Source: an optimization exercise on an open RTL-to-GDS flow (aim: small area and a short achievable clock period). Production flows keep margins and buffers that such runs may drop. Only simulation tests tie the RTL to the original design; equivalence was not proved. The series may have gaps, and a smaller design here may also do less where the tests do not look.

[flow/config.mk]
export PLATFORM = sky130hd
export DESIGN_NAME = fractal
export DESIGN_NICKNAME = fractal
export VERILOG_FILES = /design/flow/design.v
export SDC_FILE = /design/flow/constraint.sdc
export NUM_CORES = 4
export LEC_CHECK = 0
export CAP_MARGIN = 20
export CORE_MARGIN = 2
export CORE_UTILIZATION = 45
export SETUP_SLACK_MARGIN = 5.0
export SLEW_MARGIN = 20
[flow/constraint.sdc]
create_clock -name core_clock -period 11.0 [get_ports {Clk_100M}]
set_input_delay 2.2000 -clock core_clock [delete_from_list [all_inputs] [get_ports {Clk_100M}]]
set_output_delay 2.2000 -clock core_clock [all_outputs]
set_load 0.01 [all_outputs]
[flow/design.v]
`timescale 1ns / 1ps
module diverge_pipe(
	input  [14:0] X,
	input  [14:0] Y,
	input  [14:0] Xp,
	input  [14:0] Yp,
	input  [15:0] cx,
	input  [15:0] cy,
	output        big,
	output [15:0] nx,
	output [15:0] ny
	);
wire s1 = X[2] ^ (X[0] & X[3]) ^ (X[1] & X[2]);
wire c2 = (X[2] & (X[0] & X[3])) | (X[2] & (X[1] & X[2])) | ((X[0] & X[3]) & (X[1] & X[2]));
wire s3 = (X[0] & X[4]) ^ (X[1] & X[3]);
wire c4 = (X[0] & X[4]) & (X[1] & X[3]);
wire s5 = X[3] ^ (X[0] & X[5]) ^ (X[1] & X[4]);
wire c6 = (X[3] & (X[0] & X[5])) | (X[3] & (X[1] & X[4])) | ((X[0] & X[5]) & (X[1] & X[4]));
wire s7 = (X[2] & X[3]) ^ c4;
wire c8 = (X[2] & X[3]) & c4;
wire s9 = (X[0] & X[6]) ^ (X[1] & X[5]) ^ (X[2] & X[4]);
wire c10 = ((X[0] & X[6]) & (X[1] & X[5])) | ((X[0] & X[6]) & (X[2] & X[4])) | ((X[1] & X[5]) & (X[2] & X[4]));
wire s11 = c6 ^ c8 ^ s9;
wire c12 = (c6 & c8) | (c6 & s9) | (c8 & s9);
wire s13 = X[4] ^ (X[0] & X[7]) ^ (X[1] & X[6]);
wire c14 = (X[4] & (X[0] & X[7])) | (X[4] & (X[1] & X[6])) | ((X[0] & X[7]) & (X[1] & X[6]));
wire s15 = (X[2] & X[5]) ^ (X[3] & X[4]) ^ c10;
wire c16 = ((X[2] & X[5]) & (X[3] & X[4])) | ((X[2] & X[5]) & c10) | ((X[3] & X[4]) & c10);
wire s17 = s13 ^ c12 ^ s15;
wire c18 = (s13 & c12) | (s13 & s15) | (c12 & s15);
wire s19 = (X[0] & X[8]) ^ (X[1] & X[7]) ^ (X[2] & X[6]);
wire c20 = ((X[0] & X[8]) & (X[1] & X[7])) | ((X[0] & X[8]) & (X[2] & X[6])) | ((X[1] & X[7]) & (X[2] & X[6]));
wire s21 = (X[3] & X[5]) ^ c14 ^ s19;
wire c22 = ((X[3] & X[5]) & c14) | ((X[3] & X[5]) & s19) | (c14 & s19);
wire s23 = c16 ^ s21;
wire c24 = c16 & s21;
wire s25 = X[5] ^ (X[0] & X[9]) ^ (X[1] & X[8]);
wire c26 = (X[5] & (X[0] & X[9])) | (X[5] & (X[1] & X[8])) | ((X[0] & X[9]) & (X[1] & X[8]));
wire s27 = (X[2] & X[7]) ^ (X[3] & X[6]) ^ (X[4] & X[5]);
wire c28 = ((X[2] & X[7]) & (X[3] & X[6])) | ((X[2] & X[7]) & (X[4] & X[5])) | ((X[3] & X[6]) & (X[4] & X[5]));
wire s29 = c20 ^ s25 ^ s27;
wire c30 = (c20 & s25) | (c20 & s27) | (s25 & s27);
wire s31 = c22 ^ s29 ^ c24;
wire c32 = (c22 & s29) | (c22 & c24) | (s29 & c24);
wire s33 = (X[0] & X[10]) ^ (X[1] & X[9]) ^ (X[2] & X[8]);
wire c34 = ((X[0] & X[10]) & (X[1] & X[9])) | ((X[0] & X[10]) & (X[2] & X[8])) | ((X[1] & X[9]) & (X[2] & X[8]));
wire s35 = (X[3] & X[7]) ^ (X[4] & X[6]) ^ cx[0];
wire c36 = ((X[3] & X[7]) & (X[4] & X[6])) | ((X[3] & X[7]) & cx[0]) | ((X[4] & X[6]) & cx[0]);
wire s37 = c26 ^ c28 ^ s33;
wire c38 = (c26 & c28) | (c26 & s33) | (c28 & s33);
wire s39 = s35 ^ c30 ^ s37;
wire c40 = (s35 & c30) | (s35 & s37) | (c30 & s37);
wire s41 = X[6] ^ (X[0] & X[11]) ^ (X[1] & X[10]);
wire c42 = (X[6] & (X[0] & X[11])) | (X[6] & (X[1] & X[10])) | ((X[0] & X[11]) & (X[1] & X[10]));
wire s43 = (X[2] & X[9]) ^ (X[3] & X[8]) ^ (X[4] & X[7]);
wire c44 = ((X[2] & X[9]) & (X[3] & X[8])) | ((X[2] & X[9]) & (X[4] & X[7])) | ((X[3] & X[8]) & (X[4] & X[7]));
wire s45 = (X[5] & X[6]) ^ cx[1] ^ c34;
wire c46 = ((X[5] & X[6]) & cx[1]) | ((X[5] & X[6]) & c34) | (cx[1] & c34);
wire s47 = s41 ^ s43 ^ c36;
wire c48 = (s41 & s43) | (s41 & c36) | (s43 & c36);
wire s49 = c38 ^ s45 ^ s47;
wire c50 = (c38 & s45) | (c38 & s47) | (s45 & s47);
wire s51 = (X[0] & X[12]) ^ (X[1] & X[11]) ^ (X[2] & X[10]);
wire c52 = ((X[0] & X[12]) & (X[1] & X[11])) | ((X[0] & X[12]) & (X[2] & X[10])) | ((X[1] & X[11]) & (X[2] & X[10]));
wire s53 = (X[3] & X[9]) ^ (X[4] & X[8]) ^ (X[5] & X[7]);
wire c54 = ((X[3] & X[9]) & (X[4] & X[8])) | ((X[3] & X[9]) & (X[5] & X[7])) | ((X[4] & X[8]) & (X[5] & X[7]));
wire s55 = cx[2] ^ c42 ^ c44;
wire c56 = (cx[2] & c42) | (cx[2] & c44) | (c42 & c44);
wire s57 = s51 ^ s53 ^ c46;
wire c58 = (s51 & s53) | (s51 & c46) | (s53 & c46);
wire s59 = s55 ^ c48 ^ s57;
wire c60 = (s55 & c48) | (s55 & s57) | (c48 & s57);
wire s61 = X[7] ^ (X[0] & X[13]) ^ (X[1] & X[12]);
wire c62 = (X[7] & (X[0] & X[13])) | (X[7] & (X[1] & X[12])) | ((X[0] & X[13]) & (X[1] & X[12]));
wire s63 = (X[2] & X[11]) ^ (X[3] & X[10]) ^ (X[4] & X[9]);
wire c64 = ((X[2] & X[11]) & (X[3] & X[10])) | ((X[2] & X[11]) & (X[4] & X[9])) | ((X[3] & X[10]) & (X[4] & X[9]));
wire s65 = (X[5] & X[8]) ^ (X[6] & X[7]) ^ cx[3];
wire c66 = ((X[5] & X[8]) & (X[6] & X[7])) | ((X[5] & X[8]) & cx[3]) | ((X[6] & X[7]) & cx[3]);
wire s67 = c52 ^ c54 ^ s61;
wire c68 = (c52 & c54) | (c52 & s61) | (c54 & s61);
wire s69 = s63 ^ s65 ^ c56;
wire c70 = (s63 & s65) | (s63 & c56) | (s65 & c56);
wire s71 = s67 ^ c58 ^ s69;
wire c72 = (s67 & c58) | (s67 & s69) | (c58 & s69);
wire s73 = 1'b1 ^ ~(X[14] & X[0]) ^ (X[1] & X[13]);
wire c74 = (1'b1 & ~(X[14] & X[0])) | (1'b1 & (X[1] & X[13])) | (~(X[14] & X[0]) & (X[1] & X[13]));
wire s75 = (X[2] & X[12]) ^ (X[3] & X[11]) ^ (X[4] & X[10]);
wire c76 = ((X[2] & X[12]) & (X[3] & X[11])) | ((X[2] & X[12]) & (X[4] & X[10])) | ((X[3] & X[11]) & (X[4] & X[10]));
wire s77 = (X[5] & X[9]) ^ (X[6] & X[8]) ^ cx[4];
wire c78 = ((X[5] & X[9]) & (X[6] & X[8])) | ((X[5] & X[9]) & cx[4]) | ((X[6] & X[8]) & cx[4]);
wire s79 = c62 ^ c64 ^ s73;
wire c80 = (c62 & c64) | (c62 & s73) | (c64 & s73);
wire s81 = s75 ^ c66 ^ s77;
wire c82 = (s75 & c66) | (s75 & s77) | (c66 & s77);
wire s83 = c68 ^ s79 ^ s81;
wire c84 = (c68 & s79) | (c68 & s81) | (s79 & s81);
wire s85 = c70 ^ s83 ^ c72;
wire c86 = (c70 & s83) | (c70 & c72) | (s83 & c72);
wire s87 = X[8] ^ ~(X[14] & X[1]) ^ (X[2] & X[13]);
wire c88 = (X[8] & ~(X[14] & X[1])) | (X[8] & (X[2] & X[13])) | (~(X[14] & X[1]) & (X[2] & X[13]));
wire s89 = (X[3] & X[12]) ^ (X[4] & X[11]) ^ (X[5] & X[10]);
wire c90 = ((X[3] & X[12]) & (X[4] & X[11])) | ((X[3] & X[12]) & (X[5] & X[10])) | ((X[4] & X[11]) & (X[5] & X[10]));
wire s91 = (X[6] & X[9]) ^ (X[7] & X[8]) ^ cx[5];
wire c92 = ((X[6] & X[9]) & (X[7] & X[8])) | ((X[6] & X[9]) & cx[5]) | ((X[7] & X[8]) & cx[5]);
wire s93 = c74 ^ c76 ^ s87;
wire c94 = (c74 & c76) | (c74 & s87) | (c76 & s87);
wire s95 = s89 ^ c78 ^ s91;
wire c96 = (s89 & c78) | (s89 & s91) | (c78 & s91);
wire s97 = c80 ^ s93 ^ c82;
wire c98 = (c80 & s93) | (c80 & c82) | (s93 & c82);
wire s99 = s95 ^ c84 ^ s97;
wire c100 = (s95 & c84) | (s95 & s97) | (c84 & s97);
wire s101 = ~(X[14] & X[2]) ^ (X[3] & X[13]) ^ (X[4] & X[12]);
wire c102 = (~(X[14] & X[2]) & (X[3] & X[13])) | (~(X[14] & X[2]) & (X[4] & X[12])) | ((X[3] & X[13]) & (X[4] & X[12]));
wire s103 = (X[5] & X[11]) ^ (X[6] & X[10]) ^ (X[7] & X[9]);
wire c104 = ((X[5] & X[11]) & (X[6] & X[10])) | ((X[5] & X[11]) & (X[7] & X[9])) | ((X[6] & X[10]) & (X[7] & X[9]));
wire s105 = cx[6] ^ c88 ^ c90;
wire c106 = (cx[6] & c88) | (cx[6] & c90) | (c88 & c90);
wire s107 = s101 ^ s103 ^ c92;
wire c108 = (s101 & s103) | (s101 & c92) | (s103 & c92);
wire s109 = c94 ^ s105 ^ s107;
wire c110 = (c94 & s105) | (c94 & s107) | (s105 & s107);
wire s111 = c96 ^ c98 ^ s109;
wire c112 = (c96 & c98) | (c96 & s109) | (c98 & s109);
wire s113 = X[9] ^ ~(X[14] & X[3]) ^ (X[4] & X[13]);
wire c114 = (X[9] & ~(X[14] & X[3])) | (X[9] & (X[4] & X[13])) | (~(X[14] & X[3]) & (X[4] & X[13]));
wire s115 = (X[5] & X[12]) ^ (X[6] & X[11]) ^ (X[7] & X[10]);
wire c116 = ((X[5] & X[12]) & (X[6] & X[11])) | ((X[5] & X[12]) & (X[7] & X[10])) | ((X[6] & X[11]) & (X[7] & X[10]));
wire s117 = (X[8] & X[9]) ^ cx[7] ^ c102;
wire c118 = ((X[8] & X[9]) & cx[7]) | ((X[8] & X[9]) & c102) | (cx[7] & c102);
wire s119 = c104 ^ s113 ^ s115;
wire c120 = (c104 & s113) | (c104 & s115) | (s113 & s115);
wire s121 = c106 ^ s117 ^ c108;
wire c122 = (c106 & s117) | (c106 & c108) | (s117 & c108);
wire s123 = s119 ^ c110 ^ s121;
wire c124 = (s119 & c110) | (s119 & s121) | (c110 & s121);
wire s125 = ~(X[14] & X[4]) ^ (X[5] & X[13]) ^ (X[6] & X[12]);
wire c126 = (~(X[14] & X[4]) & (X[5] & X[13])) | (~(X[14] & X[4]) & (X[6] & X[12])) | ((X[5] & X[13]) & (X[6] & X[12]));
wire s127 = (X[7] & X[11]) ^ (X[8] & X[10]) ^ cx[8];
wire c128 = ((X[7] & X[11]) & (X[8] & X[10])) | ((X[7] & X[11]) & cx[8]) | ((X[8] & X[10]) & cx[8]);
wire s129 = c114 ^ c116 ^ s125;
wire c130 = (c114 & c116) | (c114 & s125) | (c116 & s125);
wire s131 = s127 ^ c118 ^ c120;
wire c132 = (s127 & c118) | (s127 & c120) | (c118 & c120);
wire s133 = s129 ^ c122 ^ s131;
wire c134 = (s129 & c122) | (s129 & s131) | (c122 & s131);
wire s135 = X[10] ^ ~(X[14] & X[5]) ^ (X[6] & X[13]);
wire c136 = (X[10] & ~(X[14] & X[5])) | (X[10] & (X[6] & X[13])) | (~(X[14] & X[5]) & (X[6] & X[13]));
wire s137 = (X[7] & X[12]) ^ (X[8] & X[11]) ^ (X[9] & X[10]);
wire c138 = ((X[7] & X[12]) & (X[8] & X[11])) | ((X[7] & X[12]) & (X[9] & X[10])) | ((X[8] & X[11]) & (X[9] & X[10]));
wire s139 = cx[9] ^ c126 ^ s135;
wire c140 = (cx[9] & c126) | (cx[9] & s135) | (c126 & s135);
wire s141 = s137 ^ c128 ^ c130;
wire c142 = (s137 & c128) | (s137 & c130) | (c128 & c130);
wire s143 = s139 ^ c132 ^ s141;
wire c144 = (s139 & c132) | (s139 & s141) | (c132 & s141);
wire s145 = ~(X[14] & X[6]) ^ (X[7] & X[13]) ^ (X[8] & X[12]);
wire c146 = (~(X[14] & X[6]) & (X[7] & X[13])) | (~(X[14] & X[6]) & (X[8] & X[12])) | ((X[7] & X[13]) & (X[8] & X[12]));
wire s147 = (X[9] & X[11]) ^ cx[10] ^ c136;
wire c148 = ((X[9] & X[11]) & cx[10]) | ((X[9] & X[11]) & c136) | (cx[10] & c136);
wire s149 = c138 ^ s145 ^ c140;
wire c150 = (c138 & s145) | (c138 & c140) | (s145 & c140);
wire s151 = s147 ^ c142 ^ s149;
wire c152 = (s147 & c142) | (s147 & s149) | (c142 & s149);
wire s153 = X[11] ^ ~(X[14] & X[7]) ^ (X[8] & X[13]);
wire c154 = (X[11] & ~(X[14] & X[7])) | (X[11] & (X[8] & X[13])) | (~(X[14] & X[7]) & (X[8] & X[13]));
wire s155 = (X[9] & X[12]) ^ (X[10] & X[11]) ^ cx[11];
wire c156 = ((X[9] & X[12]) & (X[10] & X[11])) | ((X[9] & X[12]) & cx[11]) | ((X[10] & X[11]) & cx[11]);
wire s157 = c146 ^ s153 ^ s155;
wire c158 = (c146 & s153) | (c146 & s155) | (s153 & s155);
wire s159 = c148 ^ s157 ^ c150;
wire c160 = (c148 & s157) | (c148 & c150) | (s157 & c150);
wire s161 = ~(X[14] & X[8]) ^ (X[9] & X[13]) ^ (X[10] & X[12]);
wire c162 = (~(X[14] & X[8]) & (X[9] & X[13])) | (~(X[14] & X[8]) & (X[10] & X[12])) | ((X[9] & X[13]) & (X[10] & X[12]));
wire s163 = cx[12] ^ c154 ^ s161;
wire c164 = (cx[12] & c154) | (cx[12] & s161) | (c154 & s161);
wire s165 = c156 ^ s163 ^ c158;
wire c166 = (c156 & s163) | (c156 & c158) | (s163 & c158);
wire s167 = X[12] ^ ~(X[14] & X[9]) ^ (X[10] & X[13]);
wire c168 = (X[12] & ~(X[14] & X[9])) | (X[12] & (X[10] & X[13])) | (~(X[14] & X[9]) & (X[10] & X[13]));
wire s169 = (X[11] & X[12]) ^ cx[13] ^ c162;
wire c170 = ((X[11] & X[12]) & cx[13]) | ((X[11] & X[12]) & c162) | (cx[13] & c162);
wire s171 = s167 ^ c164 ^ s169;
wire c172 = (s167 & c164) | (s167 & s169) | (c164 & s169);
wire s173 = ~(X[14] & X[10]) ^ (X[11] & X[13]) ^ cx[14];
wire c174 = (~(X[14] & X[10]) & (X[11] & X[13])) | (~(X[14] & X[10]) & cx[14]) | ((X[11] & X[13]) & cx[14]);
wire s175 = c168 ^ s173 ^ c170;
wire c176 = (c168 & s173) | (c168 & c170) | (s173 & c170);
wire s177 = X[13] ^ ~(X[14] & X[11]) ^ (X[12] & X[13]);
wire c178 = (X[13] & ~(X[14] & X[11])) | (X[13] & (X[12] & X[13])) | (~(X[14] & X[11]) & (X[12] & X[13]));
wire s179 = cx[15] ^ s177 ^ c174;
wire c180 = (cx[15] & s177) | (cx[15] & c174) | (s177 & c174);
wire s181 = ~(X[14] & X[12]) ^ c178;
wire c182 = ~(X[14] & X[12]) & c178;
wire [27:0] xx_a, xx_b;
assign xx_a[0] = X[0]; assign xx_b[0] = 1'b0;
assign xx_a[1] = 1'b0; assign xx_b[1] = 1'b0;
assign xx_a[2] = X[1]; assign xx_b[2] = (X[0] & X[1]);
assign xx_a[3] = (X[0] & X[2]); assign xx_b[3] = 1'b0;
assign xx_a[4] = s1; assign xx_b[4] = 1'b0;
assign xx_a[5] = s3; assign xx_b[5] = c2;
assign xx_a[6] = s7; assign xx_b[6] = s5;
assign xx_a[7] = s11; assign xx_b[7] = 1'b0;
assign xx_a[8] = s17; assign xx_b[8] = 1'b0;
assign xx_a[9] = s23; assign xx_b[9] = c18;
assign xx_a[10] = s31; assign xx_b[10] = 1'b0;
assign xx_a[11] = s39; assign xx_b[11] = c32;
assign xx_a[12] = c40; assign xx_b[12] = s49;
assign xx_a[13] = c50; assign xx_b[13] = s59;
assign xx_a[14] = c60; assign xx_b[14] = s71;
assign xx_a[15] = s85; assign xx_b[15] = 1'b0;
assign xx_a[16] = s99; assign xx_b[16] = c86;
assign xx_a[17] = c100; assign xx_b[17] = s111;
assign xx_a[18] = c112; assign xx_b[18] = s123;
assign xx_a[19] = c124; assign xx_b[19] = s133;
assign xx_a[20] = c134; assign xx_b[20] = s143;
assign xx_a[21] = c144; assign xx_b[21] = s151;
assign xx_a[22] = c152; assign xx_b[22] = s159;
assign xx_a[23] = s165; assign xx_b[23] = c160;
assign xx_a[24] = s171; assign xx_b[24] = c166;
assign xx_a[25] = c172; assign xx_b[25] = s175;
assign xx_a[26] = s179; assign xx_b[26] = c176;
assign xx_a[27] = s181; assign xx_b[27] = c180;
wire s183 = Y[1] ^ 1'b1 ^ (Y[0] & Y[1]);
wire c184 = (Y[1] & 1'b1) | (Y[1] & (Y[0] & Y[1])) | (1'b1 & (Y[0] & Y[1]));
wire s185 = 1'b1 ^ (Y[0] & Y[2]);
wire c186 = 1'b1 & (Y[0] & Y[2]);
wire s187 = Y[2] ^ 1'b1 ^ (Y[0] & Y[3]);
wire c188 = (Y[2] & 1'b1) | (Y[2] & (Y[0] & Y[3])) | (1'b1 & (Y[0] & Y[3]));
wire s189 = (Y[1] & Y[2]) ^ c186;
wire c190 = (Y[1] & Y[2]) & c186;
wire s191 = 1'b1 ^ (Y[0] & Y[4]) ^ (Y[1] & Y[3]);
wire c192 = (1'b1 & (Y[0] & Y[4])) | (1'b1 & (Y[1] & Y[3])) | ((Y[0] & Y[4]) & (Y[1] & Y[3]));
wire s193 = c188 ^ c190 ^ s191;
wire c194 = (c188 & c190) | (c188 & s191) | (c190 & s191);
wire s195 = Y[3] ^ 1'b1 ^ (Y[0] & Y[5]);
wire c196 = (Y[3] & 1'b1) | (Y[3] & (Y[0] & Y[5])) | (1'b1 & (Y[0] & Y[5]));
wire s197 = (Y[1] & Y[4]) ^ (Y[2] & Y[3]) ^ c192;
wire c198 = ((Y[1] & Y[4]) & (Y[2] & Y[3])) | ((Y[1] & Y[4]) & c192) | ((Y[2] & Y[3]) & c192);
wire s199 = s195 ^ c194 ^ s197;
wire c200 = (s195 & c194) | (s195 & s197) | (c194 & s197);
wire s201 = 1'b1 ^ (Y[0] & Y[6]) ^ (Y[1] & Y[5]);
wire c202 = (1'b1 & (Y[0] & Y[6])) | (1'b1 & (Y[1] & Y[5])) | ((Y[0] & Y[6]) & (Y[1] & Y[5]));
wire s203 = (Y[2] & Y[4]) ^ c196 ^ s201;
wire c204 = ((Y[2] & Y[4]) & c196) | ((Y[2] & Y[4]) & s201) | (c196 & s201);
wire s205 = c198 ^ s203;
wire c206 = c198 & s203;
wire s207 = Y[4] ^ 1'b1 ^ (Y[0] & Y[7]);
wire c208 = (Y[4] & 1'b1) | (Y[4] & (Y[0] & Y[7])) | (1'b1 & (Y[0] & Y[7]));
wire s209 = (Y[1] & Y[6]) ^ (Y[2] & Y[5]) ^ (Y[3] & Y[4]);
wire c210 = ((Y[1] & Y[6]) & (Y[2] & Y[5])) | ((Y[1] & Y[6]) & (Y[3] & Y[4])) | ((Y[2] & Y[5]) & (Y[3] & Y[4]));
wire s211 = c202 ^ s207 ^ s209;
wire c212 = (c202 & s207) | (c202 & s209) | (s207 & s209);
wire s213 = c204 ^ s211 ^ c206;
wire c214 = (c204 & s211) | (c204 & c206) | (s211 & c206);
wire s215 = 1'b1 ^ (Y[0] & Y[8]) ^ (Y[1] & Y[7]);
wire c216 = (1'b1 & (Y[0] & Y[8])) | (1'b1 & (Y[1] & Y[7])) | ((Y[0] & Y[8]) & (Y[1] & Y[7]));
wire s217 = (Y[2] & Y[6]) ^ (Y[3] & Y[5]) ^ c208;
wire c218 = ((Y[2] & Y[6]) & (Y[3] & Y[5])) | ((Y[2] & Y[6]) & c208) | ((Y[3] & Y[5]) & c208);
wire s219 = c210 ^ s215 ^ c212;
wire c220 = (c210 & s215) | (c210 & c212) | (s215 & c212);
wire s221 = s217 ^ s219 ^ c214;
wire c222 = (s217 & s219) | (s217 & c214) | (s219 & c214);
wire s223 = Y[5] ^ 1'b1 ^ (Y[0] & Y[9]);
wire c224 = (Y[5] & 1'b1) | (Y[5] & (Y[0] & Y[9])) | (1'b1 & (Y[0] & Y[9]));
wire s225 = (Y[1] & Y[8]) ^ (Y[2] & Y[7]) ^ (Y[3] & Y[6]);
wire c226 = ((Y[1] & Y[8]) & (Y[2] & Y[7])) | ((Y[1] & Y[8]) & (Y[3] & Y[6])) | ((Y[2] & Y[7]) & (Y[3] & Y[6]));
wire s227 = (Y[4] & Y[5]) ^ c216 ^ s223;
wire c228 = ((Y[4] & Y[5]) & c216) | ((Y[4] & Y[5]) & s223) | (c216 & s223);
wire s229 = s225 ^ c218 ^ s227;
wire c230 = (s225 & c218) | (s225 & s227) | (c218 & s227);
wire s231 = c220 ^ s229;
wire c232 = c220 & s229;
wire s233 = (Y[0] & Y[10]) ^ (Y[1] & Y[9]) ^ (Y[2] & Y[8]);
wire c234 = ((Y[0] & Y[10]) & (Y[1] & Y[9])) | ((Y[0] & Y[10]) & (Y[2] & Y[8])) | ((Y[1] & Y[9]) & (Y[2] & Y[8]));
wire s235 = (Y[3] & Y[7]) ^ (Y[4] & Y[6]) ^ ~cx[0];
wire c236 = ((Y[3] & Y[7]) & (Y[4] & Y[6])) | ((Y[3] & Y[7]) & ~cx[0]) | ((Y[4] & Y[6]) & ~cx[0]);
wire s237 = c224 ^ c226 ^ s233;
wire c238 = (c224 & c226) | (c224 & s233) | (c226 & s233);
wire s239 = s235 ^ c228 ^ s237;
wire c240 = (s235 & c228) | (s235 & s237) | (c228 & s237);
wire s241 = c230 ^ s239 ^ c232;
wire c242 = (c230 & s239) | (c230 & c232) | (s239 & c232);
wire s243 = Y[6] ^ (Y[0] & Y[11]) ^ (Y[1] & Y[10]);
wire c244 = (Y[6] & (Y[0] & Y[11])) | (Y[6] & (Y[1] & Y[10])) | ((Y[0] & Y[11]) & (Y[1] & Y[10]));
wire s245 = (Y[2] & Y[9]) ^ (Y[3] & Y[8]) ^ (Y[4] & Y[7]);
wire c246 = ((Y[2] & Y[9]) & (Y[3] & Y[8])) | ((Y[2] & Y[9]) & (Y[4] & Y[7])) | ((Y[3] & Y[8]) & (Y[4] & Y[7]));
wire s247 = (Y[5] & Y[6]) ^ ~cx[1] ^ c234;
wire c248 = ((Y[5] & Y[6]) & ~cx[1]) | ((Y[5] & Y[6]) & c234) | (~cx[1] & c234);
wire s249 = s243 ^ s245 ^ c236;
wire c250 = (s243 & s245) | (s243 & c236) | (s245 & c236);
wire s251 = c238 ^ s247 ^ s249;
wire c252 = (c238 & s247) | (c238 & s249) | (s247 & s249);
wire s253 = c240 ^ s251;
wire c254 = c240 & s251;
wire s255 = (Y[0] & Y[12]) ^ (Y[1] & Y[11]) ^ (Y[2] & Y[10]);
wire c256 = ((Y[0] & Y[12]) & (Y[1] & Y[11])) | ((Y[0] & Y[12]) & (Y[2] & Y[10])) | ((Y[1] & Y[11]) & (Y[2] & Y[10]));
wire s257 = (Y[3] & Y[9]) ^ (Y[4] & Y[8]) ^ (Y[5] & Y[7]);
wire c258 = ((Y[3] & Y[9]) & (Y[4] & Y[8])) | ((Y[3] & Y[9]) & (Y[5] & Y[7])) | ((Y[4] & Y[8]) & (Y[5] & Y[7]));
wire s259 = ~cx[2] ^ c244 ^ c246;
wire c260 = (~cx[2] & c244) | (~cx[2] & c246) | (c244 & c246);
wire s261 = s255 ^ s257 ^ c248;
wire c262 = (s255 & s257) | (s255 & c248) | (s257 & c248);
wire s263 = s259 ^ c250 ^ s261;
wire c264 = (s259 & c250) | (s259 & s261) | (c250 & s261);
wire s265 = c252 ^ c254 ^ s263;
wire c266 = (c252 & c254) | (c252 & s263) | (c254 & s263);
wire s267 = Y[7] ^ (Y[0] & Y[13]) ^ (Y[1] & Y[12]);
wire c268 = (Y[7] & (Y[0] & Y[13])) | (Y[7] & (Y[1] & Y[12])) | ((Y[0] & Y[13]) & (Y[1] & Y[12]));
wire s269 = (Y[2] & Y[11]) ^ (Y[3] & Y[10]) ^ (Y[4] & Y[9]);
wire c270 = ((Y[2] & Y[11]) & (Y[3] & Y[10])) | ((Y[2] & Y[11]) & (Y[4] & Y[9])) | ((Y[3] & Y[10]) & (Y[4] & Y[9]));
wire s271 = (Y[5] & Y[8]) ^ (Y[6] & Y[7]) ^ ~cx[3];
wire c272 = ((Y[5] & Y[8]) & (Y[6] & Y[7])) | ((Y[5] & Y[8]) & ~cx[3]) | ((Y[6] & Y[7]) & ~cx[3]);
wire s273 = c256 ^ c258 ^ s267;
wire c274 = (c256 & c258) | (c256 & s267) | (c258 & s267);
wire s275 = s269 ^ s271 ^ c260;
wire c276 = (s269 & s271) | (s269 & c260) | (s271 & c260);
wire s277 = s273 ^ c262 ^ s275;
wire c278 = (s273 & c262) | (s273 & s275) | (c262 & s275);
wire s279 = c264 ^ s277;
wire c280 = c264 & s277;
wire s281 = 1'b1 ^ ~(Y[14] & Y[0]) ^ (Y[1] & Y[13]);
wire c282 = (1'b1 & ~(Y[14] & Y[0])) | (1'b1 & (Y[1] & Y[13])) | (~(Y[14] & Y[0]) & (Y[1] & Y[13]));
wire s283 = (Y[2] & Y[12]) ^ (Y[3] & Y[11]) ^ (Y[4] & Y[10]);
wire c284 = ((Y[2] & Y[12]) & (Y[3] & Y[11])) | ((Y[2] & Y[12]) & (Y[4] & Y[10])) | ((Y[3] & Y[11]) & (Y[4] & Y[10]));
wire s285 = (Y[5] & Y[9]) ^ (Y[6] & Y[8]) ^ ~cx[4];
wire c286 = ((Y[5] & Y[9]) & (Y[6] & Y[8])) | ((Y[5] & Y[9]) & ~cx[4]) | ((Y[6] & Y[8]) & ~cx[4]);
wire s287 = c268 ^ c270 ^ s281;
wire c288 = (c268 & c270) | (c268 & s281) | (c270 & s281);
wire s289 = s283 ^ c272 ^ s285;
wire c290 = (s283 & c272) | (s283 & s285) | (c272 & s285);
wire s291 = c274 ^ s287 ^ s289;
wire c292 = (c274 & s287) | (c274 & s289) | (s287 & s289);
wire s293 = c276 ^ s291 ^ c278;
wire c294 = (c276 & s291) | (c276 & c278) | (s291 & c278);
wire s295 = Y[8] ^ ~(Y[14] & Y[1]) ^ (Y[2] & Y[13]);
wire c296 = (Y[8] & ~(Y[14] & Y[1])) | (Y[8] & (Y[2] & Y[13])) | (~(Y[14] & Y[1]) & (Y[2] & Y[13]));
wire s297 = (Y[3] & Y[12]) ^ (Y[4] & Y[11]) ^ (Y[5] & Y[10]);
wire c298 = ((Y[3] & Y[12]) & (Y[4] & Y[11])) | ((Y[3] & Y[12]) & (Y[5] & Y[10])) | ((Y[4] & Y[11]) & (Y[5] & Y[10]));
wire s299 = (Y[6] & Y[9]) ^ (Y[7] & Y[8]) ^ ~cx[5];
wire c300 = ((Y[6] & Y[9]) & (Y[7] & Y[8])) | ((Y[6] & Y[9]) & ~cx[5]) | ((Y[7] & Y[8]) & ~cx[5]);
wire s301 = c282 ^ c284 ^ s295;
wire c302 = (c282 & c284) | (c282 & s295) | (c284 & s295);
wire s303 = s297 ^ c286 ^ s299;
wire c304 = (s297 & c286) | (s297 & s299) | (c286 & s299);
wire s305 = c288 ^ s301 ^ c290;
wire c306 = (c288 & s301) | (c288 & c290) | (s301 & c290);
wire s307 = s303 ^ c292 ^ s305;
wire c308 = (s303 & c292) | (s303 & s305) | (c292 & s305);
wire s309 = ~(Y[14] & Y[2]) ^ (Y[3] & Y[13]) ^ (Y[4] & Y[12]);
wire c310 = (~(Y[14] & Y[2]) & (Y[3] & Y[13])) | (~(Y[14] & Y[2]) & (Y[4] & Y[12])) | ((Y[3] & Y[13]) & (Y[4] & Y[12]));
wire s311 = (Y[5] & Y[11]) ^ (Y[6] & Y[10]) ^ (Y[7] & Y[9]);
wire c312 = ((Y[5] & Y[11]) & (Y[6] & Y[10])) | ((Y[5] & Y[11]) & (Y[7] & Y[9])) | ((Y[6] & Y[10]) & (Y[7] & Y[9]));
wire s313 = ~cx[6] ^ c296 ^ c298;
wire c314 = (~cx[6] & c296) | (~cx[6] & c298) | (c296 & c298);
wire s315 = s309 ^ s311 ^ c300;
wire c316 = (s309 & s311) | (s309 & c300) | (s311 & c300);
wire s317 = c302 ^ s313 ^ s315;
wire c318 = (c302 & s313) | (c302 & s315) | (s313 & s315);
wire s319 = c304 ^ c306 ^ s317;
wire c320 = (c304 & c306) | (c304 & s317) | (c306 & s317);
wire s321 = Y[9] ^ ~(Y[14] & Y[3]) ^ (Y[4] & Y[13]);
wire c322 = (Y[9] & ~(Y[14] & Y[3])) | (Y[9] & (Y[4] & Y[13])) | (~(Y[14] & Y[3]) & (Y[4] & Y[13]));
wire s323 = (Y[5] & Y[12]) ^ (Y[6] & Y[11]) ^ (Y[7] & Y[10]);
wire c324 = ((Y[5] & Y[12]) & (Y[6] & Y[11])) | ((Y[5] & Y[12]) & (Y[7] & Y[10])) | ((Y[6] & Y[11]) & (Y[7] & Y[10]));
wire s325 = (Y[8] & Y[9]) ^ ~cx[7] ^ c310;
wire c326 = ((Y[8] & Y[9]) & ~cx[7]) | ((Y[8] & Y[9]) & c310) | (~cx[7] & c310);
wire s327 = c312 ^ s321 ^ s323;
wire c328 = (c312 & s321) | (c312 & s323) | (s321 & s323);
wire s329 = c314 ^ s325 ^ c316;
wire c330 = (c314 & s325) | (c314 & c316) | (s325 & c316);
wire s331 = s327 ^ c318 ^ s329;
wire c332 = (s327 & c318) | (s327 & s329) | (c318 & s329);
wire s333 = ~(Y[14] & Y[4]) ^ (Y[5] & Y[13]) ^ (Y[6] & Y[12]);
wire c334 = (~(Y[14] & Y[4]) & (Y[5] & Y[13])) | (~(Y[14] & Y[4]) & (Y[6] & Y[12])) | ((Y[5] & Y[13]) & (Y[6] & Y[12]));
wire s335 = (Y[7] & Y[11]) ^ (Y[8] & Y[10]) ^ ~cx[8];
wire c336 = ((Y[7] & Y[11]) & (Y[8] & Y[10])) | ((Y[7] & Y[11]) & ~cx[8]) | ((Y[8] & Y[10]) & ~cx[8]);
wire s337 = c322 ^ c324 ^ s333;
wire c338 = (c322 & c324) | (c322 & s333) | (c324 & s333);
wire s339 = s335 ^ c326 ^ c328;
wire c340 = (s335 & c326) | (s335 & c328) | (c326 & c328);
wire s341 = s337 ^ c330 ^ s339;
wire c342 = (s337 & c330) | (s337 & s339) | (c330 & s339);
wire s343 = Y[10] ^ ~(Y[14] & Y[5]) ^ (Y[6] & Y[13]);
wire c344 = (Y[10] & ~(Y[14] & Y[5])) | (Y[10] & (Y[6] & Y[13])) | (~(Y[14] & Y[5]) & (Y[6] & Y[13]));
wire s345 = (Y[7] & Y[12]) ^ (Y[8] & Y[11]) ^ (Y[9] & Y[10]);
wire c346 = ((Y[7] & Y[12]) & (Y[8] & Y[11])) | ((Y[7] & Y[12]) & (Y[9] & Y[10])) | ((Y[8] & Y[11]) & (Y[9] & Y[10]));
wire s347 = ~cx[9] ^ c334 ^ s343;
wire c348 = (~cx[9] & c334) | (~cx[9] & s343) | (c334 & s343);
wire s349 = s345 ^ c336 ^ c338;
wire c350 = (s345 & c336) | (s345 & c338) | (c336 & c338);
wire s351 = s347 ^ c340 ^ s349;
wire c352 = (s347 & c340) | (s347 & s349) | (c340 & s349);
wire s353 = ~(Y[14] & Y[6]) ^ (Y[7] & Y[13]) ^ (Y[8] & Y[12]);
wire c354 = (~(Y[14] & Y[6]) & (Y[7] & Y[13])) | (~(Y[14] & Y[6]) & (Y[8] & Y[12])) | ((Y[7] & Y[13]) & (Y[8] & Y[12]));
wire s355 = (Y[9] & Y[11]) ^ ~cx[10] ^ c344;
wire c356 = ((Y[9] & Y[11]) & ~cx[10]) | ((Y[9] & Y[11]) & c344) | (~cx[10] & c344);
wire s357 = c346 ^ s353 ^ c348;
wire c358 = (c346 & s353) | (c346 & c348) | (s353 & c348);
wire s359 = s355 ^ c350 ^ s357;
wire c360 = (s355 & c350) | (s355 & s357) | (c350 & s357);
wire s361 = Y[11] ^ ~(Y[14] & Y[7]) ^ (Y[8] & Y[13]);
wire c362 = (Y[11] & ~(Y[14] & Y[7])) | (Y[11] & (Y[8] & Y[13])) | (~(Y[14] & Y[7]) & (Y[8] & Y[13]));
wire s363 = (Y[9] & Y[12]) ^ (Y[10] & Y[11]) ^ ~cx[11];
wire c364 = ((Y[9] & Y[12]) & (Y[10] & Y[11])) | ((Y[9] & Y[12]) & ~cx[11]) | ((Y[10] & Y[11]) & ~cx[11]);
wire s365 = c354 ^ s361 ^ s363;
wire c366 = (c354 & s361) | (c354 & s363) | (s361 & s363);
wire s367 = c356 ^ s365 ^ c358;
wire c368 = (c356 & s365) | (c356 & c358) | (s365 & c358);
wire s369 = ~(Y[14] & Y[8]) ^ (Y[9] & Y[13]) ^ (Y[10] & Y[12]);
wire c370 = (~(Y[14] & Y[8]) & (Y[9] & Y[13])) | (~(Y[14] & Y[8]) & (Y[10] & Y[12])) | ((Y[9] & Y[13]) & (Y[10] & Y[12]));
wire s371 = ~cx[12] ^ c362 ^ s369;
wire c372 = (~cx[12] & c362) | (~cx[12] & s369) | (c362 & s369);
wire s373 = c364 ^ s371 ^ c366;
wire c374 = (c364 & s371) | (c364 & c366) | (s371 & c366);
wire s375 = Y[12] ^ ~(Y[14] & Y[9]) ^ (Y[10] & Y[13]);
wire c376 = (Y[12] & ~(Y[14] & Y[9])) | (Y[12] & (Y[10] & Y[13])) | (~(Y[14] & Y[9]) & (Y[10] & Y[13]));
wire s377 = (Y[11] & Y[12]) ^ ~cx[13] ^ c370;
wire c378 = ((Y[11] & Y[12]) & ~cx[13]) | ((Y[11] & Y[12]) & c370) | (~cx[13] & c370);
wire s379 = s375 ^ c372 ^ s377;
wire c380 = (s375 & c372) | (s375 & s377) | (c372 & s377);
wire s381 = ~(Y[14] & Y[10]) ^ (Y[11] & Y[13]) ^ ~cx[14];
wire c382 = (~(Y[14] & Y[10]) & (Y[11] & Y[13])) | (~(Y[14] & Y[10]) & ~cx[14]) | ((Y[11] & Y[13]) & ~cx[14]);
wire s383 = c376 ^ s381 ^ c378;
wire c384 = (c376 & s381) | (c376 & c378) | (s381 & c378);
wire s385 = Y[13] ^ 1'b1 ^ ~(Y[14] & Y[11]);
wire c386 = (Y[13] & 1'b1) | (Y[13] & ~(Y[14] & Y[11])) | (1'b1 & ~(Y[14] & Y[11]));
wire s387 = (Y[12] & Y[13]) ^ ~cx[15] ^ s385;
wire c388 = ((Y[12] & Y[13]) & ~cx[15]) | ((Y[12] & Y[13]) & s385) | (~cx[15] & s385);
wire s389 = c382 ^ s387 ^ c384;
wire c390 = (c382 & s387) | (c382 & c384) | (s387 & c384);
wire s391 = ~(Y[14] & Y[12]) ^ c386 ^ c388;
wire c392 = (~(Y[14] & Y[12]) & c386) | (~(Y[14] & Y[12]) & c388) | (c386 & c388);
wire [27:0] yy_a, yy_b;
assign yy_a[0] = Y[0]; assign yy_b[0] = 1'b1;
assign yy_a[1] = 1'b1; assign yy_b[1] = 1'b0;
assign yy_a[2] = s183; assign yy_b[2] = 1'b0;
assign yy_a[3] = s185; assign yy_b[3] = c184;
assign yy_a[4] = s189; assign yy_b[4] = s187;
assign yy_a[5] = s193; assign yy_b[5] = 1'b0;
assign yy_a[6] = s199; assign yy_b[6] = 1'b0;
assign yy_a[7] = s205; assign yy_b[7] = c200;
assign yy_a[8] = s213; assign yy_b[8] = 1'b0;
assign yy_a[9] = s221; assign yy_b[9] = 1'b0;
assign yy_a[10] = s231; assign yy_b[10] = c222;
assign yy_a[11] = s241; assign yy_b[11] = 1'b0;
assign yy_a[12] = s253; assign yy_b[12] = c242;
assign yy_a[13] = s265; assign yy_b[13] = 1'b0;
assign yy_a[14] = s279; assign yy_b[14] = c266;
assign yy_a[15] = c280; assign yy_b[15] = s293;
assign yy_a[16] = s307; assign yy_b[16] = c294;
assign yy_a[17] = c308; assign yy_b[17] = s319;
assign yy_a[18] = c320; assign yy_b[18] = s331;
assign yy_a[19] = c332; assign yy_b[19] = s341;
assign yy_a[20] = c342; assign yy_b[20] = s351;
assign yy_a[21] = c352; assign yy_b[21] = s359;
assign yy_a[22] = c360; assign yy_b[22] = s367;
assign yy_a[23] = s373; assign yy_b[23] = c368;
assign yy_a[24] = s379; assign yy_b[24] = c374;
assign yy_a[25] = c380; assign yy_b[25] = s383;
assign yy_a[26] = s389; assign yy_b[26] = 1'b0;
assign yy_a[27] = s391; assign yy_b[27] = c390;
wire s393 = xx_a[0] ^ xx_b[0] ^ yy_a[0];
wire c394 = (xx_a[0] & xx_b[0]) | (xx_a[0] & yy_a[0]) | (xx_b[0] & yy_a[0]);
wire s395 = xx_a[1] ^ xx_b[1] ^ yy_a[1];
wire c396 = (xx_a[1] & xx_b[1]) | (xx_a[1] & yy_a[1]) | (xx_b[1] & yy_a[1]);
wire s397 = yy_b[1] ^ c394 ^ s395;
wire c398 = (yy_b[1] & c394) | (yy_b[1] & s395) | (c394 & s395);
wire s399 = xx_a[2] ^ yy_b[2] ^ xx_b[2];
wire c400 = (xx_a[2] & yy_b[2]) | (xx_a[2] & xx_b[2]) | (yy_b[2] & xx_b[2]);
wire s401 = c396 ^ yy_a[2] ^ s399;
wire c402 = (c396 & yy_a[2]) | (c396 & s399) | (yy_a[2] & s399);
wire s403 = xx_b[3] ^ xx_a[3] ^ yy_a[3];
wire c404 = (xx_b[3] & xx_a[3]) | (xx_b[3] & yy_a[3]) | (xx_a[3] & yy_a[3]);
wire s405 = yy_b[3] ^ c400 ^ s403;
wire c406 = (yy_b[3] & c400) | (yy_b[3] & s403) | (c400 & s403);
wire s407 = xx_b[4] ^ yy_a[4] ^ xx_a[4];
wire c408 = (xx_b[4] & yy_a[4]) | (xx_b[4] & xx_a[4]) | (yy_a[4] & xx_a[4]);
wire s409 = yy_b[4] ^ c404 ^ s407;
wire c410 = (yy_b[4] & c404) | (yy_b[4] & s407) | (c404 & s407);
wire s411 = yy_b[5] ^ xx_a[5] ^ xx_b[5];
wire c412 = (yy_b[5] & xx_a[5]) | (yy_b[5] & xx_b[5]) | (xx_a[5] & xx_b[5]);
wire s413 = c408 ^ s411 ^ yy_a[5];
wire c414 = (c408 & s411) | (c408 & yy_a[5]) | (s411 & yy_a[5]);
wire s415 = yy_b[6] ^ xx_a[6] ^ xx_b[6];
wire c416 = (yy_b[6] & xx_a[6]) | (yy_b[6] & xx_b[6]) | (xx_a[6] & xx_b[6]);
wire s417 = c412 ^ s415 ^ c414;
wire c418 = (c412 & s415) | (c412 & c414) | (s415 & c414);
wire s419 = xx_b[7] ^ c416 ^ xx_a[7];
wire c420 = (xx_b[7] & c416) | (xx_b[7] & xx_a[7]) | (c416 & xx_a[7]);
wire s421 = yy_a[7] ^ yy_b[7] ^ s419;
wire c422 = (yy_a[7] & yy_b[7]) | (yy_a[7] & s419) | (yy_b[7] & s419);
wire s423 = xx_b[8] ^ yy_b[8] ^ c420;
wire c424 = (xx_b[8] & yy_b[8]) | (xx_b[8] & c420) | (yy_b[8] & c420);
wire s425 = xx_a[8] ^ yy_a[8] ^ c422;
wire c426 = (xx_a[8] & yy_a[8]) | (xx_a[8] & c422) | (yy_a[8] & c422);
wire s427 = yy_b[9] ^ xx_a[9] ^ xx_b[9];
wire c428 = (yy_b[9] & xx_a[9]) | (yy_b[9] & xx_b[9]) | (xx_a[9] & xx_b[9]);
wire s429 = c424 ^ s427 ^ yy_a[9];
wire c430 = (c424 & s427) | (c424 & yy_a[9]) | (s427 & yy_a[9]);
wire s431 = xx_b[10] ^ xx_a[10] ^ c428;
wire c432 = (xx_b[10] & xx_a[10]) | (xx_b[10] & c428) | (xx_a[10] & c428);
wire s433 = yy_a[10] ^ yy_b[10] ^ s431;
wire c434 = (yy_a[10] & yy_b[10]) | (yy_a[10] & s431) | (yy_b[10] & s431);
wire s435 = yy_b[11] ^ xx_a[11] ^ xx_b[11];
wire c436 = (yy_b[11] & xx_a[11]) | (yy_b[11] & xx_b[11]) | (xx_a[11] & xx_b[11]);
wire s437 = c432 ^ s435 ^ yy_a[11];
wire c438 = (c432 & s435) | (c432 & yy_a[11]) | (s435 & yy_a[11]);
wire s439 = xx_a[12] ^ xx_b[12] ^ yy_a[12];
wire c440 = (xx_a[12] & xx_b[12]) | (xx_a[12] & yy_a[12]) | (xx_b[12] & yy_a[12]);
wire s441 = c436 ^ yy_b[12] ^ s439;
wire c442 = (c436 & yy_b[12]) | (c436 & s439) | (yy_b[12] & s439);
wire s443 = yy_b[13] ^ xx_a[13] ^ xx_b[13];
wire c444 = (yy_b[13] & xx_a[13]) | (yy_b[13] & xx_b[13]) | (xx_a[13] & xx_b[13]);
wire s445 = c440 ^ yy_a[13] ^ s443;
wire c446 = (c440 & yy_a[13]) | (c440 & s443) | (yy_a[13] & s443);
wire s447 = xx_a[14] ^ xx_b[14] ^ yy_a[14];
wire c448 = (xx_a[14] & xx_b[14]) | (xx_a[14] & yy_a[14]) | (xx_b[14] & yy_a[14]);
wire s449 = yy_b[14] ^ c444 ^ s447;
wire c450 = (yy_b[14] & c444) | (yy_b[14] & s447) | (c444 & s447);
wire s451 = xx_b[15] ^ yy_a[15] ^ xx_a[15];
wire c452 = (xx_b[15] & yy_a[15]) | (xx_b[15] & xx_a[15]) | (yy_a[15] & xx_a[15]);
wire s453 = yy_b[15] ^ c448 ^ s451;
wire c454 = (yy_b[15] & c448) | (yy_b[15] & s451) | (c448 & s451);
wire s455 = xx_a[16] ^ yy_a[16] ^ xx_b[16];
wire c456 = (xx_a[16] & yy_a[16]) | (xx_a[16] & xx_b[16]) | (yy_a[16] & xx_b[16]);
wire s457 = yy_b[16] ^ c452 ^ s455;
wire c458 = (yy_b[16] & c452) | (yy_b[16] & s455) | (c452 & s455);
wire s459 = xx_a[17] ^ yy_a[17] ^ xx_b[17];
wire c460 = (xx_a[17] & yy_a[17]) | (xx_a[17] & xx_b[17]) | (yy_a[17] & xx_b[17]);
wire s461 = yy_b[17] ^ c456 ^ s459;
wire c462 = (yy_b[17] & c456) | (yy_b[17] & s459) | (c456 & s459);
wire s463 = xx_a[18] ^ xx_b[18] ^ yy_a[18];
wire c464 = (xx_a[18] & xx_b[18]) | (xx_a[18] & yy_a[18]) | (xx_b[18] & yy_a[18]);
wire s465 = yy_b[18] ^ c460 ^ s463;
wire c466 = (yy_b[18] & c460) | (yy_b[18] & s463) | (c460 & s463);
wire s467 = xx_a[19] ^ yy_a[19] ^ xx_b[19];
wire c468 = (xx_a[19] & yy_a[19]) | (xx_a[19] & xx_b[19]) | (yy_a[19] & xx_b[19]);
wire s469 = yy_b[19] ^ c464 ^ s467;
wire c470 = (yy_b[19] & c464) | (yy_b[19] & s467) | (c464 & s467);
wire s471 = xx_a[20] ^ yy_a[20] ^ xx_b[20];
wire c472 = (xx_a[20] & yy_a[20]) | (xx_a[20] & xx_b[20]) | (yy_a[20] & xx_b[20]);
wire s473 = yy_b[20] ^ c468 ^ s471;
wire c474 = (yy_b[20] & c468) | (yy_b[20] & s471) | (c468 & s471);
wire s475 = xx_a[21] ^ yy_a[21] ^ xx_b[21];
wire c476 = (xx_a[21] & yy_a[21]) | (xx_a[21] & xx_b[21]) | (yy_a[21] & xx_b[21]);
wire s477 = yy_b[21] ^ c472 ^ s475;
wire c478 = (yy_b[21] & c472) | (yy_b[21] & s475) | (c472 & s475);
wire s479 = xx_a[22] ^ xx_b[22] ^ yy_a[22];
wire c480 = (xx_a[22] & xx_b[22]) | (xx_a[22] & yy_a[22]) | (xx_b[22] & yy_a[22]);
wire s481 = yy_b[22] ^ c476 ^ s479;
wire c482 = (yy_b[22] & c476) | (yy_b[22] & s479) | (c476 & s479);
wire s483 = xx_a[23] ^ yy_a[23] ^ xx_b[23];
wire c484 = (xx_a[23] & yy_a[23]) | (xx_a[23] & xx_b[23]) | (yy_a[23] & xx_b[23]);
wire s485 = yy_b[23] ^ c480 ^ s483;
wire c486 = (yy_b[23] & c480) | (yy_b[23] & s483) | (c480 & s483);
wire s487 = xx_a[24] ^ yy_a[24] ^ xx_b[24];
wire c488 = (xx_a[24] & yy_a[24]) | (xx_a[24] & xx_b[24]) | (yy_a[24] & xx_b[24]);
wire s489 = yy_b[24] ^ s487 ^ c484;
wire c490 = (yy_b[24] & s487) | (yy_b[24] & c484) | (s487 & c484);
wire s491 = xx_a[25] ^ xx_b[25] ^ yy_a[25];
wire c492 = (xx_a[25] & xx_b[25]) | (xx_a[25] & yy_a[25]) | (xx_b[25] & yy_a[25]);
wire s493 = yy_b[25] ^ s491 ^ c488;
wire c494 = (yy_b[25] & s491) | (yy_b[25] & c488) | (s491 & c488);
wire s495 = yy_b[26] ^ xx_a[26] ^ xx_b[26];
wire c496 = (yy_b[26] & xx_a[26]) | (yy_b[26] & xx_b[26]) | (xx_a[26] & xx_b[26]);
wire s497 = yy_a[26] ^ c492 ^ s495;
wire c498 = (yy_a[26] & c492) | (yy_a[26] & s495) | (c492 & s495);
wire s499 = xx_a[27] ^ xx_b[27] ^ yy_a[27];
wire c500 = (xx_a[27] & xx_b[27]) | (xx_a[27] & yy_a[27]) | (xx_b[27] & yy_a[27]);
wire s501 = yy_b[27] ^ c496 ^ s499;
wire c502 = (yy_b[27] & c496) | (yy_b[27] & s499) | (c496 & s499);
wire [27:0] ss_a, ss_b;
assign ss_a[0] = yy_b[0]; assign ss_b[0] = s393;
assign ss_a[1] = s397; assign ss_b[1] = 1'b0;
assign ss_a[2] = c398; assign ss_b[2] = s401;
assign ss_a[3] = c402; assign ss_b[3] = s405;
assign ss_a[4] = c406; assign ss_b[4] = s409;
assign ss_a[5] = c410; assign ss_b[5] = s413;
assign ss_a[6] = yy_a[6]; assign ss_b[6] = s417;
assign ss_a[7] = c418; assign ss_b[7] = s421;
assign ss_a[8] = s423; assign ss_b[8] = s425;
assign ss_a[9] = c426; assign ss_b[9] = s429;
assign ss_a[10] = c430; assign ss_b[10] = s433;
assign ss_a[11] = c434; assign ss_b[11] = s437;
assign ss_a[12] = c438; assign ss_b[12] = s441;
assign ss_a[13] = c442; assign ss_b[13] = s445;
assign ss_a[14] = c446; assign ss_b[14] = s449;
assign ss_a[15] = c450; assign ss_b[15] = s453;
assign ss_a[16] = c454; assign ss_b[16] = s457;
assign ss_a[17] = c458; assign ss_b[17] = s461;
assign ss_a[18] = c462; assign ss_b[18] = s465;
assign ss_a[19] = c466; assign ss_b[19] = s469;
assign ss_a[20] = c470; assign ss_b[20] = s473;
assign ss_a[21] = c474; assign ss_b[21] = s477;
assign ss_a[22] = c478; assign ss_b[22] = s481;
assign ss_a[23] = c482; assign ss_b[23] = s485;
assign ss_a[24] = c486; assign ss_b[24] = s489;
assign ss_a[25] = s493; assign ss_b[25] = c490;
assign ss_a[26] = s497; assign ss_b[26] = c494;
assign ss_a[27] = c498; assign ss_b[27] = s501;
wire [27:0] S = ss_a + ss_b;
assign big = ~S[27];
wire s503 = xx_a[0] ^ xx_b[0] ^ ~yy_a[0];
wire c504 = (xx_a[0] & xx_b[0]) | (xx_a[0] & ~yy_a[0]) | (xx_b[0] & ~yy_a[0]);
wire s505 = ~yy_b[0] ^ 1'b1;
wire c506 = ~yy_b[0] & 1'b1;
wire s507 = xx_a[1] ^ xx_b[1] ^ ~yy_a[1];
wire c508 = (xx_a[1] & xx_b[1]) | (xx_a[1] & ~yy_a[1]) | (xx_b[1] & ~yy_a[1]);
wire s509 = ~yy_b[1] ^ c506 ^ c504;
wire c510 = (~yy_b[1] & c506) | (~yy_b[1] & c504) | (c506 & c504);
wire s511 = xx_a[2] ^ ~yy_b[2] ^ xx_b[2];
wire c512 = (xx_a[2] & ~yy_b[2]) | (xx_a[2] & xx_b[2]) | (~yy_b[2] & xx_b[2]);
wire s513 = c508 ^ ~yy_a[2] ^ s511;
wire c514 = (c508 & ~yy_a[2]) | (c508 & s511) | (~yy_a[2] & s511);
wire s515 = xx_b[3] ^ xx_a[3] ^ ~yy_a[3];
wire c516 = (xx_b[3] & xx_a[3]) | (xx_b[3] & ~yy_a[3]) | (xx_a[3] & ~yy_a[3]);
wire s517 = ~yy_b[3] ^ c512 ^ s515;
wire c518 = (~yy_b[3] & c512) | (~yy_b[3] & s515) | (c512 & s515);
wire s519 = xx_b[4] ^ ~yy_a[4] ^ xx_a[4];
wire c520 = (xx_b[4] & ~yy_a[4]) | (xx_b[4] & xx_a[4]) | (~yy_a[4] & xx_a[4]);
wire s521 = ~yy_b[4] ^ c516 ^ s519;
wire c522 = (~yy_b[4] & c516) | (~yy_b[4] & s519) | (c516 & s519);
wire s523 = ~yy_b[5] ^ xx_a[5] ^ xx_b[5];
wire c524 = (~yy_b[5] & xx_a[5]) | (~yy_b[5] & xx_b[5]) | (xx_a[5] & xx_b[5]);
wire s525 = c520 ^ s523 ^ ~yy_a[5];
wire c526 = (c520 & s523) | (c520 & ~yy_a[5]) | (s523 & ~yy_a[5]);
wire s527 = ~yy_b[6] ^ xx_a[6] ^ xx_b[6];
wire c528 = (~yy_b[6] & xx_a[6]) | (~yy_b[6] & xx_b[6]) | (xx_a[6] & xx_b[6]);
wire s529 = c524 ^ s527 ^ c526;
wire c530 = (c524 & s527) | (c524 & c526) | (s527 & c526);
wire s531 = xx_b[7] ^ c528 ^ xx_a[7];
wire c532 = (xx_b[7] & c528) | (xx_b[7] & xx_a[7]) | (c528 & xx_a[7]);
wire s533 = ~yy_a[7] ^ ~yy_b[7] ^ s531;
wire c534 = (~yy_a[7] & ~yy_b[7]) | (~yy_a[7] & s531) | (~yy_b[7] & s531);
wire s535 = xx_b[8] ^ ~yy_b[8] ^ c532;
wire c536 = (xx_b[8] & ~yy_b[8]) | (xx_b[8] & c532) | (~yy_b[8] & c532);
wire s537 = xx_a[8] ^ ~yy_a[8] ^ c534;
wire c538 = (xx_a[8] & ~yy_a[8]) | (xx_a[8] & c534) | (~yy_a[8] & c534);
wire s539 = ~yy_b[9] ^ xx_a[9] ^ xx_b[9];
wire c540 = (~yy_b[9] & xx_a[9]) | (~yy_b[9] & xx_b[9]) | (xx_a[9] & xx_b[9]);
wire s541 = c536 ^ s539 ^ ~yy_a[9];
wire c542 = (c536 & s539) | (c536 & ~yy_a[9]) | (s539 & ~yy_a[9]);
wire s543 = xx_b[10] ^ xx_a[10] ^ c540;
wire c544 = (xx_b[10] & xx_a[10]) | (xx_b[10] & c540) | (xx_a[10] & c540);
wire s545 = ~yy_a[10] ^ ~yy_b[10] ^ s543;
wire c546 = (~yy_a[10] & ~yy_b[10]) | (~yy_a[10] & s543) | (~yy_b[10] & s543);
wire s547 = ~yy_b[11] ^ xx_a[11] ^ xx_b[11];
wire c548 = (~yy_b[11] & xx_a[11]) | (~yy_b[11] & xx_b[11]) | (xx_a[11] & xx_b[11]);
wire s549 = c544 ^ s547 ^ ~yy_a[11];
wire c550 = (c544 & s547) | (c544 & ~yy_a[11]) | (s547 & ~yy_a[11]);
wire s551 = xx_a[12] ^ xx_b[12] ^ ~yy_a[12];
wire c552 = (xx_a[12] & xx_b[12]) | (xx_a[12] & ~yy_a[12]) | (xx_b[12] & ~yy_a[12]);
wire s553 = c548 ^ ~yy_b[12] ^ s551;
wire c554 = (c548 & ~yy_b[12]) | (c548 & s551) | (~yy_b[12] & s551);
wire s555 = ~yy_b[13] ^ xx_a[13] ^ xx_b[13];
wire c556 = (~yy_b[13] & xx_a[13]) | (~yy_b[13] & xx_b[13]) | (xx_a[13] & xx_b[13]);
wire s557 = c552 ^ ~yy_a[13] ^ s555;
wire c558 = (c552 & ~yy_a[13]) | (c552 & s555) | (~yy_a[13] & s555);
wire s559 = xx_a[14] ^ xx_b[14] ^ ~yy_a[14];
wire c560 = (xx_a[14] & xx_b[14]) | (xx_a[14] & ~yy_a[14]) | (xx_b[14] & ~yy_a[14]);
wire s561 = ~yy_b[14] ^ c556 ^ s559;
wire c562 = (~yy_b[14] & c556) | (~yy_b[14] & s559) | (c556 & s559);
wire s563 = xx_b[15] ^ ~yy_a[15] ^ xx_a[15];
wire c564 = (xx_b[15] & ~yy_a[15]) | (xx_b[15] & xx_a[15]) | (~yy_a[15] & xx_a[15]);
wire s565 = ~yy_b[15] ^ c560 ^ s563;
wire c566 = (~yy_b[15] & c560) | (~yy_b[15] & s563) | (c560 & s563);
wire s567 = xx_a[16] ^ ~yy_a[16] ^ xx_b[16];
wire c568 = (xx_a[16] & ~yy_a[16]) | (xx_a[16] & xx_b[16]) | (~yy_a[16] & xx_b[16]);
wire s569 = ~yy_b[16] ^ c564 ^ s567;
wire c570 = (~yy_b[16] & c564) | (~yy_b[16] & s567) | (c564 & s567);
wire s571 = xx_a[17] ^ ~yy_a[17] ^ xx_b[17];
wire c572 = (xx_a[17] & ~yy_a[17]) | (xx_a[17] & xx_b[17]) | (~yy_a[17] & xx_b[17]);
wire s573 = ~yy_b[17] ^ c568 ^ s571;
wire c574 = (~yy_b[17] & c568) | (~yy_b[17] & s571) | (c568 & s571);
wire s575 = xx_a[18] ^ xx_b[18] ^ ~yy_a[18];
wire c576 = (xx_a[18] & xx_b[18]) | (xx_a[18] & ~yy_a[18]) | (xx_b[18] & ~yy_a[18]);
wire s577 = ~yy_b[18] ^ c572 ^ s575;
wire c578 = (~yy_b[18] & c572) | (~yy_b[18] & s575) | (c572 & s575);
wire s579 = xx_a[19] ^ ~yy_a[19] ^ xx_b[19];
wire c580 = (xx_a[19] & ~yy_a[19]) | (xx_a[19] & xx_b[19]) | (~yy_a[19] & xx_b[19]);
wire s581 = ~yy_b[19] ^ c576 ^ s579;
wire c582 = (~yy_b[19] & c576) | (~yy_b[19] & s579) | (c576 & s579);
wire s583 = xx_a[20] ^ ~yy_a[20] ^ xx_b[20];
wire c584 = (xx_a[20] & ~yy_a[20]) | (xx_a[20] & xx_b[20]) | (~yy_a[20] & xx_b[20]);
wire s585 = ~yy_b[20] ^ c580 ^ s583;
wire c586 = (~yy_b[20] & c580) | (~yy_b[20] & s583) | (c580 & s583);
wire s587 = xx_a[21] ^ ~yy_a[21] ^ xx_b[21];
wire c588 = (xx_a[21] & ~yy_a[21]) | (xx_a[21] & xx_b[21]) | (~yy_a[21] & xx_b[21]);
wire s589 = ~yy_b[21] ^ c584 ^ s587;
wire c590 = (~yy_b[21] & c584) | (~yy_b[21] & s587) | (c584 & s587);
wire s591 = xx_a[22] ^ xx_b[22] ^ ~yy_a[22];
wire c592 = (xx_a[22] & xx_b[22]) | (xx_a[22] & ~yy_a[22]) | (xx_b[22] & ~yy_a[22]);
wire s593 = ~yy_b[22] ^ c588 ^ s591;
wire c594 = (~yy_b[22] & c588) | (~yy_b[22] & s591) | (c588 & s591);
wire s595 = xx_a[23] ^ ~yy_a[23] ^ xx_b[23];
wire c596 = (xx_a[23] & ~yy_a[23]) | (xx_a[23] & xx_b[23]) | (~yy_a[23] & xx_b[23]);
wire s597 = ~yy_b[23] ^ c592 ^ s595;
wire c598 = (~yy_b[23] & c592) | (~yy_b[23] & s595) | (c592 & s595);
wire s599 = xx_a[24] ^ ~yy_a[24] ^ xx_b[24];
wire c600 = (xx_a[24] & ~yy_a[24]) | (xx_a[24] & xx_b[24]) | (~yy_a[24] & xx_b[24]);
wire s601 = ~yy_b[24] ^ s599 ^ c596;
wire c602 = (~yy_b[24] & s599) | (~yy_b[24] & c596) | (s599 & c596);
wire s603 = xx_a[25] ^ xx_b[25] ^ ~yy_a[25];
wire c604 = (xx_a[25] & xx_b[25]) | (xx_a[25] & ~yy_a[25]) | (xx_b[25] & ~yy_a[25]);
wire s605 = ~yy_b[25] ^ s603 ^ c600;
wire c606 = (~yy_b[25] & s603) | (~yy_b[25] & c600) | (s603 & c600);
wire s607 = ~yy_b[26] ^ 1'b1 ^ xx_a[26];
wire c608 = (~yy_b[26] & 1'b1) | (~yy_b[26] & xx_a[26]) | (1'b1 & xx_a[26]);
wire s609 = xx_b[26] ^ s607 ^ ~yy_a[26];
wire c610 = (xx_b[26] & s607) | (xx_b[26] & ~yy_a[26]) | (s607 & ~yy_a[26]);
wire s611 = c604 ^ s609 ^ c606;
wire c612 = (c604 & s609) | (c604 & c606) | (s609 & c606);
wire s613 = 1'b1 ^ xx_a[27] ^ xx_b[27];
wire c614 = (1'b1 & xx_a[27]) | (1'b1 & xx_b[27]) | (xx_a[27] & xx_b[27]);
wire s615 = ~yy_a[27] ^ c608 ^ s613;
wire c616 = (~yy_a[27] & c608) | (~yy_a[27] & s613) | (c608 & s613);
wire s617 = ~yy_b[27] ^ s615 ^ c610;
wire c618 = (~yy_b[27] & s615) | (~yy_b[27] & c610) | (s615 & c610);
wire [27:0] dx_a, dx_b;
assign dx_a[0] = s505; assign dx_b[0] = s503;
assign dx_a[1] = s507; assign dx_b[1] = s509;
assign dx_a[2] = c510; assign dx_b[2] = s513;
assign dx_a[3] = c514; assign dx_b[3] = s517;
assign dx_a[4] = c518; assign dx_b[4] = s521;
assign dx_a[5] = c522; assign dx_b[5] = s525;
assign dx_a[6] = ~yy_a[6]; assign dx_b[6] = s529;
assign dx_a[7] = c530; assign dx_b[7] = s533;
assign dx_a[8] = s535; assign dx_b[8] = s537;
assign dx_a[9] = c538; assign dx_b[9] = s541;
assign dx_a[10] = c542; assign dx_b[10] = s545;
assign dx_a[11] = c546; assign dx_b[11] = s549;
assign dx_a[12] = c550; assign dx_b[12] = s553;
assign dx_a[13] = c554; assign dx_b[13] = s557;
assign dx_a[14] = c558; assign dx_b[14] = s561;
assign dx_a[15] = c562; assign dx_b[15] = s565;
assign dx_a[16] = c566; assign dx_b[16] = s569;
assign dx_a[17] = c570; assign dx_b[17] = s573;
assign dx_a[18] = c574; assign dx_b[18] = s577;
assign dx_a[19] = c578; assign dx_b[19] = s581;
assign dx_a[20] = c582; assign dx_b[20] = s585;
assign dx_a[21] = c586; assign dx_b[21] = s589;
assign dx_a[22] = c590; assign dx_b[22] = s593;
assign dx_a[23] = c594; assign dx_b[23] = s597;
assign dx_a[24] = c598; assign dx_b[24] = s601;
assign dx_a[25] = s605; assign dx_b[25] = c602;
assign dx_a[26] = s611; assign dx_b[26] = 1'b0;
assign dx_a[27] = s617; assign dx_b[27] = c612;
wire [27:0] DX = dx_a + dx_b;
assign nx = DX[27:12];
wire s619 = (Xp[0] & Yp[2]) ^ (Xp[1] & Yp[1]) ^ (Xp[2] & Yp[0]);
wire c620 = ((Xp[0] & Yp[2]) & (Xp[1] & Yp[1])) | ((Xp[0] & Yp[2]) & (Xp[2] & Yp[0])) | ((Xp[1] & Yp[1]) & (Xp[2] & Yp[0]));
wire s621 = (Xp[0] & Yp[3]) ^ (Xp[1] & Yp[2]) ^ (Xp[2] & Yp[1]);
wire c622 = ((Xp[0] & Yp[3]) & (Xp[1] & Yp[2])) | ((Xp[0] & Yp[3]) & (Xp[2] & Yp[1])) | ((Xp[1] & Yp[2]) & (Xp[2] & Yp[1]));
wire s623 = (Xp[3] & Yp[0]) ^ c620 ^ s621;
wire c624 = ((Xp[3] & Yp[0]) & c620) | ((Xp[3] & Yp[0]) & s621) | (c620 & s621);
wire s625 = (Xp[0] & Yp[4]) ^ (Xp[1] & Yp[3]) ^ (Xp[2] & Yp[2]);
wire c626 = ((Xp[0] & Yp[4]) & (Xp[1] & Yp[3])) | ((Xp[0] & Yp[4]) & (Xp[2] & Yp[2])) | ((Xp[1] & Yp[3]) & (Xp[2] & Yp[2]));
wire s627 = (Xp[3] & Yp[1]) ^ (Xp[4] & Yp[0]) ^ c622;
wire c628 = ((Xp[3] & Yp[1]) & (Xp[4] & Yp[0])) | ((Xp[3] & Yp[1]) & c622) | ((Xp[4] & Yp[0]) & c622);
wire s629 = s625 ^ c624 ^ s627;
wire c630 = (s625 & c624) | (s625 & s627) | (c624 & s627);
wire s631 = (Xp[0] & Yp[5]) ^ (Xp[1] & Yp[4]) ^ (Xp[2] & Yp[3]);
wire c632 = ((Xp[0] & Yp[5]) & (Xp[1] & Yp[4])) | ((Xp[0] & Yp[5]) & (Xp[2] & Yp[3])) | ((Xp[1] & Yp[4]) & (Xp[2] & Yp[3]));
wire s633 = (Xp[3] & Yp[2]) ^ (Xp[4] & Yp[1]) ^ (Xp[5] & Yp[0]);
wire c634 = ((Xp[3] & Yp[2]) & (Xp[4] & Yp[1])) | ((Xp[3] & Yp[2]) & (Xp[5] & Yp[0])) | ((Xp[4] & Yp[1]) & (Xp[5] & Yp[0]));
wire s635 = c626 ^ s631 ^ s633;
wire c636 = (c626 & s631) | (c626 & s633) | (s631 & s633);
wire s637 = c628 ^ s635;
wire c638 = c628 & s635;
wire s639 = (Xp[0] & Yp[6]) ^ (Xp[1] & Yp[5]) ^ (Xp[2] & Yp[4]);
wire c640 = ((Xp[0] & Yp[6]) & (Xp[1] & Yp[5])) | ((Xp[0] & Yp[6]) & (Xp[2] & Yp[4])) | ((Xp[1] & Yp[5]) & (Xp[2] & Yp[4]));
wire s641 = (Xp[3] & Yp[3]) ^ (Xp[4] & Yp[2]) ^ (Xp[5] & Yp[1]);
wire c642 = ((Xp[3] & Yp[3]) & (Xp[4] & Yp[2])) | ((Xp[3] & Yp[3]) & (Xp[5] & Yp[1])) | ((Xp[4] & Yp[2]) & (Xp[5] & Yp[1]));
wire s643 = (Xp[6] & Yp[0]) ^ c632 ^ c634;
wire c644 = ((Xp[6] & Yp[0]) & c632) | ((Xp[6] & Yp[0]) & c634) | (c632 & c634);
wire s645 = s639 ^ s641 ^ c636;
wire c646 = (s639 & s641) | (s639 & c636) | (s641 & c636);
wire s647 = s643 ^ c638 ^ s645;
wire c648 = (s643 & c638) | (s643 & s645) | (c638 & s645);
wire s649 = (Xp[0] & Yp[7]) ^ (Xp[1] & Yp[6]) ^ (Xp[2] & Yp[5]);
wire c650 = ((Xp[0] & Yp[7]) & (Xp[1] & Yp[6])) | ((Xp[0] & Yp[7]) & (Xp[2] & Yp[5])) | ((Xp[1] & Yp[6]) & (Xp[2] & Yp[5]));
wire s651 = (Xp[3] & Yp[4]) ^ (Xp[4] & Yp[3]) ^ (Xp[5] & Yp[2]);
wire c652 = ((Xp[3] & Yp[4]) & (Xp[4] & Yp[3])) | ((Xp[3] & Yp[4]) & (Xp[5] & Yp[2])) | ((Xp[4] & Yp[3]) & (Xp[5] & Yp[2]));
wire s653 = (Xp[6] & Yp[1]) ^ (Xp[7] & Yp[0]) ^ c640;
wire c654 = ((Xp[6] & Yp[1]) & (Xp[7] & Yp[0])) | ((Xp[6] & Yp[1]) & c640) | ((Xp[7] & Yp[0]) & c640);
wire s655 = c642 ^ s649 ^ s651;
wire c656 = (c642 & s649) | (c642 & s651) | (s649 & s651);
wire s657 = c644 ^ s653 ^ s655;
wire c658 = (c644 & s653) | (c644 & s655) | (s653 & s655);
wire s659 = c646 ^ s657;
wire c660 = c646 & s657;
wire s661 = (Xp[0] & Yp[8]) ^ (Xp[1] & Yp[7]) ^ (Xp[2] & Yp[6]);
wire c662 = ((Xp[0] & Yp[8]) & (Xp[1] & Yp[7])) | ((Xp[0] & Yp[8]) & (Xp[2] & Yp[6])) | ((Xp[1] & Yp[7]) & (Xp[2] & Yp[6]));
wire s663 = (Xp[3] & Yp[5]) ^ (Xp[4] & Yp[4]) ^ (Xp[5] & Yp[3]);
wire c664 = ((Xp[3] & Yp[5]) & (Xp[4] & Yp[4])) | ((Xp[3] & Yp[5]) & (Xp[5] & Yp[3])) | ((Xp[4] & Yp[4]) & (Xp[5] & Yp[3]));
wire s665 = (Xp[6] & Yp[2]) ^ (Xp[7] & Yp[1]) ^ (Xp[8] & Yp[0]);
wire c666 = ((Xp[6] & Yp[2]) & (Xp[7] & Yp[1])) | ((Xp[6] & Yp[2]) & (Xp[8] & Yp[0])) | ((Xp[7] & Yp[1]) & (Xp[8] & Yp[0]));
wire s667 = c650 ^ c652 ^ s661;
wire c668 = (c650 & c652) | (c650 & s661) | (c652 & s661);
wire s669 = s663 ^ s665 ^ c654;
wire c670 = (s663 & s665) | (s663 & c654) | (s665 & c654);
wire s671 = c656 ^ s667 ^ s669;
wire c672 = (c656 & s667) | (c656 & s669) | (s667 & s669);
wire s673 = c658 ^ c660 ^ s671;
wire c674 = (c658 & c660) | (c658 & s671) | (c660 & s671);
wire s675 = (Xp[0] & Yp[9]) ^ (Xp[1] & Yp[8]) ^ (Xp[2] & Yp[7]);
wire c676 = ((Xp[0] & Yp[9]) & (Xp[1] & Yp[8])) | ((Xp[0] & Yp[9]) & (Xp[2] & Yp[7])) | ((Xp[1] & Yp[8]) & (Xp[2] & Yp[7]));
wire s677 = (Xp[3] & Yp[6]) ^ (Xp[4] & Yp[5]) ^ (Xp[5] & Yp[4]);
wire c678 = ((Xp[3] & Yp[6]) & (Xp[4] & Yp[5])) | ((Xp[3] & Yp[6]) & (Xp[5] & Yp[4])) | ((Xp[4] & Yp[5]) & (Xp[5] & Yp[4]));
wire s679 = (Xp[6] & Yp[3]) ^ (Xp[7] & Yp[2]) ^ (Xp[8] & Yp[1]);
wire c680 = ((Xp[6] & Yp[3]) & (Xp[7] & Yp[2])) | ((Xp[6] & Yp[3]) & (Xp[8] & Yp[1])) | ((Xp[7] & Yp[2]) & (Xp[8] & Yp[1]));
wire s681 = (Xp[9] & Yp[0]) ^ c662 ^ c664;
wire c682 = ((Xp[9] & Yp[0]) & c662) | ((Xp[9] & Yp[0]) & c664) | (c662 & c664);
wire s683 = c666 ^ s675 ^ s677;
wire c684 = (c666 & s675) | (c666 & s677) | (s675 & s677);
wire s685 = s679 ^ c668 ^ s681;
wire c686 = (s679 & c668) | (s679 & s681) | (c668 & s681);
wire s687 = s683 ^ c670 ^ s685;
wire c688 = (s683 & c670) | (s683 & s685) | (c670 & s685);
wire s689 = c672 ^ s687;
wire c690 = c672 & s687;
wire s691 = (Xp[0] & Yp[10]) ^ (Xp[1] & Yp[9]) ^ (Xp[2] & Yp[8]);
wire c692 = ((Xp[0] & Yp[10]) & (Xp[1] & Yp[9])) | ((Xp[0] & Yp[10]) & (Xp[2] & Yp[8])) | ((Xp[1] & Yp[9]) & (Xp[2] & Yp[8]));
wire s693 = (Xp[3] & Yp[7]) ^ (Xp[4] & Yp[6]) ^ (Xp[5] & Yp[5]);
wire c694 = ((Xp[3] & Yp[7]) & (Xp[4] & Yp[6])) | ((Xp[3] & Yp[7]) & (Xp[5] & Yp[5])) | ((Xp[4] & Yp[6]) & (Xp[5] & Yp[5]));
wire s695 = (Xp[6] & Yp[4]) ^ (Xp[7] & Yp[3]) ^ (Xp[8] & Yp[2]);
wire c696 = ((Xp[6] & Yp[4]) & (Xp[7] & Yp[3])) | ((Xp[6] & Yp[4]) & (Xp[8] & Yp[2])) | ((Xp[7] & Yp[3]) & (Xp[8] & Yp[2]));
wire s697 = (Xp[9] & Yp[1]) ^ (Xp[10] & Yp[0]) ^ c676;
wire c698 = ((Xp[9] & Yp[1]) & (Xp[10] & Yp[0])) | ((Xp[9] & Yp[1]) & c676) | ((Xp[10] & Yp[0]) & c676);
wire s699 = c678 ^ c680 ^ s691;
wire c700 = (c678 & c680) | (c678 & s691) | (c680 & s691);
wire s701 = s693 ^ s695 ^ c682;
wire c702 = (s693 & s695) | (s693 & c682) | (s695 & c682);
wire s703 = c684 ^ s697 ^ s699;
wire c704 = (c684 & s697) | (c684 & s699) | (s697 & s699);
wire s705 = c686 ^ s701 ^ s703;
wire c706 = (c686 & s701) | (c686 & s703) | (s701 & s703);
wire s707 = c688 ^ s705 ^ c690;
wire c708 = (c688 & s705) | (c688 & c690) | (s705 & c690);
wire s709 = (Xp[0] & Yp[11]) ^ (Xp[1] & Yp[10]) ^ (Xp[2] & Yp[9]);
wire c710 = ((Xp[0] & Yp[11]) & (Xp[1] & Yp[10])) | ((Xp[0] & Yp[11]) & (Xp[2] & Yp[9])) | ((Xp[1] & Yp[10]) & (Xp[2] & Yp[9]));
wire s711 = (Xp[3] & Yp[8]) ^ (Xp[4] & Yp[7]) ^ (Xp[5] & Yp[6]);
wire c712 = ((Xp[3] & Yp[8]) & (Xp[4] & Yp[7])) | ((Xp[3] & Yp[8]) & (Xp[5] & Yp[6])) | ((Xp[4] & Yp[7]) & (Xp[5] & Yp[6]));
wire s713 = (Xp[6] & Yp[5]) ^ (Xp[7] & Yp[4]) ^ (Xp[8] & Yp[3]);
wire c714 = ((Xp[6] & Yp[5]) & (Xp[7] & Yp[4])) | ((Xp[6] & Yp[5]) & (Xp[8] & Yp[3])) | ((Xp[7] & Yp[4]) & (Xp[8] & Yp[3]));
wire s715 = (Xp[9] & Yp[2]) ^ (Xp[10] & Yp[1]) ^ (Xp[11] & Yp[0]);
wire c716 = ((Xp[9] & Yp[2]) & (Xp[10] & Yp[1])) | ((Xp[9] & Yp[2]) & (Xp[11] & Yp[0])) | ((Xp[10] & Yp[1]) & (Xp[11] & Yp[0]));
wire s717 = cy[0] ^ c692 ^ c694;
wire c718 = (cy[0] & c692) | (cy[0] & c694) | (c692 & c694);
wire s719 = c696 ^ s709 ^ s711;
wire c720 = (c696 & s709) | (c696 & s711) | (s709 & s711);
wire s721 = s713 ^ s715 ^ c698;
wire c722 = (s713 & s715) | (s713 & c698) | (s715 & c698);
wire s723 = c700 ^ s717 ^ s719;
wire c724 = (c700 & s717) | (c700 & s719) | (s717 & s719);
wire s725 = c702 ^ s721 ^ c704;
wire c726 = (c702 & s721) | (c702 & c704) | (s721 & c704);
wire s727 = s723 ^ c706 ^ s725;
wire c728 = (s723 & c706) | (s723 & s725) | (c706 & s725);
wire s729 = (Xp[0] & Yp[12]) ^ (Xp[1] & Yp[11]) ^ (Xp[2] & Yp[10]);
wire c730 = ((Xp[0] & Yp[12]) & (Xp[1] & Yp[11])) | ((Xp[0] & Yp[12]) & (Xp[2] & Yp[10])) | ((Xp[1] & Yp[11]) & (Xp[2] & Yp[10]));
wire s731 = (Xp[3] & Yp[9]) ^ (Xp[4] & Yp[8]) ^ (Xp[5] & Yp[7]);
wire c732 = ((Xp[3] & Yp[9]) & (Xp[4] & Yp[8])) | ((Xp[3] & Yp[9]) & (Xp[5] & Yp[7])) | ((Xp[4] & Yp[8]) & (Xp[5] & Yp[7]));
wire s733 = (Xp[6] & Yp[6]) ^ (Xp[7] & Yp[5]) ^ (Xp[8] & Yp[4]);
wire c734 = ((Xp[6] & Yp[6]) & (Xp[7] & Yp[5])) | ((Xp[6] & Yp[6]) & (Xp[8] & Yp[4])) | ((Xp[7] & Yp[5]) & (Xp[8] & Yp[4]));
wire s735 = (Xp[9] & Yp[3]) ^ (Xp[10] & Yp[2]) ^ (Xp[11] & Yp[1]);
wire c736 = ((Xp[9] & Yp[3]) & (Xp[10] & Yp[2])) | ((Xp[9] & Yp[3]) & (Xp[11] & Yp[1])) | ((Xp[10] & Yp[2]) & (Xp[11] & Yp[1]));
wire s737 = (Xp[12] & Yp[0]) ^ cy[1] ^ c710;
wire c738 = ((Xp[12] & Yp[0]) & cy[1]) | ((Xp[12] & Yp[0]) & c710) | (cy[1] & c710);
wire s739 = c712 ^ c714 ^ c716;
wire c740 = (c712 & c714) | (c712 & c716) | (c714 & c716);
wire s741 = s729 ^ s731 ^ s733;
wire c742 = (s729 & s731) | (s729 & s733) | (s731 & s733);
wire s743 = s735 ^ c718 ^ c720;
wire c744 = (s735 & c718) | (s735 & c720) | (c718 & c720);
wire s745 = s737 ^ s739 ^ s741;
wire c746 = (s737 & s739) | (s737 & s741) | (s739 & s741);
wire s747 = c722 ^ c724 ^ s743;
wire c748 = (c722 & c724) | (c722 & s743) | (c724 & s743);
wire s749 = s745 ^ c726 ^ s747;
wire c750 = (s745 & c726) | (s745 & s747) | (c726 & s747);
wire s751 = (Xp[0] & Yp[13]) ^ (Xp[1] & Yp[12]) ^ (Xp[2] & Yp[11]);
wire c752 = ((Xp[0] & Yp[13]) & (Xp[1] & Yp[12])) | ((Xp[0] & Yp[13]) & (Xp[2] & Yp[11])) | ((Xp[1] & Yp[12]) & (Xp[2] & Yp[11]));
wire s753 = (Xp[3] & Yp[10]) ^ (Xp[4] & Yp[9]) ^ (Xp[5] & Yp[8]);
wire c754 = ((Xp[3] & Yp[10]) & (Xp[4] & Yp[9])) | ((Xp[3] & Yp[10]) & (Xp[5] & Yp[8])) | ((Xp[4] & Yp[9]) & (Xp[5] & Yp[8]));
wire s755 = (Xp[6] & Yp[7]) ^ (Xp[7] & Yp[6]) ^ (Xp[8] & Yp[5]);
wire c756 = ((Xp[6] & Yp[7]) & (Xp[7] & Yp[6])) | ((Xp[6] & Yp[7]) & (Xp[8] & Yp[5])) | ((Xp[7] & Yp[6]) & (Xp[8] & Yp[5]));
wire s757 = (Xp[9] & Yp[4]) ^ (Xp[10] & Yp[3]) ^ (Xp[11] & Yp[2]);
wire c758 = ((Xp[9] & Yp[4]) & (Xp[10] & Yp[3])) | ((Xp[9] & Yp[4]) & (Xp[11] & Yp[2])) | ((Xp[10] & Yp[3]) & (Xp[11] & Yp[2]));
wire s759 = (Xp[12] & Yp[1]) ^ (Xp[13] & Yp[0]) ^ cy[2];
wire c760 = ((Xp[12] & Yp[1]) & (Xp[13] & Yp[0])) | ((Xp[12] & Yp[1]) & cy[2]) | ((Xp[13] & Yp[0]) & cy[2]);
wire s761 = c730 ^ c732 ^ c734;
wire c762 = (c730 & c732) | (c730 & c734) | (c732 & c734);
wire s763 = c736 ^ s751 ^ s753;
wire c764 = (c736 & s751) | (c736 & s753) | (s751 & s753);
wire s765 = s755 ^ s757 ^ s759;
wire c766 = (s755 & s757) | (s755 & s759) | (s757 & s759);
wire s767 = c738 ^ c740 ^ c742;
wire c768 = (c738 & c740) | (c738 & c742) | (c740 & c742);
wire s769 = s761 ^ s763 ^ s765;
wire c770 = (s761 & s763) | (s761 & s765) | (s763 & s765);
wire s771 = c744 ^ c746 ^ s767;
wire c772 = (c744 & c746) | (c744 & s767) | (c746 & s767);
wire s773 = s769 ^ c748 ^ s771;
wire c774 = (s769 & c748) | (s769 & s771) | (c748 & s771);
wire s775 = ~(Xp[14] & Yp[0]) ^ ~(Yp[14] & Xp[0]) ^ (Xp[1] & Yp[13]);
wire c776 = (~(Xp[14] & Yp[0]) & ~(Yp[14] & Xp[0])) | (~(Xp[14] & Yp[0]) & (Xp[1] & Yp[13])) | (~(Yp[14] & Xp[0]) & (Xp[1] & Yp[13]));
wire s777 = (Xp[2] & Yp[12]) ^ (Xp[3] & Yp[11]) ^ (Xp[4] & Yp[10]);
wire c778 = ((Xp[2] & Yp[12]) & (Xp[3] & Yp[11])) | ((Xp[2] & Yp[12]) & (Xp[4] & Yp[10])) | ((Xp[3] & Yp[11]) & (Xp[4] & Yp[10]));
wire s779 = (Xp[5] & Yp[9]) ^ (Xp[6] & Yp[8]) ^ (Xp[7] & Yp[7]);
wire c780 = ((Xp[5] & Yp[9]) & (Xp[6] & Yp[8])) | ((Xp[5] & Yp[9]) & (Xp[7] & Yp[7])) | ((Xp[6] & Yp[8]) & (Xp[7] & Yp[7]));
wire s781 = (Xp[8] & Yp[6]) ^ (Xp[9] & Yp[5]) ^ (Xp[10] & Yp[4]);
wire c782 = ((Xp[8] & Yp[6]) & (Xp[9] & Yp[5])) | ((Xp[8] & Yp[6]) & (Xp[10] & Yp[4])) | ((Xp[9] & Yp[5]) & (Xp[10] & Yp[4]));
wire s783 = (Xp[11] & Yp[3]) ^ (Xp[12] & Yp[2]) ^ (Xp[13] & Yp[1]);
wire c784 = ((Xp[11] & Yp[3]) & (Xp[12] & Yp[2])) | ((Xp[11] & Yp[3]) & (Xp[13] & Yp[1])) | ((Xp[12] & Yp[2]) & (Xp[13] & Yp[1]));
wire s785 = cy[3] ^ c752 ^ c754;
wire c786 = (cy[3] & c752) | (cy[3] & c754) | (c752 & c754);
wire s787 = c756 ^ c758 ^ s775;
wire c788 = (c756 & c758) | (c756 & s775) | (c758 & s775);
wire s789 = s777 ^ s779 ^ s781;
wire c790 = (s777 & s779) | (s777 & s781) | (s779 & s781);
wire s791 = s783 ^ c760 ^ c762;
wire c792 = (s783 & c760) | (s783 & c762) | (c760 & c762);
wire s793 = c764 ^ s785 ^ s787;
wire c794 = (c764 & s785) | (c764 & s787) | (s785 & s787);
wire s795 = s789 ^ c766 ^ c768;
wire c796 = (s789 & c766) | (s789 & c768) | (c766 & c768);
wire s797 = s791 ^ s793 ^ c770;
wire c798 = (s791 & s793) | (s791 & c770) | (s793 & c770);
wire s799 = c772 ^ s795 ^ s797;
wire c800 = (c772 & s795) | (c772 & s797) | (s795 & s797);
wire s801 = 1'b1 ^ ~(Xp[14] & Yp[1]) ^ ~(Yp[14] & Xp[1]);
wire c802 = (1'b1 & ~(Xp[14] & Yp[1])) | (1'b1 & ~(Yp[14] & Xp[1])) | (~(Xp[14] & Yp[1]) & ~(Yp[14] & Xp[1]));
wire s803 = (Xp[2] & Yp[13]) ^ (Xp[3] & Yp[12]) ^ (Xp[4] & Yp[11]);
wire c804 = ((Xp[2] & Yp[13]) & (Xp[3] & Yp[12])) | ((Xp[2] & Yp[13]) & (Xp[4] & Yp[11])) | ((Xp[3] & Yp[12]) & (Xp[4] & Yp[11]));
wire s805 = (Xp[5] & Yp[10]) ^ (Xp[6] & Yp[9]) ^ (Xp[7] & Yp[8]);
wire c806 = ((Xp[5] & Yp[10]) & (Xp[6] & Yp[9])) | ((Xp[5] & Yp[10]) & (Xp[7] & Yp[8])) | ((Xp[6] & Yp[9]) & (Xp[7] & Yp[8]));
wire s807 = (Xp[8] & Yp[7]) ^ (Xp[9] & Yp[6]) ^ (Xp[10] & Yp[5]);
wire c808 = ((Xp[8] & Yp[7]) & (Xp[9] & Yp[6])) | ((Xp[8] & Yp[7]) & (Xp[10] & Yp[5])) | ((Xp[9] & Yp[6]) & (Xp[10] & Yp[5]));
wire s809 = (Xp[11] & Yp[4]) ^ (Xp[12] & Yp[3]) ^ (Xp[13] & Yp[2]);
wire c810 = ((Xp[11] & Yp[4]) & (Xp[12] & Yp[3])) | ((Xp[11] & Yp[4]) & (Xp[13] & Yp[2])) | ((Xp[12] & Yp[3]) & (Xp[13] & Yp[2]));
wire s811 = cy[4] ^ c776 ^ c778;
wire c812 = (cy[4] & c776) | (cy[4] & c778) | (c776 & c778);
wire s813 = c780 ^ c782 ^ c784;
wire c814 = (c780 & c782) | (c780 & c784) | (c782 & c784);
wire s815 = s801 ^ s803 ^ s805;
wire c816 = (s801 & s803) | (s801 & s805) | (s803 & s805);
wire s817 = s807 ^ s809 ^ c786;
wire c818 = (s807 & s809) | (s807 & c786) | (s809 & c786);
wire s819 = c788 ^ c790 ^ s811;
wire c820 = (c788 & c790) | (c788 & s811) | (c790 & s811);
wire s821 = s813 ^ s815 ^ c792;
wire c822 = (s813 & s815) | (s813 & c792) | (s815 & c792);
wire s823 = s817 ^ c794 ^ s819;
wire c824 = (s817 & c794) | (s817 & s819) | (c794 & s819);
wire s825 = c796 ^ s821 ^ s823;
wire c826 = (c796 & s821) | (c796 & s823) | (s821 & s823);
wire s827 = c798 ^ s825 ^ c800;
wire c828 = (c798 & s825) | (c798 & c800) | (s825 & c800);
wire s829 = ~(Xp[14] & Yp[2]) ^ ~(Yp[14] & Xp[2]) ^ (Xp[3] & Yp[13]);
wire c830 = (~(Xp[14] & Yp[2]) & ~(Yp[14] & Xp[2])) | (~(Xp[14] & Yp[2]) & (Xp[3] & Yp[13])) | (~(Yp[14] & Xp[2]) & (Xp[3] & Yp[13]));
wire s831 = (Xp[4] & Yp[12]) ^ (Xp[5] & Yp[11]) ^ (Xp[6] & Yp[10]);
wire c832 = ((Xp[4] & Yp[12]) & (Xp[5] & Yp[11])) | ((Xp[4] & Yp[12]) & (Xp[6] & Yp[10])) | ((Xp[5] & Yp[11]) & (Xp[6] & Yp[10]));
wire s833 = (Xp[7] & Yp[9]) ^ (Xp[8] & Yp[8]) ^ (Xp[9] & Yp[7]);
wire c834 = ((Xp[7] & Yp[9]) & (Xp[8] & Yp[8])) | ((Xp[7] & Yp[9]) & (Xp[9] & Yp[7])) | ((Xp[8] & Yp[8]) & (Xp[9] & Yp[7]));
wire s835 = (Xp[10] & Yp[6]) ^ (Xp[11] & Yp[5]) ^ (Xp[12] & Yp[4]);
wire c836 = ((Xp[10] & Yp[6]) & (Xp[11] & Yp[5])) | ((Xp[10] & Yp[6]) & (Xp[12] & Yp[4])) | ((Xp[11] & Yp[5]) & (Xp[12] & Yp[4]));
wire s837 = (Xp[13] & Yp[3]) ^ cy[5] ^ c802;
wire c838 = ((Xp[13] & Yp[3]) & cy[5]) | ((Xp[13] & Yp[3]) & c802) | (cy[5] & c802);
wire s839 = c804 ^ c806 ^ c808;
wire c840 = (c804 & c806) | (c804 & c808) | (c806 & c808);
wire s841 = c810 ^ s829 ^ s831;
wire c842 = (c810 & s829) | (c810 & s831) | (s829 & s831);
wire s843 = s833 ^ s835 ^ c812;
wire c844 = (s833 & s835) | (s833 & c812) | (s835 & c812);
wire s845 = c814 ^ c816 ^ s837;
wire c846 = (c814 & c816) | (c814 & s837) | (c816 & s837);
wire s847 = s839 ^ s841 ^ c818;
wire c848 = (s839 & s841) | (s839 & c818) | (s841 & c818);
wire s849 = c820 ^ s843 ^ s845;
wire c850 = (c820 & s843) | (c820 & s845) | (s843 & s845);
wire s851 = c822 ^ s847 ^ c824;
wire c852 = (c822 & s847) | (c822 & c824) | (s847 & c824);
wire s853 = s849 ^ c826 ^ s851;
wire c854 = (s849 & c826) | (s849 & s851) | (c826 & s851);
wire s855 = ~(Xp[14] & Yp[3]) ^ ~(Yp[14] & Xp[3]) ^ (Xp[4] & Yp[13]);
wire c856 = (~(Xp[14] & Yp[3]) & ~(Yp[14] & Xp[3])) | (~(Xp[14] & Yp[3]) & (Xp[4] & Yp[13])) | (~(Yp[14] & Xp[3]) & (Xp[4] & Yp[13]));
wire s857 = (Xp[5] & Yp[12]) ^ (Xp[6] & Yp[11]) ^ (Xp[7] & Yp[10]);
wire c858 = ((Xp[5] & Yp[12]) & (Xp[6] & Yp[11])) | ((Xp[5] & Yp[12]) & (Xp[7] & Yp[10])) | ((Xp[6] & Yp[11]) & (Xp[7] & Yp[10]));
wire s859 = (Xp[8] & Yp[9]) ^ (Xp[9] & Yp[8]) ^ (Xp[10] & Yp[7]);
wire c860 = ((Xp[8] & Yp[9]) & (Xp[9] & Yp[8])) | ((Xp[8] & Yp[9]) & (Xp[10] & Yp[7])) | ((Xp[9] & Yp[8]) & (Xp[10] & Yp[7]));
wire s861 = (Xp[11] & Yp[6]) ^ (Xp[12] & Yp[5]) ^ (Xp[13] & Yp[4]);
wire c862 = ((Xp[11] & Yp[6]) & (Xp[12] & Yp[5])) | ((Xp[11] & Yp[6]) & (Xp[13] & Yp[4])) | ((Xp[12] & Yp[5]) & (Xp[13] & Yp[4]));
wire s863 = cy[6] ^ c830 ^ c832;
wire c864 = (cy[6] & c830) | (cy[6] & c832) | (c830 & c832);
wire s865 = c834 ^ c836 ^ s855;
wire c866 = (c834 & c836) | (c834 & s855) | (c836 & s855);
wire s867 = s857 ^ s859 ^ s861;
wire c868 = (s857 & s859) | (s857 & s861) | (s859 & s861);
wire s869 = c838 ^ c840 ^ c842;
wire c870 = (c838 & c840) | (c838 & c842) | (c840 & c842);
wire s871 = s863 ^ s865 ^ s867;
wire c872 = (s863 & s865) | (s863 & s867) | (s865 & s867);
wire s873 = c844 ^ c846 ^ s869;
wire c874 = (c844 & c846) | (c844 & s869) | (c846 & s869);
wire s875 = s871 ^ c848 ^ c850;
wire c876 = (s871 & c848) | (s871 & c850) | (c848 & c850);
wire s877 = s873 ^ c852 ^ s875;
wire c878 = (s873 & c852) | (s873 & s875) | (c852 & s875);
wire s879 = ~(Xp[14] & Yp[4]) ^ ~(Yp[14] & Xp[4]) ^ (Xp[5] & Yp[13]);
wire c880 = (~(Xp[14] & Yp[4]) & ~(Yp[14] & Xp[4])) | (~(Xp[14] & Yp[4]) & (Xp[5] & Yp[13])) | (~(Yp[14] & Xp[4]) & (Xp[5] & Yp[13]));
wire s881 = (Xp[6] & Yp[12]) ^ (Xp[7] & Yp[11]) ^ (Xp[8] & Yp[10]);
wire c882 = ((Xp[6] & Yp[12]) & (Xp[7] & Yp[11])) | ((Xp[6] & Yp[12]) & (Xp[8] & Yp[10])) | ((Xp[7] & Yp[11]) & (Xp[8] & Yp[10]));
wire s883 = (Xp[9] & Yp[9]) ^ (Xp[10] & Yp[8]) ^ (Xp[11] & Yp[7]);
wire c884 = ((Xp[9] & Yp[9]) & (Xp[10] & Yp[8])) | ((Xp[9] & Yp[9]) & (Xp[11] & Yp[7])) | ((Xp[10] & Yp[8]) & (Xp[11] & Yp[7]));
wire s885 = (Xp[12] & Yp[6]) ^ (Xp[13] & Yp[5]) ^ cy[7];
wire c886 = ((Xp[12] & Yp[6]) & (Xp[13] & Yp[5])) | ((Xp[12] & Yp[6]) & cy[7]) | ((Xp[13] & Yp[5]) & cy[7]);
wire s887 = c856 ^ c858 ^ c860;
wire c888 = (c856 & c858) | (c856 & c860) | (c858 & c860);
wire s889 = c862 ^ s879 ^ s881;
wire c890 = (c862 & s879) | (c862 & s881) | (s879 & s881);
wire s891 = s883 ^ s885 ^ c864;
wire c892 = (s883 & s885) | (s883 & c864) | (s885 & c864);
wire s893 = c866 ^ c868 ^ s887;
wire c894 = (c866 & c868) | (c866 & s887) | (c868 & s887);
wire s895 = s889 ^ c870 ^ s891;
wire c896 = (s889 & c870) | (s889 & s891) | (c870 & s891);
wire s897 = c872 ^ s893 ^ c874;
wire c898 = (c872 & s893) | (c872 & c874) | (s893 & c874);
wire s899 = s895 ^ c876 ^ s897;
wire c900 = (s895 & c876) | (s895 & s897) | (c876 & s897);
wire s901 = ~(Xp[14] & Yp[5]) ^ ~(Yp[14] & Xp[5]) ^ (Xp[6] & Yp[13]);
wire c902 = (~(Xp[14] & Yp[5]) & ~(Yp[14] & Xp[5])) | (~(Xp[14] & Yp[5]) & (Xp[6] & Yp[13])) | (~(Yp[14] & Xp[5]) & (Xp[6] & Yp[13]));
wire s903 = (Xp[7] & Yp[12]) ^ (Xp[8] & Yp[11]) ^ (Xp[9] & Yp[10]);
wire c904 = ((Xp[7] & Yp[12]) & (Xp[8] & Yp[11])) | ((Xp[7] & Yp[12]) & (Xp[9] & Yp[10])) | ((Xp[8] & Yp[11]) & (Xp[9] & Yp[10]));
wire s905 = (Xp[10] & Yp[9]) ^ (Xp[11] & Yp[8]) ^ (Xp[12] & Yp[7]);
wire c906 = ((Xp[10] & Yp[9]) & (Xp[11] & Yp[8])) | ((Xp[10] & Yp[9]) & (Xp[12] & Yp[7])) | ((Xp[11] & Yp[8]) & (Xp[12] & Yp[7]));
wire s907 = (Xp[13] & Yp[6]) ^ cy[8] ^ c880;
wire c908 = ((Xp[13] & Yp[6]) & cy[8]) | ((Xp[13] & Yp[6]) & c880) | (cy[8] & c880);
wire s909 = c882 ^ c884 ^ s901;
wire c910 = (c882 & c884) | (c882 & s901) | (c884 & s901);
wire s911 = s903 ^ s905 ^ c886;
wire c912 = (s903 & s905) | (s903 & c886) | (s905 & c886);
wire s913 = c888 ^ c890 ^ s907;
wire c914 = (c888 & c890) | (c888 & s907) | (c890 & s907);
wire s915 = s909 ^ s911 ^ c892;
wire c916 = (s909 & s911) | (s909 & c892) | (s911 & c892);
wire s917 = c894 ^ s913 ^ c896;
wire c918 = (c894 & s913) | (c894 & c896) | (s913 & c896);
wire s919 = s915 ^ c898 ^ s917;
wire c920 = (s915 & c898) | (s915 & s917) | (c898 & s917);
wire s921 = ~(Xp[14] & Yp[6]) ^ ~(Yp[14] & Xp[6]) ^ (Xp[7] & Yp[13]);
wire c922 = (~(Xp[14] & Yp[6]) & ~(Yp[14] & Xp[6])) | (~(Xp[14] & Yp[6]) & (Xp[7] & Yp[13])) | (~(Yp[14] & Xp[6]) & (Xp[7] & Yp[13]));
wire s923 = (Xp[8] & Yp[12]) ^ (Xp[9] & Yp[11]) ^ (Xp[10] & Yp[10]);
wire c924 = ((Xp[8] & Yp[12]) & (Xp[9] & Yp[11])) | ((Xp[8] & Yp[12]) & (Xp[10] & Yp[10])) | ((Xp[9] & Yp[11]) & (Xp[10] & Yp[10]));
wire s925 = (Xp[11] & Yp[9]) ^ (Xp[12] & Yp[8]) ^ (Xp[13] & Yp[7]);
wire c926 = ((Xp[11] & Yp[9]) & (Xp[12] & Yp[8])) | ((Xp[11] & Yp[9]) & (Xp[13] & Yp[7])) | ((Xp[12] & Yp[8]) & (Xp[13] & Yp[7]));
wire s927 = cy[9] ^ c902 ^ c904;
wire c928 = (cy[9] & c902) | (cy[9] & c904) | (c902 & c904);
wire s929 = c906 ^ s921 ^ s923;
wire c930 = (c906 & s921) | (c906 & s923) | (s921 & s923);
wire s931 = s925 ^ c908 ^ c910;
wire c932 = (s925 & c908) | (s925 & c910) | (c908 & c910);
wire s933 = s927 ^ c912 ^ s929;
wire c934 = (s927 & c912) | (s927 & s929) | (c912 & s929);
wire s935 = c914 ^ s931 ^ s933;
wire c936 = (c914 & s931) | (c914 & s933) | (s931 & s933);
wire s937 = c916 ^ s935 ^ c918;
wire c938 = (c916 & s935) | (c916 & c918) | (s935 & c918);
wire s939 = ~(Xp[14] & Yp[7]) ^ ~(Yp[14] & Xp[7]) ^ (Xp[8] & Yp[13]);
wire c940 = (~(Xp[14] & Yp[7]) & ~(Yp[14] & Xp[7])) | (~(Xp[14] & Yp[7]) & (Xp[8] & Yp[13])) | (~(Yp[14] & Xp[7]) & (Xp[8] & Yp[13]));
wire s941 = (Xp[9] & Yp[12]) ^ (Xp[10] & Yp[11]) ^ (Xp[11] & Yp[10]);
wire c942 = ((Xp[9] & Yp[12]) & (Xp[10] & Yp[11])) | ((Xp[9] & Yp[12]) & (Xp[11] & Yp[10])) | ((Xp[10] & Yp[11]) & (Xp[11] & Yp[10]));
wire s943 = (Xp[12] & Yp[9]) ^ (Xp[13] & Yp[8]) ^ cy[10];
wire c944 = ((Xp[12] & Yp[9]) & (Xp[13] & Yp[8])) | ((Xp[12] & Yp[9]) & cy[10]) | ((Xp[13] & Yp[8]) & cy[10]);
wire s945 = c922 ^ c924 ^ c926;
wire c946 = (c922 & c924) | (c922 & c926) | (c924 & c926);
wire s947 = s939 ^ s941 ^ s943;
wire c948 = (s939 & s941) | (s939 & s943) | (s941 & s943);
wire s949 = c928 ^ c930 ^ s945;
wire c950 = (c928 & c930) | (c928 & s945) | (c930 & s945);
wire s951 = s947 ^ c932 ^ c934;
wire c952 = (s947 & c932) | (s947 & c934) | (c932 & c934);
wire s953 = s949 ^ c936 ^ s951;
wire c954 = (s949 & c936) | (s949 & s951) | (c936 & s951);
wire s955 = ~(Xp[14] & Yp[8]) ^ ~(Yp[14] & Xp[8]) ^ (Xp[9] & Yp[13]);
wire c956 = (~(Xp[14] & Yp[8]) & ~(Yp[14] & Xp[8])) | (~(Xp[14] & Yp[8]) & (Xp[9] & Yp[13])) | (~(Yp[14] & Xp[8]) & (Xp[9] & Yp[13]));
wire s957 = (Xp[10] & Yp[12]) ^ (Xp[11] & Yp[11]) ^ (Xp[12] & Yp[10]);
wire c958 = ((Xp[10] & Yp[12]) & (Xp[11] & Yp[11])) | ((Xp[10] & Yp[12]) & (Xp[12] & Yp[10])) | ((Xp[11] & Yp[11]) & (Xp[12] & Yp[10]));
wire s959 = (Xp[13] & Yp[9]) ^ cy[11] ^ c940;
wire c960 = ((Xp[13] & Yp[9]) & cy[11]) | ((Xp[13] & Yp[9]) & c940) | (cy[11] & c940);
wire s961 = c942 ^ s955 ^ s957;
wire c962 = (c942 & s955) | (c942 & s957) | (s955 & s957);
wire s963 = c944 ^ c946 ^ s959;
wire c964 = (c944 & c946) | (c944 & s959) | (c946 & s959);
wire s965 = s961 ^ c948 ^ c950;
wire c966 = (s961 & c948) | (s961 & c950) | (c948 & c950);
wire s967 = s963 ^ c952 ^ s965;
wire c968 = (s963 & c952) | (s963 & s965) | (c952 & s965);
wire s969 = ~(Xp[14] & Yp[9]) ^ ~(Yp[14] & Xp[9]) ^ (Xp[10] & Yp[13]);
wire c970 = (~(Xp[14] & Yp[9]) & ~(Yp[14] & Xp[9])) | (~(Xp[14] & Yp[9]) & (Xp[10] & Yp[13])) | (~(Yp[14] & Xp[9]) & (Xp[10] & Yp[13]));
wire s971 = (Xp[11] & Yp[12]) ^ (Xp[12] & Yp[11]) ^ (Xp[13] & Yp[10]);
wire c972 = ((Xp[11] & Yp[12]) & (Xp[12] & Yp[11])) | ((Xp[11] & Yp[12]) & (Xp[13] & Yp[10])) | ((Xp[12] & Yp[11]) & (Xp[13] & Yp[10]));
wire s973 = cy[12] ^ c956 ^ c958;
wire c974 = (cy[12] & c956) | (cy[12] & c958) | (c956 & c958);
wire s975 = s969 ^ s971 ^ c960;
wire c976 = (s969 & s971) | (s969 & c960) | (s971 & c960);
wire s977 = c962 ^ s973 ^ c964;
wire c978 = (c962 & s973) | (c962 & c964) | (s973 & c964);
wire s979 = s975 ^ c966 ^ s977;
wire c980 = (s975 & c966) | (s975 & s977) | (c966 & s977);
wire s981 = ~(Xp[14] & Yp[10]) ^ ~(Yp[14] & Xp[10]) ^ (Xp[11] & Yp[13]);
wire c982 = (~(Xp[14] & Yp[10]) & ~(Yp[14] & Xp[10])) | (~(Xp[14] & Yp[10]) & (Xp[11] & Yp[13])) | (~(Yp[14] & Xp[10]) & (Xp[11] & Yp[13]));
wire s983 = (Xp[12] & Yp[12]) ^ (Xp[13] & Yp[11]) ^ cy[13];
wire c984 = ((Xp[12] & Yp[12]) & (Xp[13] & Yp[11])) | ((Xp[12] & Yp[12]) & cy[13]) | ((Xp[13] & Yp[11]) & cy[13]);
wire s985 = c970 ^ c972 ^ s981;
wire c986 = (c970 & c972) | (c970 & s981) | (c972 & s981);
wire s987 = s983 ^ c974 ^ s985;
wire c988 = (s983 & c974) | (s983 & s985) | (c974 & s985);
wire s989 = c976 ^ s987 ^ c978;
wire c990 = (c976 & s987) | (c976 & c978) | (s987 & c978);
wire s991 = ~(Xp[14] & Yp[11]) ^ ~(Yp[14] & Xp[11]) ^ (Xp[12] & Yp[13]);
wire c992 = (~(Xp[14] & Yp[11]) & ~(Yp[14] & Xp[11])) | (~(Xp[14] & Yp[11]) & (Xp[12] & Yp[13])) | (~(Yp[14] & Xp[11]) & (Xp[12] & Yp[13]));
wire s993 = (Xp[13] & Yp[12]) ^ cy[14] ^ c982;
wire c994 = ((Xp[13] & Yp[12]) & cy[14]) | ((Xp[13] & Yp[12]) & c982) | (cy[14] & c982);
wire s995 = s991 ^ c984 ^ c986;
wire c996 = (s991 & c984) | (s991 & c986) | (c984 & c986);
wire s997 = s993 ^ c988 ^ s995;
wire c998 = (s993 & c988) | (s993 & s995) | (c988 & s995);
wire s999 = ~(Xp[14] & Yp[12]) ^ ~(Yp[14] & Xp[12]) ^ (Xp[13] & Yp[13]);
wire c1000 = (~(Xp[14] & Yp[12]) & ~(Yp[14] & Xp[12])) | (~(Xp[14] & Yp[12]) & (Xp[13] & Yp[13])) | (~(Yp[14] & Xp[12]) & (Xp[13] & Yp[13]));
wire s1001 = cy[15] ^ c992 ^ s999;
wire c1002 = (cy[15] & c992) | (cy[15] & s999) | (c992 & s999);
wire s1003 = c994 ^ s1001 ^ c996;
wire c1004 = (c994 & s1001) | (c994 & c996) | (s1001 & c996);
wire [27:0] dy_a, dy_b;
assign dy_a[0] = 1'b0; assign dy_b[0] = 1'b0;
assign dy_a[1] = (Xp[0] & Yp[0]); assign dy_b[1] = 1'b0;
assign dy_a[2] = (Xp[0] & Yp[1]); assign dy_b[2] = (Xp[1] & Yp[0]);
assign dy_a[3] = s619; assign dy_b[3] = 1'b0;
assign dy_a[4] = s623; assign dy_b[4] = 1'b0;
assign dy_a[5] = s629; assign dy_b[5] = 1'b0;
assign dy_a[6] = s637; assign dy_b[6] = c630;
assign dy_a[7] = s647; assign dy_b[7] = 1'b0;
assign dy_a[8] = s659; assign dy_b[8] = c648;
assign dy_a[9] = s673; assign dy_b[9] = 1'b0;
assign dy_a[10] = s689; assign dy_b[10] = c674;
assign dy_a[11] = s707; assign dy_b[11] = 1'b0;
assign dy_a[12] = s727; assign dy_b[12] = c708;
assign dy_a[13] = c728; assign dy_b[13] = s749;
assign dy_a[14] = c750; assign dy_b[14] = s773;
assign dy_a[15] = c774; assign dy_b[15] = s799;
assign dy_a[16] = s827; assign dy_b[16] = 1'b0;
assign dy_a[17] = s853; assign dy_b[17] = c828;
assign dy_a[18] = c854; assign dy_b[18] = s877;
assign dy_a[19] = c878; assign dy_b[19] = s899;
assign dy_a[20] = c900; assign dy_b[20] = s919;
assign dy_a[21] = c920; assign dy_b[21] = s937;
assign dy_a[22] = s953; assign dy_b[22] = c938;
assign dy_a[23] = c954; assign dy_b[23] = s967;
assign dy_a[24] = c968; assign dy_b[24] = s979;
assign dy_a[25] = c980; assign dy_b[25] = s989;
assign dy_a[26] = s997; assign dy_b[26] = c990;
assign dy_a[27] = c998; assign dy_b[27] = s1003;
wire [27:0] DY = dy_a + dy_b;
assign ny = DY[27:12];
endmodule
module diverge_tail(
	input  [15:0] a,
	input  [27:0] acc1,
	input  [27:0] acc2,
	input  [15:0] c,
	output [27:0] e1,
	output [15:0] e2
	);
wire s1 = a[2] ^ (a[0] & a[3]) ^ (a[1] & a[2]);
wire c2 = (a[2] & (a[0] & a[3])) | (a[2] & (a[1] & a[2])) | ((a[0] & a[3]) & (a[1] & a[2]));
wire s3 = (a[0] & a[4]) ^ (a[1] & a[3]);
wire c4 = (a[0] & a[4]) & (a[1] & a[3]);
wire s5 = a[3] ^ (a[0] & a[5]) ^ (a[1] & a[4]);
wire c6 = (a[3] & (a[0] & a[5])) | (a[3] & (a[1] & a[4])) | ((a[0] & a[5]) & (a[1] & a[4]));
wire s7 = (a[2] & a[3]) ^ c4;
wire c8 = (a[2] & a[3]) & c4;
wire s9 = (a[0] & a[6]) ^ (a[1] & a[5]) ^ (a[2] & a[4]);
wire c10 = ((a[0] & a[6]) & (a[1] & a[5])) | ((a[0] & a[6]) & (a[2] & a[4])) | ((a[1] & a[5]) & (a[2] & a[4]));
wire s11 = c6 ^ c8 ^ s9;
wire c12 = (c6 & c8) | (c6 & s9) | (c8 & s9);
wire s13 = a[4] ^ (a[0] & a[7]) ^ (a[1] & a[6]);
wire c14 = (a[4] & (a[0] & a[7])) | (a[4] & (a[1] & a[6])) | ((a[0] & a[7]) & (a[1] & a[6]));
wire s15 = (a[2] & a[5]) ^ (a[3] & a[4]) ^ c10;
wire c16 = ((a[2] & a[5]) & (a[3] & a[4])) | ((a[2] & a[5]) & c10) | ((a[3] & a[4]) & c10);
wire s17 = s13 ^ c12 ^ s15;
wire c18 = (s13 & c12) | (s13 & s15) | (c12 & s15);
wire s19 = (a[0] & a[8]) ^ (a[1] & a[7]) ^ (a[2] & a[6]);
wire c20 = ((a[0] & a[8]) & (a[1] & a[7])) | ((a[0] & a[8]) & (a[2] & a[6])) | ((a[1] & a[7]) & (a[2] & a[6]));
wire s21 = (a[3] & a[5]) ^ c14 ^ s19;
wire c22 = ((a[3] & a[5]) & c14) | ((a[3] & a[5]) & s19) | (c14 & s19);
wire s23 = c16 ^ s21;
wire c24 = c16 & s21;
wire s25 = a[5] ^ (a[0] & a[9]) ^ (a[1] & a[8]);
wire c26 = (a[5] & (a[0] & a[9])) | (a[5] & (a[1] & a[8])) | ((a[0] & a[9]) & (a[1] & a[8]));
wire s27 = (a[2] & a[7]) ^ (a[3] & a[6]) ^ (a[4] & a[5]);
wire c28 = ((a[2] & a[7]) & (a[3] & a[6])) | ((a[2] & a[7]) & (a[4] & a[5])) | ((a[3] & a[6]) & (a[4] & a[5]));
wire s29 = c20 ^ s25 ^ s27;
wire c30 = (c20 & s25) | (c20 & s27) | (s25 & s27);
wire s31 = c22 ^ s29 ^ c24;
wire c32 = (c22 & s29) | (c22 & c24) | (s29 & c24);
wire s33 = (a[0] & a[10]) ^ (a[1] & a[9]) ^ (a[2] & a[8]);
wire c34 = ((a[0] & a[10]) & (a[1] & a[9])) | ((a[0] & a[10]) & (a[2] & a[8])) | ((a[1] & a[9]) & (a[2] & a[8]));
wire s35 = (a[3] & a[7]) ^ (a[4] & a[6]) ^ c26;
wire c36 = ((a[3] & a[7]) & (a[4] & a[6])) | ((a[3] & a[7]) & c26) | ((a[4] & a[6]) & c26);
wire s37 = c28 ^ s33 ^ c30;
wire c38 = (c28 & s33) | (c28 & c30) | (s33 & c30);
wire s39 = s35 ^ s37 ^ c32;
wire c40 = (s35 & s37) | (s35 & c32) | (s37 & c32);
wire s41 = a[6] ^ (a[0] & a[11]) ^ (a[1] & a[10]);
wire c42 = (a[6] & (a[0] & a[11])) | (a[6] & (a[1] & a[10])) | ((a[0] & a[11]) & (a[1] & a[10]));
wire s43 = (a[2] & a[9]) ^ (a[3] & a[8]) ^ (a[4] & a[7]);
wire c44 = ((a[2] & a[9]) & (a[3] & a[8])) | ((a[2] & a[9]) & (a[4] & a[7])) | ((a[3] & a[8]) & (a[4] & a[7]));
wire s45 = (a[5] & a[6]) ^ c34 ^ s41;
wire c46 = ((a[5] & a[6]) & c34) | ((a[5] & a[6]) & s41) | (c34 & s41);
wire s47 = s43 ^ c36 ^ s45;
wire c48 = (s43 & c36) | (s43 & s45) | (c36 & s45);
wire s49 = c38 ^ s47;
wire c50 = c38 & s47;
wire s51 = (a[0] & a[12]) ^ (a[1] & a[11]) ^ (a[2] & a[10]);
wire c52 = ((a[0] & a[12]) & (a[1] & a[11])) | ((a[0] & a[12]) & (a[2] & a[10])) | ((a[1] & a[11]) & (a[2] & a[10]));
wire s53 = (a[3] & a[9]) ^ (a[4] & a[8]) ^ (a[5] & a[7]);
wire c54 = ((a[3] & a[9]) & (a[4] & a[8])) | ((a[3] & a[9]) & (a[5] & a[7])) | ((a[4] & a[8]) & (a[5] & a[7]));
wire s55 = c42 ^ c44 ^ s51;
wire c56 = (c42 & c44) | (c42 & s51) | (c44 & s51);
wire s57 = s53 ^ c46 ^ s55;
wire c58 = (s53 & c46) | (s53 & s55) | (c46 & s55);
wire s59 = c48 ^ s57 ^ c50;
wire c60 = (c48 & s57) | (c48 & c50) | (s57 & c50);
wire s61 = a[7] ^ (a[0] & a[13]) ^ (a[1] & a[12]);
wire c62 = (a[7] & (a[0] & a[13])) | (a[7] & (a[1] & a[12])) | ((a[0] & a[13]) & (a[1] & a[12]));
wire s63 = (a[2] & a[11]) ^ (a[3] & a[10]) ^ (a[4] & a[9]);
wire c64 = ((a[2] & a[11]) & (a[3] & a[10])) | ((a[2] & a[11]) & (a[4] & a[9])) | ((a[3] & a[10]) & (a[4] & a[9]));
wire s65 = (a[5] & a[8]) ^ (a[6] & a[7]) ^ c52;
wire c66 = ((a[5] & a[8]) & (a[6] & a[7])) | ((a[5] & a[8]) & c52) | ((a[6] & a[7]) & c52);
wire s67 = c54 ^ s61 ^ s63;
wire c68 = (c54 & s61) | (c54 & s63) | (s61 & s63);
wire s69 = c56 ^ s65 ^ s67;
wire c70 = (c56 & s65) | (c56 & s67) | (s65 & s67);
wire s71 = c58 ^ s69;
wire c72 = c58 & s69;
wire s73 = (a[0] & a[14]) ^ (a[1] & a[13]) ^ (a[2] & a[12]);
wire c74 = ((a[0] & a[14]) & (a[1] & a[13])) | ((a[0] & a[14]) & (a[2] & a[12])) | ((a[1] & a[13]) & (a[2] & a[12]));
wire s75 = (a[3] & a[11]) ^ (a[4] & a[10]) ^ (a[5] & a[9]);
wire c76 = ((a[3] & a[11]) & (a[4] & a[10])) | ((a[3] & a[11]) & (a[5] & a[9])) | ((a[4] & a[10]) & (a[5] & a[9]));
wire s77 = (a[6] & a[8]) ^ c62 ^ c64;
wire c78 = ((a[6] & a[8]) & c62) | ((a[6] & a[8]) & c64) | (c62 & c64);
wire s79 = s73 ^ s75 ^ c66;
wire c80 = (s73 & s75) | (s73 & c66) | (s75 & c66);
wire s81 = c68 ^ s77 ^ s79;
wire c82 = (c68 & s77) | (c68 & s79) | (s77 & s79);
wire s83 = c70 ^ c72 ^ s81;
wire c84 = (c70 & c72) | (c70 & s81) | (c72 & s81);
wire s85 = a[8] ^ 1'b1 ^ ~(a[15] & a[0]);
wire c86 = (a[8] & 1'b1) | (a[8] & ~(a[15] & a[0])) | (1'b1 & ~(a[15] & a[0]));
wire s87 = (a[1] & a[14]) ^ (a[2] & a[13]) ^ (a[3] & a[12]);
wire c88 = ((a[1] & a[14]) & (a[2] & a[13])) | ((a[1] & a[14]) & (a[3] & a[12])) | ((a[2] & a[13]) & (a[3] & a[12]));
wire s89 = (a[4] & a[11]) ^ (a[5] & a[10]) ^ (a[6] & a[9]);
wire c90 = ((a[4] & a[11]) & (a[5] & a[10])) | ((a[4] & a[11]) & (a[6] & a[9])) | ((a[5] & a[10]) & (a[6] & a[9]));
wire s91 = (a[7] & a[8]) ^ c74 ^ c76;
wire c92 = ((a[7] & a[8]) & c74) | ((a[7] & a[8]) & c76) | (c74 & c76);
wire s93 = s85 ^ s87 ^ s89;
wire c94 = (s85 & s87) | (s85 & s89) | (s87 & s89);
wire s95 = c78 ^ s91 ^ s93;
wire c96 = (c78 & s91) | (c78 & s93) | (s91 & s93);
wire s97 = c80 ^ s95 ^ c82;
wire c98 = (c80 & s95) | (c80 & c82) | (s95 & c82);
wire s99 = ~(a[15] & a[1]) ^ (a[2] & a[14]) ^ (a[3] & a[13]);
wire c100 = (~(a[15] & a[1]) & (a[2] & a[14])) | (~(a[15] & a[1]) & (a[3] & a[13])) | ((a[2] & a[14]) & (a[3] & a[13]));
wire s101 = (a[4] & a[12]) ^ (a[5] & a[11]) ^ (a[6] & a[10]);
wire c102 = ((a[4] & a[12]) & (a[5] & a[11])) | ((a[4] & a[12]) & (a[6] & a[10])) | ((a[5] & a[11]) & (a[6] & a[10]));
wire s103 = (a[7] & a[9]) ^ c86 ^ c88;
wire c104 = ((a[7] & a[9]) & c86) | ((a[7] & a[9]) & c88) | (c86 & c88);
wire s105 = c90 ^ s99 ^ s101;
wire c106 = (c90 & s99) | (c90 & s101) | (s99 & s101);
wire s107 = c92 ^ c94 ^ s103;
wire c108 = (c92 & c94) | (c92 & s103) | (c94 & s103);
wire s109 = s105 ^ c96 ^ s107;
wire c110 = (s105 & c96) | (s105 & s107) | (c96 & s107);
wire s111 = a[9] ^ ~(a[15] & a[2]) ^ (a[3] & a[14]);
wire c112 = (a[9] & ~(a[15] & a[2])) | (a[9] & (a[3] & a[14])) | (~(a[15] & a[2]) & (a[3] & a[14]));
wire s113 = (a[4] & a[13]) ^ (a[5] & a[12]) ^ (a[6] & a[11]);
wire c114 = ((a[4] & a[13]) & (a[5] & a[12])) | ((a[4] & a[13]) & (a[6] & a[11])) | ((a[5] & a[12]) & (a[6] & a[11]));
wire s115 = (a[7] & a[10]) ^ (a[8] & a[9]) ^ c100;
wire c116 = ((a[7] & a[10]) & (a[8] & a[9])) | ((a[7] & a[10]) & c100) | ((a[8] & a[9]) & c100);
wire s117 = c102 ^ s111 ^ s113;
wire c118 = (c102 & s111) | (c102 & s113) | (s111 & s113);
wire s119 = c104 ^ c106 ^ s115;
wire c120 = (c104 & c106) | (c104 & s115) | (c106 & s115);
wire s121 = s117 ^ c108 ^ s119;
wire c122 = (s117 & c108) | (s117 & s119) | (c108 & s119);
wire s123 = ~(a[15] & a[3]) ^ (a[4] & a[14]) ^ (a[5] & a[13]);
wire c124 = (~(a[15] & a[3]) & (a[4] & a[14])) | (~(a[15] & a[3]) & (a[5] & a[13])) | ((a[4] & a[14]) & (a[5] & a[13]));
wire s125 = (a[6] & a[12]) ^ (a[7] & a[11]) ^ (a[8] & a[10]);
wire c126 = ((a[6] & a[12]) & (a[7] & a[11])) | ((a[6] & a[12]) & (a[8] & a[10])) | ((a[7] & a[11]) & (a[8] & a[10]));
wire s127 = c112 ^ c114 ^ s123;
wire c128 = (c112 & c114) | (c112 & s123) | (c114 & s123);
wire s129 = s125 ^ c116 ^ c118;
wire c130 = (s125 & c116) | (s125 & c118) | (c116 & c118);
wire s131 = s127 ^ c120 ^ s129;
wire c132 = (s127 & c120) | (s127 & s129) | (c120 & s129);
wire s133 = a[10] ^ ~(a[15] & a[4]) ^ (a[5] & a[14]);
wire c134 = (a[10] & ~(a[15] & a[4])) | (a[10] & (a[5] & a[14])) | (~(a[15] & a[4]) & (a[5] & a[14]));
wire s135 = (a[6] & a[13]) ^ (a[7] & a[12]) ^ (a[8] & a[11]);
wire c136 = ((a[6] & a[13]) & (a[7] & a[12])) | ((a[6] & a[13]) & (a[8] & a[11])) | ((a[7] & a[12]) & (a[8] & a[11]));
wire s137 = (a[9] & a[10]) ^ c124 ^ c126;
wire c138 = ((a[9] & a[10]) & c124) | ((a[9] & a[10]) & c126) | (c124 & c126);
wire s139 = s133 ^ s135 ^ c128;
wire c140 = (s133 & s135) | (s133 & c128) | (s135 & c128);
wire s141 = s137 ^ c130 ^ s139;
wire c142 = (s137 & c130) | (s137 & s139) | (c130 & s139);
wire s143 = ~(a[15] & a[5]) ^ (a[6] & a[14]) ^ (a[7] & a[13]);
wire c144 = (~(a[15] & a[5]) & (a[6] & a[14])) | (~(a[15] & a[5]) & (a[7] & a[13])) | ((a[6] & a[14]) & (a[7] & a[13]));
wire s145 = (a[8] & a[12]) ^ (a[9] & a[11]) ^ c134;
wire c146 = ((a[8] & a[12]) & (a[9] & a[11])) | ((a[8] & a[12]) & c134) | ((a[9] & a[11]) & c134);
wire s147 = c136 ^ s143 ^ c138;
wire c148 = (c136 & s143) | (c136 & c138) | (s143 & c138);
wire s149 = s145 ^ c140 ^ s147;
wire c150 = (s145 & c140) | (s145 & s147) | (c140 & s147);
wire s151 = a[11] ^ ~(a[15] & a[6]) ^ (a[7] & a[14]);
wire c152 = (a[11] & ~(a[15] & a[6])) | (a[11] & (a[7] & a[14])) | (~(a[15] & a[6]) & (a[7] & a[14]));
wire s153 = (a[8] & a[13]) ^ (a[9] & a[12]) ^ (a[10] & a[11]);
wire c154 = ((a[8] & a[13]) & (a[9] & a[12])) | ((a[8] & a[13]) & (a[10] & a[11])) | ((a[9] & a[12]) & (a[10] & a[11]));
wire s155 = c144 ^ s151 ^ s153;
wire c156 = (c144 & s151) | (c144 & s153) | (s151 & s153);
wire s157 = c146 ^ s155 ^ c148;
wire c158 = (c146 & s155) | (c146 & c148) | (s155 & c148);
wire s159 = ~(a[15] & a[7]) ^ (a[8] & a[14]) ^ (a[9] & a[13]);
wire c160 = (~(a[15] & a[7]) & (a[8] & a[14])) | (~(a[15] & a[7]) & (a[9] & a[13])) | ((a[8] & a[14]) & (a[9] & a[13]));
wire s161 = (a[10] & a[12]) ^ c152 ^ c154;
wire c162 = ((a[10] & a[12]) & c152) | ((a[10] & a[12]) & c154) | (c152 & c154);
wire s163 = s159 ^ c156 ^ s161;
wire c164 = (s159 & c156) | (s159 & s161) | (c156 & s161);
wire s165 = a[12] ^ ~(a[15] & a[8]) ^ (a[9] & a[14]);
wire c166 = (a[12] & ~(a[15] & a[8])) | (a[12] & (a[9] & a[14])) | (~(a[15] & a[8]) & (a[9] & a[14]));
wire s167 = (a[10] & a[13]) ^ (a[11] & a[12]) ^ c160;
wire c168 = ((a[10] & a[13]) & (a[11] & a[12])) | ((a[10] & a[13]) & c160) | ((a[11] & a[12]) & c160);
wire s169 = s165 ^ c162 ^ s167;
wire c170 = (s165 & c162) | (s165 & s167) | (c162 & s167);
wire s171 = ~(a[15] & a[9]) ^ (a[10] & a[14]) ^ (a[11] & a[13]);
wire c172 = (~(a[15] & a[9]) & (a[10] & a[14])) | (~(a[15] & a[9]) & (a[11] & a[13])) | ((a[10] & a[14]) & (a[11] & a[13]));
wire s173 = c166 ^ s171 ^ c168;
wire c174 = (c166 & s171) | (c166 & c168) | (s171 & c168);
wire s175 = a[13] ^ ~(a[15] & a[10]) ^ (a[11] & a[14]);
wire c176 = (a[13] & ~(a[15] & a[10])) | (a[13] & (a[11] & a[14])) | (~(a[15] & a[10]) & (a[11] & a[14]));
wire s177 = (a[12] & a[13]) ^ c172 ^ s175;
wire c178 = ((a[12] & a[13]) & c172) | ((a[12] & a[13]) & s175) | (c172 & s175);
wire s179 = ~(a[15] & a[11]) ^ (a[12] & a[14]) ^ c176;
wire c180 = (~(a[15] & a[11]) & (a[12] & a[14])) | (~(a[15] & a[11]) & c176) | ((a[12] & a[14]) & c176);
wire [27:0] qq_a, qq_b;
assign qq_a[0] = a[0]; assign qq_b[0] = 1'b0;
assign qq_a[1] = 1'b0; assign qq_b[1] = 1'b0;
assign qq_a[2] = a[1]; assign qq_b[2] = (a[0] & a[1]);
assign qq_a[3] = (a[0] & a[2]); assign qq_b[3] = 1'b0;
assign qq_a[4] = s1; assign qq_b[4] = 1'b0;
assign qq_a[5] = s3; assign qq_b[5] = c2;
assign qq_a[6] = s7; assign qq_b[6] = s5;
assign qq_a[7] = s11; assign qq_b[7] = 1'b0;
assign qq_a[8] = s17; assign qq_b[8] = 1'b0;
assign qq_a[9] = s23; assign qq_b[9] = c18;
assign qq_a[10] = s31; assign qq_b[10] = 1'b0;
assign qq_a[11] = s39; assign qq_b[11] = 1'b0;
assign qq_a[12] = s49; assign qq_b[12] = c40;
assign qq_a[13] = s59; assign qq_b[13] = 1'b0;
assign qq_a[14] = s71; assign qq_b[14] = c60;
assign qq_a[15] = s83; assign qq_b[15] = 1'b0;
assign qq_a[16] = c84; assign qq_b[16] = s97;
assign qq_a[17] = s109; assign qq_b[17] = c98;
assign qq_a[18] = c110; assign qq_b[18] = s121;
assign qq_a[19] = c122; assign qq_b[19] = s131;
assign qq_a[20] = c132; assign qq_b[20] = s141;
assign qq_a[21] = c142; assign qq_b[21] = s149;
assign qq_a[22] = c150; assign qq_b[22] = s157;
assign qq_a[23] = s163; assign qq_b[23] = c158;
assign qq_a[24] = c164; assign qq_b[24] = s169;
assign qq_a[25] = c170; assign qq_b[25] = s173;
assign qq_a[26] = s177; assign qq_b[26] = c174;
assign qq_a[27] = c178; assign qq_b[27] = s179;
wire s181 = qq_a[0] ^ qq_b[0];
wire c182 = qq_a[0] & qq_b[0];
wire s183 = qq_a[1] ^ qq_b[1] ^ c182;
wire c184 = (qq_a[1] & qq_b[1]) | (qq_a[1] & c182) | (qq_b[1] & c182);
wire s185 = qq_a[2] ^ qq_b[2] ^ acc1[2];
wire c186 = (qq_a[2] & qq_b[2]) | (qq_a[2] & acc1[2]) | (qq_b[2] & acc1[2]);
wire s187 = qq_b[3] ^ qq_a[3] ^ acc1[3];
wire c188 = (qq_b[3] & qq_a[3]) | (qq_b[3] & acc1[3]) | (qq_a[3] & acc1[3]);
wire s189 = qq_b[4] ^ acc1[4] ^ qq_a[4];
wire c190 = (qq_b[4] & acc1[4]) | (qq_b[4] & qq_a[4]) | (acc1[4] & qq_a[4]);
wire s191 = qq_a[5] ^ acc1[5] ^ qq_b[5];
wire c192 = (qq_a[5] & acc1[5]) | (qq_a[5] & qq_b[5]) | (acc1[5] & qq_b[5]);
wire s193 = acc1[6] ^ qq_a[6] ^ qq_b[6];
wire c194 = (acc1[6] & qq_a[6]) | (acc1[6] & qq_b[6]) | (qq_a[6] & qq_b[6]);
wire s195 = qq_b[7] ^ acc1[7] ^ c194;
wire c196 = (qq_b[7] & acc1[7]) | (qq_b[7] & c194) | (acc1[7] & c194);
wire s197 = qq_b[8] ^ acc1[8] ^ c196;
wire c198 = (qq_b[8] & acc1[8]) | (qq_b[8] & c196) | (acc1[8] & c196);
wire s199 = acc1[9] ^ qq_a[9] ^ qq_b[9];
wire c200 = (acc1[9] & qq_a[9]) | (acc1[9] & qq_b[9]) | (qq_a[9] & qq_b[9]);
wire s201 = qq_b[10] ^ acc1[10] ^ qq_a[10];
wire c202 = (qq_b[10] & acc1[10]) | (qq_b[10] & qq_a[10]) | (acc1[10] & qq_a[10]);
wire s203 = qq_b[11] ^ acc1[11] ^ qq_a[11];
wire c204 = (qq_b[11] & acc1[11]) | (qq_b[11] & qq_a[11]) | (acc1[11] & qq_a[11]);
wire s205 = acc1[12] ^ qq_a[12] ^ qq_b[12];
wire c206 = (acc1[12] & qq_a[12]) | (acc1[12] & qq_b[12]) | (qq_a[12] & qq_b[12]);
wire s207 = qq_b[13] ^ acc1[13] ^ qq_a[13];
wire c208 = (qq_b[13] & acc1[13]) | (qq_b[13] & qq_a[13]) | (acc1[13] & qq_a[13]);
wire s209 = acc1[14] ^ qq_a[14] ^ qq_b[14];
wire c210 = (acc1[14] & qq_a[14]) | (acc1[14] & qq_b[14]) | (qq_a[14] & qq_b[14]);
wire s211 = qq_b[15] ^ acc1[15] ^ qq_a[15];
wire c212 = (qq_b[15] & acc1[15]) | (qq_b[15] & qq_a[15]) | (acc1[15] & qq_a[15]);
wire s213 = acc1[16] ^ qq_a[16] ^ qq_b[16];
wire c214 = (acc1[16] & qq_a[16]) | (acc1[16] & qq_b[16]) | (qq_a[16] & qq_b[16]);
wire s215 = acc1[17] ^ qq_a[17] ^ qq_b[17];
wire c216 = (acc1[17] & qq_a[17]) | (acc1[17] & qq_b[17]) | (qq_a[17] & qq_b[17]);
wire s217 = acc1[18] ^ qq_a[18] ^ qq_b[18];
wire c218 = (acc1[18] & qq_a[18]) | (acc1[18] & qq_b[18]) | (qq_a[18] & qq_b[18]);
wire s219 = acc1[19] ^ qq_a[19] ^ qq_b[19];
wire c220 = (acc1[19] & qq_a[19]) | (acc1[19] & qq_b[19]) | (qq_a[19] & qq_b[19]);
wire s221 = acc1[20] ^ qq_a[20] ^ qq_b[20];
wire c222 = (acc1[20] & qq_a[20]) | (acc1[20] & qq_b[20]) | (qq_a[20] & qq_b[20]);
wire s223 = acc1[21] ^ qq_a[21] ^ qq_b[21];
wire c224 = (acc1[21] & qq_a[21]) | (acc1[21] & qq_b[21]) | (qq_a[21] & qq_b[21]);
wire s225 = acc1[22] ^ qq_a[22] ^ qq_b[22];
wire c226 = (acc1[22] & qq_a[22]) | (acc1[22] & qq_b[22]) | (qq_a[22] & qq_b[22]);
wire s227 = acc1[23] ^ qq_a[23] ^ qq_b[23];
wire c228 = (acc1[23] & qq_a[23]) | (acc1[23] & qq_b[23]) | (qq_a[23] & qq_b[23]);
wire s229 = acc1[24] ^ qq_a[24] ^ qq_b[24];
wire c230 = (acc1[24] & qq_a[24]) | (acc1[24] & qq_b[24]) | (qq_a[24] & qq_b[24]);
wire s231 = acc1[25] ^ qq_a[25] ^ qq_b[25];
wire c232 = (acc1[25] & qq_a[25]) | (acc1[25] & qq_b[25]) | (qq_a[25] & qq_b[25]);
wire s233 = acc1[26] ^ qq_a[26] ^ qq_b[26];
wire c234 = (acc1[26] & qq_a[26]) | (acc1[26] & qq_b[26]) | (qq_a[26] & qq_b[26]);
wire s235 = acc1[27] ^ qq_a[27] ^ qq_b[27];
wire c236 = (acc1[27] & qq_a[27]) | (acc1[27] & qq_b[27]) | (qq_a[27] & qq_b[27]);
wire [27:0] e1r_a, e1r_b;
assign e1r_a[0] = s181; assign e1r_b[0] = acc1[0];
assign e1r_a[1] = acc1[1]; assign e1r_b[1] = s183;
assign e1r_a[2] = c184; assign e1r_b[2] = s185;
assign e1r_a[3] = c186; assign e1r_b[3] = s187;
assign e1r_a[4] = c188; assign e1r_b[4] = s189;
assign e1r_a[5] = c190; assign e1r_b[5] = s191;
assign e1r_a[6] = c192; assign e1r_b[6] = s193;
assign e1r_a[7] = qq_a[7]; assign e1r_b[7] = s195;
assign e1r_a[8] = qq_a[8]; assign e1r_b[8] = s197;
assign e1r_a[9] = c198; assign e1r_b[9] = s199;
assign e1r_a[10] = c200; assign e1r_b[10] = s201;
assign e1r_a[11] = c202; assign e1r_b[11] = s203;
assign e1r_a[12] = c204; assign e1r_b[12] = s205;
assign e1r_a[13] = c206; assign e1r_b[13] = s207;
assign e1r_a[14] = c208; assign e1r_b[14] = s209;
assign e1r_a[15] = c210; assign e1r_b[15] = s211;
assign e1r_a[16] = c212; assign e1r_b[16] = s213;
assign e1r_a[17] = c214; assign e1r_b[17] = s215;
assign e1r_a[18] = s217; assign e1r_b[18] = c216;
assign e1r_a[19] = c218; assign e1r_b[19] = s219;
assign e1r_a[20] = c220; assign e1r_b[20] = s221;
assign e1r_a[21] = c222; assign e1r_b[21] = s223;
assign e1r_a[22] = c224; assign e1r_b[22] = s225;
assign e1r_a[23] = c226; assign e1r_b[23] = s227;
assign e1r_a[24] = s229; assign e1r_b[24] = c228;
assign e1r_a[25] = c230; assign e1r_b[25] = s231;
assign e1r_a[26] = c232; assign e1r_b[26] = s233;
assign e1r_a[27] = s235; assign e1r_b[27] = c234;
assign e1 = e1r_a + e1r_b;
wire s237 = ~qq_a[0] ^ ~qq_b[0] ^ 1'b1;
wire c238 = (~qq_a[0] & ~qq_b[0]) | (~qq_a[0] & 1'b1) | (~qq_b[0] & 1'b1);
wire s239 = ~qq_a[1] ^ ~qq_b[1] ^ 1'b1;
wire c240 = (~qq_a[1] & ~qq_b[1]) | (~qq_a[1] & 1'b1) | (~qq_b[1] & 1'b1);
wire s241 = acc2[1] ^ c238 ^ s239;
wire c242 = (acc2[1] & c238) | (acc2[1] & s239) | (c238 & s239);
wire s243 = ~qq_a[2] ^ ~qq_b[2] ^ acc2[2];
wire c244 = (~qq_a[2] & ~qq_b[2]) | (~qq_a[2] & acc2[2]) | (~qq_b[2] & acc2[2]);
wire s245 = c240 ^ s243 ^ c242;
wire c246 = (c240 & s243) | (c240 & c242) | (s243 & c242);
wire s247 = ~qq_b[3] ^ ~qq_a[3] ^ acc2[3];
wire c248 = (~qq_b[3] & ~qq_a[3]) | (~qq_b[3] & acc2[3]) | (~qq_a[3] & acc2[3]);
wire s249 = c244 ^ s247;
wire c250 = c244 & s247;
wire s251 = ~qq_b[4] ^ acc2[4] ^ c248;
wire c252 = (~qq_b[4] & acc2[4]) | (~qq_b[4] & c248) | (acc2[4] & c248);
wire s253 = ~qq_a[4] ^ c250 ^ s251;
wire c254 = (~qq_a[4] & c250) | (~qq_a[4] & s251) | (c250 & s251);
wire s255 = acc2[5] ^ ~qq_a[5] ^ ~qq_b[5];
wire c256 = (acc2[5] & ~qq_a[5]) | (acc2[5] & ~qq_b[5]) | (~qq_a[5] & ~qq_b[5]);
wire s257 = c252 ^ s255;
wire c258 = c252 & s255;
wire s259 = acc2[6] ^ ~qq_a[6] ^ ~qq_b[6];
wire c260 = (acc2[6] & ~qq_a[6]) | (acc2[6] & ~qq_b[6]) | (~qq_a[6] & ~qq_b[6]);
wire s261 = c256 ^ s259 ^ c258;
wire c262 = (c256 & s259) | (c256 & c258) | (s259 & c258);
wire s263 = ~qq_b[7] ^ acc2[7] ^ c260;
wire c264 = (~qq_b[7] & acc2[7]) | (~qq_b[7] & c260) | (acc2[7] & c260);
wire s265 = ~qq_a[7] ^ s263 ^ c262;
wire c266 = (~qq_a[7] & s263) | (~qq_a[7] & c262) | (s263 & c262);
wire s267 = ~qq_b[8] ^ acc2[8] ^ c264;
wire c268 = (~qq_b[8] & acc2[8]) | (~qq_b[8] & c264) | (acc2[8] & c264);
wire s269 = ~qq_a[8] ^ s267 ^ c266;
wire c270 = (~qq_a[8] & s267) | (~qq_a[8] & c266) | (s267 & c266);
wire s271 = acc2[9] ^ ~qq_a[9] ^ ~qq_b[9];
wire c272 = (acc2[9] & ~qq_a[9]) | (acc2[9] & ~qq_b[9]) | (~qq_a[9] & ~qq_b[9]);
wire s273 = c268 ^ s271;
wire c274 = c268 & s271;
wire s275 = ~qq_b[10] ^ acc2[10] ^ ~qq_a[10];
wire c276 = (~qq_b[10] & acc2[10]) | (~qq_b[10] & ~qq_a[10]) | (acc2[10] & ~qq_a[10]);
wire s277 = c272 ^ c274 ^ s275;
wire c278 = (c272 & c274) | (c272 & s275) | (c274 & s275);
wire s279 = ~qq_b[11] ^ acc2[11] ^ ~qq_a[11];
wire c280 = (~qq_b[11] & acc2[11]) | (~qq_b[11] & ~qq_a[11]) | (acc2[11] & ~qq_a[11]);
wire s281 = c276 ^ c278 ^ s279;
wire c282 = (c276 & c278) | (c276 & s279) | (c278 & s279);
wire s283 = acc2[12] ^ c[0] ^ ~qq_a[12];
wire c284 = (acc2[12] & c[0]) | (acc2[12] & ~qq_a[12]) | (c[0] & ~qq_a[12]);
wire s285 = ~qq_b[12] ^ s283 ^ c280;
wire c286 = (~qq_b[12] & s283) | (~qq_b[12] & c280) | (s283 & c280);
wire s287 = ~qq_b[13] ^ acc2[13] ^ c[1];
wire c288 = (~qq_b[13] & acc2[13]) | (~qq_b[13] & c[1]) | (acc2[13] & c[1]);
wire s289 = s287 ^ ~qq_a[13] ^ c284;
wire c290 = (s287 & ~qq_a[13]) | (s287 & c284) | (~qq_a[13] & c284);
wire s291 = acc2[14] ^ c[2] ^ c288;
wire c292 = (acc2[14] & c[2]) | (acc2[14] & c288) | (c[2] & c288);
wire s293 = s291 ^ ~qq_a[14] ^ ~qq_b[14];
wire c294 = (s291 & ~qq_a[14]) | (s291 & ~qq_b[14]) | (~qq_a[14] & ~qq_b[14]);
wire s295 = ~qq_b[15] ^ acc2[15] ^ c[3];
wire c296 = (~qq_b[15] & acc2[15]) | (~qq_b[15] & c[3]) | (acc2[15] & c[3]);
wire s297 = s295 ^ c292 ^ ~qq_a[15];
wire c298 = (s295 & c292) | (s295 & ~qq_a[15]) | (c292 & ~qq_a[15]);
wire s299 = acc2[16] ^ c[4] ^ c296;
wire c300 = (acc2[16] & c[4]) | (acc2[16] & c296) | (c[4] & c296);
wire s301 = s299 ^ ~qq_a[16] ^ ~qq_b[16];
wire c302 = (s299 & ~qq_a[16]) | (s299 & ~qq_b[16]) | (~qq_a[16] & ~qq_b[16]);
wire s303 = acc2[17] ^ c[5] ^ c300;
wire c304 = (acc2[17] & c[5]) | (acc2[17] & c300) | (c[5] & c300);
wire s305 = s303 ^ ~qq_a[17] ^ ~qq_b[17];
wire c306 = (s303 & ~qq_a[17]) | (s303 & ~qq_b[17]) | (~qq_a[17] & ~qq_b[17]);
wire s307 = acc2[18] ^ c[6] ^ c304;
wire c308 = (acc2[18] & c[6]) | (acc2[18] & c304) | (c[6] & c304);
wire s309 = ~qq_a[18] ^ ~qq_b[18] ^ s307;
wire c310 = (~qq_a[18] & ~qq_b[18]) | (~qq_a[18] & s307) | (~qq_b[18] & s307);
wire s311 = acc2[19] ^ c[7] ^ ~qq_a[19];
wire c312 = (acc2[19] & c[7]) | (acc2[19] & ~qq_a[19]) | (c[7] & ~qq_a[19]);
wire s313 = ~qq_b[19] ^ c308 ^ s311;
wire c314 = (~qq_b[19] & c308) | (~qq_b[19] & s311) | (c308 & s311);
wire s315 = acc2[20] ^ c[8] ^ ~qq_a[20];
wire c316 = (acc2[20] & c[8]) | (acc2[20] & ~qq_a[20]) | (c[8] & ~qq_a[20]);
wire s317 = ~qq_b[20] ^ c312 ^ s315;
wire c318 = (~qq_b[20] & c312) | (~qq_b[20] & s315) | (c312 & s315);
wire s319 = acc2[21] ^ c[9] ^ ~qq_a[21];
wire c320 = (acc2[21] & c[9]) | (acc2[21] & ~qq_a[21]) | (c[9] & ~qq_a[21]);
wire s321 = ~qq_b[21] ^ c316 ^ s319;
wire c322 = (~qq_b[21] & c316) | (~qq_b[21] & s319) | (c316 & s319);
wire s323 = acc2[22] ^ c[10] ^ ~qq_a[22];
wire c324 = (acc2[22] & c[10]) | (acc2[22] & ~qq_a[22]) | (c[10] & ~qq_a[22]);
wire s325 = ~qq_b[22] ^ c320 ^ s323;
wire c326 = (~qq_b[22] & c320) | (~qq_b[22] & s323) | (c320 & s323);
wire s327 = acc2[23] ^ c[11] ^ ~qq_a[23];
wire c328 = (acc2[23] & c[11]) | (acc2[23] & ~qq_a[23]) | (c[11] & ~qq_a[23]);
wire s329 = ~qq_b[23] ^ s327 ^ c324;
wire c330 = (~qq_b[23] & s327) | (~qq_b[23] & c324) | (s327 & c324);
wire s331 = acc2[24] ^ c[12] ^ ~qq_a[24];
wire c332 = (acc2[24] & c[12]) | (acc2[24] & ~qq_a[24]) | (c[12] & ~qq_a[24]);
wire s333 = ~qq_b[24] ^ c328 ^ s331;
wire c334 = (~qq_b[24] & c328) | (~qq_b[24] & s331) | (c328 & s331);
wire s335 = acc2[25] ^ c[13] ^ ~qq_a[25];
wire c336 = (acc2[25] & c[13]) | (acc2[25] & ~qq_a[25]) | (c[13] & ~qq_a[25]);
wire s337 = ~qq_b[25] ^ c332 ^ s335;
wire c338 = (~qq_b[25] & c332) | (~qq_b[25] & s335) | (c332 & s335);
wire s339 = 1'b1 ^ acc2[26] ^ c[14];
wire c340 = (1'b1 & acc2[26]) | (1'b1 & c[14]) | (acc2[26] & c[14]);
wire s341 = s339 ^ ~qq_a[26] ^ ~qq_b[26];
wire c342 = (s339 & ~qq_a[26]) | (s339 & ~qq_b[26]) | (~qq_a[26] & ~qq_b[26]);
wire s343 = c336 ^ s341;
wire c344 = c336 & s341;
wire s345 = acc2[27] ^ c[15] ^ c340;
wire c346 = (acc2[27] & c[15]) | (acc2[27] & c340) | (c[15] & c340);
wire s347 = ~qq_a[27] ^ ~qq_b[27] ^ s345;
wire c348 = (~qq_a[27] & ~qq_b[27]) | (~qq_a[27] & s345) | (~qq_b[27] & s345);
wire s349 = c342 ^ s347 ^ c344;
wire c350 = (c342 & s347) | (c342 & c344) | (s347 & c344);
wire [27:0] e2r_a, e2r_b;
assign e2r_a[0] = acc2[0]; assign e2r_b[0] = s237;
assign e2r_a[1] = s241; assign e2r_b[1] = 1'b0;
assign e2r_a[2] = s245; assign e2r_b[2] = 1'b0;
assign e2r_a[3] = s249; assign e2r_b[3] = c246;
assign e2r_a[4] = s253; assign e2r_b[4] = 1'b0;
assign e2r_a[5] = s257; assign e2r_b[5] = c254;
assign e2r_a[6] = s261; assign e2r_b[6] = 1'b0;
assign e2r_a[7] = s265; assign e2r_b[7] = 1'b0;
assign e2r_a[8] = s269; assign e2r_b[8] = 1'b0;
assign e2r_a[9] = s273; assign e2r_b[9] = c270;
assign e2r_a[10] = s277; assign e2r_b[10] = 1'b0;
assign e2r_a[11] = s281; assign e2r_b[11] = 1'b0;
assign e2r_a[12] = c282; assign e2r_b[12] = s285;
assign e2r_a[13] = s289; assign e2r_b[13] = c286;
assign e2r_a[14] = c290; assign e2r_b[14] = s293;
assign e2r_a[15] = c294; assign e2r_b[15] = s297;
assign e2r_a[16] = c298; assign e2r_b[16] = s301;
assign e2r_a[17] = c302; assign e2r_b[17] = s305;
assign e2r_a[18] = c306; assign e2r_b[18] = s309;
assign e2r_a[19] = c310; assign e2r_b[19] = s313;
assign e2r_a[20] = c314; assign e2r_b[20] = s317;
assign e2r_a[21] = c318; assign e2r_b[21] = s321;
assign e2r_a[22] = c322; assign e2r_b[22] = s325;
assign e2r_a[23] = c326; assign e2r_b[23] = s329;
assign e2r_a[24] = s333; assign e2r_b[24] = c330;
assign e2r_a[25] = c334; assign e2r_b[25] = s337;
assign e2r_a[26] = s343; assign e2r_b[26] = c338;
assign e2r_a[27] = s349; assign e2r_b[27] = 1'b0;
wire [27:0] E2 = e2r_a + e2r_b;
assign e2 = E2[27:12];
endmodule
`timescale 1ns / 1ps
module fractal(
input Clk_100M, reset,
input [15:0]startX,  
input [15:0]startY,
input [15:0]stepX,  
input [15:0]stepY,
output [7:0] divOut,
output [18:0] addr_w,
output wire display,
output wire wea
    );
reg [2:0]  cc;
reg [9:0]  colCount;
reg [8:0]  rowCount;
reg        tempGo;
reg [15:0] xRegTemp;      
reg [15:0] yRegTemp;      
reg [15:0] sX, sY;        
reg [15:0] xReg1;         
reg [15:0] yReg1;
reg [18:0] currAddr;
wire load = (cc == 3'd5);
reg [1:0] colBits, rowBits;
always @(*) begin
	case (cc[1:0])
		2'd0:    begin colBits = colCount[3:2]; rowBits = rowCount[3:2]; end
		2'd1:    begin colBits = colCount[5:4]; rowBits = rowCount[5:4]; end
		2'd2:    begin colBits = colCount[7:6]; rowBits = rowCount[7:6]; end
		default: begin colBits = colCount[9:8]; rowBits = {1'b0, rowCount[8]}; end
	endcase
end
wire [15:0] newX = startX + xRegTemp;
wire [15:0] newY = startY + yRegTemp;
always @(posedge Clk_100M) begin
	if (reset) begin
		cc       <= 3'd0;
		colCount <= 10'h3ff;
		rowCount <= 9'd0;
		tempGo   <= 1'b0;
		xRegTemp <= 16'd0;
		yRegTemp <= 16'd0;
		xReg1    <= 16'd0;
		yReg1    <= 16'd0;
		currAddr <= 19'd0;
	end else begin
		cc <= load ? 3'd0 : cc + 3'd1;
		if (load) begin
			xReg1    <= newX;
			yReg1    <= newY;
			xRegTemp <= stepX * colCount[1:0];
			yRegTemp <= stepY * rowCount[1:0];
			currAddr <= (colCount == 10'd0 && rowCount == 9'd0) ? 19'd0 : currAddr + 19'd1;
			if (colCount == 10'd639)
				tempGo <= 1'b1;
		end else if (!cc[2]) begin
			xRegTemp <= xRegTemp + sX * colBits;
			yRegTemp <= yRegTemp + sY * rowBits;
		end
		if (cc == 3'd4) begin
			if (colCount == 10'd639) begin
				colCount <= 10'd0;
				rowCount <= (rowCount == 9'd479) ? 9'd0 : rowCount + 9'd1;
			end else begin
				colCount <= colCount + 10'd1;
			end
		end
	end
end
always @(posedge Clk_100M) begin
	if (reset) begin
		sX <= 16'd0;
		sY <= 16'd0;
	end else begin
		sX <= load ? {stepX[13:0], 2'b00} : {sX[13:0], 2'b00};
		sY <= load ? {stepY[13:0], 2'b00} : {sY[13:0], 2'b00};
	end
end
assign addr_w  = currAddr;
assign display = tempGo;
assign wea     = 1'b1;
function inrange;
	input [15:0] v;
	inrange = (v[15:13] == 3'b000) | (v[15:13] == 3'b111) | (v == 16'h2000);
endfunction
reg [15:0] mx, my;
reg [14:0] pxn, pyn;      
reg        mAcc;          
reg        eB;            
reg [2:0]  mIdx;          
reg        first;         
wire        uBig;
wire [15:0] unx, uny;
diverge_pipe step(.X(mx[14:0]), .Y(my[14:0]), .Xp(~pxn), .Yp(~pyn), .cx(xReg1), .cy(yReg1),
	.big(uBig), .nx(unx), .ny(uny));
wire        mEsc   = mAcc | (eB & ~first);           
wire        mRange = ~inrange(mx) | ~inrange(my);     
always @(posedge Clk_100M) begin
	first <= load;
	eB    <= uBig;
	if (load) begin
		mx   <= newX;
		my   <= newY;
		pxn  <= ~newX[14:0];
		pyn  <= ~newY[14:0];
		mAcc <= 1'b0;
	end else begin
		mx   <= unx;
		my   <= uny;
		pxn  <= ~unx[14:0];
		pyn  <= ~uny[14:0];
		mAcc <= mEsc | mRange;
		if (!mEsc) mIdx <= cc;
	end
end
reg [15:0] cxT, cyT;      
reg [15:0] dIn;
reg [15:0] tA;            
reg [27:0] acc;
reg        tEsc;          
reg [2:0]  tIdx;
reg        bD;            
reg        resEsc;
reg [2:0]  resIdx;
reg        outEsc;
reg [2:0]  outIdx;
reg        accOn;         
reg        selX;          
reg        selU;          
always @(posedge Clk_100M) begin
	accOn <= (cc == 3'd0) | (cc == 3'd3);
	selX  <= (cc == 3'd0);
	selU  <= (cc == 3'd1);
end
wire [15:0] sqIn  = {selU ? dIn[15] : dIn[14], dIn[14:0]};
wire [27:0] e1;
wire [15:0] e2;
diverge_tail tail(.a(sqIn), .acc1(accOn ? acc : 28'hbff_ffff), .acc2(acc),
	.c(selX ? cxT : cyT), .e1(e1), .e2(e2));
wire        tBig = ~e1[27];
always @(posedge Clk_100M) begin
	acc <= e1;
	dIn <= load ? unx : tA;
	if (load)
		tA <= uny;
	else if (cc == 3'd0)
		tA <= {dIn[14], dIn[14:0]} - {tA[14], tA[14:0]};
	else
		tA <= e2;
	if (load) begin
		cxT <= xReg1;
		cyT <= yReg1;
	end
	bD <= tBig;
	case (cc)
		3'd5: begin
			tEsc   <= mEsc | mRange;
			tIdx   <= mEsc ? mIdx : 3'd5;
			resEsc <= tEsc | bD;
			resIdx <= tIdx;
		end
		3'd0: begin
			if (!(tEsc | eB)) tIdx <= 3'd6;
			tEsc <= tEsc | eB | ~inrange(dIn) | ~inrange(tA);
		end
		3'd2: begin
			tEsc <= tEsc | bD;
		end
		3'd3: begin
			if (!tEsc) tIdx <= 3'd7;
			tEsc <= tEsc | ~inrange(dIn) | ~inrange(tA);
		end
		default: ;
	endcase
	if (cc == 3'd3) begin
		outEsc <= resEsc;
		outIdx <= resIdx;
	end
end
assign divOut = outEsc ? {5'd0, outIdx} : 8'd100;
endmodule
[flow/flow/run.sh]
#!/bin/bash
set -euo pipefail
MARGIN=6.5
cd "$(dirname "$0")/.."
{
  cat <<'TCL'
proc synth {args} {
  if {[lsearch -exact $args "fine:"] >= 0} {
    yosys synth -nofsm -noshare -noabc {*}$args
    yosys extract_fa
    yosys abc -fast
    yosys opt -fast
  } else {
    yosys synth -nofsm -noshare {*}$args
  }
}
TCL
  tail -n +2 synth_recipe.tcl
} > flow/fa_synth.tcl
sed -e "s#$PWD/synth_recipe.tcl#$PWD/flow/fa_synth.tcl#g" \
    -e "s#SETUP_SLACK_MARGIN=[0-9.]*#SETUP_SLACK_MARGIN=$MARGIN#" standard.sh > flow/fa_standard.sh
grep -q fa_synth.tcl flow/fa_standard.sh
grep -q "SETUP_SLACK_MARGIN=$MARGIN" flow/fa_standard.sh
bash flow/fa_standard.sh > flow_make.log 2>&1
[flow/standard.sh]
#!/bin/bash
# synth_recipe.tcl (not shown) runs the flow's synth.tcl, then flattens the netlist and writes it again
# the make line also repeats each setting of config.mk as NAME=value (left out here)
make -C /OpenROAD-flow-scripts/flow DESIGN_CONFIG=/design/flow/config.mk WORK_HOME=/design/flow/orfs CLKGATE_MAP_FILE= SYNTH_SCRIPT=/design/flow/synth_recipe.tcl "${@:-finish}"
run_1/class_map.png
The bar under the picture is 100 um long.
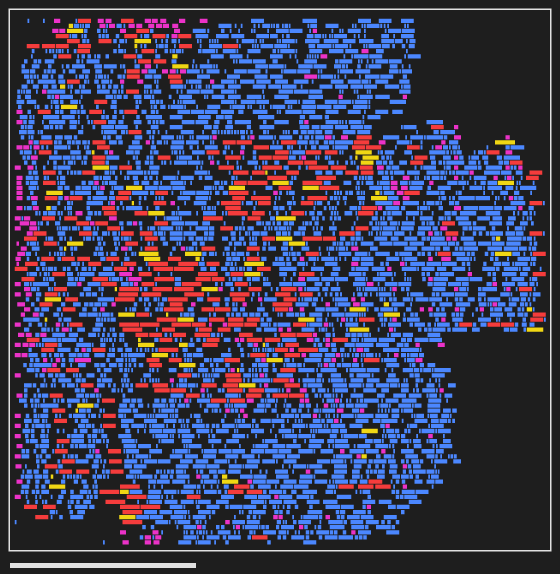
clock drivers and dummy loads -> yellow  # cells 73
registers -> red  # cells 310
remaining buffers and delay cells -> magenta  # cells 272
remaining logic cells -> blue  # cells 3,486
row count: 104
CORE AREA: 80,800 um2
Final Cell Area: 43,900 um2
post-layout util: 54.3%

run_1/clock_nets.png
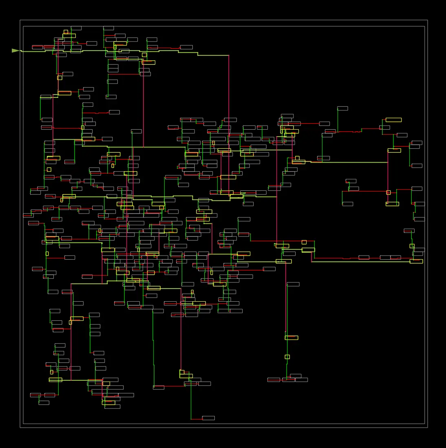
Seq Cell Count: 310
clock buffer count: 47
Max Clock Skew: 0.0340 ns

==> flow_metrics.env, run 1 <==
export IMPL_seq_area_frac_synth_pct=18.1
export IMPL_synth_seq_cells=310
export IMPL_worstMarginPinSlew_ns=1.18
export IMPL_cp_max_fo=6
export IMPL_route_detailed_drc=0
export IMPL_synth_most_common_cell="fa_1"
export IMPL_crit_buf_inv=7
export IMPL_drive_gt1_share_pct=18.9
export IMPL_synthArstFlopShare_pct=0
export IMPL_rrSetupSlack_ns=5.18
export IMPL_finalWeightedCongestion=0.892
export IMPL_grt_pass1_wl_mm=167
export IMPL_cp_top_family="adder cells"
export IMPL_worstSkewPairLatency_ns=0.59
export IMPL_dr_pass1_iters=5
export IMPL_io_pins=95
export IMPL_synth_largest_area_cell="fa_1"
export IMPL_dieArea_um2=84100
export IMPL_clkSlewWorstSetupHoldPaths_ns=0.06
export IMPL_ant_nets=0
export IMPL_cts_htree_levels=2
export IMPL_critPathRequiredTime_ns=11.44
export IMPL_totalWireLength_mm=108
export IMPL_tns_ns=0
export IMPL_clock_sinks=310
export IMPL_track_usage_pct=25.5
export IMPL_slowest_stage="fa_1"
export IMPL_via_count=28000
export IMPL_area_delta_synth_final_pct=19.2
export IMPL_critPathArrivalTime_ns=6.27
export IMPL_antenna_found_initial=1
export IMPL_cts_tree="built"
export IMPL_start_util_pct=45.6
export IMPL_ff2ff_path_depth=25
export IMPL_synthesis_area_um2=36800
export IMPL_ys_types=80
export IMPL_dr_first_iter_drc_count=1498
export IMPL_r2r_end="dIn[11]"
export IMPL_critical_path_max_stage_delay_ns=0.55
export IMPL_layout_min_cycle_time_ns=5.82
export IMPL_outcome="timing/DRC/antenna clean"
export IMPL_hpwl_mm=82.2
export IMPL_wire_per_inst_um=20.7
export IMPL_hold_path_class="reg2reg"
export IMPL_period_share_pct=53.0
export IMPL_max_freq_mhz=172
export IMPL_maxSlewViolCount=0
export IMPL_instances_no_fill=5202
export IMPL_relSlewSlack_pct=20.9
export IMPL_worstHoldPathCells=0
export IMPL_synth_top_area_share_pct=32.6
export IMPL_syn_area_per_cell_um2=9.35
export IMPL_rsz0062_at_grt="true"
export IMPL_hold_end="outIdx[1]"
export IMPL_min_from="resIdx[1]"
export IMPL_synth_edf_count=47
export IMPL_synth_area_leaders="fa_1 33%, dfxtp_1 14%, ha_1 10%"
export IMPL_root_buffer="clkbuf_16"
export IMPL_drt_vias_per_instance=5.39
export IMPL_reg2reg_from="my[0]"
export IMPL_clk_path_buf_depth=3
export IMPL_maxCapViolations=0
export IMPL_hold_violations=0
export IMPL_cp_end_kind="flop"
export IMPL_cts_hold_buf=0
export IMPL_grt_overflow=0
export IMPL_cts_buffers=40
export IMPL_finalSetupViolCount=0
export IMPL_post_place_cells=4960
export IMPL_startpoint_type="flop"
export IMPL_synth_main_ff_cell="dfxtp_1"
export IMPL_dpl_cell_area_um2=39600
run_1/layers.png
The bar under the picture is 100 um long.
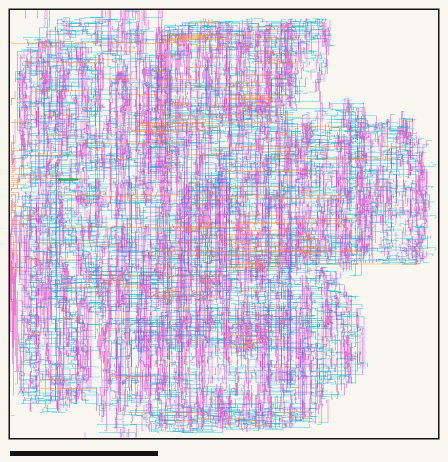
M2 -> magenta  # wire length 54.3 mm
M1 -> cyan  # wire length 45.2 mm
M5 -> green  # wire length 12.0 um
M3 -> orange  # wire length 5,250 um
M4 -> blue  # wire length 2,810 um

run_1/pinout.png
The bar under the picture is 100 um long. Pins as bars across the die edge, other pins in grey.
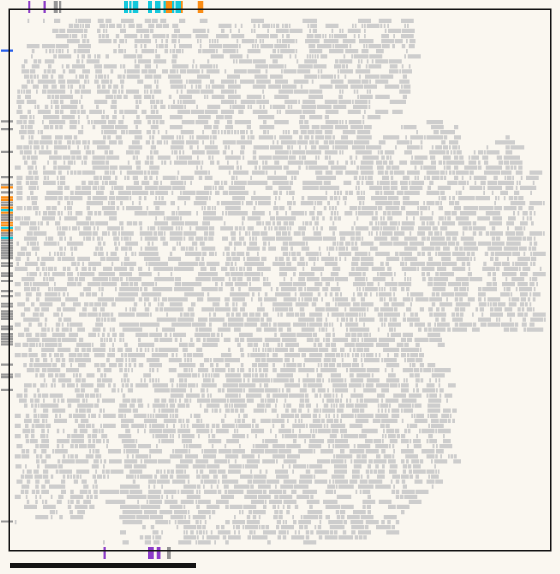
`startY` -> orange  # pins 16, direction input, edge 8 left, 8 top
`divOut` -> purple  # pins 8, direction output, edge 6 bottom, 2 top
`addr_w` -> cyan  # pins 19, direction output, edge 16 top, 3 left
`Clk_100M` -> blue  # pins 1, direction input, edge left
I/O Buffers: 90
Die Y-Extent: 290 um
die width: 290 um

[run 1: how the worst max path moves through the flow]
stage,depth (start not counted),startpoint,to
4_1_cts,25,my[0],dIn[13]
2_1_floorplan,24,my[1],dIn[13]
3_3_place_gp,22,my[8],dIn[13]
3_5_place_dp,22,my[8],mx[15]
6_report,25,my[0],dIn[11]
5_1_grt,24,my[0],dIn[14]
[run 1: registers in the layout, indices dropped and copies added, names as in the netlist, 10 cells and up]
signal and cells:
acc 28, colCount 10, currAddr 19, cxT 16, cyT 16, dIn 16
mx 16, my 16, pxn 15, pyn 15, sX 14, sY 14
tA 16, xReg1 16, xRegTemp 16, yReg1 16, yRegTemp 16
[run 1: cell type report]
type                    count  area [um2]
diodes                      1        2.50
clock buffers              47        1050
clock inverters            26         302
fillers                  7213       36900
inverters                 438        1810
multi-input cells        3048       30000
flip-flops and latches    310        6930
well taps                1060        1330
repair buffers            272        2460
[run 1: cell usage in the layout (no fill, tap or decap), drive strengths merged, types with 20 or more instances in the layout]
| master | instances |
|---|---|
| buf | 181 |
| clkdlybuf4s50 | 77 |
| o21bai | 20 |
| dfxtp | 263 |
| nand3 | 42 |
| a21o | 65 |
| inv | 428 |
| and3 | 23 |
| nand2b | 24 |
| xor2 | 61 |
| a31oi | 24 |
| clkinv | 24 |
| o21ai | 100 |
| nor2 | 465 |
| nand4 | 20 |
| mux2i | 27 |
| nor3 | 63 |
| and2 | 288 |
| nand2 | 314 |
| nor2b | 24 |
| ha | 299 |
| clkbuf | 52 |
| edfxtp | 47 |
| fa | 600 |
| xnor2 | 144 |
| a211oi | 35 |
| a21oi | 201 |
| or2 | 24 |
[run 1: metal layers]
layer | global-route usage (%) | up-vias | part of all wire (%)
li1 | - | 13100 | -
met5 | 0 | - | 0.010
met1 | 33.4 | 14100 | 42
met2 | 45.0 | 682 | 50
met4 | 6.50 | 2 | 2.6
met3 | 2.73 | 130 | 4.9
[run 1: kinds of logic (layout without fill, tap and decap cells)]
| kind of cell | Yosys count | in the layout | synth area share, % |
|---|---|---|---|
| flops | 310 | 310 | 18.1 |
| compound gates | 563 | 563 | 9.87 |
| mux | 42 | 42 | 1.19 |
| other cells | 2 | 5 | 0.0204 |
| fa+ha+maj | 899 | 899 | 42.8 |
| buf+inv | 584 | 783 | 6.01 |
| xor+xnor | 205 | 205 | 4.88 |
| simple gates | 1335 | 1335 | 17.1 |
[run 1: what timing repair did]
action                                  in CTS  in global routing
buffers inserted                            88                 78
cloned                                       0                  2
pin swaps                                   86                136
endpoints found under the setup margin     132                129
gates resized for setup                    270                183
endpoints found under the hold margin        0                  0
[run 1: stage by stage]
stage | setup slack [ns] | hold WS, ns
2_1_floorplan | 5.41 | 0.400
3_3_place_gp | 4.85 | 0.410
3_5_place_dp | 4.73 | 0.412
4_1_cts | 5.17 | 0.425
5_1_grt | 4.94 | 0.434
6_report | 5.18 | 0.425
==> run 1 -> run 2 <==
--- a/flow/design.v
+++ b/flow/design.v
@@ -1642,6 +1642,7 @@
 always @(*) begin
-	case (cc[1:0])
-		2'd0:    begin colBits = colCount[3:2]; rowBits = rowCount[3:2]; end
-		2'd1:    begin colBits = colCount[5:4]; rowBits = rowCount[5:4]; end
-		2'd2:    begin colBits = colCount[7:6]; rowBits = rowCount[7:6]; end
+	case (cc)
+		3'd0:    begin colBits = colCount[1:0]; rowBits = rowCount[1:0]; end
+		3'd1:    begin colBits = colCount[3:2]; rowBits = rowCount[3:2]; end
+		3'd2:    begin colBits = colCount[5:4]; rowBits = rowCount[5:4]; end
+		3'd3:    begin colBits = colCount[7:6]; rowBits = rowCount[7:6]; end
 		default: begin colBits = colCount[9:8]; rowBits = {1'b0, rowCount[8]}; end
@@ -1667,4 +1668,4 @@
 			yReg1    <= newY;
-			xRegTemp <= stepX * colCount[1:0];
-			yRegTemp <= stepY * rowCount[1:0];
+			xRegTemp <= 16'd0;
+			yRegTemp <= 16'd0;
 			currAddr <= (colCount == 10'd0 && rowCount == 9'd0) ? 19'd0 : currAddr + 19'd1;
@@ -1672,3 +1673,3 @@
 				tempGo <= 1'b1;
-		end else if (!cc[2]) begin
+		end else begin
 			xRegTemp <= xRegTemp + sX * colBits;
@@ -1691,4 +1692,4 @@
 	end else begin
-		sX <= load ? {stepX[13:0], 2'b00} : {sX[13:0], 2'b00};
-		sY <= load ? {stepY[13:0], 2'b00} : {sY[13:0], 2'b00};
+		sX <= load ? stepX : {sX[13:0], 2'b00};
+		sY <= load ? stepY : {sY[13:0], 2'b00};
 	end
--- a/flow/flow/run.sh
+++ b/flow/flow/run.sh
@@ -2,3 +2,3 @@
 set -euo pipefail
-MARGIN=6.5
+MARGIN=5.5
 cd "$(dirname "$0")/.."
run_2/pinout.png
The bar under the picture is 100 um long. Pins as bars across the die edge, other pins in grey.
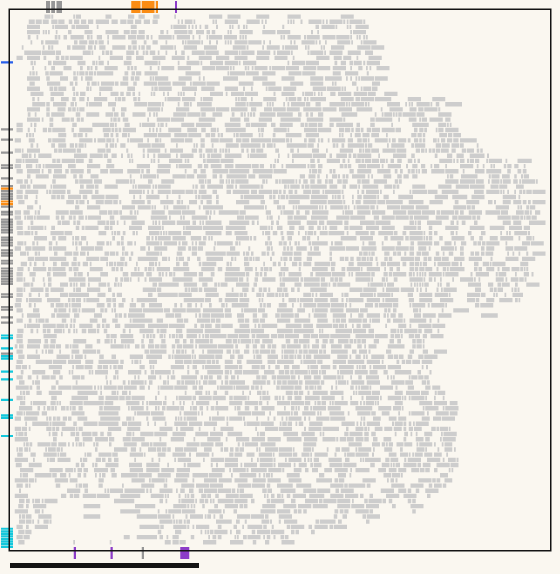
`Clk_100M` -> blue  # pins 1, direction input, edge left
`divOut` -> purple  # pins 8, direction output, edge 7 bottom, 1 top
`addr_w` -> cyan  # pins 19, direction output, edge left
`startY` -> orange  # pins 16, direction input, edge 13 top, 3 left
all pins by edge = 66 left, 21 top, 8 bottom
die width: 285 um
Die Y-Extent: 285 um

run_2/m2.png
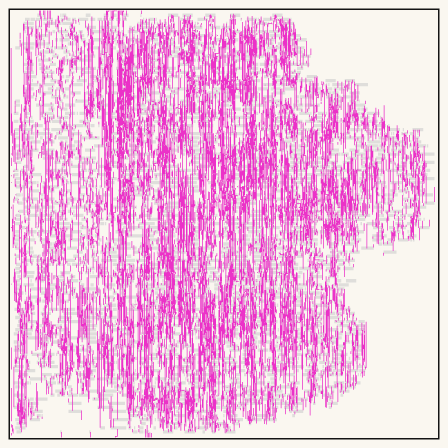
main direction = vertical
longest straight run = 141 um
met2 GRT Util: 41.6%
Via Count: 26,500
Post-Route WL: 98.5 mm

run_2/clock_nets.png
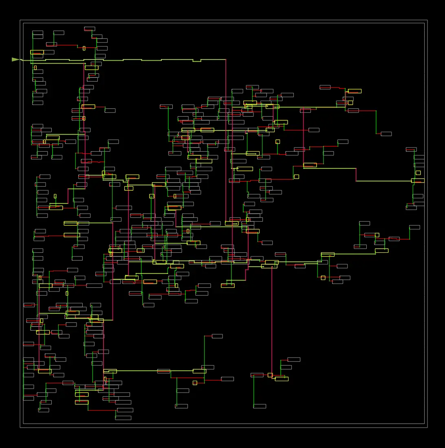
CTS sink count: 314

==> run 2 against run 1 <==
Effect of this change: critical endpoint is now mx[11]; maximum frequency shrank 3.3%; core utilization shrank 1.3 points; synthesized area shrank 3.5%; still clean on timing, DRC and antenna; clock skew shrank 0.0066 ns; sequential share of layout area grew 0.98 points; largest cell class unchanged; critical path type unchanged.
==> flow_metrics.env, run 2 <==
export IMPL_drive_gt1_share_pct=15.4
export IMPL_ant_nets=0
export IMPL_seq_area_frac_synth_pct=19.0
export IMPL_area_delta_synth_final_pct=17.2
export IMPL_syn_inst=3723
export IMPL_synth_common_cells="602 x fa_1, 453 x nor2_1, 384 x inv_1, 314 x nand2_1, 276 x ha_1"
export IMPL_fillCellCount=7226
export IMPL_finalSetupViolCount=0
export IMPL_track_usage_pct=24.4
export IMPL_synth_largest_area_cell="fa_1"
export IMPL_dr_first_iter_drc_count=1502
export IMPL_syn_area_per_cell_um2=9.55
export IMPL_grt_met3_usage_pct=2.82
export IMPL_clk_path_buf_depth=3
export IMPL_largest_reg_flops=28
export IMPL_reg_top3="acc x28, currAddr x19"
export IMPL_max_freq_mhz=166
export IMPL_synth_top_area_share_pct=33.9
export IMPL_worstMarginPinSlew_ns=1.04
export IMPL_period_share_pct=54.7
export IMPL_hpwl_mm=76.2
export IMPL_worstHoldPathCells=0
export IMPL_largest_register="acc"
export IMPL_synth_main_ff_cell="dfxtp_1"
export IMPL_antenna_found_initial=1
export IMPL_finalWeightedCongestion=0.888
export IMPL_cts_tree="built"
export IMPL_diodes=0
export IMPL_grt_busiest_layer="met2"
export IMPL_start_util_pct=45.2
export IMPL_std_cell_rows=103
export IMPL_cp_end_kind="flop"
export IMPL_whs_ns=0.417
export IMPL_ys_types=88
export IMPL_critPathRequiredTime_ns=11.47
export IMPL_use_met1_pct=32.6
export IMPL_io_pins=95
export IMPL_maxCapViolations=0
export IMPL_ff2ff_path_depth=26
export IMPL_path_class="reg2reg"
export IMPL_hold_path_class="reg2reg"
export IMPL_drt_vias_per_instance=5.33
export IMPL_startpoint_type="flop"
export IMPL_fin_nets=4838
export IMPL_grt_max_degree=115
export IMPL_cts_hold_buf=0
export IMPL_synth_seq_cells=314
export IMPL_rsz0062_at_grt="true"
export IMPL_synth_edf_count=47
export IMPL_skew_ns=0.0274
export IMPL_synth_most_common_cell="fa_1"
export IMPL_dieArea_um2=81200
export IMPL_grt_pass1_wl_mm=154
export IMPL_wire_per_inst_um=19.8
export IMPL_ys_warnings_count=1
export IMPL_io_buffers=90
export IMPL_final_cell_mix="553 x fa_1, 429 x nor2_1, 355 x inv_1"
export IMPL_synthArstFlopShare_pct=0
export IMPL_cp_max_fo=5
export IMPL_critPathArrivalTime_ns=6.50
export IMPL_cts_buffers=41
export IMPL_cts_htree_levels=2
export IMPL_dr_pass1_iters=5
export IMPL_tns_ns=0
export IMPL_grt_pass1_vias=27400
export IMPL_maxSlewViolCount=0
export IMPL_hold_violations=0
export IMPL_clkSlewWorstSetupHoldPaths_ns=0.06
export IMPL_grt_overflow=0
export IMPL_core_area_um2=78600
export IMPL_root_buffer="clkbuf_16"
export IMPL_worstSkewPairLatency_ns=0.60
export IMPL_synthesis_area_um2=35500
export IMPL_layout_min_cycle_time_ns=6.02
export IMPL_outcome="timing/DRC/antenna clean"
export IMPL_route_detailed_drc=0
export IMPL_relSlewSlack_pct=30.8
export IMPL_layout_commonest_cell="fa_1"
export IMPL_synth_area_leaders="fa_1 34%, dfxtp_1 15%, ha_1 9.7%"
[run 2: cell count changes in the layout (fill, tap and decap cells not counted), sizes merged, moves of 21 or more]
cell,delta
xnor2,-36
o21ai,-33
a211oi,-21
ha,-23
a21oi,-32
inv,-36
and2,-29
[run 2: routing by layer]
metal	part of all wire [%]	up-vias	wire length, um
li1	-	12300	-
met1	43	13400	42100
met2	49	715	48000
met3	5.0	137	4920
met4	3.5	0	3490
met5	0	-	0
[run 2: final timing paths]
| path | startpoint | endpoint | slack, ns |
|---|---|---|---|
| setup / recovery | my[0] | mx[11] | 4.98 |
| hold / removal | resEsc | outEsc | 0.42 |
| setup reg to reg | my[0] | mx[11] | 4.98 |
| hold reg to reg | resEsc | outEsc | 0.42 |
[run 2: timing repair]
item | in CTS | in global routing
pin swaps | 55 | 151
gates cloned | 1 | 0
endpoints found under the setup margin | 101 | 94
gates resized for setup | 226 | 220
setup buffers | 81 | 61
[run 2: cell type report]
cell class,instances,area [um2],area share (%)
repair inverters,1,5.00,0.0120
inverters,403,1660,3.98
flip-flops and latches,314,6990,16.8
multi-input cells,2878,28000,67.1
clock buffers,57,1150,2.75
clock inverters,19,246,0.592
repair buffers,255,2340,5.62
well taps,1050,1310,3.15
[run 2: cells by family after synthesis]
family / synth area share [%]
fa+ha+maj: 43.6
xor+xnor: 4.29
flops: 19.0
mux: 0.975
compound gates: 8.88
buf+inv: 5.69
other cells: 0.0211
simple gates: 17.5
[run 2: per-stage QoR]
step	utilization (%)	cells	area, um2	setup slack, ns
final	53.0	4977	41700	4.98
after global routing	53.0	4977	41700	4.81
after CTS	51.3	4916	40400	5.04
after detailed placement	47.8	4758	37600	3.95
after global placement	47.8	4758	37600	3.96
after floorplan	-	3725	35800	5.46
[run 2: critical path: stages, from the launching register on]
cell and delay [ns]:
dfxtp_4 0.37, clkinvlp_4 0.16, nor2_4 0.14, fa_2 0.20
inv_2 0.04, fa_2 0.33, inv_2 0.07, fa_1 0.42
fa_1 0.49, ha_4 0.30, inv_2 0.03, fa_1 0.51
inv_2 0.05, fa_1 0.56, inv_2 0.06, ha_4 0.21
a21o_1 0.18, a21o_1 0.20, a21o_4 0.24, a211oi_4 0.31
buf_6 0.16, nor3_4 0.05, or3_4 0.42, xor2_4 0.18
buf_6 0.14, nand2_2 0.05, nand2_1 0.05
==> run 2 -> run 3 <==
--- a/flow/flow/run.sh
+++ b/flow/flow/run.sh
@@ -2,3 +2,3 @@
 set -euo pipefail
-MARGIN=5.5
+MARGIN=4.5
 cd "$(dirname "$0")/.."
run_3/class_map.png
The bar under the picture is 100 um long.
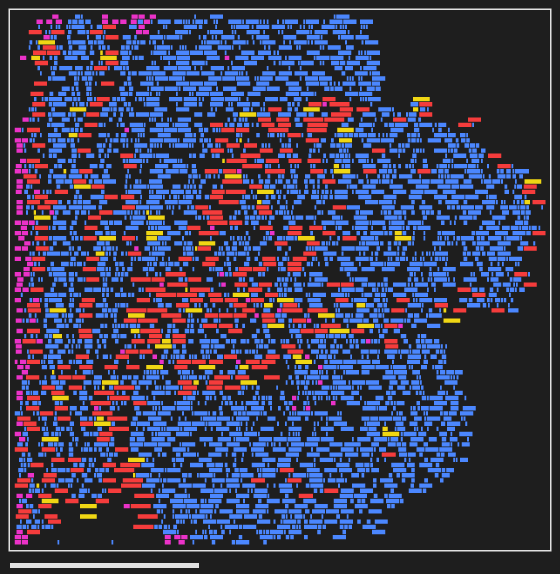
registers -> red  # cells 314
remaining buffers and delay cells -> magenta  # cells 120
remaining logic cells -> blue  # cells 3,281
clock drivers and dummy loads -> yellow  # cells 76
row count: 103
Final Cell Area: 39,000 um2
CORE AREA: 78,600 um2
sequential share of cell area: 17.5%
post-layout util: 49.7%

run_3/pinout.png
The bar under the picture is 100 um long. Pins as bars across the die edge, other pins in grey.
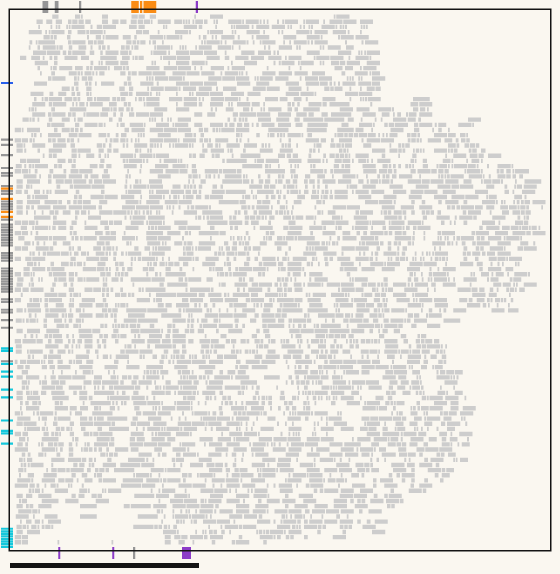
`addr_w` -> cyan  # pins 19, direction output, edge left
`divOut` -> purple  # pins 8, direction output, edge 7 bottom, 1 top
`startY` -> orange  # pins 16, direction input, edge 12 top, 4 left
`Clk_100M` -> blue  # pins 1, direction input, edge left

run_3/m2.png
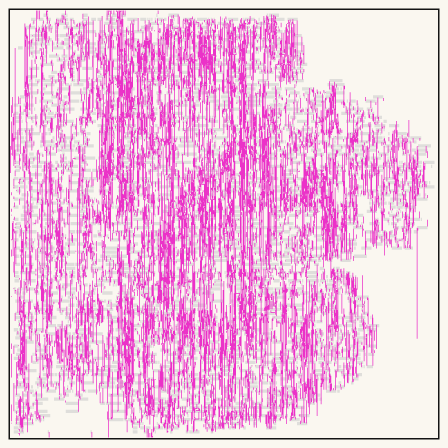
wire length on this layer = 45.7 mm
share of all routed wire = 48%
longest straight run = 124 um
main direction = vertical

==> run 3 against run 2 <==
Effect of this change: still clean; sequential share of layout area up 0.68 points; synthesized area stayed put; wire length is 3.6% lower; global-route usage is 0.39 points lower; register-to-register slack lost 0.23 ns; die area is the same; critical path type unchanged; critical endpoint is now mx[14].
==> flow_metrics.env, run 3 <==
export IMPL_outcome="timing/DRC/antenna clean"
export IMPL_start_util_pct=45.2
export IMPL_max_freq_mhz=160
export IMPL_synth_most_common_cell="fa_1"
export IMPL_maxSlewViolCount=0
export IMPL_finalSetupViolCount=0
export IMPL_route_detailed_drc=0
export IMPL_root_buffer="clkbuf_16"
export IMPL_crit_start="my[0]"
export IMPL_synth_largest_area_cell="fa_1"
export IMPL_grt_max_degree=66
export IMPL_hpwl_mm=76.3
export IMPL_min_from="tIdx[2]"
export IMPL_drive_gt1_share_pct=6.07
export IMPL_dpl_cell_area_um2=37400
export IMPL_drt_vias_per_instance=5.30
export IMPL_cts_htree_levels=2
export IMPL_fillCellCount=7470
export IMPL_synthArstFlopShare_pct=0
export IMPL_finalWeightedCongestion=0.927
export IMPL_cts_hold_buf=0
export IMPL_layout_min_cycle_time_ns=6.25
export IMPL_period_share_pct=56.8
export IMPL_layout_commonest_cell="fa_1"
export IMPL_synth_top_area_share_pct=33.9
export IMPL_synth_seq_cells=314
export IMPL_synth_area_leaders="fa_1 34%, dfxtp_1 15%, ha_1 9.7%"
export IMPL_clock_sinks=314
export IMPL_seq_area_frac_synth_pct=19.0
export IMPL_synth_edf_count=47
export IMPL_synth_main_ff_cell="dfxtp_1"
export IMPL_multi_input_area_um2=26800
export IMPL_ys_warnings_count=1
export IMPL_worstMarginPinSlew_ns=1.11
export IMPL_io_buffers=90
export IMPL_r2r_end="mx[14]"
export IMPL_startpoint_type="flop"
export IMPL_regArea_um2=6820
export IMPL_path_class="reg2reg"
export IMPL_post_place_cells=4758
export IMPL_hold_path_class="reg2reg"
export IMPL_rsz0062_at_grt="true"
export IMPL_ff2ff_path_depth=24
export IMPL_wire_per_inst_um=19.6
export IMPL_cts_tree="built"
export IMPL_largest_register="acc"
export IMPL_synth_common_cells="602 x fa_1, 453 x nor2_1, 384 x inv_1, 314 x nand2_1, 276 x ha_1"
export IMPL_relSlewSlack_pct=25.8
export IMPL_reg_top3="acc x28, currAddr x19"
export IMPL_area_delta_synth_final_pct=9.86
export IMPL_critPathRequiredTime_ns=11.47
export IMPL_cts_buffers=41
export IMPL_critPathArrivalTime_ns=6.72
export IMPL_io_pins=95
export IMPL_ys_types=88
export IMPL_tns_ns=0
export IMPL_maxCapViolations=0
export IMPL_syn_area_per_cell_um2=9.55
export IMPL_instances_no_fill=4843
export IMPL_antenna_found_initial=3
export IMPL_worstHoldPathCells=0
export IMPL_rrSetupSlack_ns=4.75
export IMPL_clk_path_buf_depth=3
export IMPL_grt_pass1_wl_mm=151
export IMPL_die_w_um=285
export IMPL_dieArea_um2=81200
export IMPL_final_cell_mix="602 x fa_1, 453 x nor2_1, 381 x inv_1"
export IMPL_via_count=25700
export IMPL_fin_nets=4702
export IMPL_track_usage_pct=24.0
export IMPL_cp_end_kind="flop"
export IMPL_totalWireLength_mm=95.0
export IMPL_die_h_um=285
export IMPL_skew_ns=0.0397
export IMPL_hold_end="resIdx[2]"
export IMPL_reg2reg_from="my[0]"
export IMPL_grt_overflow=0
export IMPL_synthesis_area_um2=35500
export IMPL_syn_inst=3723
export IMPL_worstSkewPairLatency_ns=0.61
export IMPL_largest_reg_flops=28
export IMPL_hold_violations=0
export IMPL_dr_first_iter_drc_count=1447
export IMPL_ant_nets=0
export IMPL_grt_pass1_vias=27200
export IMPL_dr_pass1_iters=6
export IMPL_cp_max_fo=7
export IMPL_clkSlewWorstSetupHoldPaths_ns=0.07
-- run 3: kinds of logic (layout without fill, tap and decap cells) --
kind of cell / after synthesis / in the layout / share of synthesized area (%)
compound gates: 481 / 481 / 8.88
fa+ha+maj: 878 / 878 / 43.6
other cells: 2 / 6 / 0.0211
buf+inv: 533 / 599 / 5.69
mux: 33 / 33 / 0.975
flops: 314 / 314 / 19.0
xor+xnor: 174 / 174 / 4.29
simple gates: 1308 / 1308 / 17.5
-- run 3: area by class of cell --
type	instances	area share, %
Multi-Input combinational cell	2878	68.7
Inverter	403	3.99
Timing Repair Buffer	120	2.87
Antenna cell	2	0.0128
Sequential cell	314	17.5
Clock inverter	18	0.449
Clock buffer	58	3.10
Tap cell	1050	3.36
-- run 3: per-stage QoR --
step                      hold WS [ns]  setup slack [ns]
after floorplan                  0.400              4.90
after global placement           0.417              4.41
after detailed placement         0.421              4.23
after CTS                        0.437              4.49
after global routing             0.446              4.49
final                            0.429              4.75
-- run 3: per-layer routing --
layer	part of all wire, %	global-route usage, %	vias up
met5	0.011	0	-
met4	3.7	8.66	2
met3	5.1	3.23	156
met2	48	40.2	660
met1	43	32.0	12800
li1	-	-	12000
-- run 3: what timing repair did --
item	4_1_cts	5_1_grt
setup endpoints to repair	23	42
endpoints found under the hold margin	0	0
pin swaps	0	5
buffers inserted	0	7
resized for setup	13	60
-- run 3: how the worst max path moves through the flow --
stage                         end  slack (ns)  depth (start not counted)
after floorplan            mx[14]        4.90                         25
final                      mx[14]        4.75                         24
after CTS                 pxn[13]        4.49                         23
after global placement    pxn[13]        4.41                         24
after global routing       mx[14]        4.49                         20
after detailed placement  pxn[13]        4.23                         24
-- run 3: critical path: stages (launching register included) --
cell        delay (ns)
dfxtp_4           0.40
clkinvlp_4        0.16
nor2_1            0.17
fa_1              0.19
inv_1             0.05
fa_1              0.36
inv_1             0.09
fa_1              0.44
fa_1              0.54
ha_4              0.30
inv_1             0.05
fa_1              0.52
inv_1             0.08
fa_1              0.59
inv_1             0.06
ha_1              0.35
a21o_1            0.19
nor3_1            0.11
o21ai_0           0.14
a31oi_2           0.31
a21oi_4           0.12
o211a_1           0.29
nor3_4            0.18
mux2i_1           0.12
or3_1             0.35
==> run 3 -> run 4 <==
==> flow/flow/run.sh (replaced) <==
#!/bin/bash
# Layout flow: the standard flow (standard.sh) with one change to synthesis.
# Yosys's synth normally runs "abc -fast" before ORFS extracts full adders
# (extract_fa); abc restructures the adder trees first, and the adders it
# leaves are found with mixed polarities, which puts an inverter between many
# pairs of full-adder cells. Here the adders are extracted before "abc -fast".
# Everything else (registers, flattening, renaming, the rest of ORFS) is the
# standard flow.
set -euo pipefail
cd "$(dirname "$0")/.."
{
  cat <<'TCL'
proc synth {args} {
  if {[lsearch -exact $args "fine:"] >= 0} {
    yosys synth -nofsm -noshare -noabc {*}$args
    yosys extract_fa
    yosys abc -fast
    yosys opt -fast
  } else {
    yosys synth -nofsm -noshare {*}$args
  }
}
TCL
  tail -n +2 synth_recipe.tcl
} > flow/fa_synth.tcl
sed "s#$PWD/synth_recipe.tcl#$PWD/flow/fa_synth.tcl#g" standard.sh > flow/fa_standard.sh
grep -q fa_synth.tcl flow/fa_standard.sh
bash flow/fa_standard.sh > flow_make.log 2>&1
run_4/placed.png
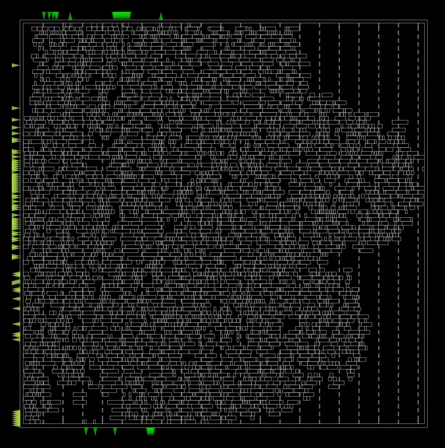
Finished Layout Cells: 4,880
post-layout util: 50.8%
sequential share of cell area: 17.4%
Fillers: 7,389

run_4/m2.png
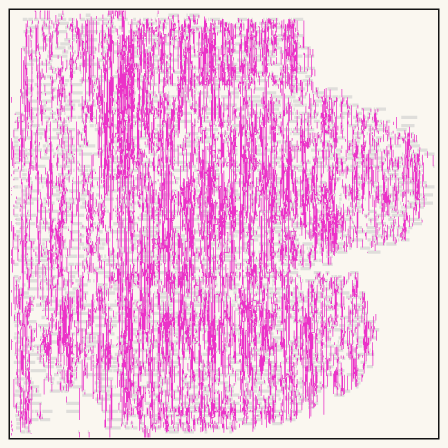
nets with wire on the layer = 3,940
share of all routed wire = 48%
wire length on this layer = 45.5 mm
longest straight run = 127 um
main direction = vertical

run_4/clock_nets.png
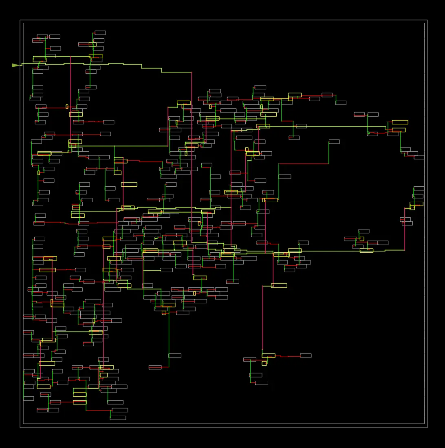
Skew-Pair Late Insertion Delay: 0.60 ns
total CTS buffers: 41
Max Clock Skew: 0.0333 ns

==> run 4 against run 3 <==
Effect of this change: wire length up 0.60%; critical endpoint unchanged; core utilization is 1.2 points higher; setup slack improved by 0.28 ns.
==> flow_metrics.env, run 4 <==
export IMPL_critPathArrivalTime_ns=6.45
export IMPL_drive_gt1_share_pct=9.56
export IMPL_grt_max_degree=107
export IMPL_layout_min_cycle_time_ns=5.97
export IMPL_ys_warnings_count=1
export IMPL_synth_largest_area_cell="fa_1"
export IMPL_pre_cts_ws_ns=4.28
export IMPL_gr_usage_met2_pct=39.8
export IMPL_finalSetupViolCount=0
export IMPL_cp_end_kind="flop"
export IMPL_track_usage_pct=23.8
export IMPL_min_from="resIdx[0]"
export IMPL_finalWeightedCongestion=0.907
export IMPL_clkSlewWorstSetupHoldPaths_ns=0.06
export IMPL_io_buffers=90
export IMPL_start_util_pct=45.2
export IMPL_crit_top_cell="fa_1"
export IMPL_slowest_stage="fa_1"
export IMPL_maxCapViolations=0
export IMPL_fin_nets=4742
export IMPL_period_share_pct=54.2
export IMPL_root_buffer="clkbuf_16"
export IMPL_tns_ns=0
export IMPL_wire_per_inst_um=19.6
export IMPL_ant_nets=0
export IMPL_ff2ff_path_depth=22
export IMPL_drt_vias_per_instance=5.31
export IMPL_grt_met3_usage_pct=3.18
export IMPL_synth_edf_count=47
export IMPL_r2r_end="mx[14]"
export IMPL_synthArstFlopShare_pct=0
export IMPL_rrSetupSlack_ns=5.03
export IMPL_grt_pass1_vias=26900
export IMPL_core_area_um2=78600
export IMPL_worstMarginPinSlew_ns=1.04
export IMPL_outcome="timing/DRC/antenna clean"
export IMPL_use_met1_pct=32.4
export IMPL_rsz0062_at_grt="true"
export IMPL_reg2reg_from="my[0]"
export IMPL_dieArea_um2=81200
export IMPL_route_detailed_drc=0
export IMPL_cp_cell_sequence="clkinvlp_4 -> buf_4 -> nor2_2 -> fa_1 -> fa_1 -> fa_1 -> ha_4 -> inv_2 -> fa_1 -> inv_2 -> fa_1 -> inv_2 -> ha_4 -> a21o_1 -> nor3_2 -> o21ai_1 -> a31oi_2 -> a21oi_4 -> o211a_4 -> nor3_4 -> mux2i_2 -> or3_1"
export IMPL_grt_overflow=0
export IMPL_synth_main_ff_cell="dfxtp_1"
export IMPL_cp_top_family="adder cells"
export IMPL_fin_ws_ns=5.03
export IMPL_die_w_um=285
export IMPL_synth_top_area_share_pct=33.9
export IMPL_grt_busiest_layer="met2"
export IMPL_synth_common_cells="602 x fa_1, 453 x nor2_1, 384 x inv_1, 314 x nand2_1, 276 x ha_1"
export IMPL_area_delta_synth_final_pct=12.4
export IMPL_cts_tree="built"
export IMPL_layout_commonest_cell="fa_1"
export IMPL_synthesis_area_um2=35500
export IMPL_clk_path_buf_depth=3
export IMPL_cts_hold_buf=0
export IMPL_std_cell_rows=103
export IMPL_maxSlewViolCount=0
export IMPL_relSlewSlack_pct=30.4
export IMPL_io_pins=95
export IMPL_seq_area_frac_synth_pct=19.0
export IMPL_synth_most_common_cell="fa_1"
export IMPL_path_class="reg2reg"
export IMPL_die_h_um=285
export IMPL_cp_depth=22
export IMPL_max_freq_mhz=168
export IMPL_synth_seq_cells=314
export IMPL_largest_register="acc"
export IMPL_grt_pass1_wl_mm=151
export IMPL_startpoint_type="flop"
export IMPL_totalWireLength_mm=95.6
export IMPL_cts_htree_levels=2
export IMPL_largest_reg_flops=28
export IMPL_dr_pass1_iters=5
export IMPL_cp_max_fo=6
export IMPL_critPathRequiredTime_ns=11.49
export IMPL_crit_start="my[0]"
export IMPL_reg_top3="acc x28, currAddr x19"
export IMPL_worstHoldPathCells=0
export IMPL_final_cell_mix="592 x fa_1, 439 x nor2_1, 369 x inv_1"
export IMPL_clock_sinks=314
export IMPL_ys_types=88
export IMPL_diodes=0
export IMPL_antenna_found_initial=2
export IMPL_crit_buf_inv=5
export IMPL_hpwl_mm=75.9
export IMPL_hold_violations=0
export IMPL_whs_ns=0.419
export IMPL_synth_area_leaders="fa_1 34%, dfxtp_1 15%, ha_1 9.7%"
export IMPL_syn_area_per_cell_um2=9.55
export IMPL_crit_end="mx[14]"
export IMPL_dr_first_iter_drc_count=1526
export IMPL_syn_inst=3723
export IMPL_via_count=25900
export IMPL_critical_path_max_stage_delay_ns=0.59
export IMPL_hold_path_class="reg2reg"
[run 4: cell counts after synthesis]
Identical to the previous run, type by type.
[run 4: metal layers]
layer  share of wire [%]  up-vias
met4                 3.5        0
met5                   0        -
met3                 5.1      154
li1                    -    12100
met2                  48      712
met1                  44    12900
[run 4: kinds of logic (layout without fill, tap and decap cells)]
| logic type | count (synthesis) | count (layout) | share of synthesized area (%) |
|---|---|---|---|
| other | 2 | 4 | 0.0211 |
| adder cells (fa/ha/maj) | 878 | 878 | 43.6 |
| multiplexers | 33 | 33 | 0.975 |
| AO/OA/AOI/OAI | 481 | 481 | 8.88 |
| XOR/XNOR | 174 | 174 | 4.29 |
| buffers and inverters | 533 | 638 | 5.69 |
| flip-flops | 314 | 314 | 19.0 |
| AND/OR/NAND/NOR | 1308 | 1308 | 17.5 |
[run 4: through the flow]
step	util [%]	cells	area, um2
2_1_floorplan	-	3725	35600
3_3_place_gp	47.6	4759	37500
3_5_place_dp	47.6	4759	37500
4_1_cts	50.0	4850	39300
5_1_grt	50.8	4880	40000
6_report	50.8	4880	40000
[run 4: worst min-delay path by stage]
stage | endpoint | slack (ns)
after CTS | outIdx[0] | 0.42
after floorplan | outEsc | 0.40
final | outIdx[0] | 0.42
after detailed placement | outIdx[0] | 0.42
after global routing | outIdx[0] | 0.44
after global placement | outIdx[0] | 0.41
[run 4: final cells by class]
cell class / instances / area, um2 / area share [%]
Multi-Input combinational cell: 2878 / 27200 / 68.1
Tap cell: 1050 / 1310 / 3.29
Inverter: 403 / 1610 / 4.03
Sequential cell: 314 / 6940 / 17.4
Clock inverter: 16 / 243 / 0.607
Timing Repair Buffer: 159 / 1430 / 3.59
Clock buffer: 59 / 1200 / 2.99
Timing Repair inverter: 1 / 5.00 / 0.0125
[run 4: repair_timing]
item,CTS,global route
setup buffers,15,30
cloned,1,0
endpoints found under the setup margin,85,78
pin swaps,15,37
gates resized for setup,119,121
==> run 4 -> run 5 <==
--- a/flow/config.mk
+++ b/flow/config.mk
@@ -9,3 +9,3 @@
 export CORE_MARGIN = 2
-export CORE_UTILIZATION = 45
+export CORE_UTILIZATION = 52
 export SETUP_SLACK_MARGIN = 5.0
run_5/m2.png
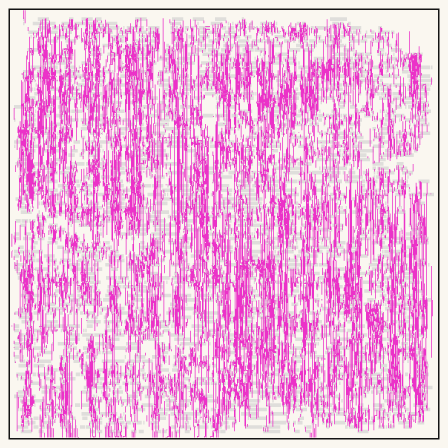
longest straight run = 86.0 um
wire length on this layer = 49.0 mm
met2 GRT Util: 50.0%
Via Count: 26,700

run_5/pinout.png
The bar under the picture is 100 um long. Pins as bars across the die edge, other pins in grey.
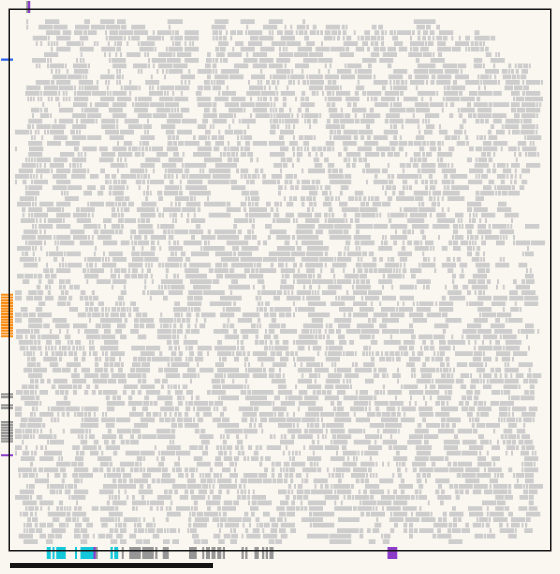
`Clk_100M` -> blue  # pins 1, direction input, edge left
`addr_w` -> cyan  # pins 19, direction output, edge bottom
`startY` -> orange  # pins 16, direction input, edge left
`divOut` -> purple  # pins 8, direction output, edge 6 bottom, 1 left, 1 top
all pins by edge = 63 bottom, 30 left, 2 top
die width: 265 um
Die Y-Extent: 265 um

run_5/placed.png
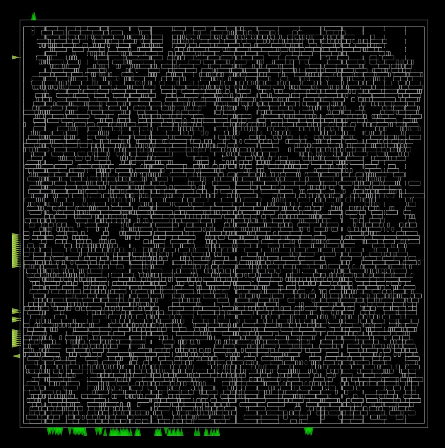
sequential share of cell area: 17.5%
Finished Layout Cells: 4,708

==> run 5 against run 4 <==
Effect of this change: still clean on timing, DRC and antenna; via count increased by 2.9%; first-iteration DRC count decreased by 0.92%.
==> flow_metrics.env, run 5 <==
export IMPL_largest_register="acc"
export IMPL_rrSetupSlack_ns=5.11
export IMPL_area_delta_synth_final_pct=11.9
export IMPL_final_cell_mix="592 x fa_1, 438 x nor2_1, 373 x inv_1"
export IMPL_min_from="resIdx[1]"
export IMPL_hold_violations=0
export IMPL_clock_sinks=314
export IMPL_syn_inst=3723
export IMPL_cts_hold_buf=0
export IMPL_wire_per_inst_um=21.6
export IMPL_grt_busiest_layer="met2"
export IMPL_dr_first_iter_drc_count=1512
export IMPL_cp_cell_sequence="buf_12 -> buf_4 -> and2_1 -> fa_1 -> fa_1 -> fa_1 -> ha_1 -> fa_1 -> inv_1 -> fa_1 -> ha_1 -> a21o_1 -> a21oi_2 -> o21ai_2 -> a31oi_4 -> a21oi_4 -> o211a_4 -> nor3_4 -> mux2i_1 -> or3_1"
export IMPL_max_freq_mhz=170
export IMPL_worstHoldPathCells=0
export IMPL_outcome="timing/DRC/antenna clean"
export IMPL_totalWireLength_mm=102
export IMPL_synth_seq_cells=314
export IMPL_std_cell_rows=95
export IMPL_grt_pass1_wl_mm=161
export IMPL_multi_input_area_um2=27200
export IMPL_slowest_stage="fa_1"
export IMPL_syn_area_per_cell_um2=9.55
export IMPL_clkSlewWorstSetupHoldPaths_ns=0.07
export IMPL_grt_pass1_vias=28300
export IMPL_reg_top3="acc x28, currAddr x19"
export IMPL_finalCoreUtilization_pct=59.0
export IMPL_synth_area_leaders="fa_1 34%, dfxtp_1 15%, ha_1 9.7%"
export IMPL_synthArstFlopShare_pct=0
export IMPL_relSlewSlack_pct=27.3
export IMPL_cp_top_family="adder cells"
export IMPL_finalSetupViolCount=0
export IMPL_track_usage_pct=29.7
export IMPL_synthesis_area_um2=35500
export IMPL_worstMarginPinSlew_ns=1.08
export IMPL_finalWeightedCongestion=0.908
export IMPL_r2r_end="mx[14]"
export IMPL_largest_reg_flops=28
export IMPL_drt_vias_per_instance=5.66
export IMPL_synth_common_cells="602 x fa_1, 453 x nor2_1, 384 x inv_1, 314 x nand2_1, 276 x ha_1"
export IMPL_crit_top_cell="fa_1"
export IMPL_synth_most_common_cell="fa_1"
export IMPL_rsz0062_at_grt="true"
export IMPL_skew_ns=0.0614
export IMPL_route_detailed_drc=0
export IMPL_tns_ns=0
export IMPL_maxCapViolations=0
export IMPL_grt_met3_usage_pct=4.23
export IMPL_antenna_found_initial=3
export IMPL_path_class="reg2reg"
export IMPL_critPathRequiredTime_ns=11.49
export IMPL_root_buffer="clkbuf_16"
export IMPL_grt_max_degree=105
export IMPL_ys_types=88
export IMPL_hpwl_mm=80.5
export IMPL_synth_edf_count=47
export IMPL_ant_nets=0
export IMPL_reg2reg_from="my[6]"
export IMPL_io_pins=95
export IMPL_synth_main_ff_cell="dfxtp_1"
export IMPL_drive_gt1_share_pct=9.73
export IMPL_seq_area_frac_synth_pct=19.0
export IMPL_synth_top_area_share_pct=33.9
export IMPL_pre_cts_ws_ns=4.09
export IMPL_grt_overflow=0
export IMPL_cts_tree="built"
export IMPL_cts_htree_levels=2
export IMPL_fillCellCount=5879
export IMPL_diodes=0
export IMPL_fin_ws_ns=5.11
export IMPL_cp_end_kind="flop"
export IMPL_startpoint_type="flop"
export IMPL_critPathArrivalTime_ns=6.38
export IMPL_layout_commonest_cell="fa_1"
export IMPL_cts_buffers=40
export IMPL_dr_pass1_iters=6
export IMPL_io_buffers=90
export IMPL_hold_path_class="reg2reg"
export IMPL_ff2ff_path_depth=20
export IMPL_cp_max_fo=10
export IMPL_maxSlewViolCount=0
export IMPL_synth_largest_area_cell="fa_1"
export IMPL_use_met1_pct=39.2
export IMPL_fin_nets=4747
export IMPL_ys_warnings_count=1
export IMPL_layout_min_cycle_time_ns=5.89
export IMPL_worstSkewPairLatency_ns=0.60
export IMPL_dieArea_um2=70500
export IMPL_critical_path_max_stage_delay_ns=0.60
export IMPL_regArea_um2=6950
export IMPL_core_area_um2=67400
## run 5: cell families after synthesis
logic type	count (synthesis)	synth area share (%)
xor+xnor	174	4.29
compound gates	481	8.88
fa+ha+maj	878	43.6
mux	33	0.975
other cells	2	0.0211
buf+inv	533	5.69
flops	314	19.0
simple gates	1308	17.5
## run 5: layout make-up
| cell class | count | share of cell area, % |
|---|---|---|
| Clock buffer | 47 | 2.66 |
| Sequential cell | 314 | 17.5 |
| Timing Repair Buffer | 166 | 3.73 |
| Inverter | 403 | 4.06 |
| Clock inverter | 27 | 0.855 |
| Tap cell | 873 | 2.75 |
| Multi-Input combinational cell | 2878 | 68.5 |
## run 5: worst max-delay path by stage
| stage | start | end | cells past startpoint |
|---|---|---|---|
| final | my[6] | mx[14] | 20 |
| after global routing | my[6] | mx[14] | 20 |
| after CTS | pxn[5] | my[8] | 17 |
| after detailed placement | my[5] | dIn[12] | 20 |
| after global placement | my[4] | dIn[12] | 20 |
| after floorplan | my[1] | mx[14] | 25 |
## run 5: what timing repair did
item,4_1_cts,5_1_grt
pin swaps,10,35
buffers inserted,23,32
setup endpoints to repair,87,75
gates resized for setup,148,104
## run 5: metrics by stage
step / hold WS [ns] / cells / instance area, um2
finish: 0.421 / 4708 / 39800
global placement: 0.410 / 4579 / 37200
floorplan: 0.400 / 3725 / 35600
CTS: 0.424 / 4676 / 39200
global route: 0.430 / 4708 / 39800
detailed placement: 0.410 / 4579 / 37200
## run 5: layer usage
metal,up-vias,share of wire [%]
met3,206,5.8
met2,751,48
li1,12100,-
met1,13600,42
met5,-,0.011
met4,2,4.2
==> run 5 -> run 6 <==
--- a/flow/config.mk
+++ b/flow/config.mk
@@ -10,2 +10,3 @@
 export CORE_UTILIZATION = 52
+export CTS_BUF_LIST = sky130_fd_sc_hd__clkbuf_8
 export SETUP_SLACK_MARGIN = 5.0
run_6/m2.png
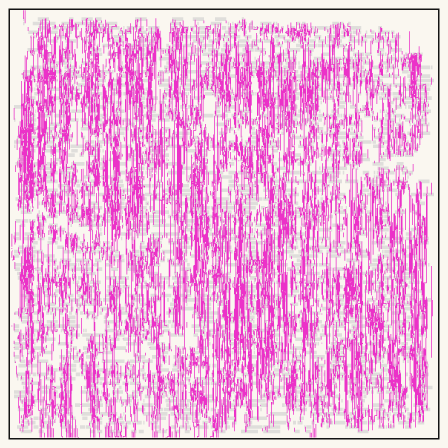
share of all routed wire = 48%
longest straight run = 88.4 um
main direction = vertical
met2 GRT Util: 50.1%
Via Count: 26,700
Post-Route WL: 103 mm

run_6/clock_nets.png
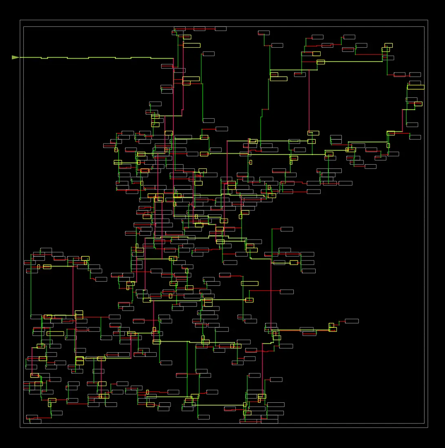
Max Clock Skew: 0.0676 ns
clock buffer count: 73

run_6/placed.png
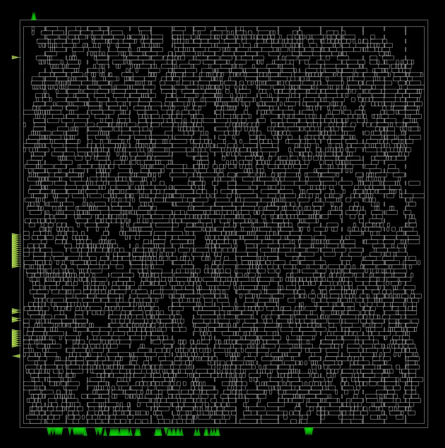
CORE AREA: 67,400 um2
tap cells: 873
Seq Cell Count: 314
sequential share of cell area: 17.5%

==> run 6 against run 5 <==
Effect of this change: still clean on timing, DRC and antenna; maximum frequency increased by 0.26%; clock skew increased by 0.0062 ns; register-to-register slack improved by 0.02 ns; setup slack better by 0.015 ns; critical path depth shrank 4; synthesized area stayed put; cell area down 0.12%; flip-flop and latch count is the same; critical endpoint is now my[8].
==> flow_metrics.env, run 6 <==
export IMPL_cts_htree_levels=2
export IMPL_dr_first_iter_drc_count=1636
export IMPL_io_buffers=90
export IMPL_grt_max_degree=105
export IMPL_drt_vias_per_instance=5.63
export IMPL_crit_buf_inv=1
export IMPL_worstSkewPairLatency_ns=0.72
export IMPL_largest_register="acc"
export IMPL_dpl_cell_area_um2=37200
export IMPL_area_delta_synth_final_pct=11.8
export IMPL_clock_sinks=314
export IMPL_route_detailed_drc=0
export IMPL_std_cell_rows=95
export IMPL_syn_area_per_cell_um2=9.55
export IMPL_reg_top3="acc x28, currAddr x19"
export IMPL_synth_seq_cells=314
export IMPL_synthesis_area_um2=35500
export IMPL_finalCoreUtilization_pct=59.0
export IMPL_synth_common_cells="602 x fa_1, 453 x nor2_1, 384 x inv_1, 314 x nand2_1, 276 x ha_1"
export IMPL_ys_warnings_count=1
export IMPL_fin_nets=4764
export IMPL_finalWeightedCongestion=0.908
export IMPL_fillCellCount=5926
export IMPL_diodes=0
export IMPL_ant_nets=0
export IMPL_grt_pass1_wl_mm=162
export IMPL_cp_cell_sequence="or2_2 -> fa_1 -> inv_1 -> fa_1 -> fa_1 -> fa_1 -> fa_1 -> fa_1 -> ha_1 -> and4_1 -> a21oi_1 -> o21ai_2 -> o21a_1 -> nor2_1 -> xor2_2 -> o21ai_1"
export IMPL_rsz0062_at_grt="true"
export IMPL_clkSlewWorstSetupHoldPaths_ns=0.07
export IMPL_path_class="reg2reg"
export IMPL_synth_edf_count=47
export IMPL_synth_adder_area_share_pct=43.6
export IMPL_maxSlewViolCount=0
export IMPL_hold_path_class="reg2reg"
export IMPL_finalSetupViolCount=0
export IMPL_drive_gt1_share_pct=10.4
export IMPL_synthMuxAreaShare_pct=0.975
export IMPL_pre_cts_ws_ns=4.09
export IMPL_cts_buffers=58
export IMPL_start_util_pct=52.7
export IMPL_layout_commonest_cell="fa_1"
export IMPL_grt_busiest_layer="met2"
export IMPL_grt_overflow=0
export IMPL_hold_violations=0
export IMPL_outcome="timing/DRC/antenna clean"
export IMPL_synth_top_area_share_pct=33.9
export IMPL_fin_ws_ns=5.12
export IMPL_dr_pass1_iters=6
export IMPL_critPathRequiredTime_ns=11.51
export IMPL_final_cell_mix="589 x fa_1, 441 x nor2_1, 384 x inv_1"
export IMPL_tns_ns=0
export IMPL_worstMarginPinSlew_ns=0.930
export IMPL_stdcell_area_um2=39700
export IMPL_whs_ns=0.421
export IMPL_die_w_um=265
export IMPL_io_pins=95
export IMPL_root_buffer="clkbuf_8"
export IMPL_grt_met3_usage_pct=4.55
export IMPL_synth_largest_area_cell="fa_1"
export IMPL_maxCapViolations=0
export IMPL_synth_main_ff_cell="dfxtp_1"
export IMPL_critical_path_max_stage_delay_ns=0.54
export IMPL_largest_reg_flops=28
export IMPL_synth_top_family_by_area="adder cells"
export IMPL_critPathArrivalTime_ns=6.39
export IMPL_grt_pass1_vias=28600
export IMPL_slowest_stage="fa_1"
export IMPL_wire_per_inst_um=21.6
export IMPL_syn_inst=3723
export IMPL_period_share_pct=53.4
export IMPL_cp_max_fo=14
export IMPL_hpwl_mm=80.5
export IMPL_track_usage_pct=29.9
export IMPL_seq_area_frac_synth_pct=19.0
export IMPL_relSlewSlack_pct=38.0
export IMPL_crit_top_cell="fa_1"
export IMPL_synthArstFlopShare_pct=0
export IMPL_dieArea_um2=70500
export IMPL_cp_top_family="adder cells"
export IMPL_max_freq_mhz=170
export IMPL_synth_compound_area_share_pct=8.88
export IMPL_die_h_um=265
export IMPL_use_met1_pct=39.4
export IMPL_ys_types=88
export IMPL_cts_tree="built"
export IMPL_antenna_found_initial=1
export IMPL_yosys_area_share_simple_pct=17.5
export IMPL_startpoint_type="flop"
export IMPL_synth_area_leaders="fa_1 34%, dfxtp_1 15%, ha_1 9.7%"
export IMPL_synth_most_common_cell="fa_1"
export IMPL_clk_path_buf_depth=3
export IMPL_layout_min_cycle_time_ns=5.88
export IMPL_cts_hold_buf=0
export IMPL_cp_end_kind="flop"
export IMPL_synthXorXnorAreaFrac_pct=4.29
[run 6: stage by stage]
stage / std cells
global placement: 4579
finish: 4743
global route: 4743
floorplan: 3725
CTS: 4710
detailed placement: 4579
[run 6: cell families (layout without fill, tap and decap cells)]
group                    after synthesis  count (layout)
multiplexers                          33              33
XOR/XNOR                             174             174
flip-flops                           314             314
AND/OR/NAND/NOR                     1308            1308
AO/OA/AOI/OAI                        481             481
other                                  2               4
adder cells (fa/ha/maj)              878             878
buffers and inverters                533             678
[run 6: cell type report]
type | instances | area [um2] | area share (%)
Clock buffer | 73 | 1000 | 2.53
Clock inverter | 37 | 362 | 0.910
Inverter | 403 | 1610 | 4.04
Multi-Input combinational cell | 2878 | 27200 | 68.6
Sequential cell | 314 | 6940 | 17.5
Tap cell | 873 | 1090 | 2.75
Timing Repair Buffer | 165 | 1480 | 3.73
[run 6: path summary, 6_finish.rpt]
check	slack (ns)	startpoint	endpoint	cells past startpoint
setup / recovery	5.12	pxn[1]	my[8]	16
hold / removal	0.42	resIdx[1]	outIdx[1]	0
setup reg to reg	5.12	pxn[1]	my[8]	16
hold reg to reg	0.42	resIdx[1]	outIdx[1]	0
[run 6: what timing repair did]
| item | 4_1_cts | 5_1_grt |
|---|---|---|
| endpoints found under the setup margin | 85 | 73 |
| pin swaps | 14 | 45 |
| resized for setup | 148 | 98 |
| buffers inserted | 21 | 33 |
[run 6: routing by layer]
| metal | wire length [um] | vias to the layer above |
|---|---|---|
| met4 | 4200 | 2 |
| met2 | 49400 | 730 |
| li1 | - | 12200 |
| met3 | 5800 | 197 |
| met5 | 13 | - |
| met1 | 43300 | 13600 |
==> run 6 -> run 7 <==
--- a/flow/config.mk
+++ b/flow/config.mk
@@ -10,3 +10,3 @@
 export CORE_UTILIZATION = 52
-export CTS_BUF_LIST = sky130_fd_sc_hd__clkbuf_8
+export CTS_BUF_LIST = sky130_fd_sc_hd__clkbuf_4 sky130_fd_sc_hd__clkbuf_8
 export SETUP_SLACK_MARGIN = 5.0
run_7/class_map.png
The bar under the picture is 100 um long.
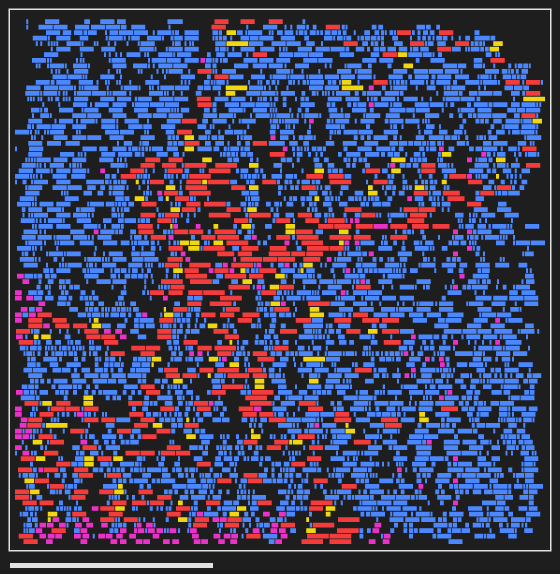
remaining logic cells -> blue  # cells 3,281
registers -> red  # cells 314
clock drivers and dummy loads -> yellow  # cells 110
remaining buffers and delay cells -> magenta  # cells 164

run_7/pinout.png
The bar under the picture is 100 um long. Pins as bars across the die edge, other pins in grey.
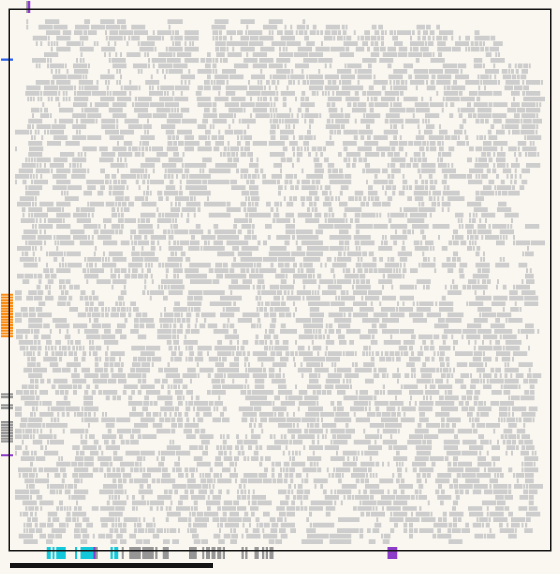
`startY` -> orange  # pins 16, direction input, edge left
`addr_w` -> cyan  # pins 19, direction output, edge bottom
`divOut` -> purple  # pins 8, direction output, edge 6 bottom, 1 left, 1 top
`Clk_100M` -> blue  # pins 1, direction input, edge left

run_7/clock_nets.png
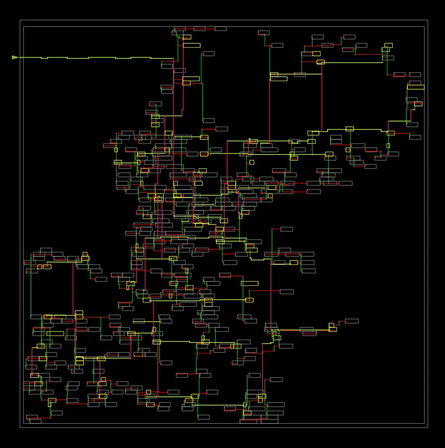
Skew-Pair Late Insertion Delay: 0.73 ns
total CTS buffers: 58

==> run 7 against run 6 <==
Effect of this change: still clean on timing, DRC and antenna; setup slack worse by 0.0095 ns; die area unchanged; flip-flop and latch count unchanged; synthesized cell count unchanged; clock skew up 0.0099 ns; critical endpoint unchanged.
==> flow_metrics.env, run 7 <==
export IMPL_outcome="timing/DRC/antenna clean"
export IMPL_root_buffer="clkbuf_8"
export IMPL_startpoint_type="flop"
export IMPL_totalWireLength_mm=103
export IMPL_ant_nets=0
export IMPL_crit_top_cell="fa_1"
export IMPL_core_area_um2=67400
export IMPL_area_delta_synth_final_pct=11.8
export IMPL_clkSlewWorstSetupHoldPaths_ns=0.07
export IMPL_slowest_stage="fa_1"
export IMPL_reg2reg_from="pxn[1]"
export IMPL_synth_compound_area_share_pct=8.88
export IMPL_gr_usage_met2_pct=50.2
export IMPL_synth_adder_area_share_pct=43.6
export IMPL_synth_seq_cells=314
export IMPL_synth_top_family_by_area="adder cells"
export IMPL_critical_path_max_stage_delay_ns=0.54
export IMPL_grt_pass1_wl_mm=162
export IMPL_ys_types=88
export IMPL_worstMarginPinSlew_ns=1.00
export IMPL_cp_end_kind="flop"
export IMPL_largest_reg_flops=28
export IMPL_seq_area_frac_synth_pct=19.0
export IMPL_drt_vias_per_instance=5.64
export IMPL_clock_sinks=314
export IMPL_dr_pass1_iters=6
export IMPL_yosys_area_share_simple_pct=17.5
export IMPL_grt_pass1_vias=28600
export IMPL_via_count=26700
export IMPL_synth_common_cells="602 x fa_1, 453 x nor2_1, 384 x inv_1, 314 x nand2_1, 276 x ha_1"
export IMPL_syn_inst=3723
export IMPL_hold_violations=0
export IMPL_largest_register="acc"
export IMPL_period_share_pct=53.5
export IMPL_crit_start="pxn[1]"
export IMPL_drive_gt1_share_pct=10.6
export IMPL_dr_first_iter_drc_count=1653
export IMPL_grt_met3_usage_pct=4.52
export IMPL_max_freq_mhz=170
export IMPL_r2r_end="my[8]"
export IMPL_synth_largest_area_cell="fa_1"
export IMPL_skew_ns=0.0775
export IMPL_grt_overflow=0
export IMPL_grt_busiest_layer="met2"
export IMPL_maxSlewViolCount=0
export IMPL_finalSetupViolCount=0
export IMPL_reg_top3="acc x28, currAddr x19"
export IMPL_track_usage_pct=29.9
export IMPL_clk_path_buf_depth=3
export IMPL_path_class="reg2reg"
export IMPL_rrSetupSlack_ns=5.11
export IMPL_antenna_found_initial=2
export IMPL_maxCapViolations=0
export IMPL_critPathRequiredTime_ns=11.51
export IMPL_cts_htree_levels=2
export IMPL_cts_hold_buf=0
export IMPL_io_pins=95
export IMPL_layout_min_cycle_time_ns=5.89
export IMPL_die_w_um=265
export IMPL_final_cell_mix="590 x fa_1, 441 x nor2_1, 372 x inv_1"
export IMPL_hold_path_class="reg2reg"
export IMPL_synth_most_common_cell="fa_1"
export IMPL_hpwl_mm=80.5
export IMPL_synthXorXnorAreaFrac_pct=4.29
export IMPL_synthesis_area_um2=35500
export IMPL_post_place_cells=4579
export IMPL_route_detailed_drc=0
export IMPL_rsz0062_at_grt="true"
[run 7: layer usage]
layer  wire length [um]  share of wire, %
met1              43600                42
met2              49300                48
met3               5510               5.4
met4               4230               4.1
met5                 12             0.012
[run 7: through the flow]
stage | setup slack [ns] | instance area, um2
finish | 5.11 | 39700
global route | 4.94 | 39700
CTS | 4.99 | 39200
detailed placement | 4.09 | 37200
global placement | 4.24 | 37200
floorplan | 5.01 | 35600
[run 7: worst min path at each step]
stage | start | to | slack, ns | cells after the start
6_report | resIdx[1] | outIdx[1] | 0.42 | 0
5_1_grt | resEsc | outEsc | 0.44 | 0
4_1_cts | resIdx[1] | outIdx[1] | 0.43 | 0
3_5_place_dp | resIdx[1] | outIdx[1] | 0.41 | 0
3_3_place_gp | resEsc | outEsc | 0.41 | 0
2_1_floorplan | resEsc | outEsc | 0.40 | 0
[run 7: cell families (layout without fill, tap and decap cells)]
logic type,after synthesis,count (layout)
simple gates,1308,1308
fa+ha+maj,878,878
buf+inv,533,677
compound gates,481,481
flops,314,314
xor+xnor,174,174
mux,33,33
other cells,2,4
[run 7: repair_timing]
action	CTS	global route
setup buffers	21	32
setup endpoints to repair	84	71
pin swaps	14	47
gates resized for setup	148	93
[run 7: final cells by class]
class,count,area [um2]
fill,5926,27700
multi-input combinational,2878,27200
sequential,314,6940
inverter,403,1610
timing repair buffer,164,1460
clock buffer,85,1090
tap,873,1090
clock inverter,25,317
[run 7: critical path: cells and delay by family, from the launching register on]
kind | cells | cell delay, ns
fa+ha+maj | 7 | 3.36
flops | 1 | 0.45
buf+inv | 1 | 0.06
xor+xnor | 1 | 0.36
compound gates | 4 | 0.71
simple gates | 3 | 0.75
--- run 8: outline of the changes from run 7 ---
flow/design.v: 1799 -> 1725 lines; modules unchanged: 0
  diverge_pipe: edited, 1167 -> 1119 lines
  diverge_tail: edited, 449 -> 425 lines
  fractal: edited, 181 -> 179 lines
==> module fractal as of run 8 <==
module fractal(
input Clk_100M, reset,
input [15:0]startX,  
input [15:0]startY,
input [15:0]stepX,  
input [15:0]stepY,
output [7:0] divOut,
output [18:0] addr_w,
output wire display,
output wire wea
    );
reg [2:0]  cc;
reg [9:0]  colCount;
reg [8:0]  rowCount;
reg        tempGo;
reg [15:0] xRegTemp;      
reg [15:0] yRegTemp;      
reg [15:0] sX, sY;        
reg [15:0] xReg1;         
reg [15:0] yReg1;
reg [18:0] currAddr;
wire load = (cc == 3'd5);
reg [1:0] colBits, rowBits;
always @(*) begin
	case (cc)
		3'd0:    begin colBits = colCount[1:0]; rowBits = rowCount[1:0]; end
		3'd1:    begin colBits = colCount[3:2]; rowBits = rowCount[3:2]; end
		3'd2:    begin colBits = colCount[5:4]; rowBits = rowCount[5:4]; end
		3'd3:    begin colBits = colCount[7:6]; rowBits = rowCount[7:6]; end
		default: begin colBits = colCount[9:8]; rowBits = {1'b0, rowCount[8]}; end
	endcase
end
wire [15:0] newX = startX + xRegTemp;
wire [15:0] newY = startY + yRegTemp;
always @(posedge Clk_100M) begin
	if (reset) begin
		cc       <= 3'd0;
		colCount <= 10'h3ff;
		rowCount <= 9'd0;
		tempGo   <= 1'b0;
		xRegTemp <= 16'd0;
		yRegTemp <= 16'd0;
		xReg1    <= 16'd0;
		yReg1    <= 16'd0;
		currAddr <= 19'd0;
	end else begin
		cc <= load ? 3'd0 : cc + 3'd1;
		if (load) begin
			xReg1    <= newX;
			yReg1    <= newY;
			xRegTemp <= 16'd0;
			yRegTemp <= 16'd0;
			currAddr <= (colCount == 10'd0 && rowCount == 9'd0) ? 19'd0 : currAddr + 19'd1;
			if (colCount == 10'd639)
				tempGo <= 1'b1;
		end else begin
			xRegTemp <= xRegTemp + sX * colBits;
			yRegTemp <= yRegTemp + sY * rowBits;
		end
		if (cc == 3'd4) begin
			if (colCount == 10'd639) begin
				colCount <= 10'd0;
				rowCount <= (rowCount == 9'd479) ? 9'd0 : rowCount + 9'd1;
			end else begin
				colCount <= colCount + 10'd1;
			end
		end
	end
end
always @(posedge Clk_100M) begin
	if (reset) begin
		sX <= 16'd0;
		sY <= 16'd0;
	end else begin
		sX <= load ? stepX : {sX[13:0], 2'b00};
		sY <= load ? stepY : {sY[13:0], 2'b00};
	end
end
assign addr_w  = currAddr;
assign display = tempGo;
assign wea     = 1'b1;
function inrange;
	input [15:0] v;
	inrange = (v[15:13] == 3'b000) | (v[15:13] == 3'b111) | (v == 16'h2000);
endfunction
reg [15:0] mx, my;
reg [14:0] pxn, pyn;      
reg        mAcc;          
reg        eB;            
reg [2:0]  mIdx;          
reg        first;         
wire        uBig;
wire [15:0] unx, uny;
diverge_pipe step(.X(mx[14:0]), .Y(my[14:0]), .Xp(~pxn), .Yp(~pyn), .cx(xReg1), .cy(yReg1),
	.big(uBig), .nx(unx), .ny(uny));
wire        mEsc   = mAcc | (eB & ~first);           
wire        mRange = ~inrange(mx) | ~inrange(my);     
always @(posedge Clk_100M) begin
	first <= load;
	eB    <= uBig;
	if (load) begin
		mx   <= newX;
		my   <= newY;
		pxn  <= ~newX[14:0];
		pyn  <= ~newY[14:0];
		mAcc <= 1'b0;
	end else begin
		mx   <= unx;
		my   <= uny;
		pxn  <= ~unx[14:0];
		pyn  <= ~uny[14:0];
		mAcc <= mEsc | mRange;
		if (!mEsc) mIdx <= cc;
	end
end
reg [15:0] cxT, cyT;      
reg [15:0] dIn;
reg [15:0] tA;            
reg [27:0] acc;
reg        tEsc;          
reg [2:0]  tIdx;
reg        bD;            
reg        resEsc;
reg [2:0]  resIdx;
reg        outEsc;
reg [2:0]  outIdx;
reg        accOn;         
reg        selX;          
always @(posedge Clk_100M) begin
	accOn <= (cc == 3'd0) | (cc == 3'd3);
	selX  <= (cc == 3'd0);
end
wire [15:0] sqIn  = dIn;
wire [27:0] e1;
wire [15:0] e2;
diverge_tail tail(.a(sqIn), .acc1(accOn ? acc : 28'hbff_ffff), .acc2(acc),
	.c(selX ? cxT : cyT), .e1(e1), .e2(e2));
wire        tBig = ~e1[27];
always @(posedge Clk_100M) begin
	acc <= e1;
	dIn <= load ? unx : tA;
	if (load)
		tA <= uny;
	else if (cc == 3'd0)
		tA <= {dIn[14], dIn[14:0]} - {tA[14], tA[14:0]};
	else
		tA <= e2;
	if (load) begin
		cxT <= xReg1;
		cyT <= yReg1;
	end
	bD <= tBig;
	case (cc)
		3'd5: begin
			tEsc   <= mEsc | mRange;
			tIdx   <= mEsc ? mIdx : 3'd5;
			resEsc <= tEsc | bD;
			resIdx <= tIdx;
		end
		3'd0: begin
			if (!(tEsc | eB)) tIdx <= 3'd6;
			tEsc <= tEsc | eB | ~inrange(dIn) | ~inrange(tA);
		end
		3'd2: begin
			tEsc <= tEsc | bD;
		end
		3'd3: begin
			if (!tEsc) tIdx <= 3'd7;
			tEsc <= tEsc | ~inrange(dIn) | ~inrange(tA);
		end
		default: ;
	endcase
	if (cc == 3'd3) begin
		outEsc <= resEsc;
		outIdx <= resIdx;
	end
end
assign divOut = outEsc ? {5'd0, outIdx} : 8'd100;
endmodule
--- a/flow/config.mk
+++ b/flow/config.mk
@@ -9,5 +9,4 @@
 export CORE_MARGIN = 2
 export CORE_UTILIZATION = 52
-export CTS_BUF_LIST = sky130_fd_sc_hd__clkbuf_4 sky130_fd_sc_hd__clkbuf_8
 export SETUP_SLACK_MARGIN = 5.0
 export SLEW_MARGIN = 20
run_8/clock_nets.png
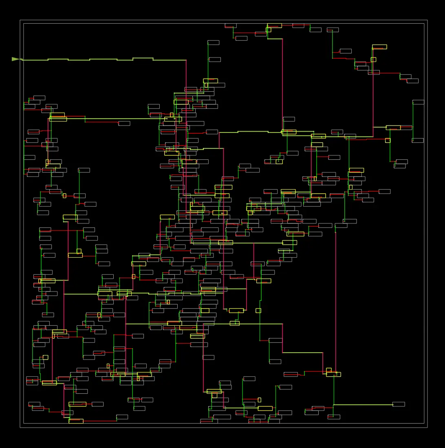
Seq Cell Count: 313
CTS sink count: 313

run_8/layers.png
The bar under the picture is 100 um long.
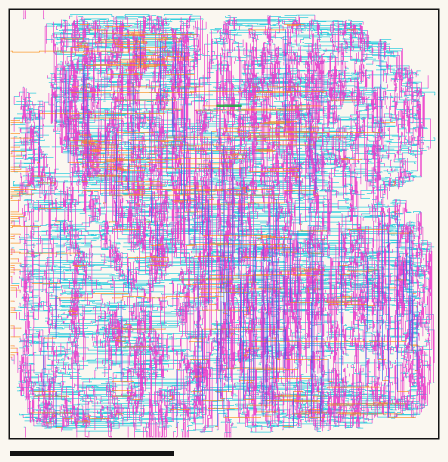
M3 -> orange  # wire length 5,430 um
M4 -> blue  # wire length 4,270 um
M2 -> magenta  # wire length 47.1 mm
M1 -> cyan  # wire length 40.6 mm
M5 -> green  # wire length 13.8 um

run_8/m2.png
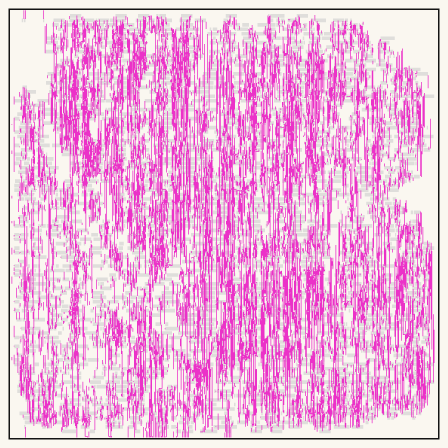
longest straight run = 110 um
main direction = vertical
share of all routed wire = 48%

==> run 8 against run 7 <==
Effect of this change: via count down 3.4%; largest cell class unchanged; critical path type unchanged; flip-flop and latch count down 1; first-iteration DRC count up 4.1%; global-route usage down 0.35 points; maximum frequency up 0.47%; still clean; cell area down 2.4%; non-clock buffer count up 15; register-to-register slack better by 0.03 ns; highest routed layer unchanged.
==> flow_metrics.env, run 8 <==
export IMPL_outcome="timing/DRC/antenna clean"
export IMPL_worstMarginPinSlew_ns=1.10
export IMPL_max_freq_mhz=171
export IMPL_startpoint_type="flop"
export IMPL_synth_common_cells="571 x fa_1, 453 x nor2_1, 406 x inv_1, 295 x nand2_1, 275 x ha_1"
export IMPL_via_count=25800
export IMPL_route_detailed_drc=0
export IMPL_largest_register="acc"
export IMPL_antenna_found_initial=1
export IMPL_drt_vias_per_instance=5.62
export IMPL_hold_path_class="reg2reg"
export IMPL_path_class="reg2reg"
export IMPL_hold_violations=0
export IMPL_finalCoreUtilization_pct=59.2
export IMPL_grt_overflow=0
export IMPL_clkSlewWorstSetupHoldPaths_ns=0.06
export IMPL_die_w_um=261
export IMPL_worstSkewPairLatency_ns=0.61
export IMPL_instances_no_fill=4597
export IMPL_synth_seq_cells=313
export IMPL_maxSlewViolCount=0
export IMPL_rsz0062_at_grt="true"
export IMPL_cts_buffers=40
export IMPL_dr_pass1_iters=6
export IMPL_grt_pass1_wl_mm=154
export IMPL_cts_htree_levels=2
export IMPL_ant_nets=0
export IMPL_root_buffer="clkbuf_16"
export IMPL_hpwl_mm=76.2
export IMPL_seq_area_frac_synth_pct=19.7
export IMPL_crit_top_cell="fa_1"
export IMPL_area_delta_synth_final_pct=13.2
export IMPL_totalWireLength_mm=97.4
export IMPL_slowest_stage="fa_1"
export IMPL_layout_min_cycle_time_ns=5.86
export IMPL_core_area_um2=65500
export IMPL_track_usage_pct=29.6
export IMPL_period_share_pct=53.3
export IMPL_clk_path_buf_depth=3
export IMPL_maxCapViolations=0
export IMPL_drive_gt1_share_pct=10.6
export IMPL_cp_end_kind="flop"
export IMPL_ys_types=81
export IMPL_largest_reg_flops=28
export IMPL_synth_largest_area_cell="fa_1"
export IMPL_syn_inst=3597
export IMPL_synthesis_area_um2=34200
export IMPL_post_place_cells=4454
export IMPL_grt_pass1_vias=27400
export IMPL_finalSetupViolCount=0
export IMPL_final_cell_mix="546 x fa_1, 439 x nor2_1, 391 x inv_1"
export IMPL_reg_top3="acc x28, currAddr x19"
export IMPL_synth_most_common_cell="fa_1"
export IMPL_critical_path_max_stage_delay_ns=0.58
run 8: timing repair:
item / 4_1_cts / 5_1_grt
endpoints found under the setup margin: 79 / 56
resized for setup: 169 / 120
endpoints found under the hold margin: 0 / 0
buffers inserted: 37 / 31
pin swaps: 21 / 59
run 8: logic make-up after synthesis:
family / count (synthesis) / share of synthesized area [%]
xor gates and xnor gates: 182 / 4.65
and+or+nand+nor: 1210 / 16.5
AOI/OAI and AO/OA: 477 / 8.90
other: 2 / 0.0219
DFF: 313 / 19.7
buffers and inverters: 538 / 5.96
muxes: 29 / 0.884
adders and majority gates: 846 / 43.4
run 8: layer usage:
layer,routed length [um],global-route usage (%),vias up,part of all wire [%]
met5,13,0,-,0.013
met4,4270,11.7,2,4.4
met3,5430,4.32,198,5.6
met2,47100,49.9,789,48
met1,40600,38.5,13100,42
li1,-,-,11700,-
run 8: final timing paths:
check	to	slack, ns	from	cells past startpoint
worst max register to register	tA[13]	5.14	pyn[13]	16
worst max-delay path	tA[13]	5.14	pyn[13]	16
worst min register to register	resIdx[0]	0.43	tIdx[0]	0
worst min-delay path	resIdx[0]	0.43	tIdx[0]	0
run 8: metrics by stage:
stage / setup slack (ns) / instance area (um2)
floorplan: 5.13 / 34300
global placement: 4.07 / 35900
detailed placement: 4.00 / 35900
CTS: 4.95 / 38100
global route: 4.94 / 38800
finish: 5.14 / 38800
run 8: worst max-delay path, delay by kind of cell (launching register included):
family / cells / cell delay (ns)
AO/OA/AOI/OAI: 5 / 1.35
XOR/XNOR: 1 / 0.27
adder cells (fa/ha/maj): 7 / 3.15
buffers and inverters: 1 / 0.05
flip-flops: 1 / 0.39
AND/OR/NAND/NOR: 2 / 0.45
run 8: cell type report:
| class | instances | area (um2) |
|---|---|---|
| Inverter | 418 | 1650 |
| Antenna cell | 1 | 2.50 |
| Sequential cell | 313 | 6940 |
| Timing Repair Buffer | 179 | 1680 |
| Clock buffer | 43 | 1020 |
| Multi-Input combinational cell | 2748 | 26000 |
| Fill cell | 5693 | 26700 |
| Clock inverter | 31 | 363 |
| Tap cell | 864 | 1080 |
==> run 9: too many edits to list; what changed since run 8 <==
flow/design.v: 1725 -> 1677 lines; modules unchanged: 1
  diverge_pipe: edited, 1119 -> 1071 lines
  fractal: edited, 179 -> 179 lines
==> module fractal as of run 9 <==
module fractal(
input Clk_100M, reset,
input [15:0]startX,  
input [15:0]startY,
input [15:0]stepX,  
input [15:0]stepY,
output [7:0] divOut,
output [18:0] addr_w,
output wire display,
output wire wea
    );
reg [2:0]  cc;
reg [9:0]  colCount;
reg [8:0]  rowCount;
reg        tempGo;
reg [15:0] xRegTemp;      
reg [15:0] yRegTemp;      
reg [15:0] sX, sY;        
reg [15:0] xReg1;         
reg [15:0] yReg1;
reg [18:0] currAddr;
wire load = (cc == 3'd5);
reg [1:0] colBits, rowBits;
always @(*) begin
	case (cc)
		3'd0:    begin colBits = colCount[1:0]; rowBits = rowCount[1:0]; end
		3'd1:    begin colBits = colCount[3:2]; rowBits = rowCount[3:2]; end
		3'd2:    begin colBits = colCount[5:4]; rowBits = rowCount[5:4]; end
		3'd3:    begin colBits = colCount[7:6]; rowBits = rowCount[7:6]; end
		default: begin colBits = colCount[9:8]; rowBits = {1'b0, rowCount[8]}; end
	endcase
end
wire [15:0] newX = startX + xRegTemp;
wire [15:0] newY = startY + yRegTemp;
always @(posedge Clk_100M) begin
	if (reset) begin
		cc       <= 3'd0;
		colCount <= 10'h3ff;
		rowCount <= 9'd0;
		tempGo   <= 1'b0;
		xRegTemp <= 16'd0;
		yRegTemp <= 16'd0;
		xReg1    <= 16'd0;
		yReg1    <= 16'd0;
		currAddr <= 19'd0;
	end else begin
		cc <= load ? 3'd0 : cc + 3'd1;
		if (load) begin
			xReg1    <= newX;
			yReg1    <= newY;
			xRegTemp <= 16'd0;
			yRegTemp <= 16'd0;
			currAddr <= (colCount == 10'd0 && rowCount == 9'd0) ? 19'd0 : currAddr + 19'd1;
			if (colCount == 10'd639)
				tempGo <= 1'b1;
		end else begin
			xRegTemp <= xRegTemp + sX * colBits;
			yRegTemp <= yRegTemp + sY * rowBits;
		end
		if (cc == 3'd4) begin
			if (colCount == 10'd639) begin
				colCount <= 10'd0;
				rowCount <= (rowCount == 9'd479) ? 9'd0 : rowCount + 9'd1;
			end else begin
				colCount <= colCount + 10'd1;
			end
		end
	end
end
always @(posedge Clk_100M) begin
	if (reset) begin
		sX <= 16'd0;
		sY <= 16'd0;
	end else begin
		sX <= load ? stepX : {sX[13:0], 2'b00};
		sY <= load ? stepY : {sY[13:0], 2'b00};
	end
end
assign addr_w  = currAddr;
assign display = tempGo;
assign wea     = 1'b1;
function inrange;
	input [15:0] v;
	inrange = (v[15:13] == 3'b000) | (v[15:13] == 3'b111) | (v == 16'h2000);
endfunction
reg [15:0] mx, my;
reg [13:0] pxn, pyn;      
reg        mAcc;          
reg        eB;            
reg [2:0]  mIdx;          
reg        first;         
wire        uBig;
wire [15:0] unx, uny;
diverge_pipe step(.X(mx[14:0]), .Y(my[14:0]), .Xp({1'b0, ~pxn}), .Yp({1'b0, ~pyn}), .cx(xReg1), .cy(yReg1),
	.big(uBig), .nx(unx), .ny(uny));
wire        mEsc   = mAcc | (eB & ~first);           
wire        mRange = ~inrange(mx) | ~inrange(my);     
always @(posedge Clk_100M) begin
	first <= load;
	eB    <= uBig;
	if (load) begin
		mx   <= newX;
		my   <= newY;
		pxn  <= ~newX[13:0];
		pyn  <= ~newY[13:0];
		mAcc <= 1'b0;
	end else begin
		mx   <= unx;
		my   <= uny;
		pxn  <= ~unx[13:0];
		pyn  <= ~uny[13:0];
		mAcc <= mEsc | mRange;
		if (!mEsc) mIdx <= cc;
	end
end
reg [15:0] cxT, cyT;      
reg [15:0] dIn;
reg [15:0] tA;            
reg [27:0] acc;
reg        tEsc;          
reg [2:0]  tIdx;
reg        bD;            
reg        resEsc;
reg [2:0]  resIdx;
reg        outEsc;
reg [2:0]  outIdx;
reg        accOn;         
reg        selX;          
always @(posedge Clk_100M) begin
	accOn <= (cc == 3'd0) | (cc == 3'd3);
	selX  <= (cc == 3'd0);
end
wire [15:0] sqIn  = dIn;
wire [27:0] e1;
wire [15:0] e2;
diverge_tail tail(.a(sqIn), .acc1(accOn ? acc : 28'hbff_ffff), .acc2(acc),
	.c(selX ? cxT : cyT), .e1(e1), .e2(e2));
wire        tBig = ~e1[27];
always @(posedge Clk_100M) begin
	acc <= e1;
	dIn <= load ? unx : tA;
	if (load)
		tA <= uny;
	else if (cc == 3'd0)
		tA <= {dIn[14], dIn[14:0]} - {tA[14], tA[14:0]};
	else
		tA <= e2;
	if (load) begin
		cxT <= xReg1;
		cyT <= yReg1;
	end
	bD <= tBig;
	case (cc)
		3'd5: begin
			tEsc   <= mEsc | mRange;
			tIdx   <= mEsc ? mIdx : 3'd5;
			resEsc <= tEsc | bD;
			resIdx <= tIdx;
		end
		3'd0: begin
			if (!(tEsc | eB)) tIdx <= 3'd6;
			tEsc <= tEsc | eB | ~inrange(dIn) | ~inrange(tA);
		end
		3'd2: begin
			tEsc <= tEsc | bD;
		end
		3'd3: begin
			if (!tEsc) tIdx <= 3'd7;
			tEsc <= tEsc | ~inrange(dIn) | ~inrange(tA);
		end
		default: ;
	endcase
	if (cc == 3'd3) begin
		outEsc <= resEsc;
		outIdx <= resIdx;
	end
end
assign divOut = outEsc ? {5'd0, outIdx} : 8'd100;
endmodule
run_9/pinout.png
The bar under the picture is 100 um long. Pins as bars across the die edge, other pins in grey.
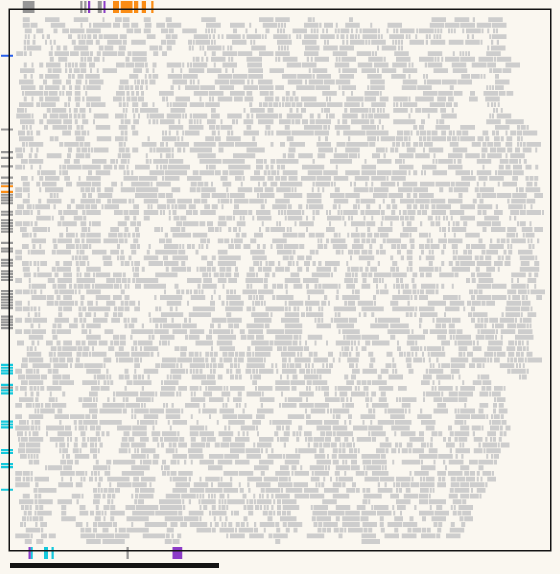
`Clk_100M` -> blue  # pins 1, direction input, edge left
`divOut` -> purple  # pins 8, direction output, edge 6 bottom, 2 top
`startY` -> orange  # pins 16, direction input, edge 14 top, 2 left
`addr_w` -> cyan  # pins 19, direction output, edge 15 left, 4 bottom
all pins by edge = 58 left, 26 top, 11 bottom
die width: 259 um
Die Y-Extent: 259 um

run_9/placed.png
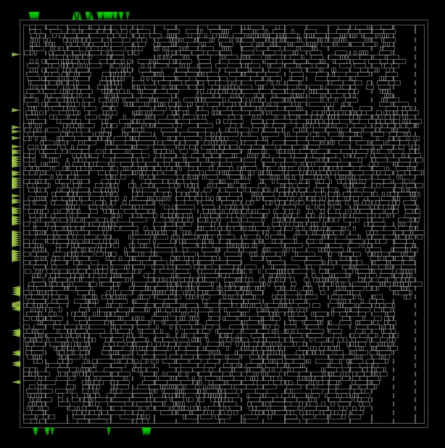
Finished Layout Cells: 4,522
post-layout util: 58.9%
sequential share of cell area: 18.1%
tap cells: 855
Fillers: 5,571

run_9/class_map.png
The bar under the picture is 100 um long.
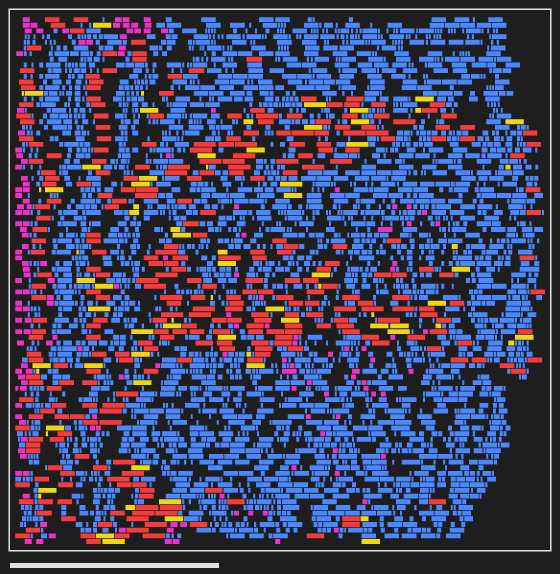
remaining buffers and delay cells -> magenta  # cells 154
clock drivers and dummy loads -> yellow  # cells 73
registers -> red  # cells 311
remaining logic cells -> blue  # cells 3,128

==> run 9 against run 8 <==
Effect of this change: non-clock buffer count shrank 25; via count shrank 3.2%; synthesized cell count shrank 1.0%; die area shrank 1.3%; wire length shrank 8.8%; critical path type unchanged.
==> flow_metrics.env, run 9 <==
export IMPL_synth_most_common_cell="fa_1"
export IMPL_cp_max_fo=6
export IMPL_cp_cell_sequence="clkinvlp_4 -> nor2_2 -> fa_1 -> fa_1 -> fa_1 -> ha_4 -> fa_2 -> fa_2 -> fa_1 -> inv_2 -> ha_4 -> or2_4 -> a21o_1 -> a41o_1 -> nand2_2 -> o2111ai_4 -> a2111o_1 -> a31oi_4 -> xnor2_2 -> mux2_4"
export IMPL_area_delta_synth_final_pct=12.1
export IMPL_cts_htree_levels=2
export IMPL_io_pins=95
export IMPL_synth_top_area_share_pct=32.5
export IMPL_rrSetupSlack_ns=5.06
export IMPL_antenna_found_initial=0
export IMPL_path_class="reg2reg"
export IMPL_dr_first_iter_drc_count=1629
export IMPL_layout_min_cycle_time_ns=5.94
export IMPL_critPathArrivalTime_ns=6.42
export IMPL_layout_commonest_cell="fa_1"
export IMPL_crit_buf_inv=2
export IMPL_rsz0062_at_grt="true"
export IMPL_finalSetupViolCount=0
export IMPL_critical_path_max_stage_delay_ns=0.53
export IMPL_wire_per_inst_um=19.6
export IMPL_cp_top_family="adder cells"
export IMPL_final_cell_mix="532 x fa_1, 399 x nor2_1, 392 x inv_1"
export IMPL_ant_nets=0
export IMPL_dieArea_um2=67000
export IMPL_drt_vias_per_instance=5.53
export IMPL_critPathRequiredTime_ns=11.48
export IMPL_dr_pass1_iters=5
export IMPL_maxCapViolations=0
export IMPL_fin_nets=4525
export IMPL_io_buffers=90
export IMPL_totalWireLength_mm=88.8
export IMPL_cts_hold_buf=0
export IMPL_route_detailed_drc=0
export IMPL_ys_types=89
export IMPL_skew_ns=0.0471
export IMPL_synthArstFlopShare_pct=0
export IMPL_startpoint_type="flop"
export IMPL_syn_inst=3560
export IMPL_synth_seq_cells=311
export IMPL_hold_path_class="reg2reg"
export IMPL_grt_max_degree=71
export IMPL_outcome="timing/DRC/antenna clean"
export IMPL_tns_ns=0
export IMPL_grt_pass1_vias=26000
export IMPL_synth_main_ff_cell="dfxtp_1"
export IMPL_hold_violations=0
export IMPL_root_buffer="clkbuf_16"
export IMPL_cts_buffers=40
export IMPL_syn_area_per_cell_um2=9.49
export IMPL_synth_common_cells="549 x fa_1, 418 x nor2_1, 410 x inv_1, 296 x nand2_1, 275 x ha_1"
export IMPL_via_count=25000
export IMPL_period_share_pct=54.0
export IMPL_seq_area_frac_synth_pct=19.8
export IMPL_grt_pass1_wl_mm=143
export IMPL_clock_sinks=311
export IMPL_synthesis_area_um2=33800
export IMPL_slowest_stage="fa_1"
export IMPL_synth_edf_count=47
export IMPL_worstSkewPairLatency_ns=0.59
export IMPL_synth_largest_area_cell="fa_1"
export IMPL_reg_top3="acc x28, currAddr x19"
export IMPL_grt_overflow=0
export IMPL_worstMarginPinSlew_ns=1.03
export IMPL_max_freq_mhz=168
export IMPL_clkSlewWorstSetupHoldPaths_ns=0.06
export IMPL_drive_gt1_share_pct=9.68
export IMPL_maxSlewViolCount=0
export IMPL_start_util_pct=52.5
export IMPL_track_usage_pct=27.5
export IMPL_crit_top_cell="fa_1"
export IMPL_largest_register="acc"
export IMPL_cp_end_kind="flop"
export IMPL_std_cell_rows=93
export IMPL_ys_warnings_count=1
export IMPL_hpwl_mm=72.5
export IMPL_finalWeightedCongestion=0.918
export IMPL_largest_reg_flops=28
export IMPL_cts_tree="built"
export IMPL_relSlewSlack_pct=31.5
export IMPL_synth_area_leaders="fa_1 33%, dfxtp_1 16%, ha_1 10%"
export IMPL_clk_path_buf_depth=3
export IMPL_core_area_um2=64300
-- run 9: cell count changes after synthesis, sizes merged, moves of 10 or more --
cell	previous run	this run
a21oi	177	187
fa	571	549
xor2	81	69
nor2	453	418
a21o	44	58
o21ai	77	93
-- run 9: logic make-up after synthesis --
family / count (synthesis) / share of synthesized area (%)
muxes: 28 / 0.874
AOI/OAI and AO/OA: 510 / 9.73
DFF: 311 / 19.8
and+or+nand+nor: 1161 / 16.1
other: 2 / 0.0222
buffers and inverters: 545 / 6.13
xor gates and xnor gates: 179 / 4.64
adders and majority gates: 824 / 42.7
-- run 9: final timing paths --
kind             start        end  depth (start not counted)
max              my[2]    dIn[14]                         20
min          resIdx[2]  outIdx[2]                          0
max reg2reg      my[2]    dIn[14]                         20
min reg2reg  resIdx[2]  outIdx[2]                          0
-- run 9: area by class of cell --
class / instances / area [um2]
fill: 5571 / 26500
multi-input combinational: 2706 / 25400
sequential: 311 / 6870
inverter: 422 / 1680
timing repair buffer: 154 / 1410
clock buffer: 52 / 1100
tap: 855 / 1070
clock inverter: 21 / 335
antenna: 1 / 2.50
-- run 9: per-layer routing --
layer	routed length, um	share of wire [%]	vias up	track usage (%)
li1	-	-	11600	-
met1	38600	43	12600	37.6
met2	42400	48	708	45.2
met3	4510	5.1	140	3.06
met4	3300	3.7	0	10.5
met5	0	0	-	0
-- run 9: stage by stage --
step	util [%]	cells	hold slack, ns	worst slack, ns	instance area, um2
2_1_floorplan	-	3562	0.400	5.00	33800
3_3_place_gp	55.0	4399	0.401	4.53	35400
3_5_place_dp	55.0	4399	0.405	4.43	35400
4_1_cts	58.0	4494	0.420	5.00	37300
5_1_grt	58.9	4521	0.424	4.89	37900
6_report	58.9	4522	0.418	5.06	37900
-- run 9: what timing repair did --
action	in CTS	in global routing
resized for setup	129	102
buffers inserted	22	27
endpoints found under the setup margin	61	64
pin swaps	32	38
==> run 9 -> run 10 <==
--- a/flow/config.mk
+++ b/flow/config.mk
@@ -12 +12,2 @@
 export SLEW_MARGIN = 20
+export TNS_END_PERCENT = 5
run_10/clock_nets.png
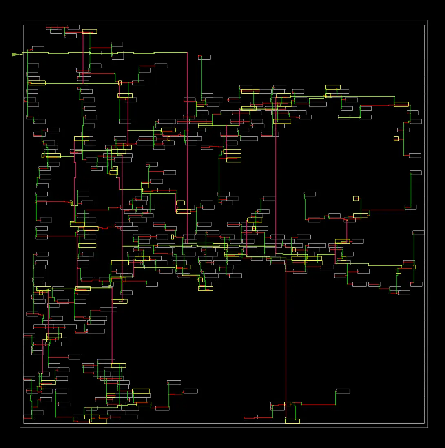
Max Clock Skew: 0.0466 ns
Skew-Pair Late Insertion Delay: 0.59 ns
total CTS buffers: 40

run_10/layers.png
The bar under the picture is 100 um long.
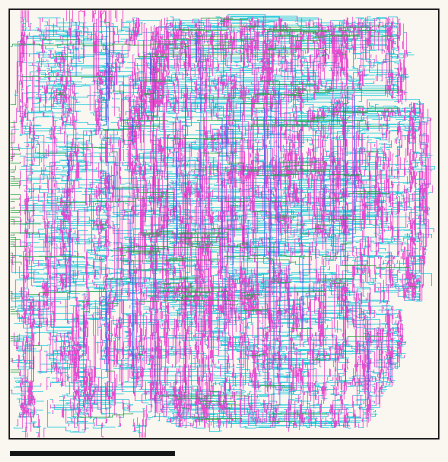
M4 -> blue  # wire length 3,290 um
M2 -> magenta  # wire length 42.4 mm
M3 -> green  # wire length 3,960 um
M1 -> cyan  # wire length 39.0 mm

run_10/class_map.png
The bar under the picture is 100 um long.
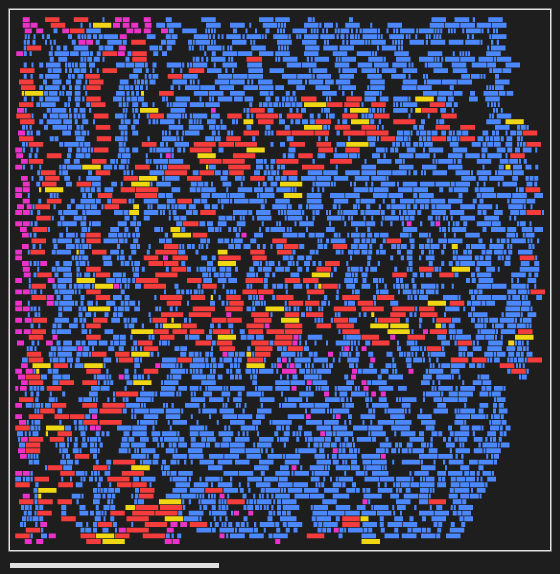
remaining buffers and delay cells -> magenta  # cells 144
remaining logic cells -> blue  # cells 3,128
registers -> red  # cells 311
clock drivers and dummy loads -> yellow  # cells 73
sequential share of cell area: 18.2%
Final Cell Area: 37,700 um2

==> run 10 against run 9 <==
Effect of this change: global-route usage barely moved; worst hold slack about the same; critical path depth unchanged; highest routed layer unchanged; still clean; register-to-register slack hardly changed.
==> flow_metrics.env, run 10 <==
export IMPL_synth_most_common_cell="fa_1"
export IMPL_synthArstFlopShare_pct=0
export IMPL_grt_max_degree=71
export IMPL_critical_path_max_stage_delay_ns=0.52
export IMPL_finalWeightedCongestion=0.918
export IMPL_diodes=0
export IMPL_wire_per_inst_um=19.7
export IMPL_fin_nets=4515
export IMPL_via_count=24900
export IMPL_maxSlewViolCount=0
export IMPL_cts_tree="built"
export IMPL_dr_first_iter_drc_count=1721
export IMPL_syn_area_per_cell_um2=9.49
export IMPL_largest_register="acc"
export IMPL_ys_warnings_count=1
export IMPL_ys_types=89
export IMPL_largest_reg_flops=28
export IMPL_startpoint_type="flop"
export IMPL_start_util_pct=52.5
export IMPL_synth_seq_cells=311
export IMPL_final_cell_mix="535 x fa_1, 400 x nor2_1, 393 x inv_1"
export IMPL_ant_nets=0
export IMPL_io_buffers=90
export IMPL_synth_top_area_share_pct=32.5
export IMPL_route_detailed_drc=0
export IMPL_cp_top_family="adder cells"
export IMPL_relSlewSlack_pct=31.5
export IMPL_pre_cts_ws_ns=4.43
export IMPL_tns_ns=0
export IMPL_cts_hold_buf=0
export IMPL_dpl_cell_area_um2=35400
export IMPL_drt_vias_per_instance=5.53
export IMPL_crit_buf_inv=2
export IMPL_rsz0062_at_grt="true"
export IMPL_die_w_um=259
export IMPL_clkSlewWorstSetupHoldPaths_ns=0.06
export IMPL_grt_overflow=0
export IMPL_syn_inst=3560
export IMPL_critPathArrivalTime_ns=6.40
export IMPL_layout_min_cycle_time_ns=5.92
export IMPL_seq_area_frac_synth_pct=19.8
export IMPL_core_area_um2=64300
export IMPL_max_freq_mhz=169
export IMPL_hold_path_class="reg2reg"
export IMPL_critPathRequiredTime_ns=11.48
export IMPL_cts_htree_levels=2
export IMPL_outcome="timing/DRC/antenna clean"
export IMPL_area_delta_synth_final_pct=11.5
export IMPL_synthesis_area_um2=33800
export IMPL_grt_pass1_vias=26000
export IMPL_slowest_stage="fa_1"
export IMPL_hold_violations=0
export IMPL_synth_common_cells="549 x fa_1, 418 x nor2_1, 410 x inv_1, 296 x nand2_1, 275 x ha_1"
export IMPL_totalWireLength_mm=88.7
export IMPL_drive_gt1_share_pct=9.05
export IMPL_rrSetupSlack_ns=5.08
export IMPL_dr_pass1_iters=6
export IMPL_track_usage_pct=27.5
export IMPL_die_h_um=259
export IMPL_grt_pass1_wl_mm=143
export IMPL_antenna_found_initial=0
export IMPL_whs_ns=0.418
export IMPL_clk_path_buf_depth=3
export IMPL_synth_largest_area_cell="fa_1"
export IMPL_cp_cell_sequence="clkinvlp_4 -> nor2_2 -> fa_1 -> fa_1 -> fa_1 -> ha_4 -> fa_2 -> fa_2 -> fa_1 -> inv_2 -> ha_4 -> or2_4 -> a21o_1 -> a41o_1 -> nand2_2 -> o2111ai_4 -> a2111o_1 -> a31oi_4 -> xnor2_2 -> mux2_4"
export IMPL_worstMarginPinSlew_ns=1.03
export IMPL_dieArea_um2=67000
export IMPL_reg_top3="acc x28, currAddr x19"
export IMPL_hpwl_mm=72.5
export IMPL_path_class="reg2reg"
export IMPL_cp_max_fo=6
export IMPL_fin_ws_ns=5.08
export IMPL_cp_end_kind="flop"
export IMPL_clock_sinks=311
export IMPL_synth_area_leaders="fa_1 33%, dfxtp_1 16%, ha_1 10%"
export IMPL_root_buffer="clkbuf_16"
## run 10: cell count changes in the layout (fill, tap and decap cells not counted), sizes merged
cell / change
buf: -10
diode: -1
## run 10: kinds of logic after synthesis
group / count (synthesis) / share of synthesized area (%)
other: 2 / 0.0222
adders and majority gates: 824 / 42.7
muxes: 28 / 0.874
and+or+nand+nor: 1161 / 16.1
DFF: 311 / 19.8
buffers and inverters: 545 / 6.13
AOI/OAI and AO/OA: 510 / 9.73
xor gates and xnor gates: 179 / 4.64
## run 10: what timing repair did
item / 4_1_cts / 5_1_grt
gates resized for setup: 124 / 83
setup endpoints to repair: 61 / 64
setup buffers: 22 / 17
pin swaps: 32 / 29
## run 10: cell type report
class	instances	area, um2	share of cell area, %
clock buffer	52	1100	2.91
clock inverter	21	335	0.890
inverter	422	1680	4.46
multi-input combinational	2706	25300	67.2
sequential	311	6860	18.2
tap	855	1070	2.84
timing repair buffer	144	1310	3.49
## run 10: worst paths after layout
check	start	endpoint	cells past startpoint
worst max-delay path	my[2]	dIn[14]	20
worst min-delay path	resIdx[2]	outIdx[2]	0
worst max register to register	my[2]	dIn[14]	20
worst min register to register	resIdx[2]	outIdx[2]	0
## run 10: stage by stage
stage                     cells
after floorplan            3562
after global placement     4399
after detailed placement   4399
after CTS                  4494
after global routing       4511
final                      4511
## run 10: worst register-to-register path, stage by stage (launching register included)
cell and delay, ns:
dfxtp_4 0.36, clkinvlp_4 0.18, nor2_2 0.14, fa_1 0.43, fa_1 0.52, fa_1 0.46
ha_4 0.19, fa_2 0.50, fa_2 0.38, fa_1 0.52, inv_2 0.05, ha_4 0.23
or2_4 0.24, a21o_1 0.17, a41o_1 0.26, nand2_2 0.10, o2111ai_4 0.12, a2111o_1 0.44
a31oi_4 0.19, xnor2_2 0.09, mux2_4 0.26
## run 10: metal layers
| layer | GRT usage [%] | up-vias | part of all wire [%] |
|---|---|---|---|
| li1 | - | 11600 | - |
| met1 | 37.6 | 12600 | 44 |
| met2 | 45.2 | 647 | 48 |
| met3 | 3.04 | 138 | 4.5 |
| met4 | 10.5 | 0 | 3.7 |
| met5 | 0 | - | 0 |
==> run 10 -> run 11 <==
--- a/flow/config.mk
+++ b/flow/config.mk
@@ -12,2 +12,2 @@
 export SLEW_MARGIN = 20
-export TNS_END_PERCENT = 5
+export TNS_END_PERCENT = 0
run_11/clock_nets.png
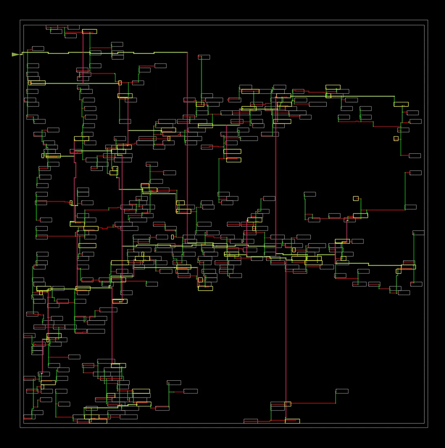
clock buffer count: 52
Skew-Pair Late Insertion Delay: 0.60 ns
Seq Cell Count: 311
Max Clock Skew: 0.0460 ns

run_11/layers.png
The bar under the picture is 100 um long.
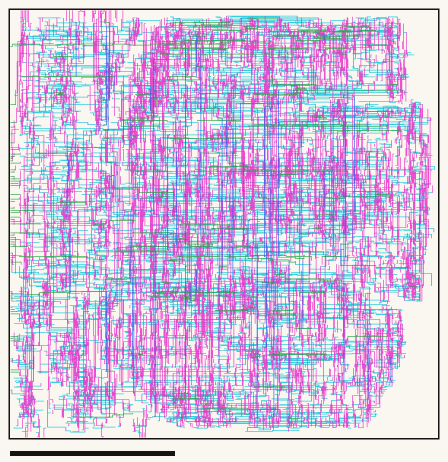
M4 -> blue  # wire length 3,290 um
M1 -> cyan  # wire length 38.9 mm
M2 -> magenta  # wire length 42.3 mm
M3 -> green  # wire length 4,150 um

run_11/m2.png
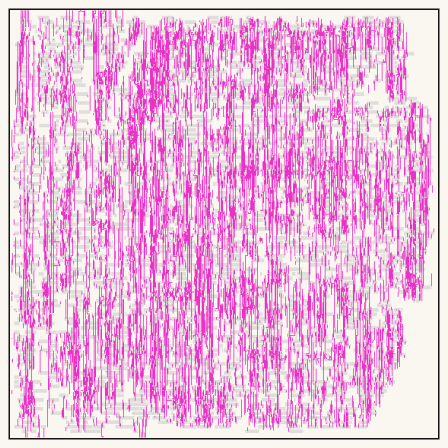
main direction = vertical
nets with wire on the layer = 3,826
longest straight run = 99.6 um
share of all routed wire = 48%
met2 GRT Util: 45.4%
Via Count: 24,900
Post-Route WL: 88.6 mm

==> run 11 against run 10 <==
Effect of this change: synthesized cell count unchanged; flip-flop and latch count unchanged; critical path type unchanged; largest cell class unchanged.
==> flow_metrics.env, run 11 <==
export IMPL_hold_path_class="reg2reg"
export IMPL_synth_top_area_share_pct=32.5
export IMPL_syn_inst=3560
export IMPL_synth_main_ff_cell="dfxtp_1"
export IMPL_clkSlewWorstSetupHoldPaths_ns=0.06
export IMPL_fin_nets=4502
export IMPL_cp_max_fo=5
export IMPL_ys_types=89
export IMPL_synth_most_common_cell="fa_1"
export IMPL_cp_top_family="adder cells"
export IMPL_crit_top_cell="fa_2"
export IMPL_worstMarginPinSlew_ns=1.04
export IMPL_route_detailed_drc=0
export IMPL_clock_sinks=311
export IMPL_dr_first_iter_drc_count=1625
export IMPL_synthesis_area_um2=33800
export IMPL_layout_min_cycle_time_ns=6.01
export IMPL_grt_overflow=0
export IMPL_largest_register="acc"
export IMPL_reg_top3="acc x28, currAddr x19"
export IMPL_synth_edf_count=47
export IMPL_dr_pass1_iters=6
export IMPL_drive_gt1_share_pct=8.34
export IMPL_rsz0062_at_grt="true"
export IMPL_cts_buffers=40
export IMPL_ys_warnings_count=1
export IMPL_cp_end_kind="flop"
export IMPL_grt_max_degree=71
export IMPL_drt_vias_per_instance=5.53
export IMPL_std_cell_rows=93
export IMPL_layout_commonest_cell="fa_1"
export IMPL_die_w_um=259
export IMPL_antenna_found_initial=0
export IMPL_grt_pass1_wl_mm=143
export IMPL_synth_largest_area_cell="fa_1"
export IMPL_critPathRequiredTime_ns=11.48
export IMPL_core_area_um2=64300
export IMPL_clk_path_buf_depth=3
export IMPL_dieArea_um2=67000
export IMPL_area_delta_synth_final_pct=11.0
export IMPL_die_h_um=259
export IMPL_wire_per_inst_um=19.7
export IMPL_root_buffer="clkbuf_16"
export IMPL_final_cell_mix="536 x fa_1, 404 x nor2_1, 396 x inv_1"
export IMPL_critPathArrivalTime_ns=6.49
export IMPL_hpwl_mm=72.5
export IMPL_path_class="reg2reg"
export IMPL_maxSlewViolCount=0
export IMPL_relSlewSlack_pct=30.4
export IMPL_start_util_pct=52.5
export IMPL_slowest_stage="fa_2"
export IMPL_io_pins=95
export IMPL_fin_ws_ns=4.99
export IMPL_io_buffers=90
export IMPL_synthArstFlopShare_pct=0
export IMPL_crit_buf_inv=3
export IMPL_grt_pass1_vias=26000
export IMPL_critical_path_max_stage_delay_ns=0.57
export IMPL_track_usage_pct=27.5
export IMPL_diodes=0
export IMPL_maxCapViolations=0
export IMPL_syn_area_per_cell_um2=9.49
export IMPL_finalWeightedCongestion=0.918
export IMPL_startpoint_type="flop"
export IMPL_cts_htree_levels=2
export IMPL_synth_seq_cells=311
export IMPL_tns_ns=0
export IMPL_cts_tree="built"
export IMPL_cp_cell_sequence="clkinvlp_4 -> buf_12 -> nor2_4 -> fa_2 -> fa_2 -> fa_1 -> ha_2 -> fa_2 -> fa_2 -> fa_1 -> inv_2 -> ha_4 -> or2_4 -> a21o_1 -> a41o_1 -> nand2_2 -> o2111ai_4 -> a2111o_1 -> a31oi_4 -> xnor2_2 -> mux2_4"
export IMPL_pre_cts_ws_ns=4.43
export IMPL_max_freq_mhz=167
export IMPL_seq_area_frac_synth_pct=19.8
export IMPL_ant_nets=0
export IMPL_synth_common_cells="549 x fa_1, 418 x nor2_1, 410 x inv_1, 296 x nand2_1, 275 x ha_1"
export IMPL_period_share_pct=54.6
export IMPL_hold_violations=0
export IMPL_outcome="timing/DRC/antenna clean"
export IMPL_finalSetupViolCount=0
export IMPL_rrSetupSlack_ns=4.99
export IMPL_largest_reg_flops=28
export IMPL_synth_area_leaders="fa_1 33%, dfxtp_1 16%, ha_1 10%"
==> run 11: area by class of cell <==
class | instances | area [um2]
inverter | 422 | 1650
sequential | 311 | 6850
multi-input combinational | 2706 | 25300
clock inverter | 21 | 335
tap | 855 | 1070
fill | 5618 | 26800
clock buffer | 52 | 1100
timing repair buffer | 131 | 1240
==> run 11: timing repair <==
action	4_1_cts	5_1_grt
pin swaps	11	35
setup buffers	18	8
gates cloned	0	0
hold buffers	0	0
gates resized for setup	96	80
setup endpoints to repair	61	68
==> run 11: kinds of logic (layout without fill, tap and decap cells) <==
kind of cell / Yosys count / after routing / synth area share [%]
buffers and inverters: 545 / 626 / 6.13
xor gates and xnor gates: 179 / 179 / 4.64
muxes: 28 / 28 / 0.874
adders and majority gates: 824 / 824 / 42.7
and+or+nand+nor: 1161 / 1161 / 16.1
DFF: 311 / 311 / 19.8
AOI/OAI and AO/OA: 510 / 510 / 9.73
other: 2 / 4 / 0.0222
==> run 11: path summary, 6_finish.rpt <==
path	from	depth (start not counted)	endpoint
max	my[2]	21	dIn[14]
min	resIdx[2]	0	outIdx[2]
max reg2reg	my[2]	21	dIn[14]
min reg2reg	resIdx[2]	0	outIdx[2]
==> run 11: metrics by stage <==
stage	cells	cell area [um2]	hold slack (ns)	util, %
after detailed placement	4399	35400	0.405	55.0
after global placement	4399	35400	0.401	55.0
after global routing	4498	37500	0.424	58.3
final	4498	37500	0.418	58.3
after floorplan	3562	33800	0.400	-
after CTS	4490	37200	0.420	57.8
==> run 11: metal layers <==
metal | vias to the layer above | GRT usage, % | wire length [um] | part of all wire, %
li1 | 11600 | - | - | -
met1 | 12500 | 37.5 | 38900 | 44
met2 | 648 | 45.4 | 42300 | 48
met3 | 136 | 3.03 | 4150 | 4.7
met4 | 0 | 10.1 | 3290 | 3.7
met5 | - | 0 | 0 | 0
==> run 11: worst reg2reg max path: stages, from the launching register on <==
cell,delay [ns]
dfxtp_4,0.36
clkinvlp_4,0.13
buf_12,0.12
nor2_4,0.03
fa_2,0.57
fa_2,0.45
fa_1,0.43
ha_2,0.20
fa_2,0.50
fa_2,0.38
fa_1,0.52
inv_2,0.05
ha_4,0.22
or2_4,0.26
a21o_1,0.17
a41o_1,0.27
nand2_2,0.10
o2111ai_4,0.12
a2111o_1,0.44
a31oi_4,0.22
xnor2_2,0.10
mux2_4,0.26

==> gallery <==
Placement view.
panel A
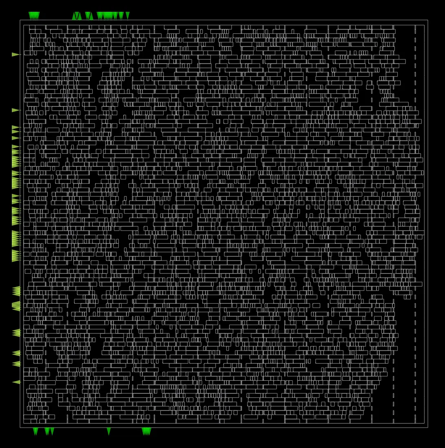
panel B
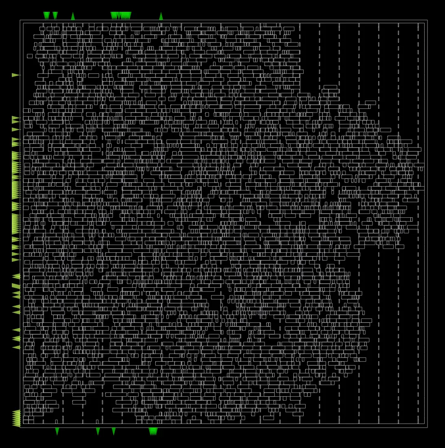
panel C
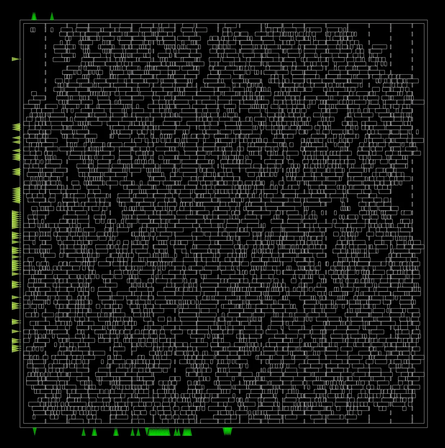
| picture | from |
|---|---|
| panel B | run 3 |
| panel A | run 10 |
| panel C | run 8 |
Of these, lowest utilization: panel B


==> screenshots <==
Placement by cell class.
The bar under the picture is 100 um long.
picture 1
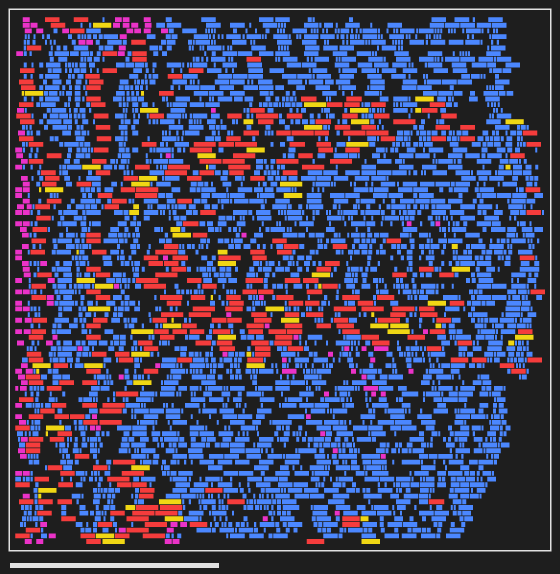
picture 2
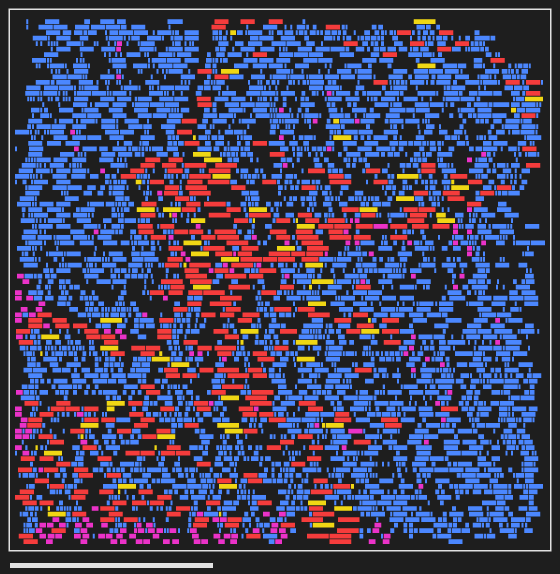
picture 3
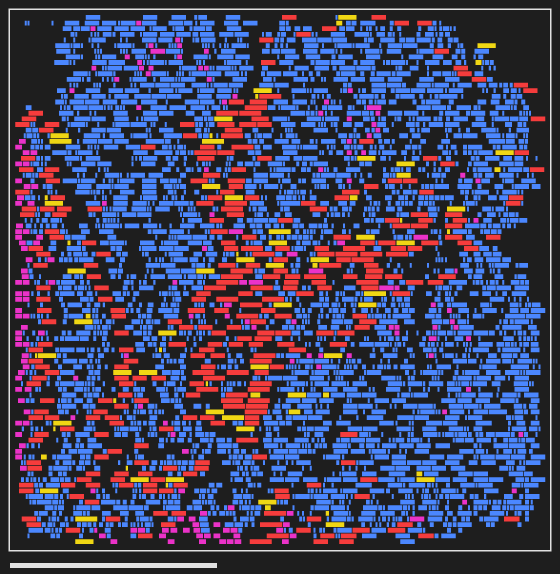
picture 4
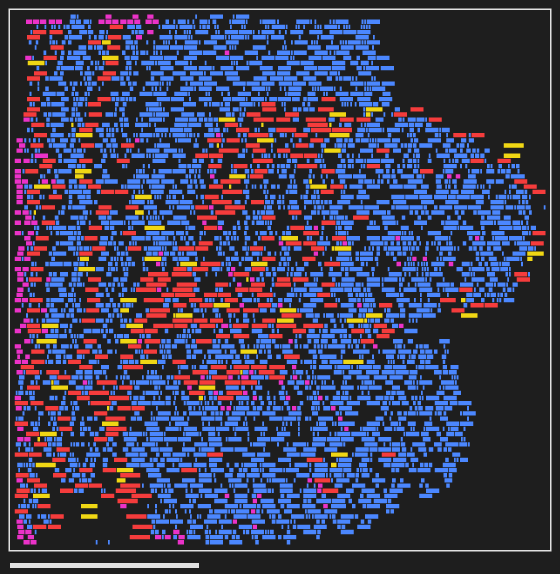
Picture 2 comes from run 5.
Picture 4 comes from run 4.
Picture 3 comes from run 8.
Picture 1 comes from run 11.
Of these, largest die: picture 4

Key to picture 2:
remaining buffers and delay cells -> magenta  # cells 166
clock drivers and dummy loads -> yellow  # cells 74
remaining logic cells -> blue  # cells 3,281
registers -> red  # cells 314

[afterwards: timing with drivers on the ports]
Ports are ideal in the flow. The routed layouts listed here were re-timed in OpenROAD. Step 1 sets driving cells, clkbuf_16 on the clock port and buf_2 on the other inputs (assumed; they add their load-dependent delay and slew). Step 2 times the ports against the registers' clock, not the clock port: input delays grow and output delays shrink by t, the midpoint of the rising clock arrivals with the driver on. Three values: ideal ports, drivers, drivers and shift; two values: the first two.
run | t, ns | slack for setup (ns) | worst setup path at the end | latest minus earliest clock arrival (ns) | slew at the worst register clock pin (ns)
run 1 | 0.643 | 5.175 / 5.175 / 5.175 | register to register | 0.036 / 0.036 | 0.07 / 0.07
run 2 | 0.654 | 4.979 / 4.979 / 4.979 | register to register | 0.028 / 0.028 | 0.07 / 0.07
run 3 | 0.654 | 4.750 / 4.750 / 4.750 | register to register | 0.040 / 0.040 | 0.07 / 0.07
run 4 | 0.655 | 5.034 / 5.034 / 5.034 | register to register | 0.034 / 0.035 | 0.06 / 0.06
run 5 | 0.633 | 5.107 / 5.107 / 5.107 | register to register | 0.062 / 0.062 | 0.07 / 0.07
run 6 | 0.750 | 5.122 / 5.122 / 5.122 | register to register | 0.068 / 0.069 | 0.07 / 0.07
run 7 | 0.754 | 5.113 / 5.113 / 5.113 | register to register | 0.079 / 0.079 | 0.07 / 0.07
run 8 | 0.645 | 5.140 / 5.140 / 5.046 | input to register | 0.050 / 0.050 | 0.08 / 0.08
run 9 | 0.636 | 5.065 / 5.065 / 5.065 | register to register | 0.047 / 0.048 | 0.07 / 0.07
run 10 | 0.637 | 5.076 / 5.076 / 5.076 | register to register | 0.047 / 0.047 | 0.07 / 0.07
run 11 | 0.639 | 4.994 / 4.994 / 4.994 | register to register | 0.046 / 0.046 | 0.07 / 0.07
After both steps setup and hold are still met in every run listed. For run 8, which loses most, drivers alone change the setup slack by 0.000 ns; drivers and shift together by -0.094 ns.
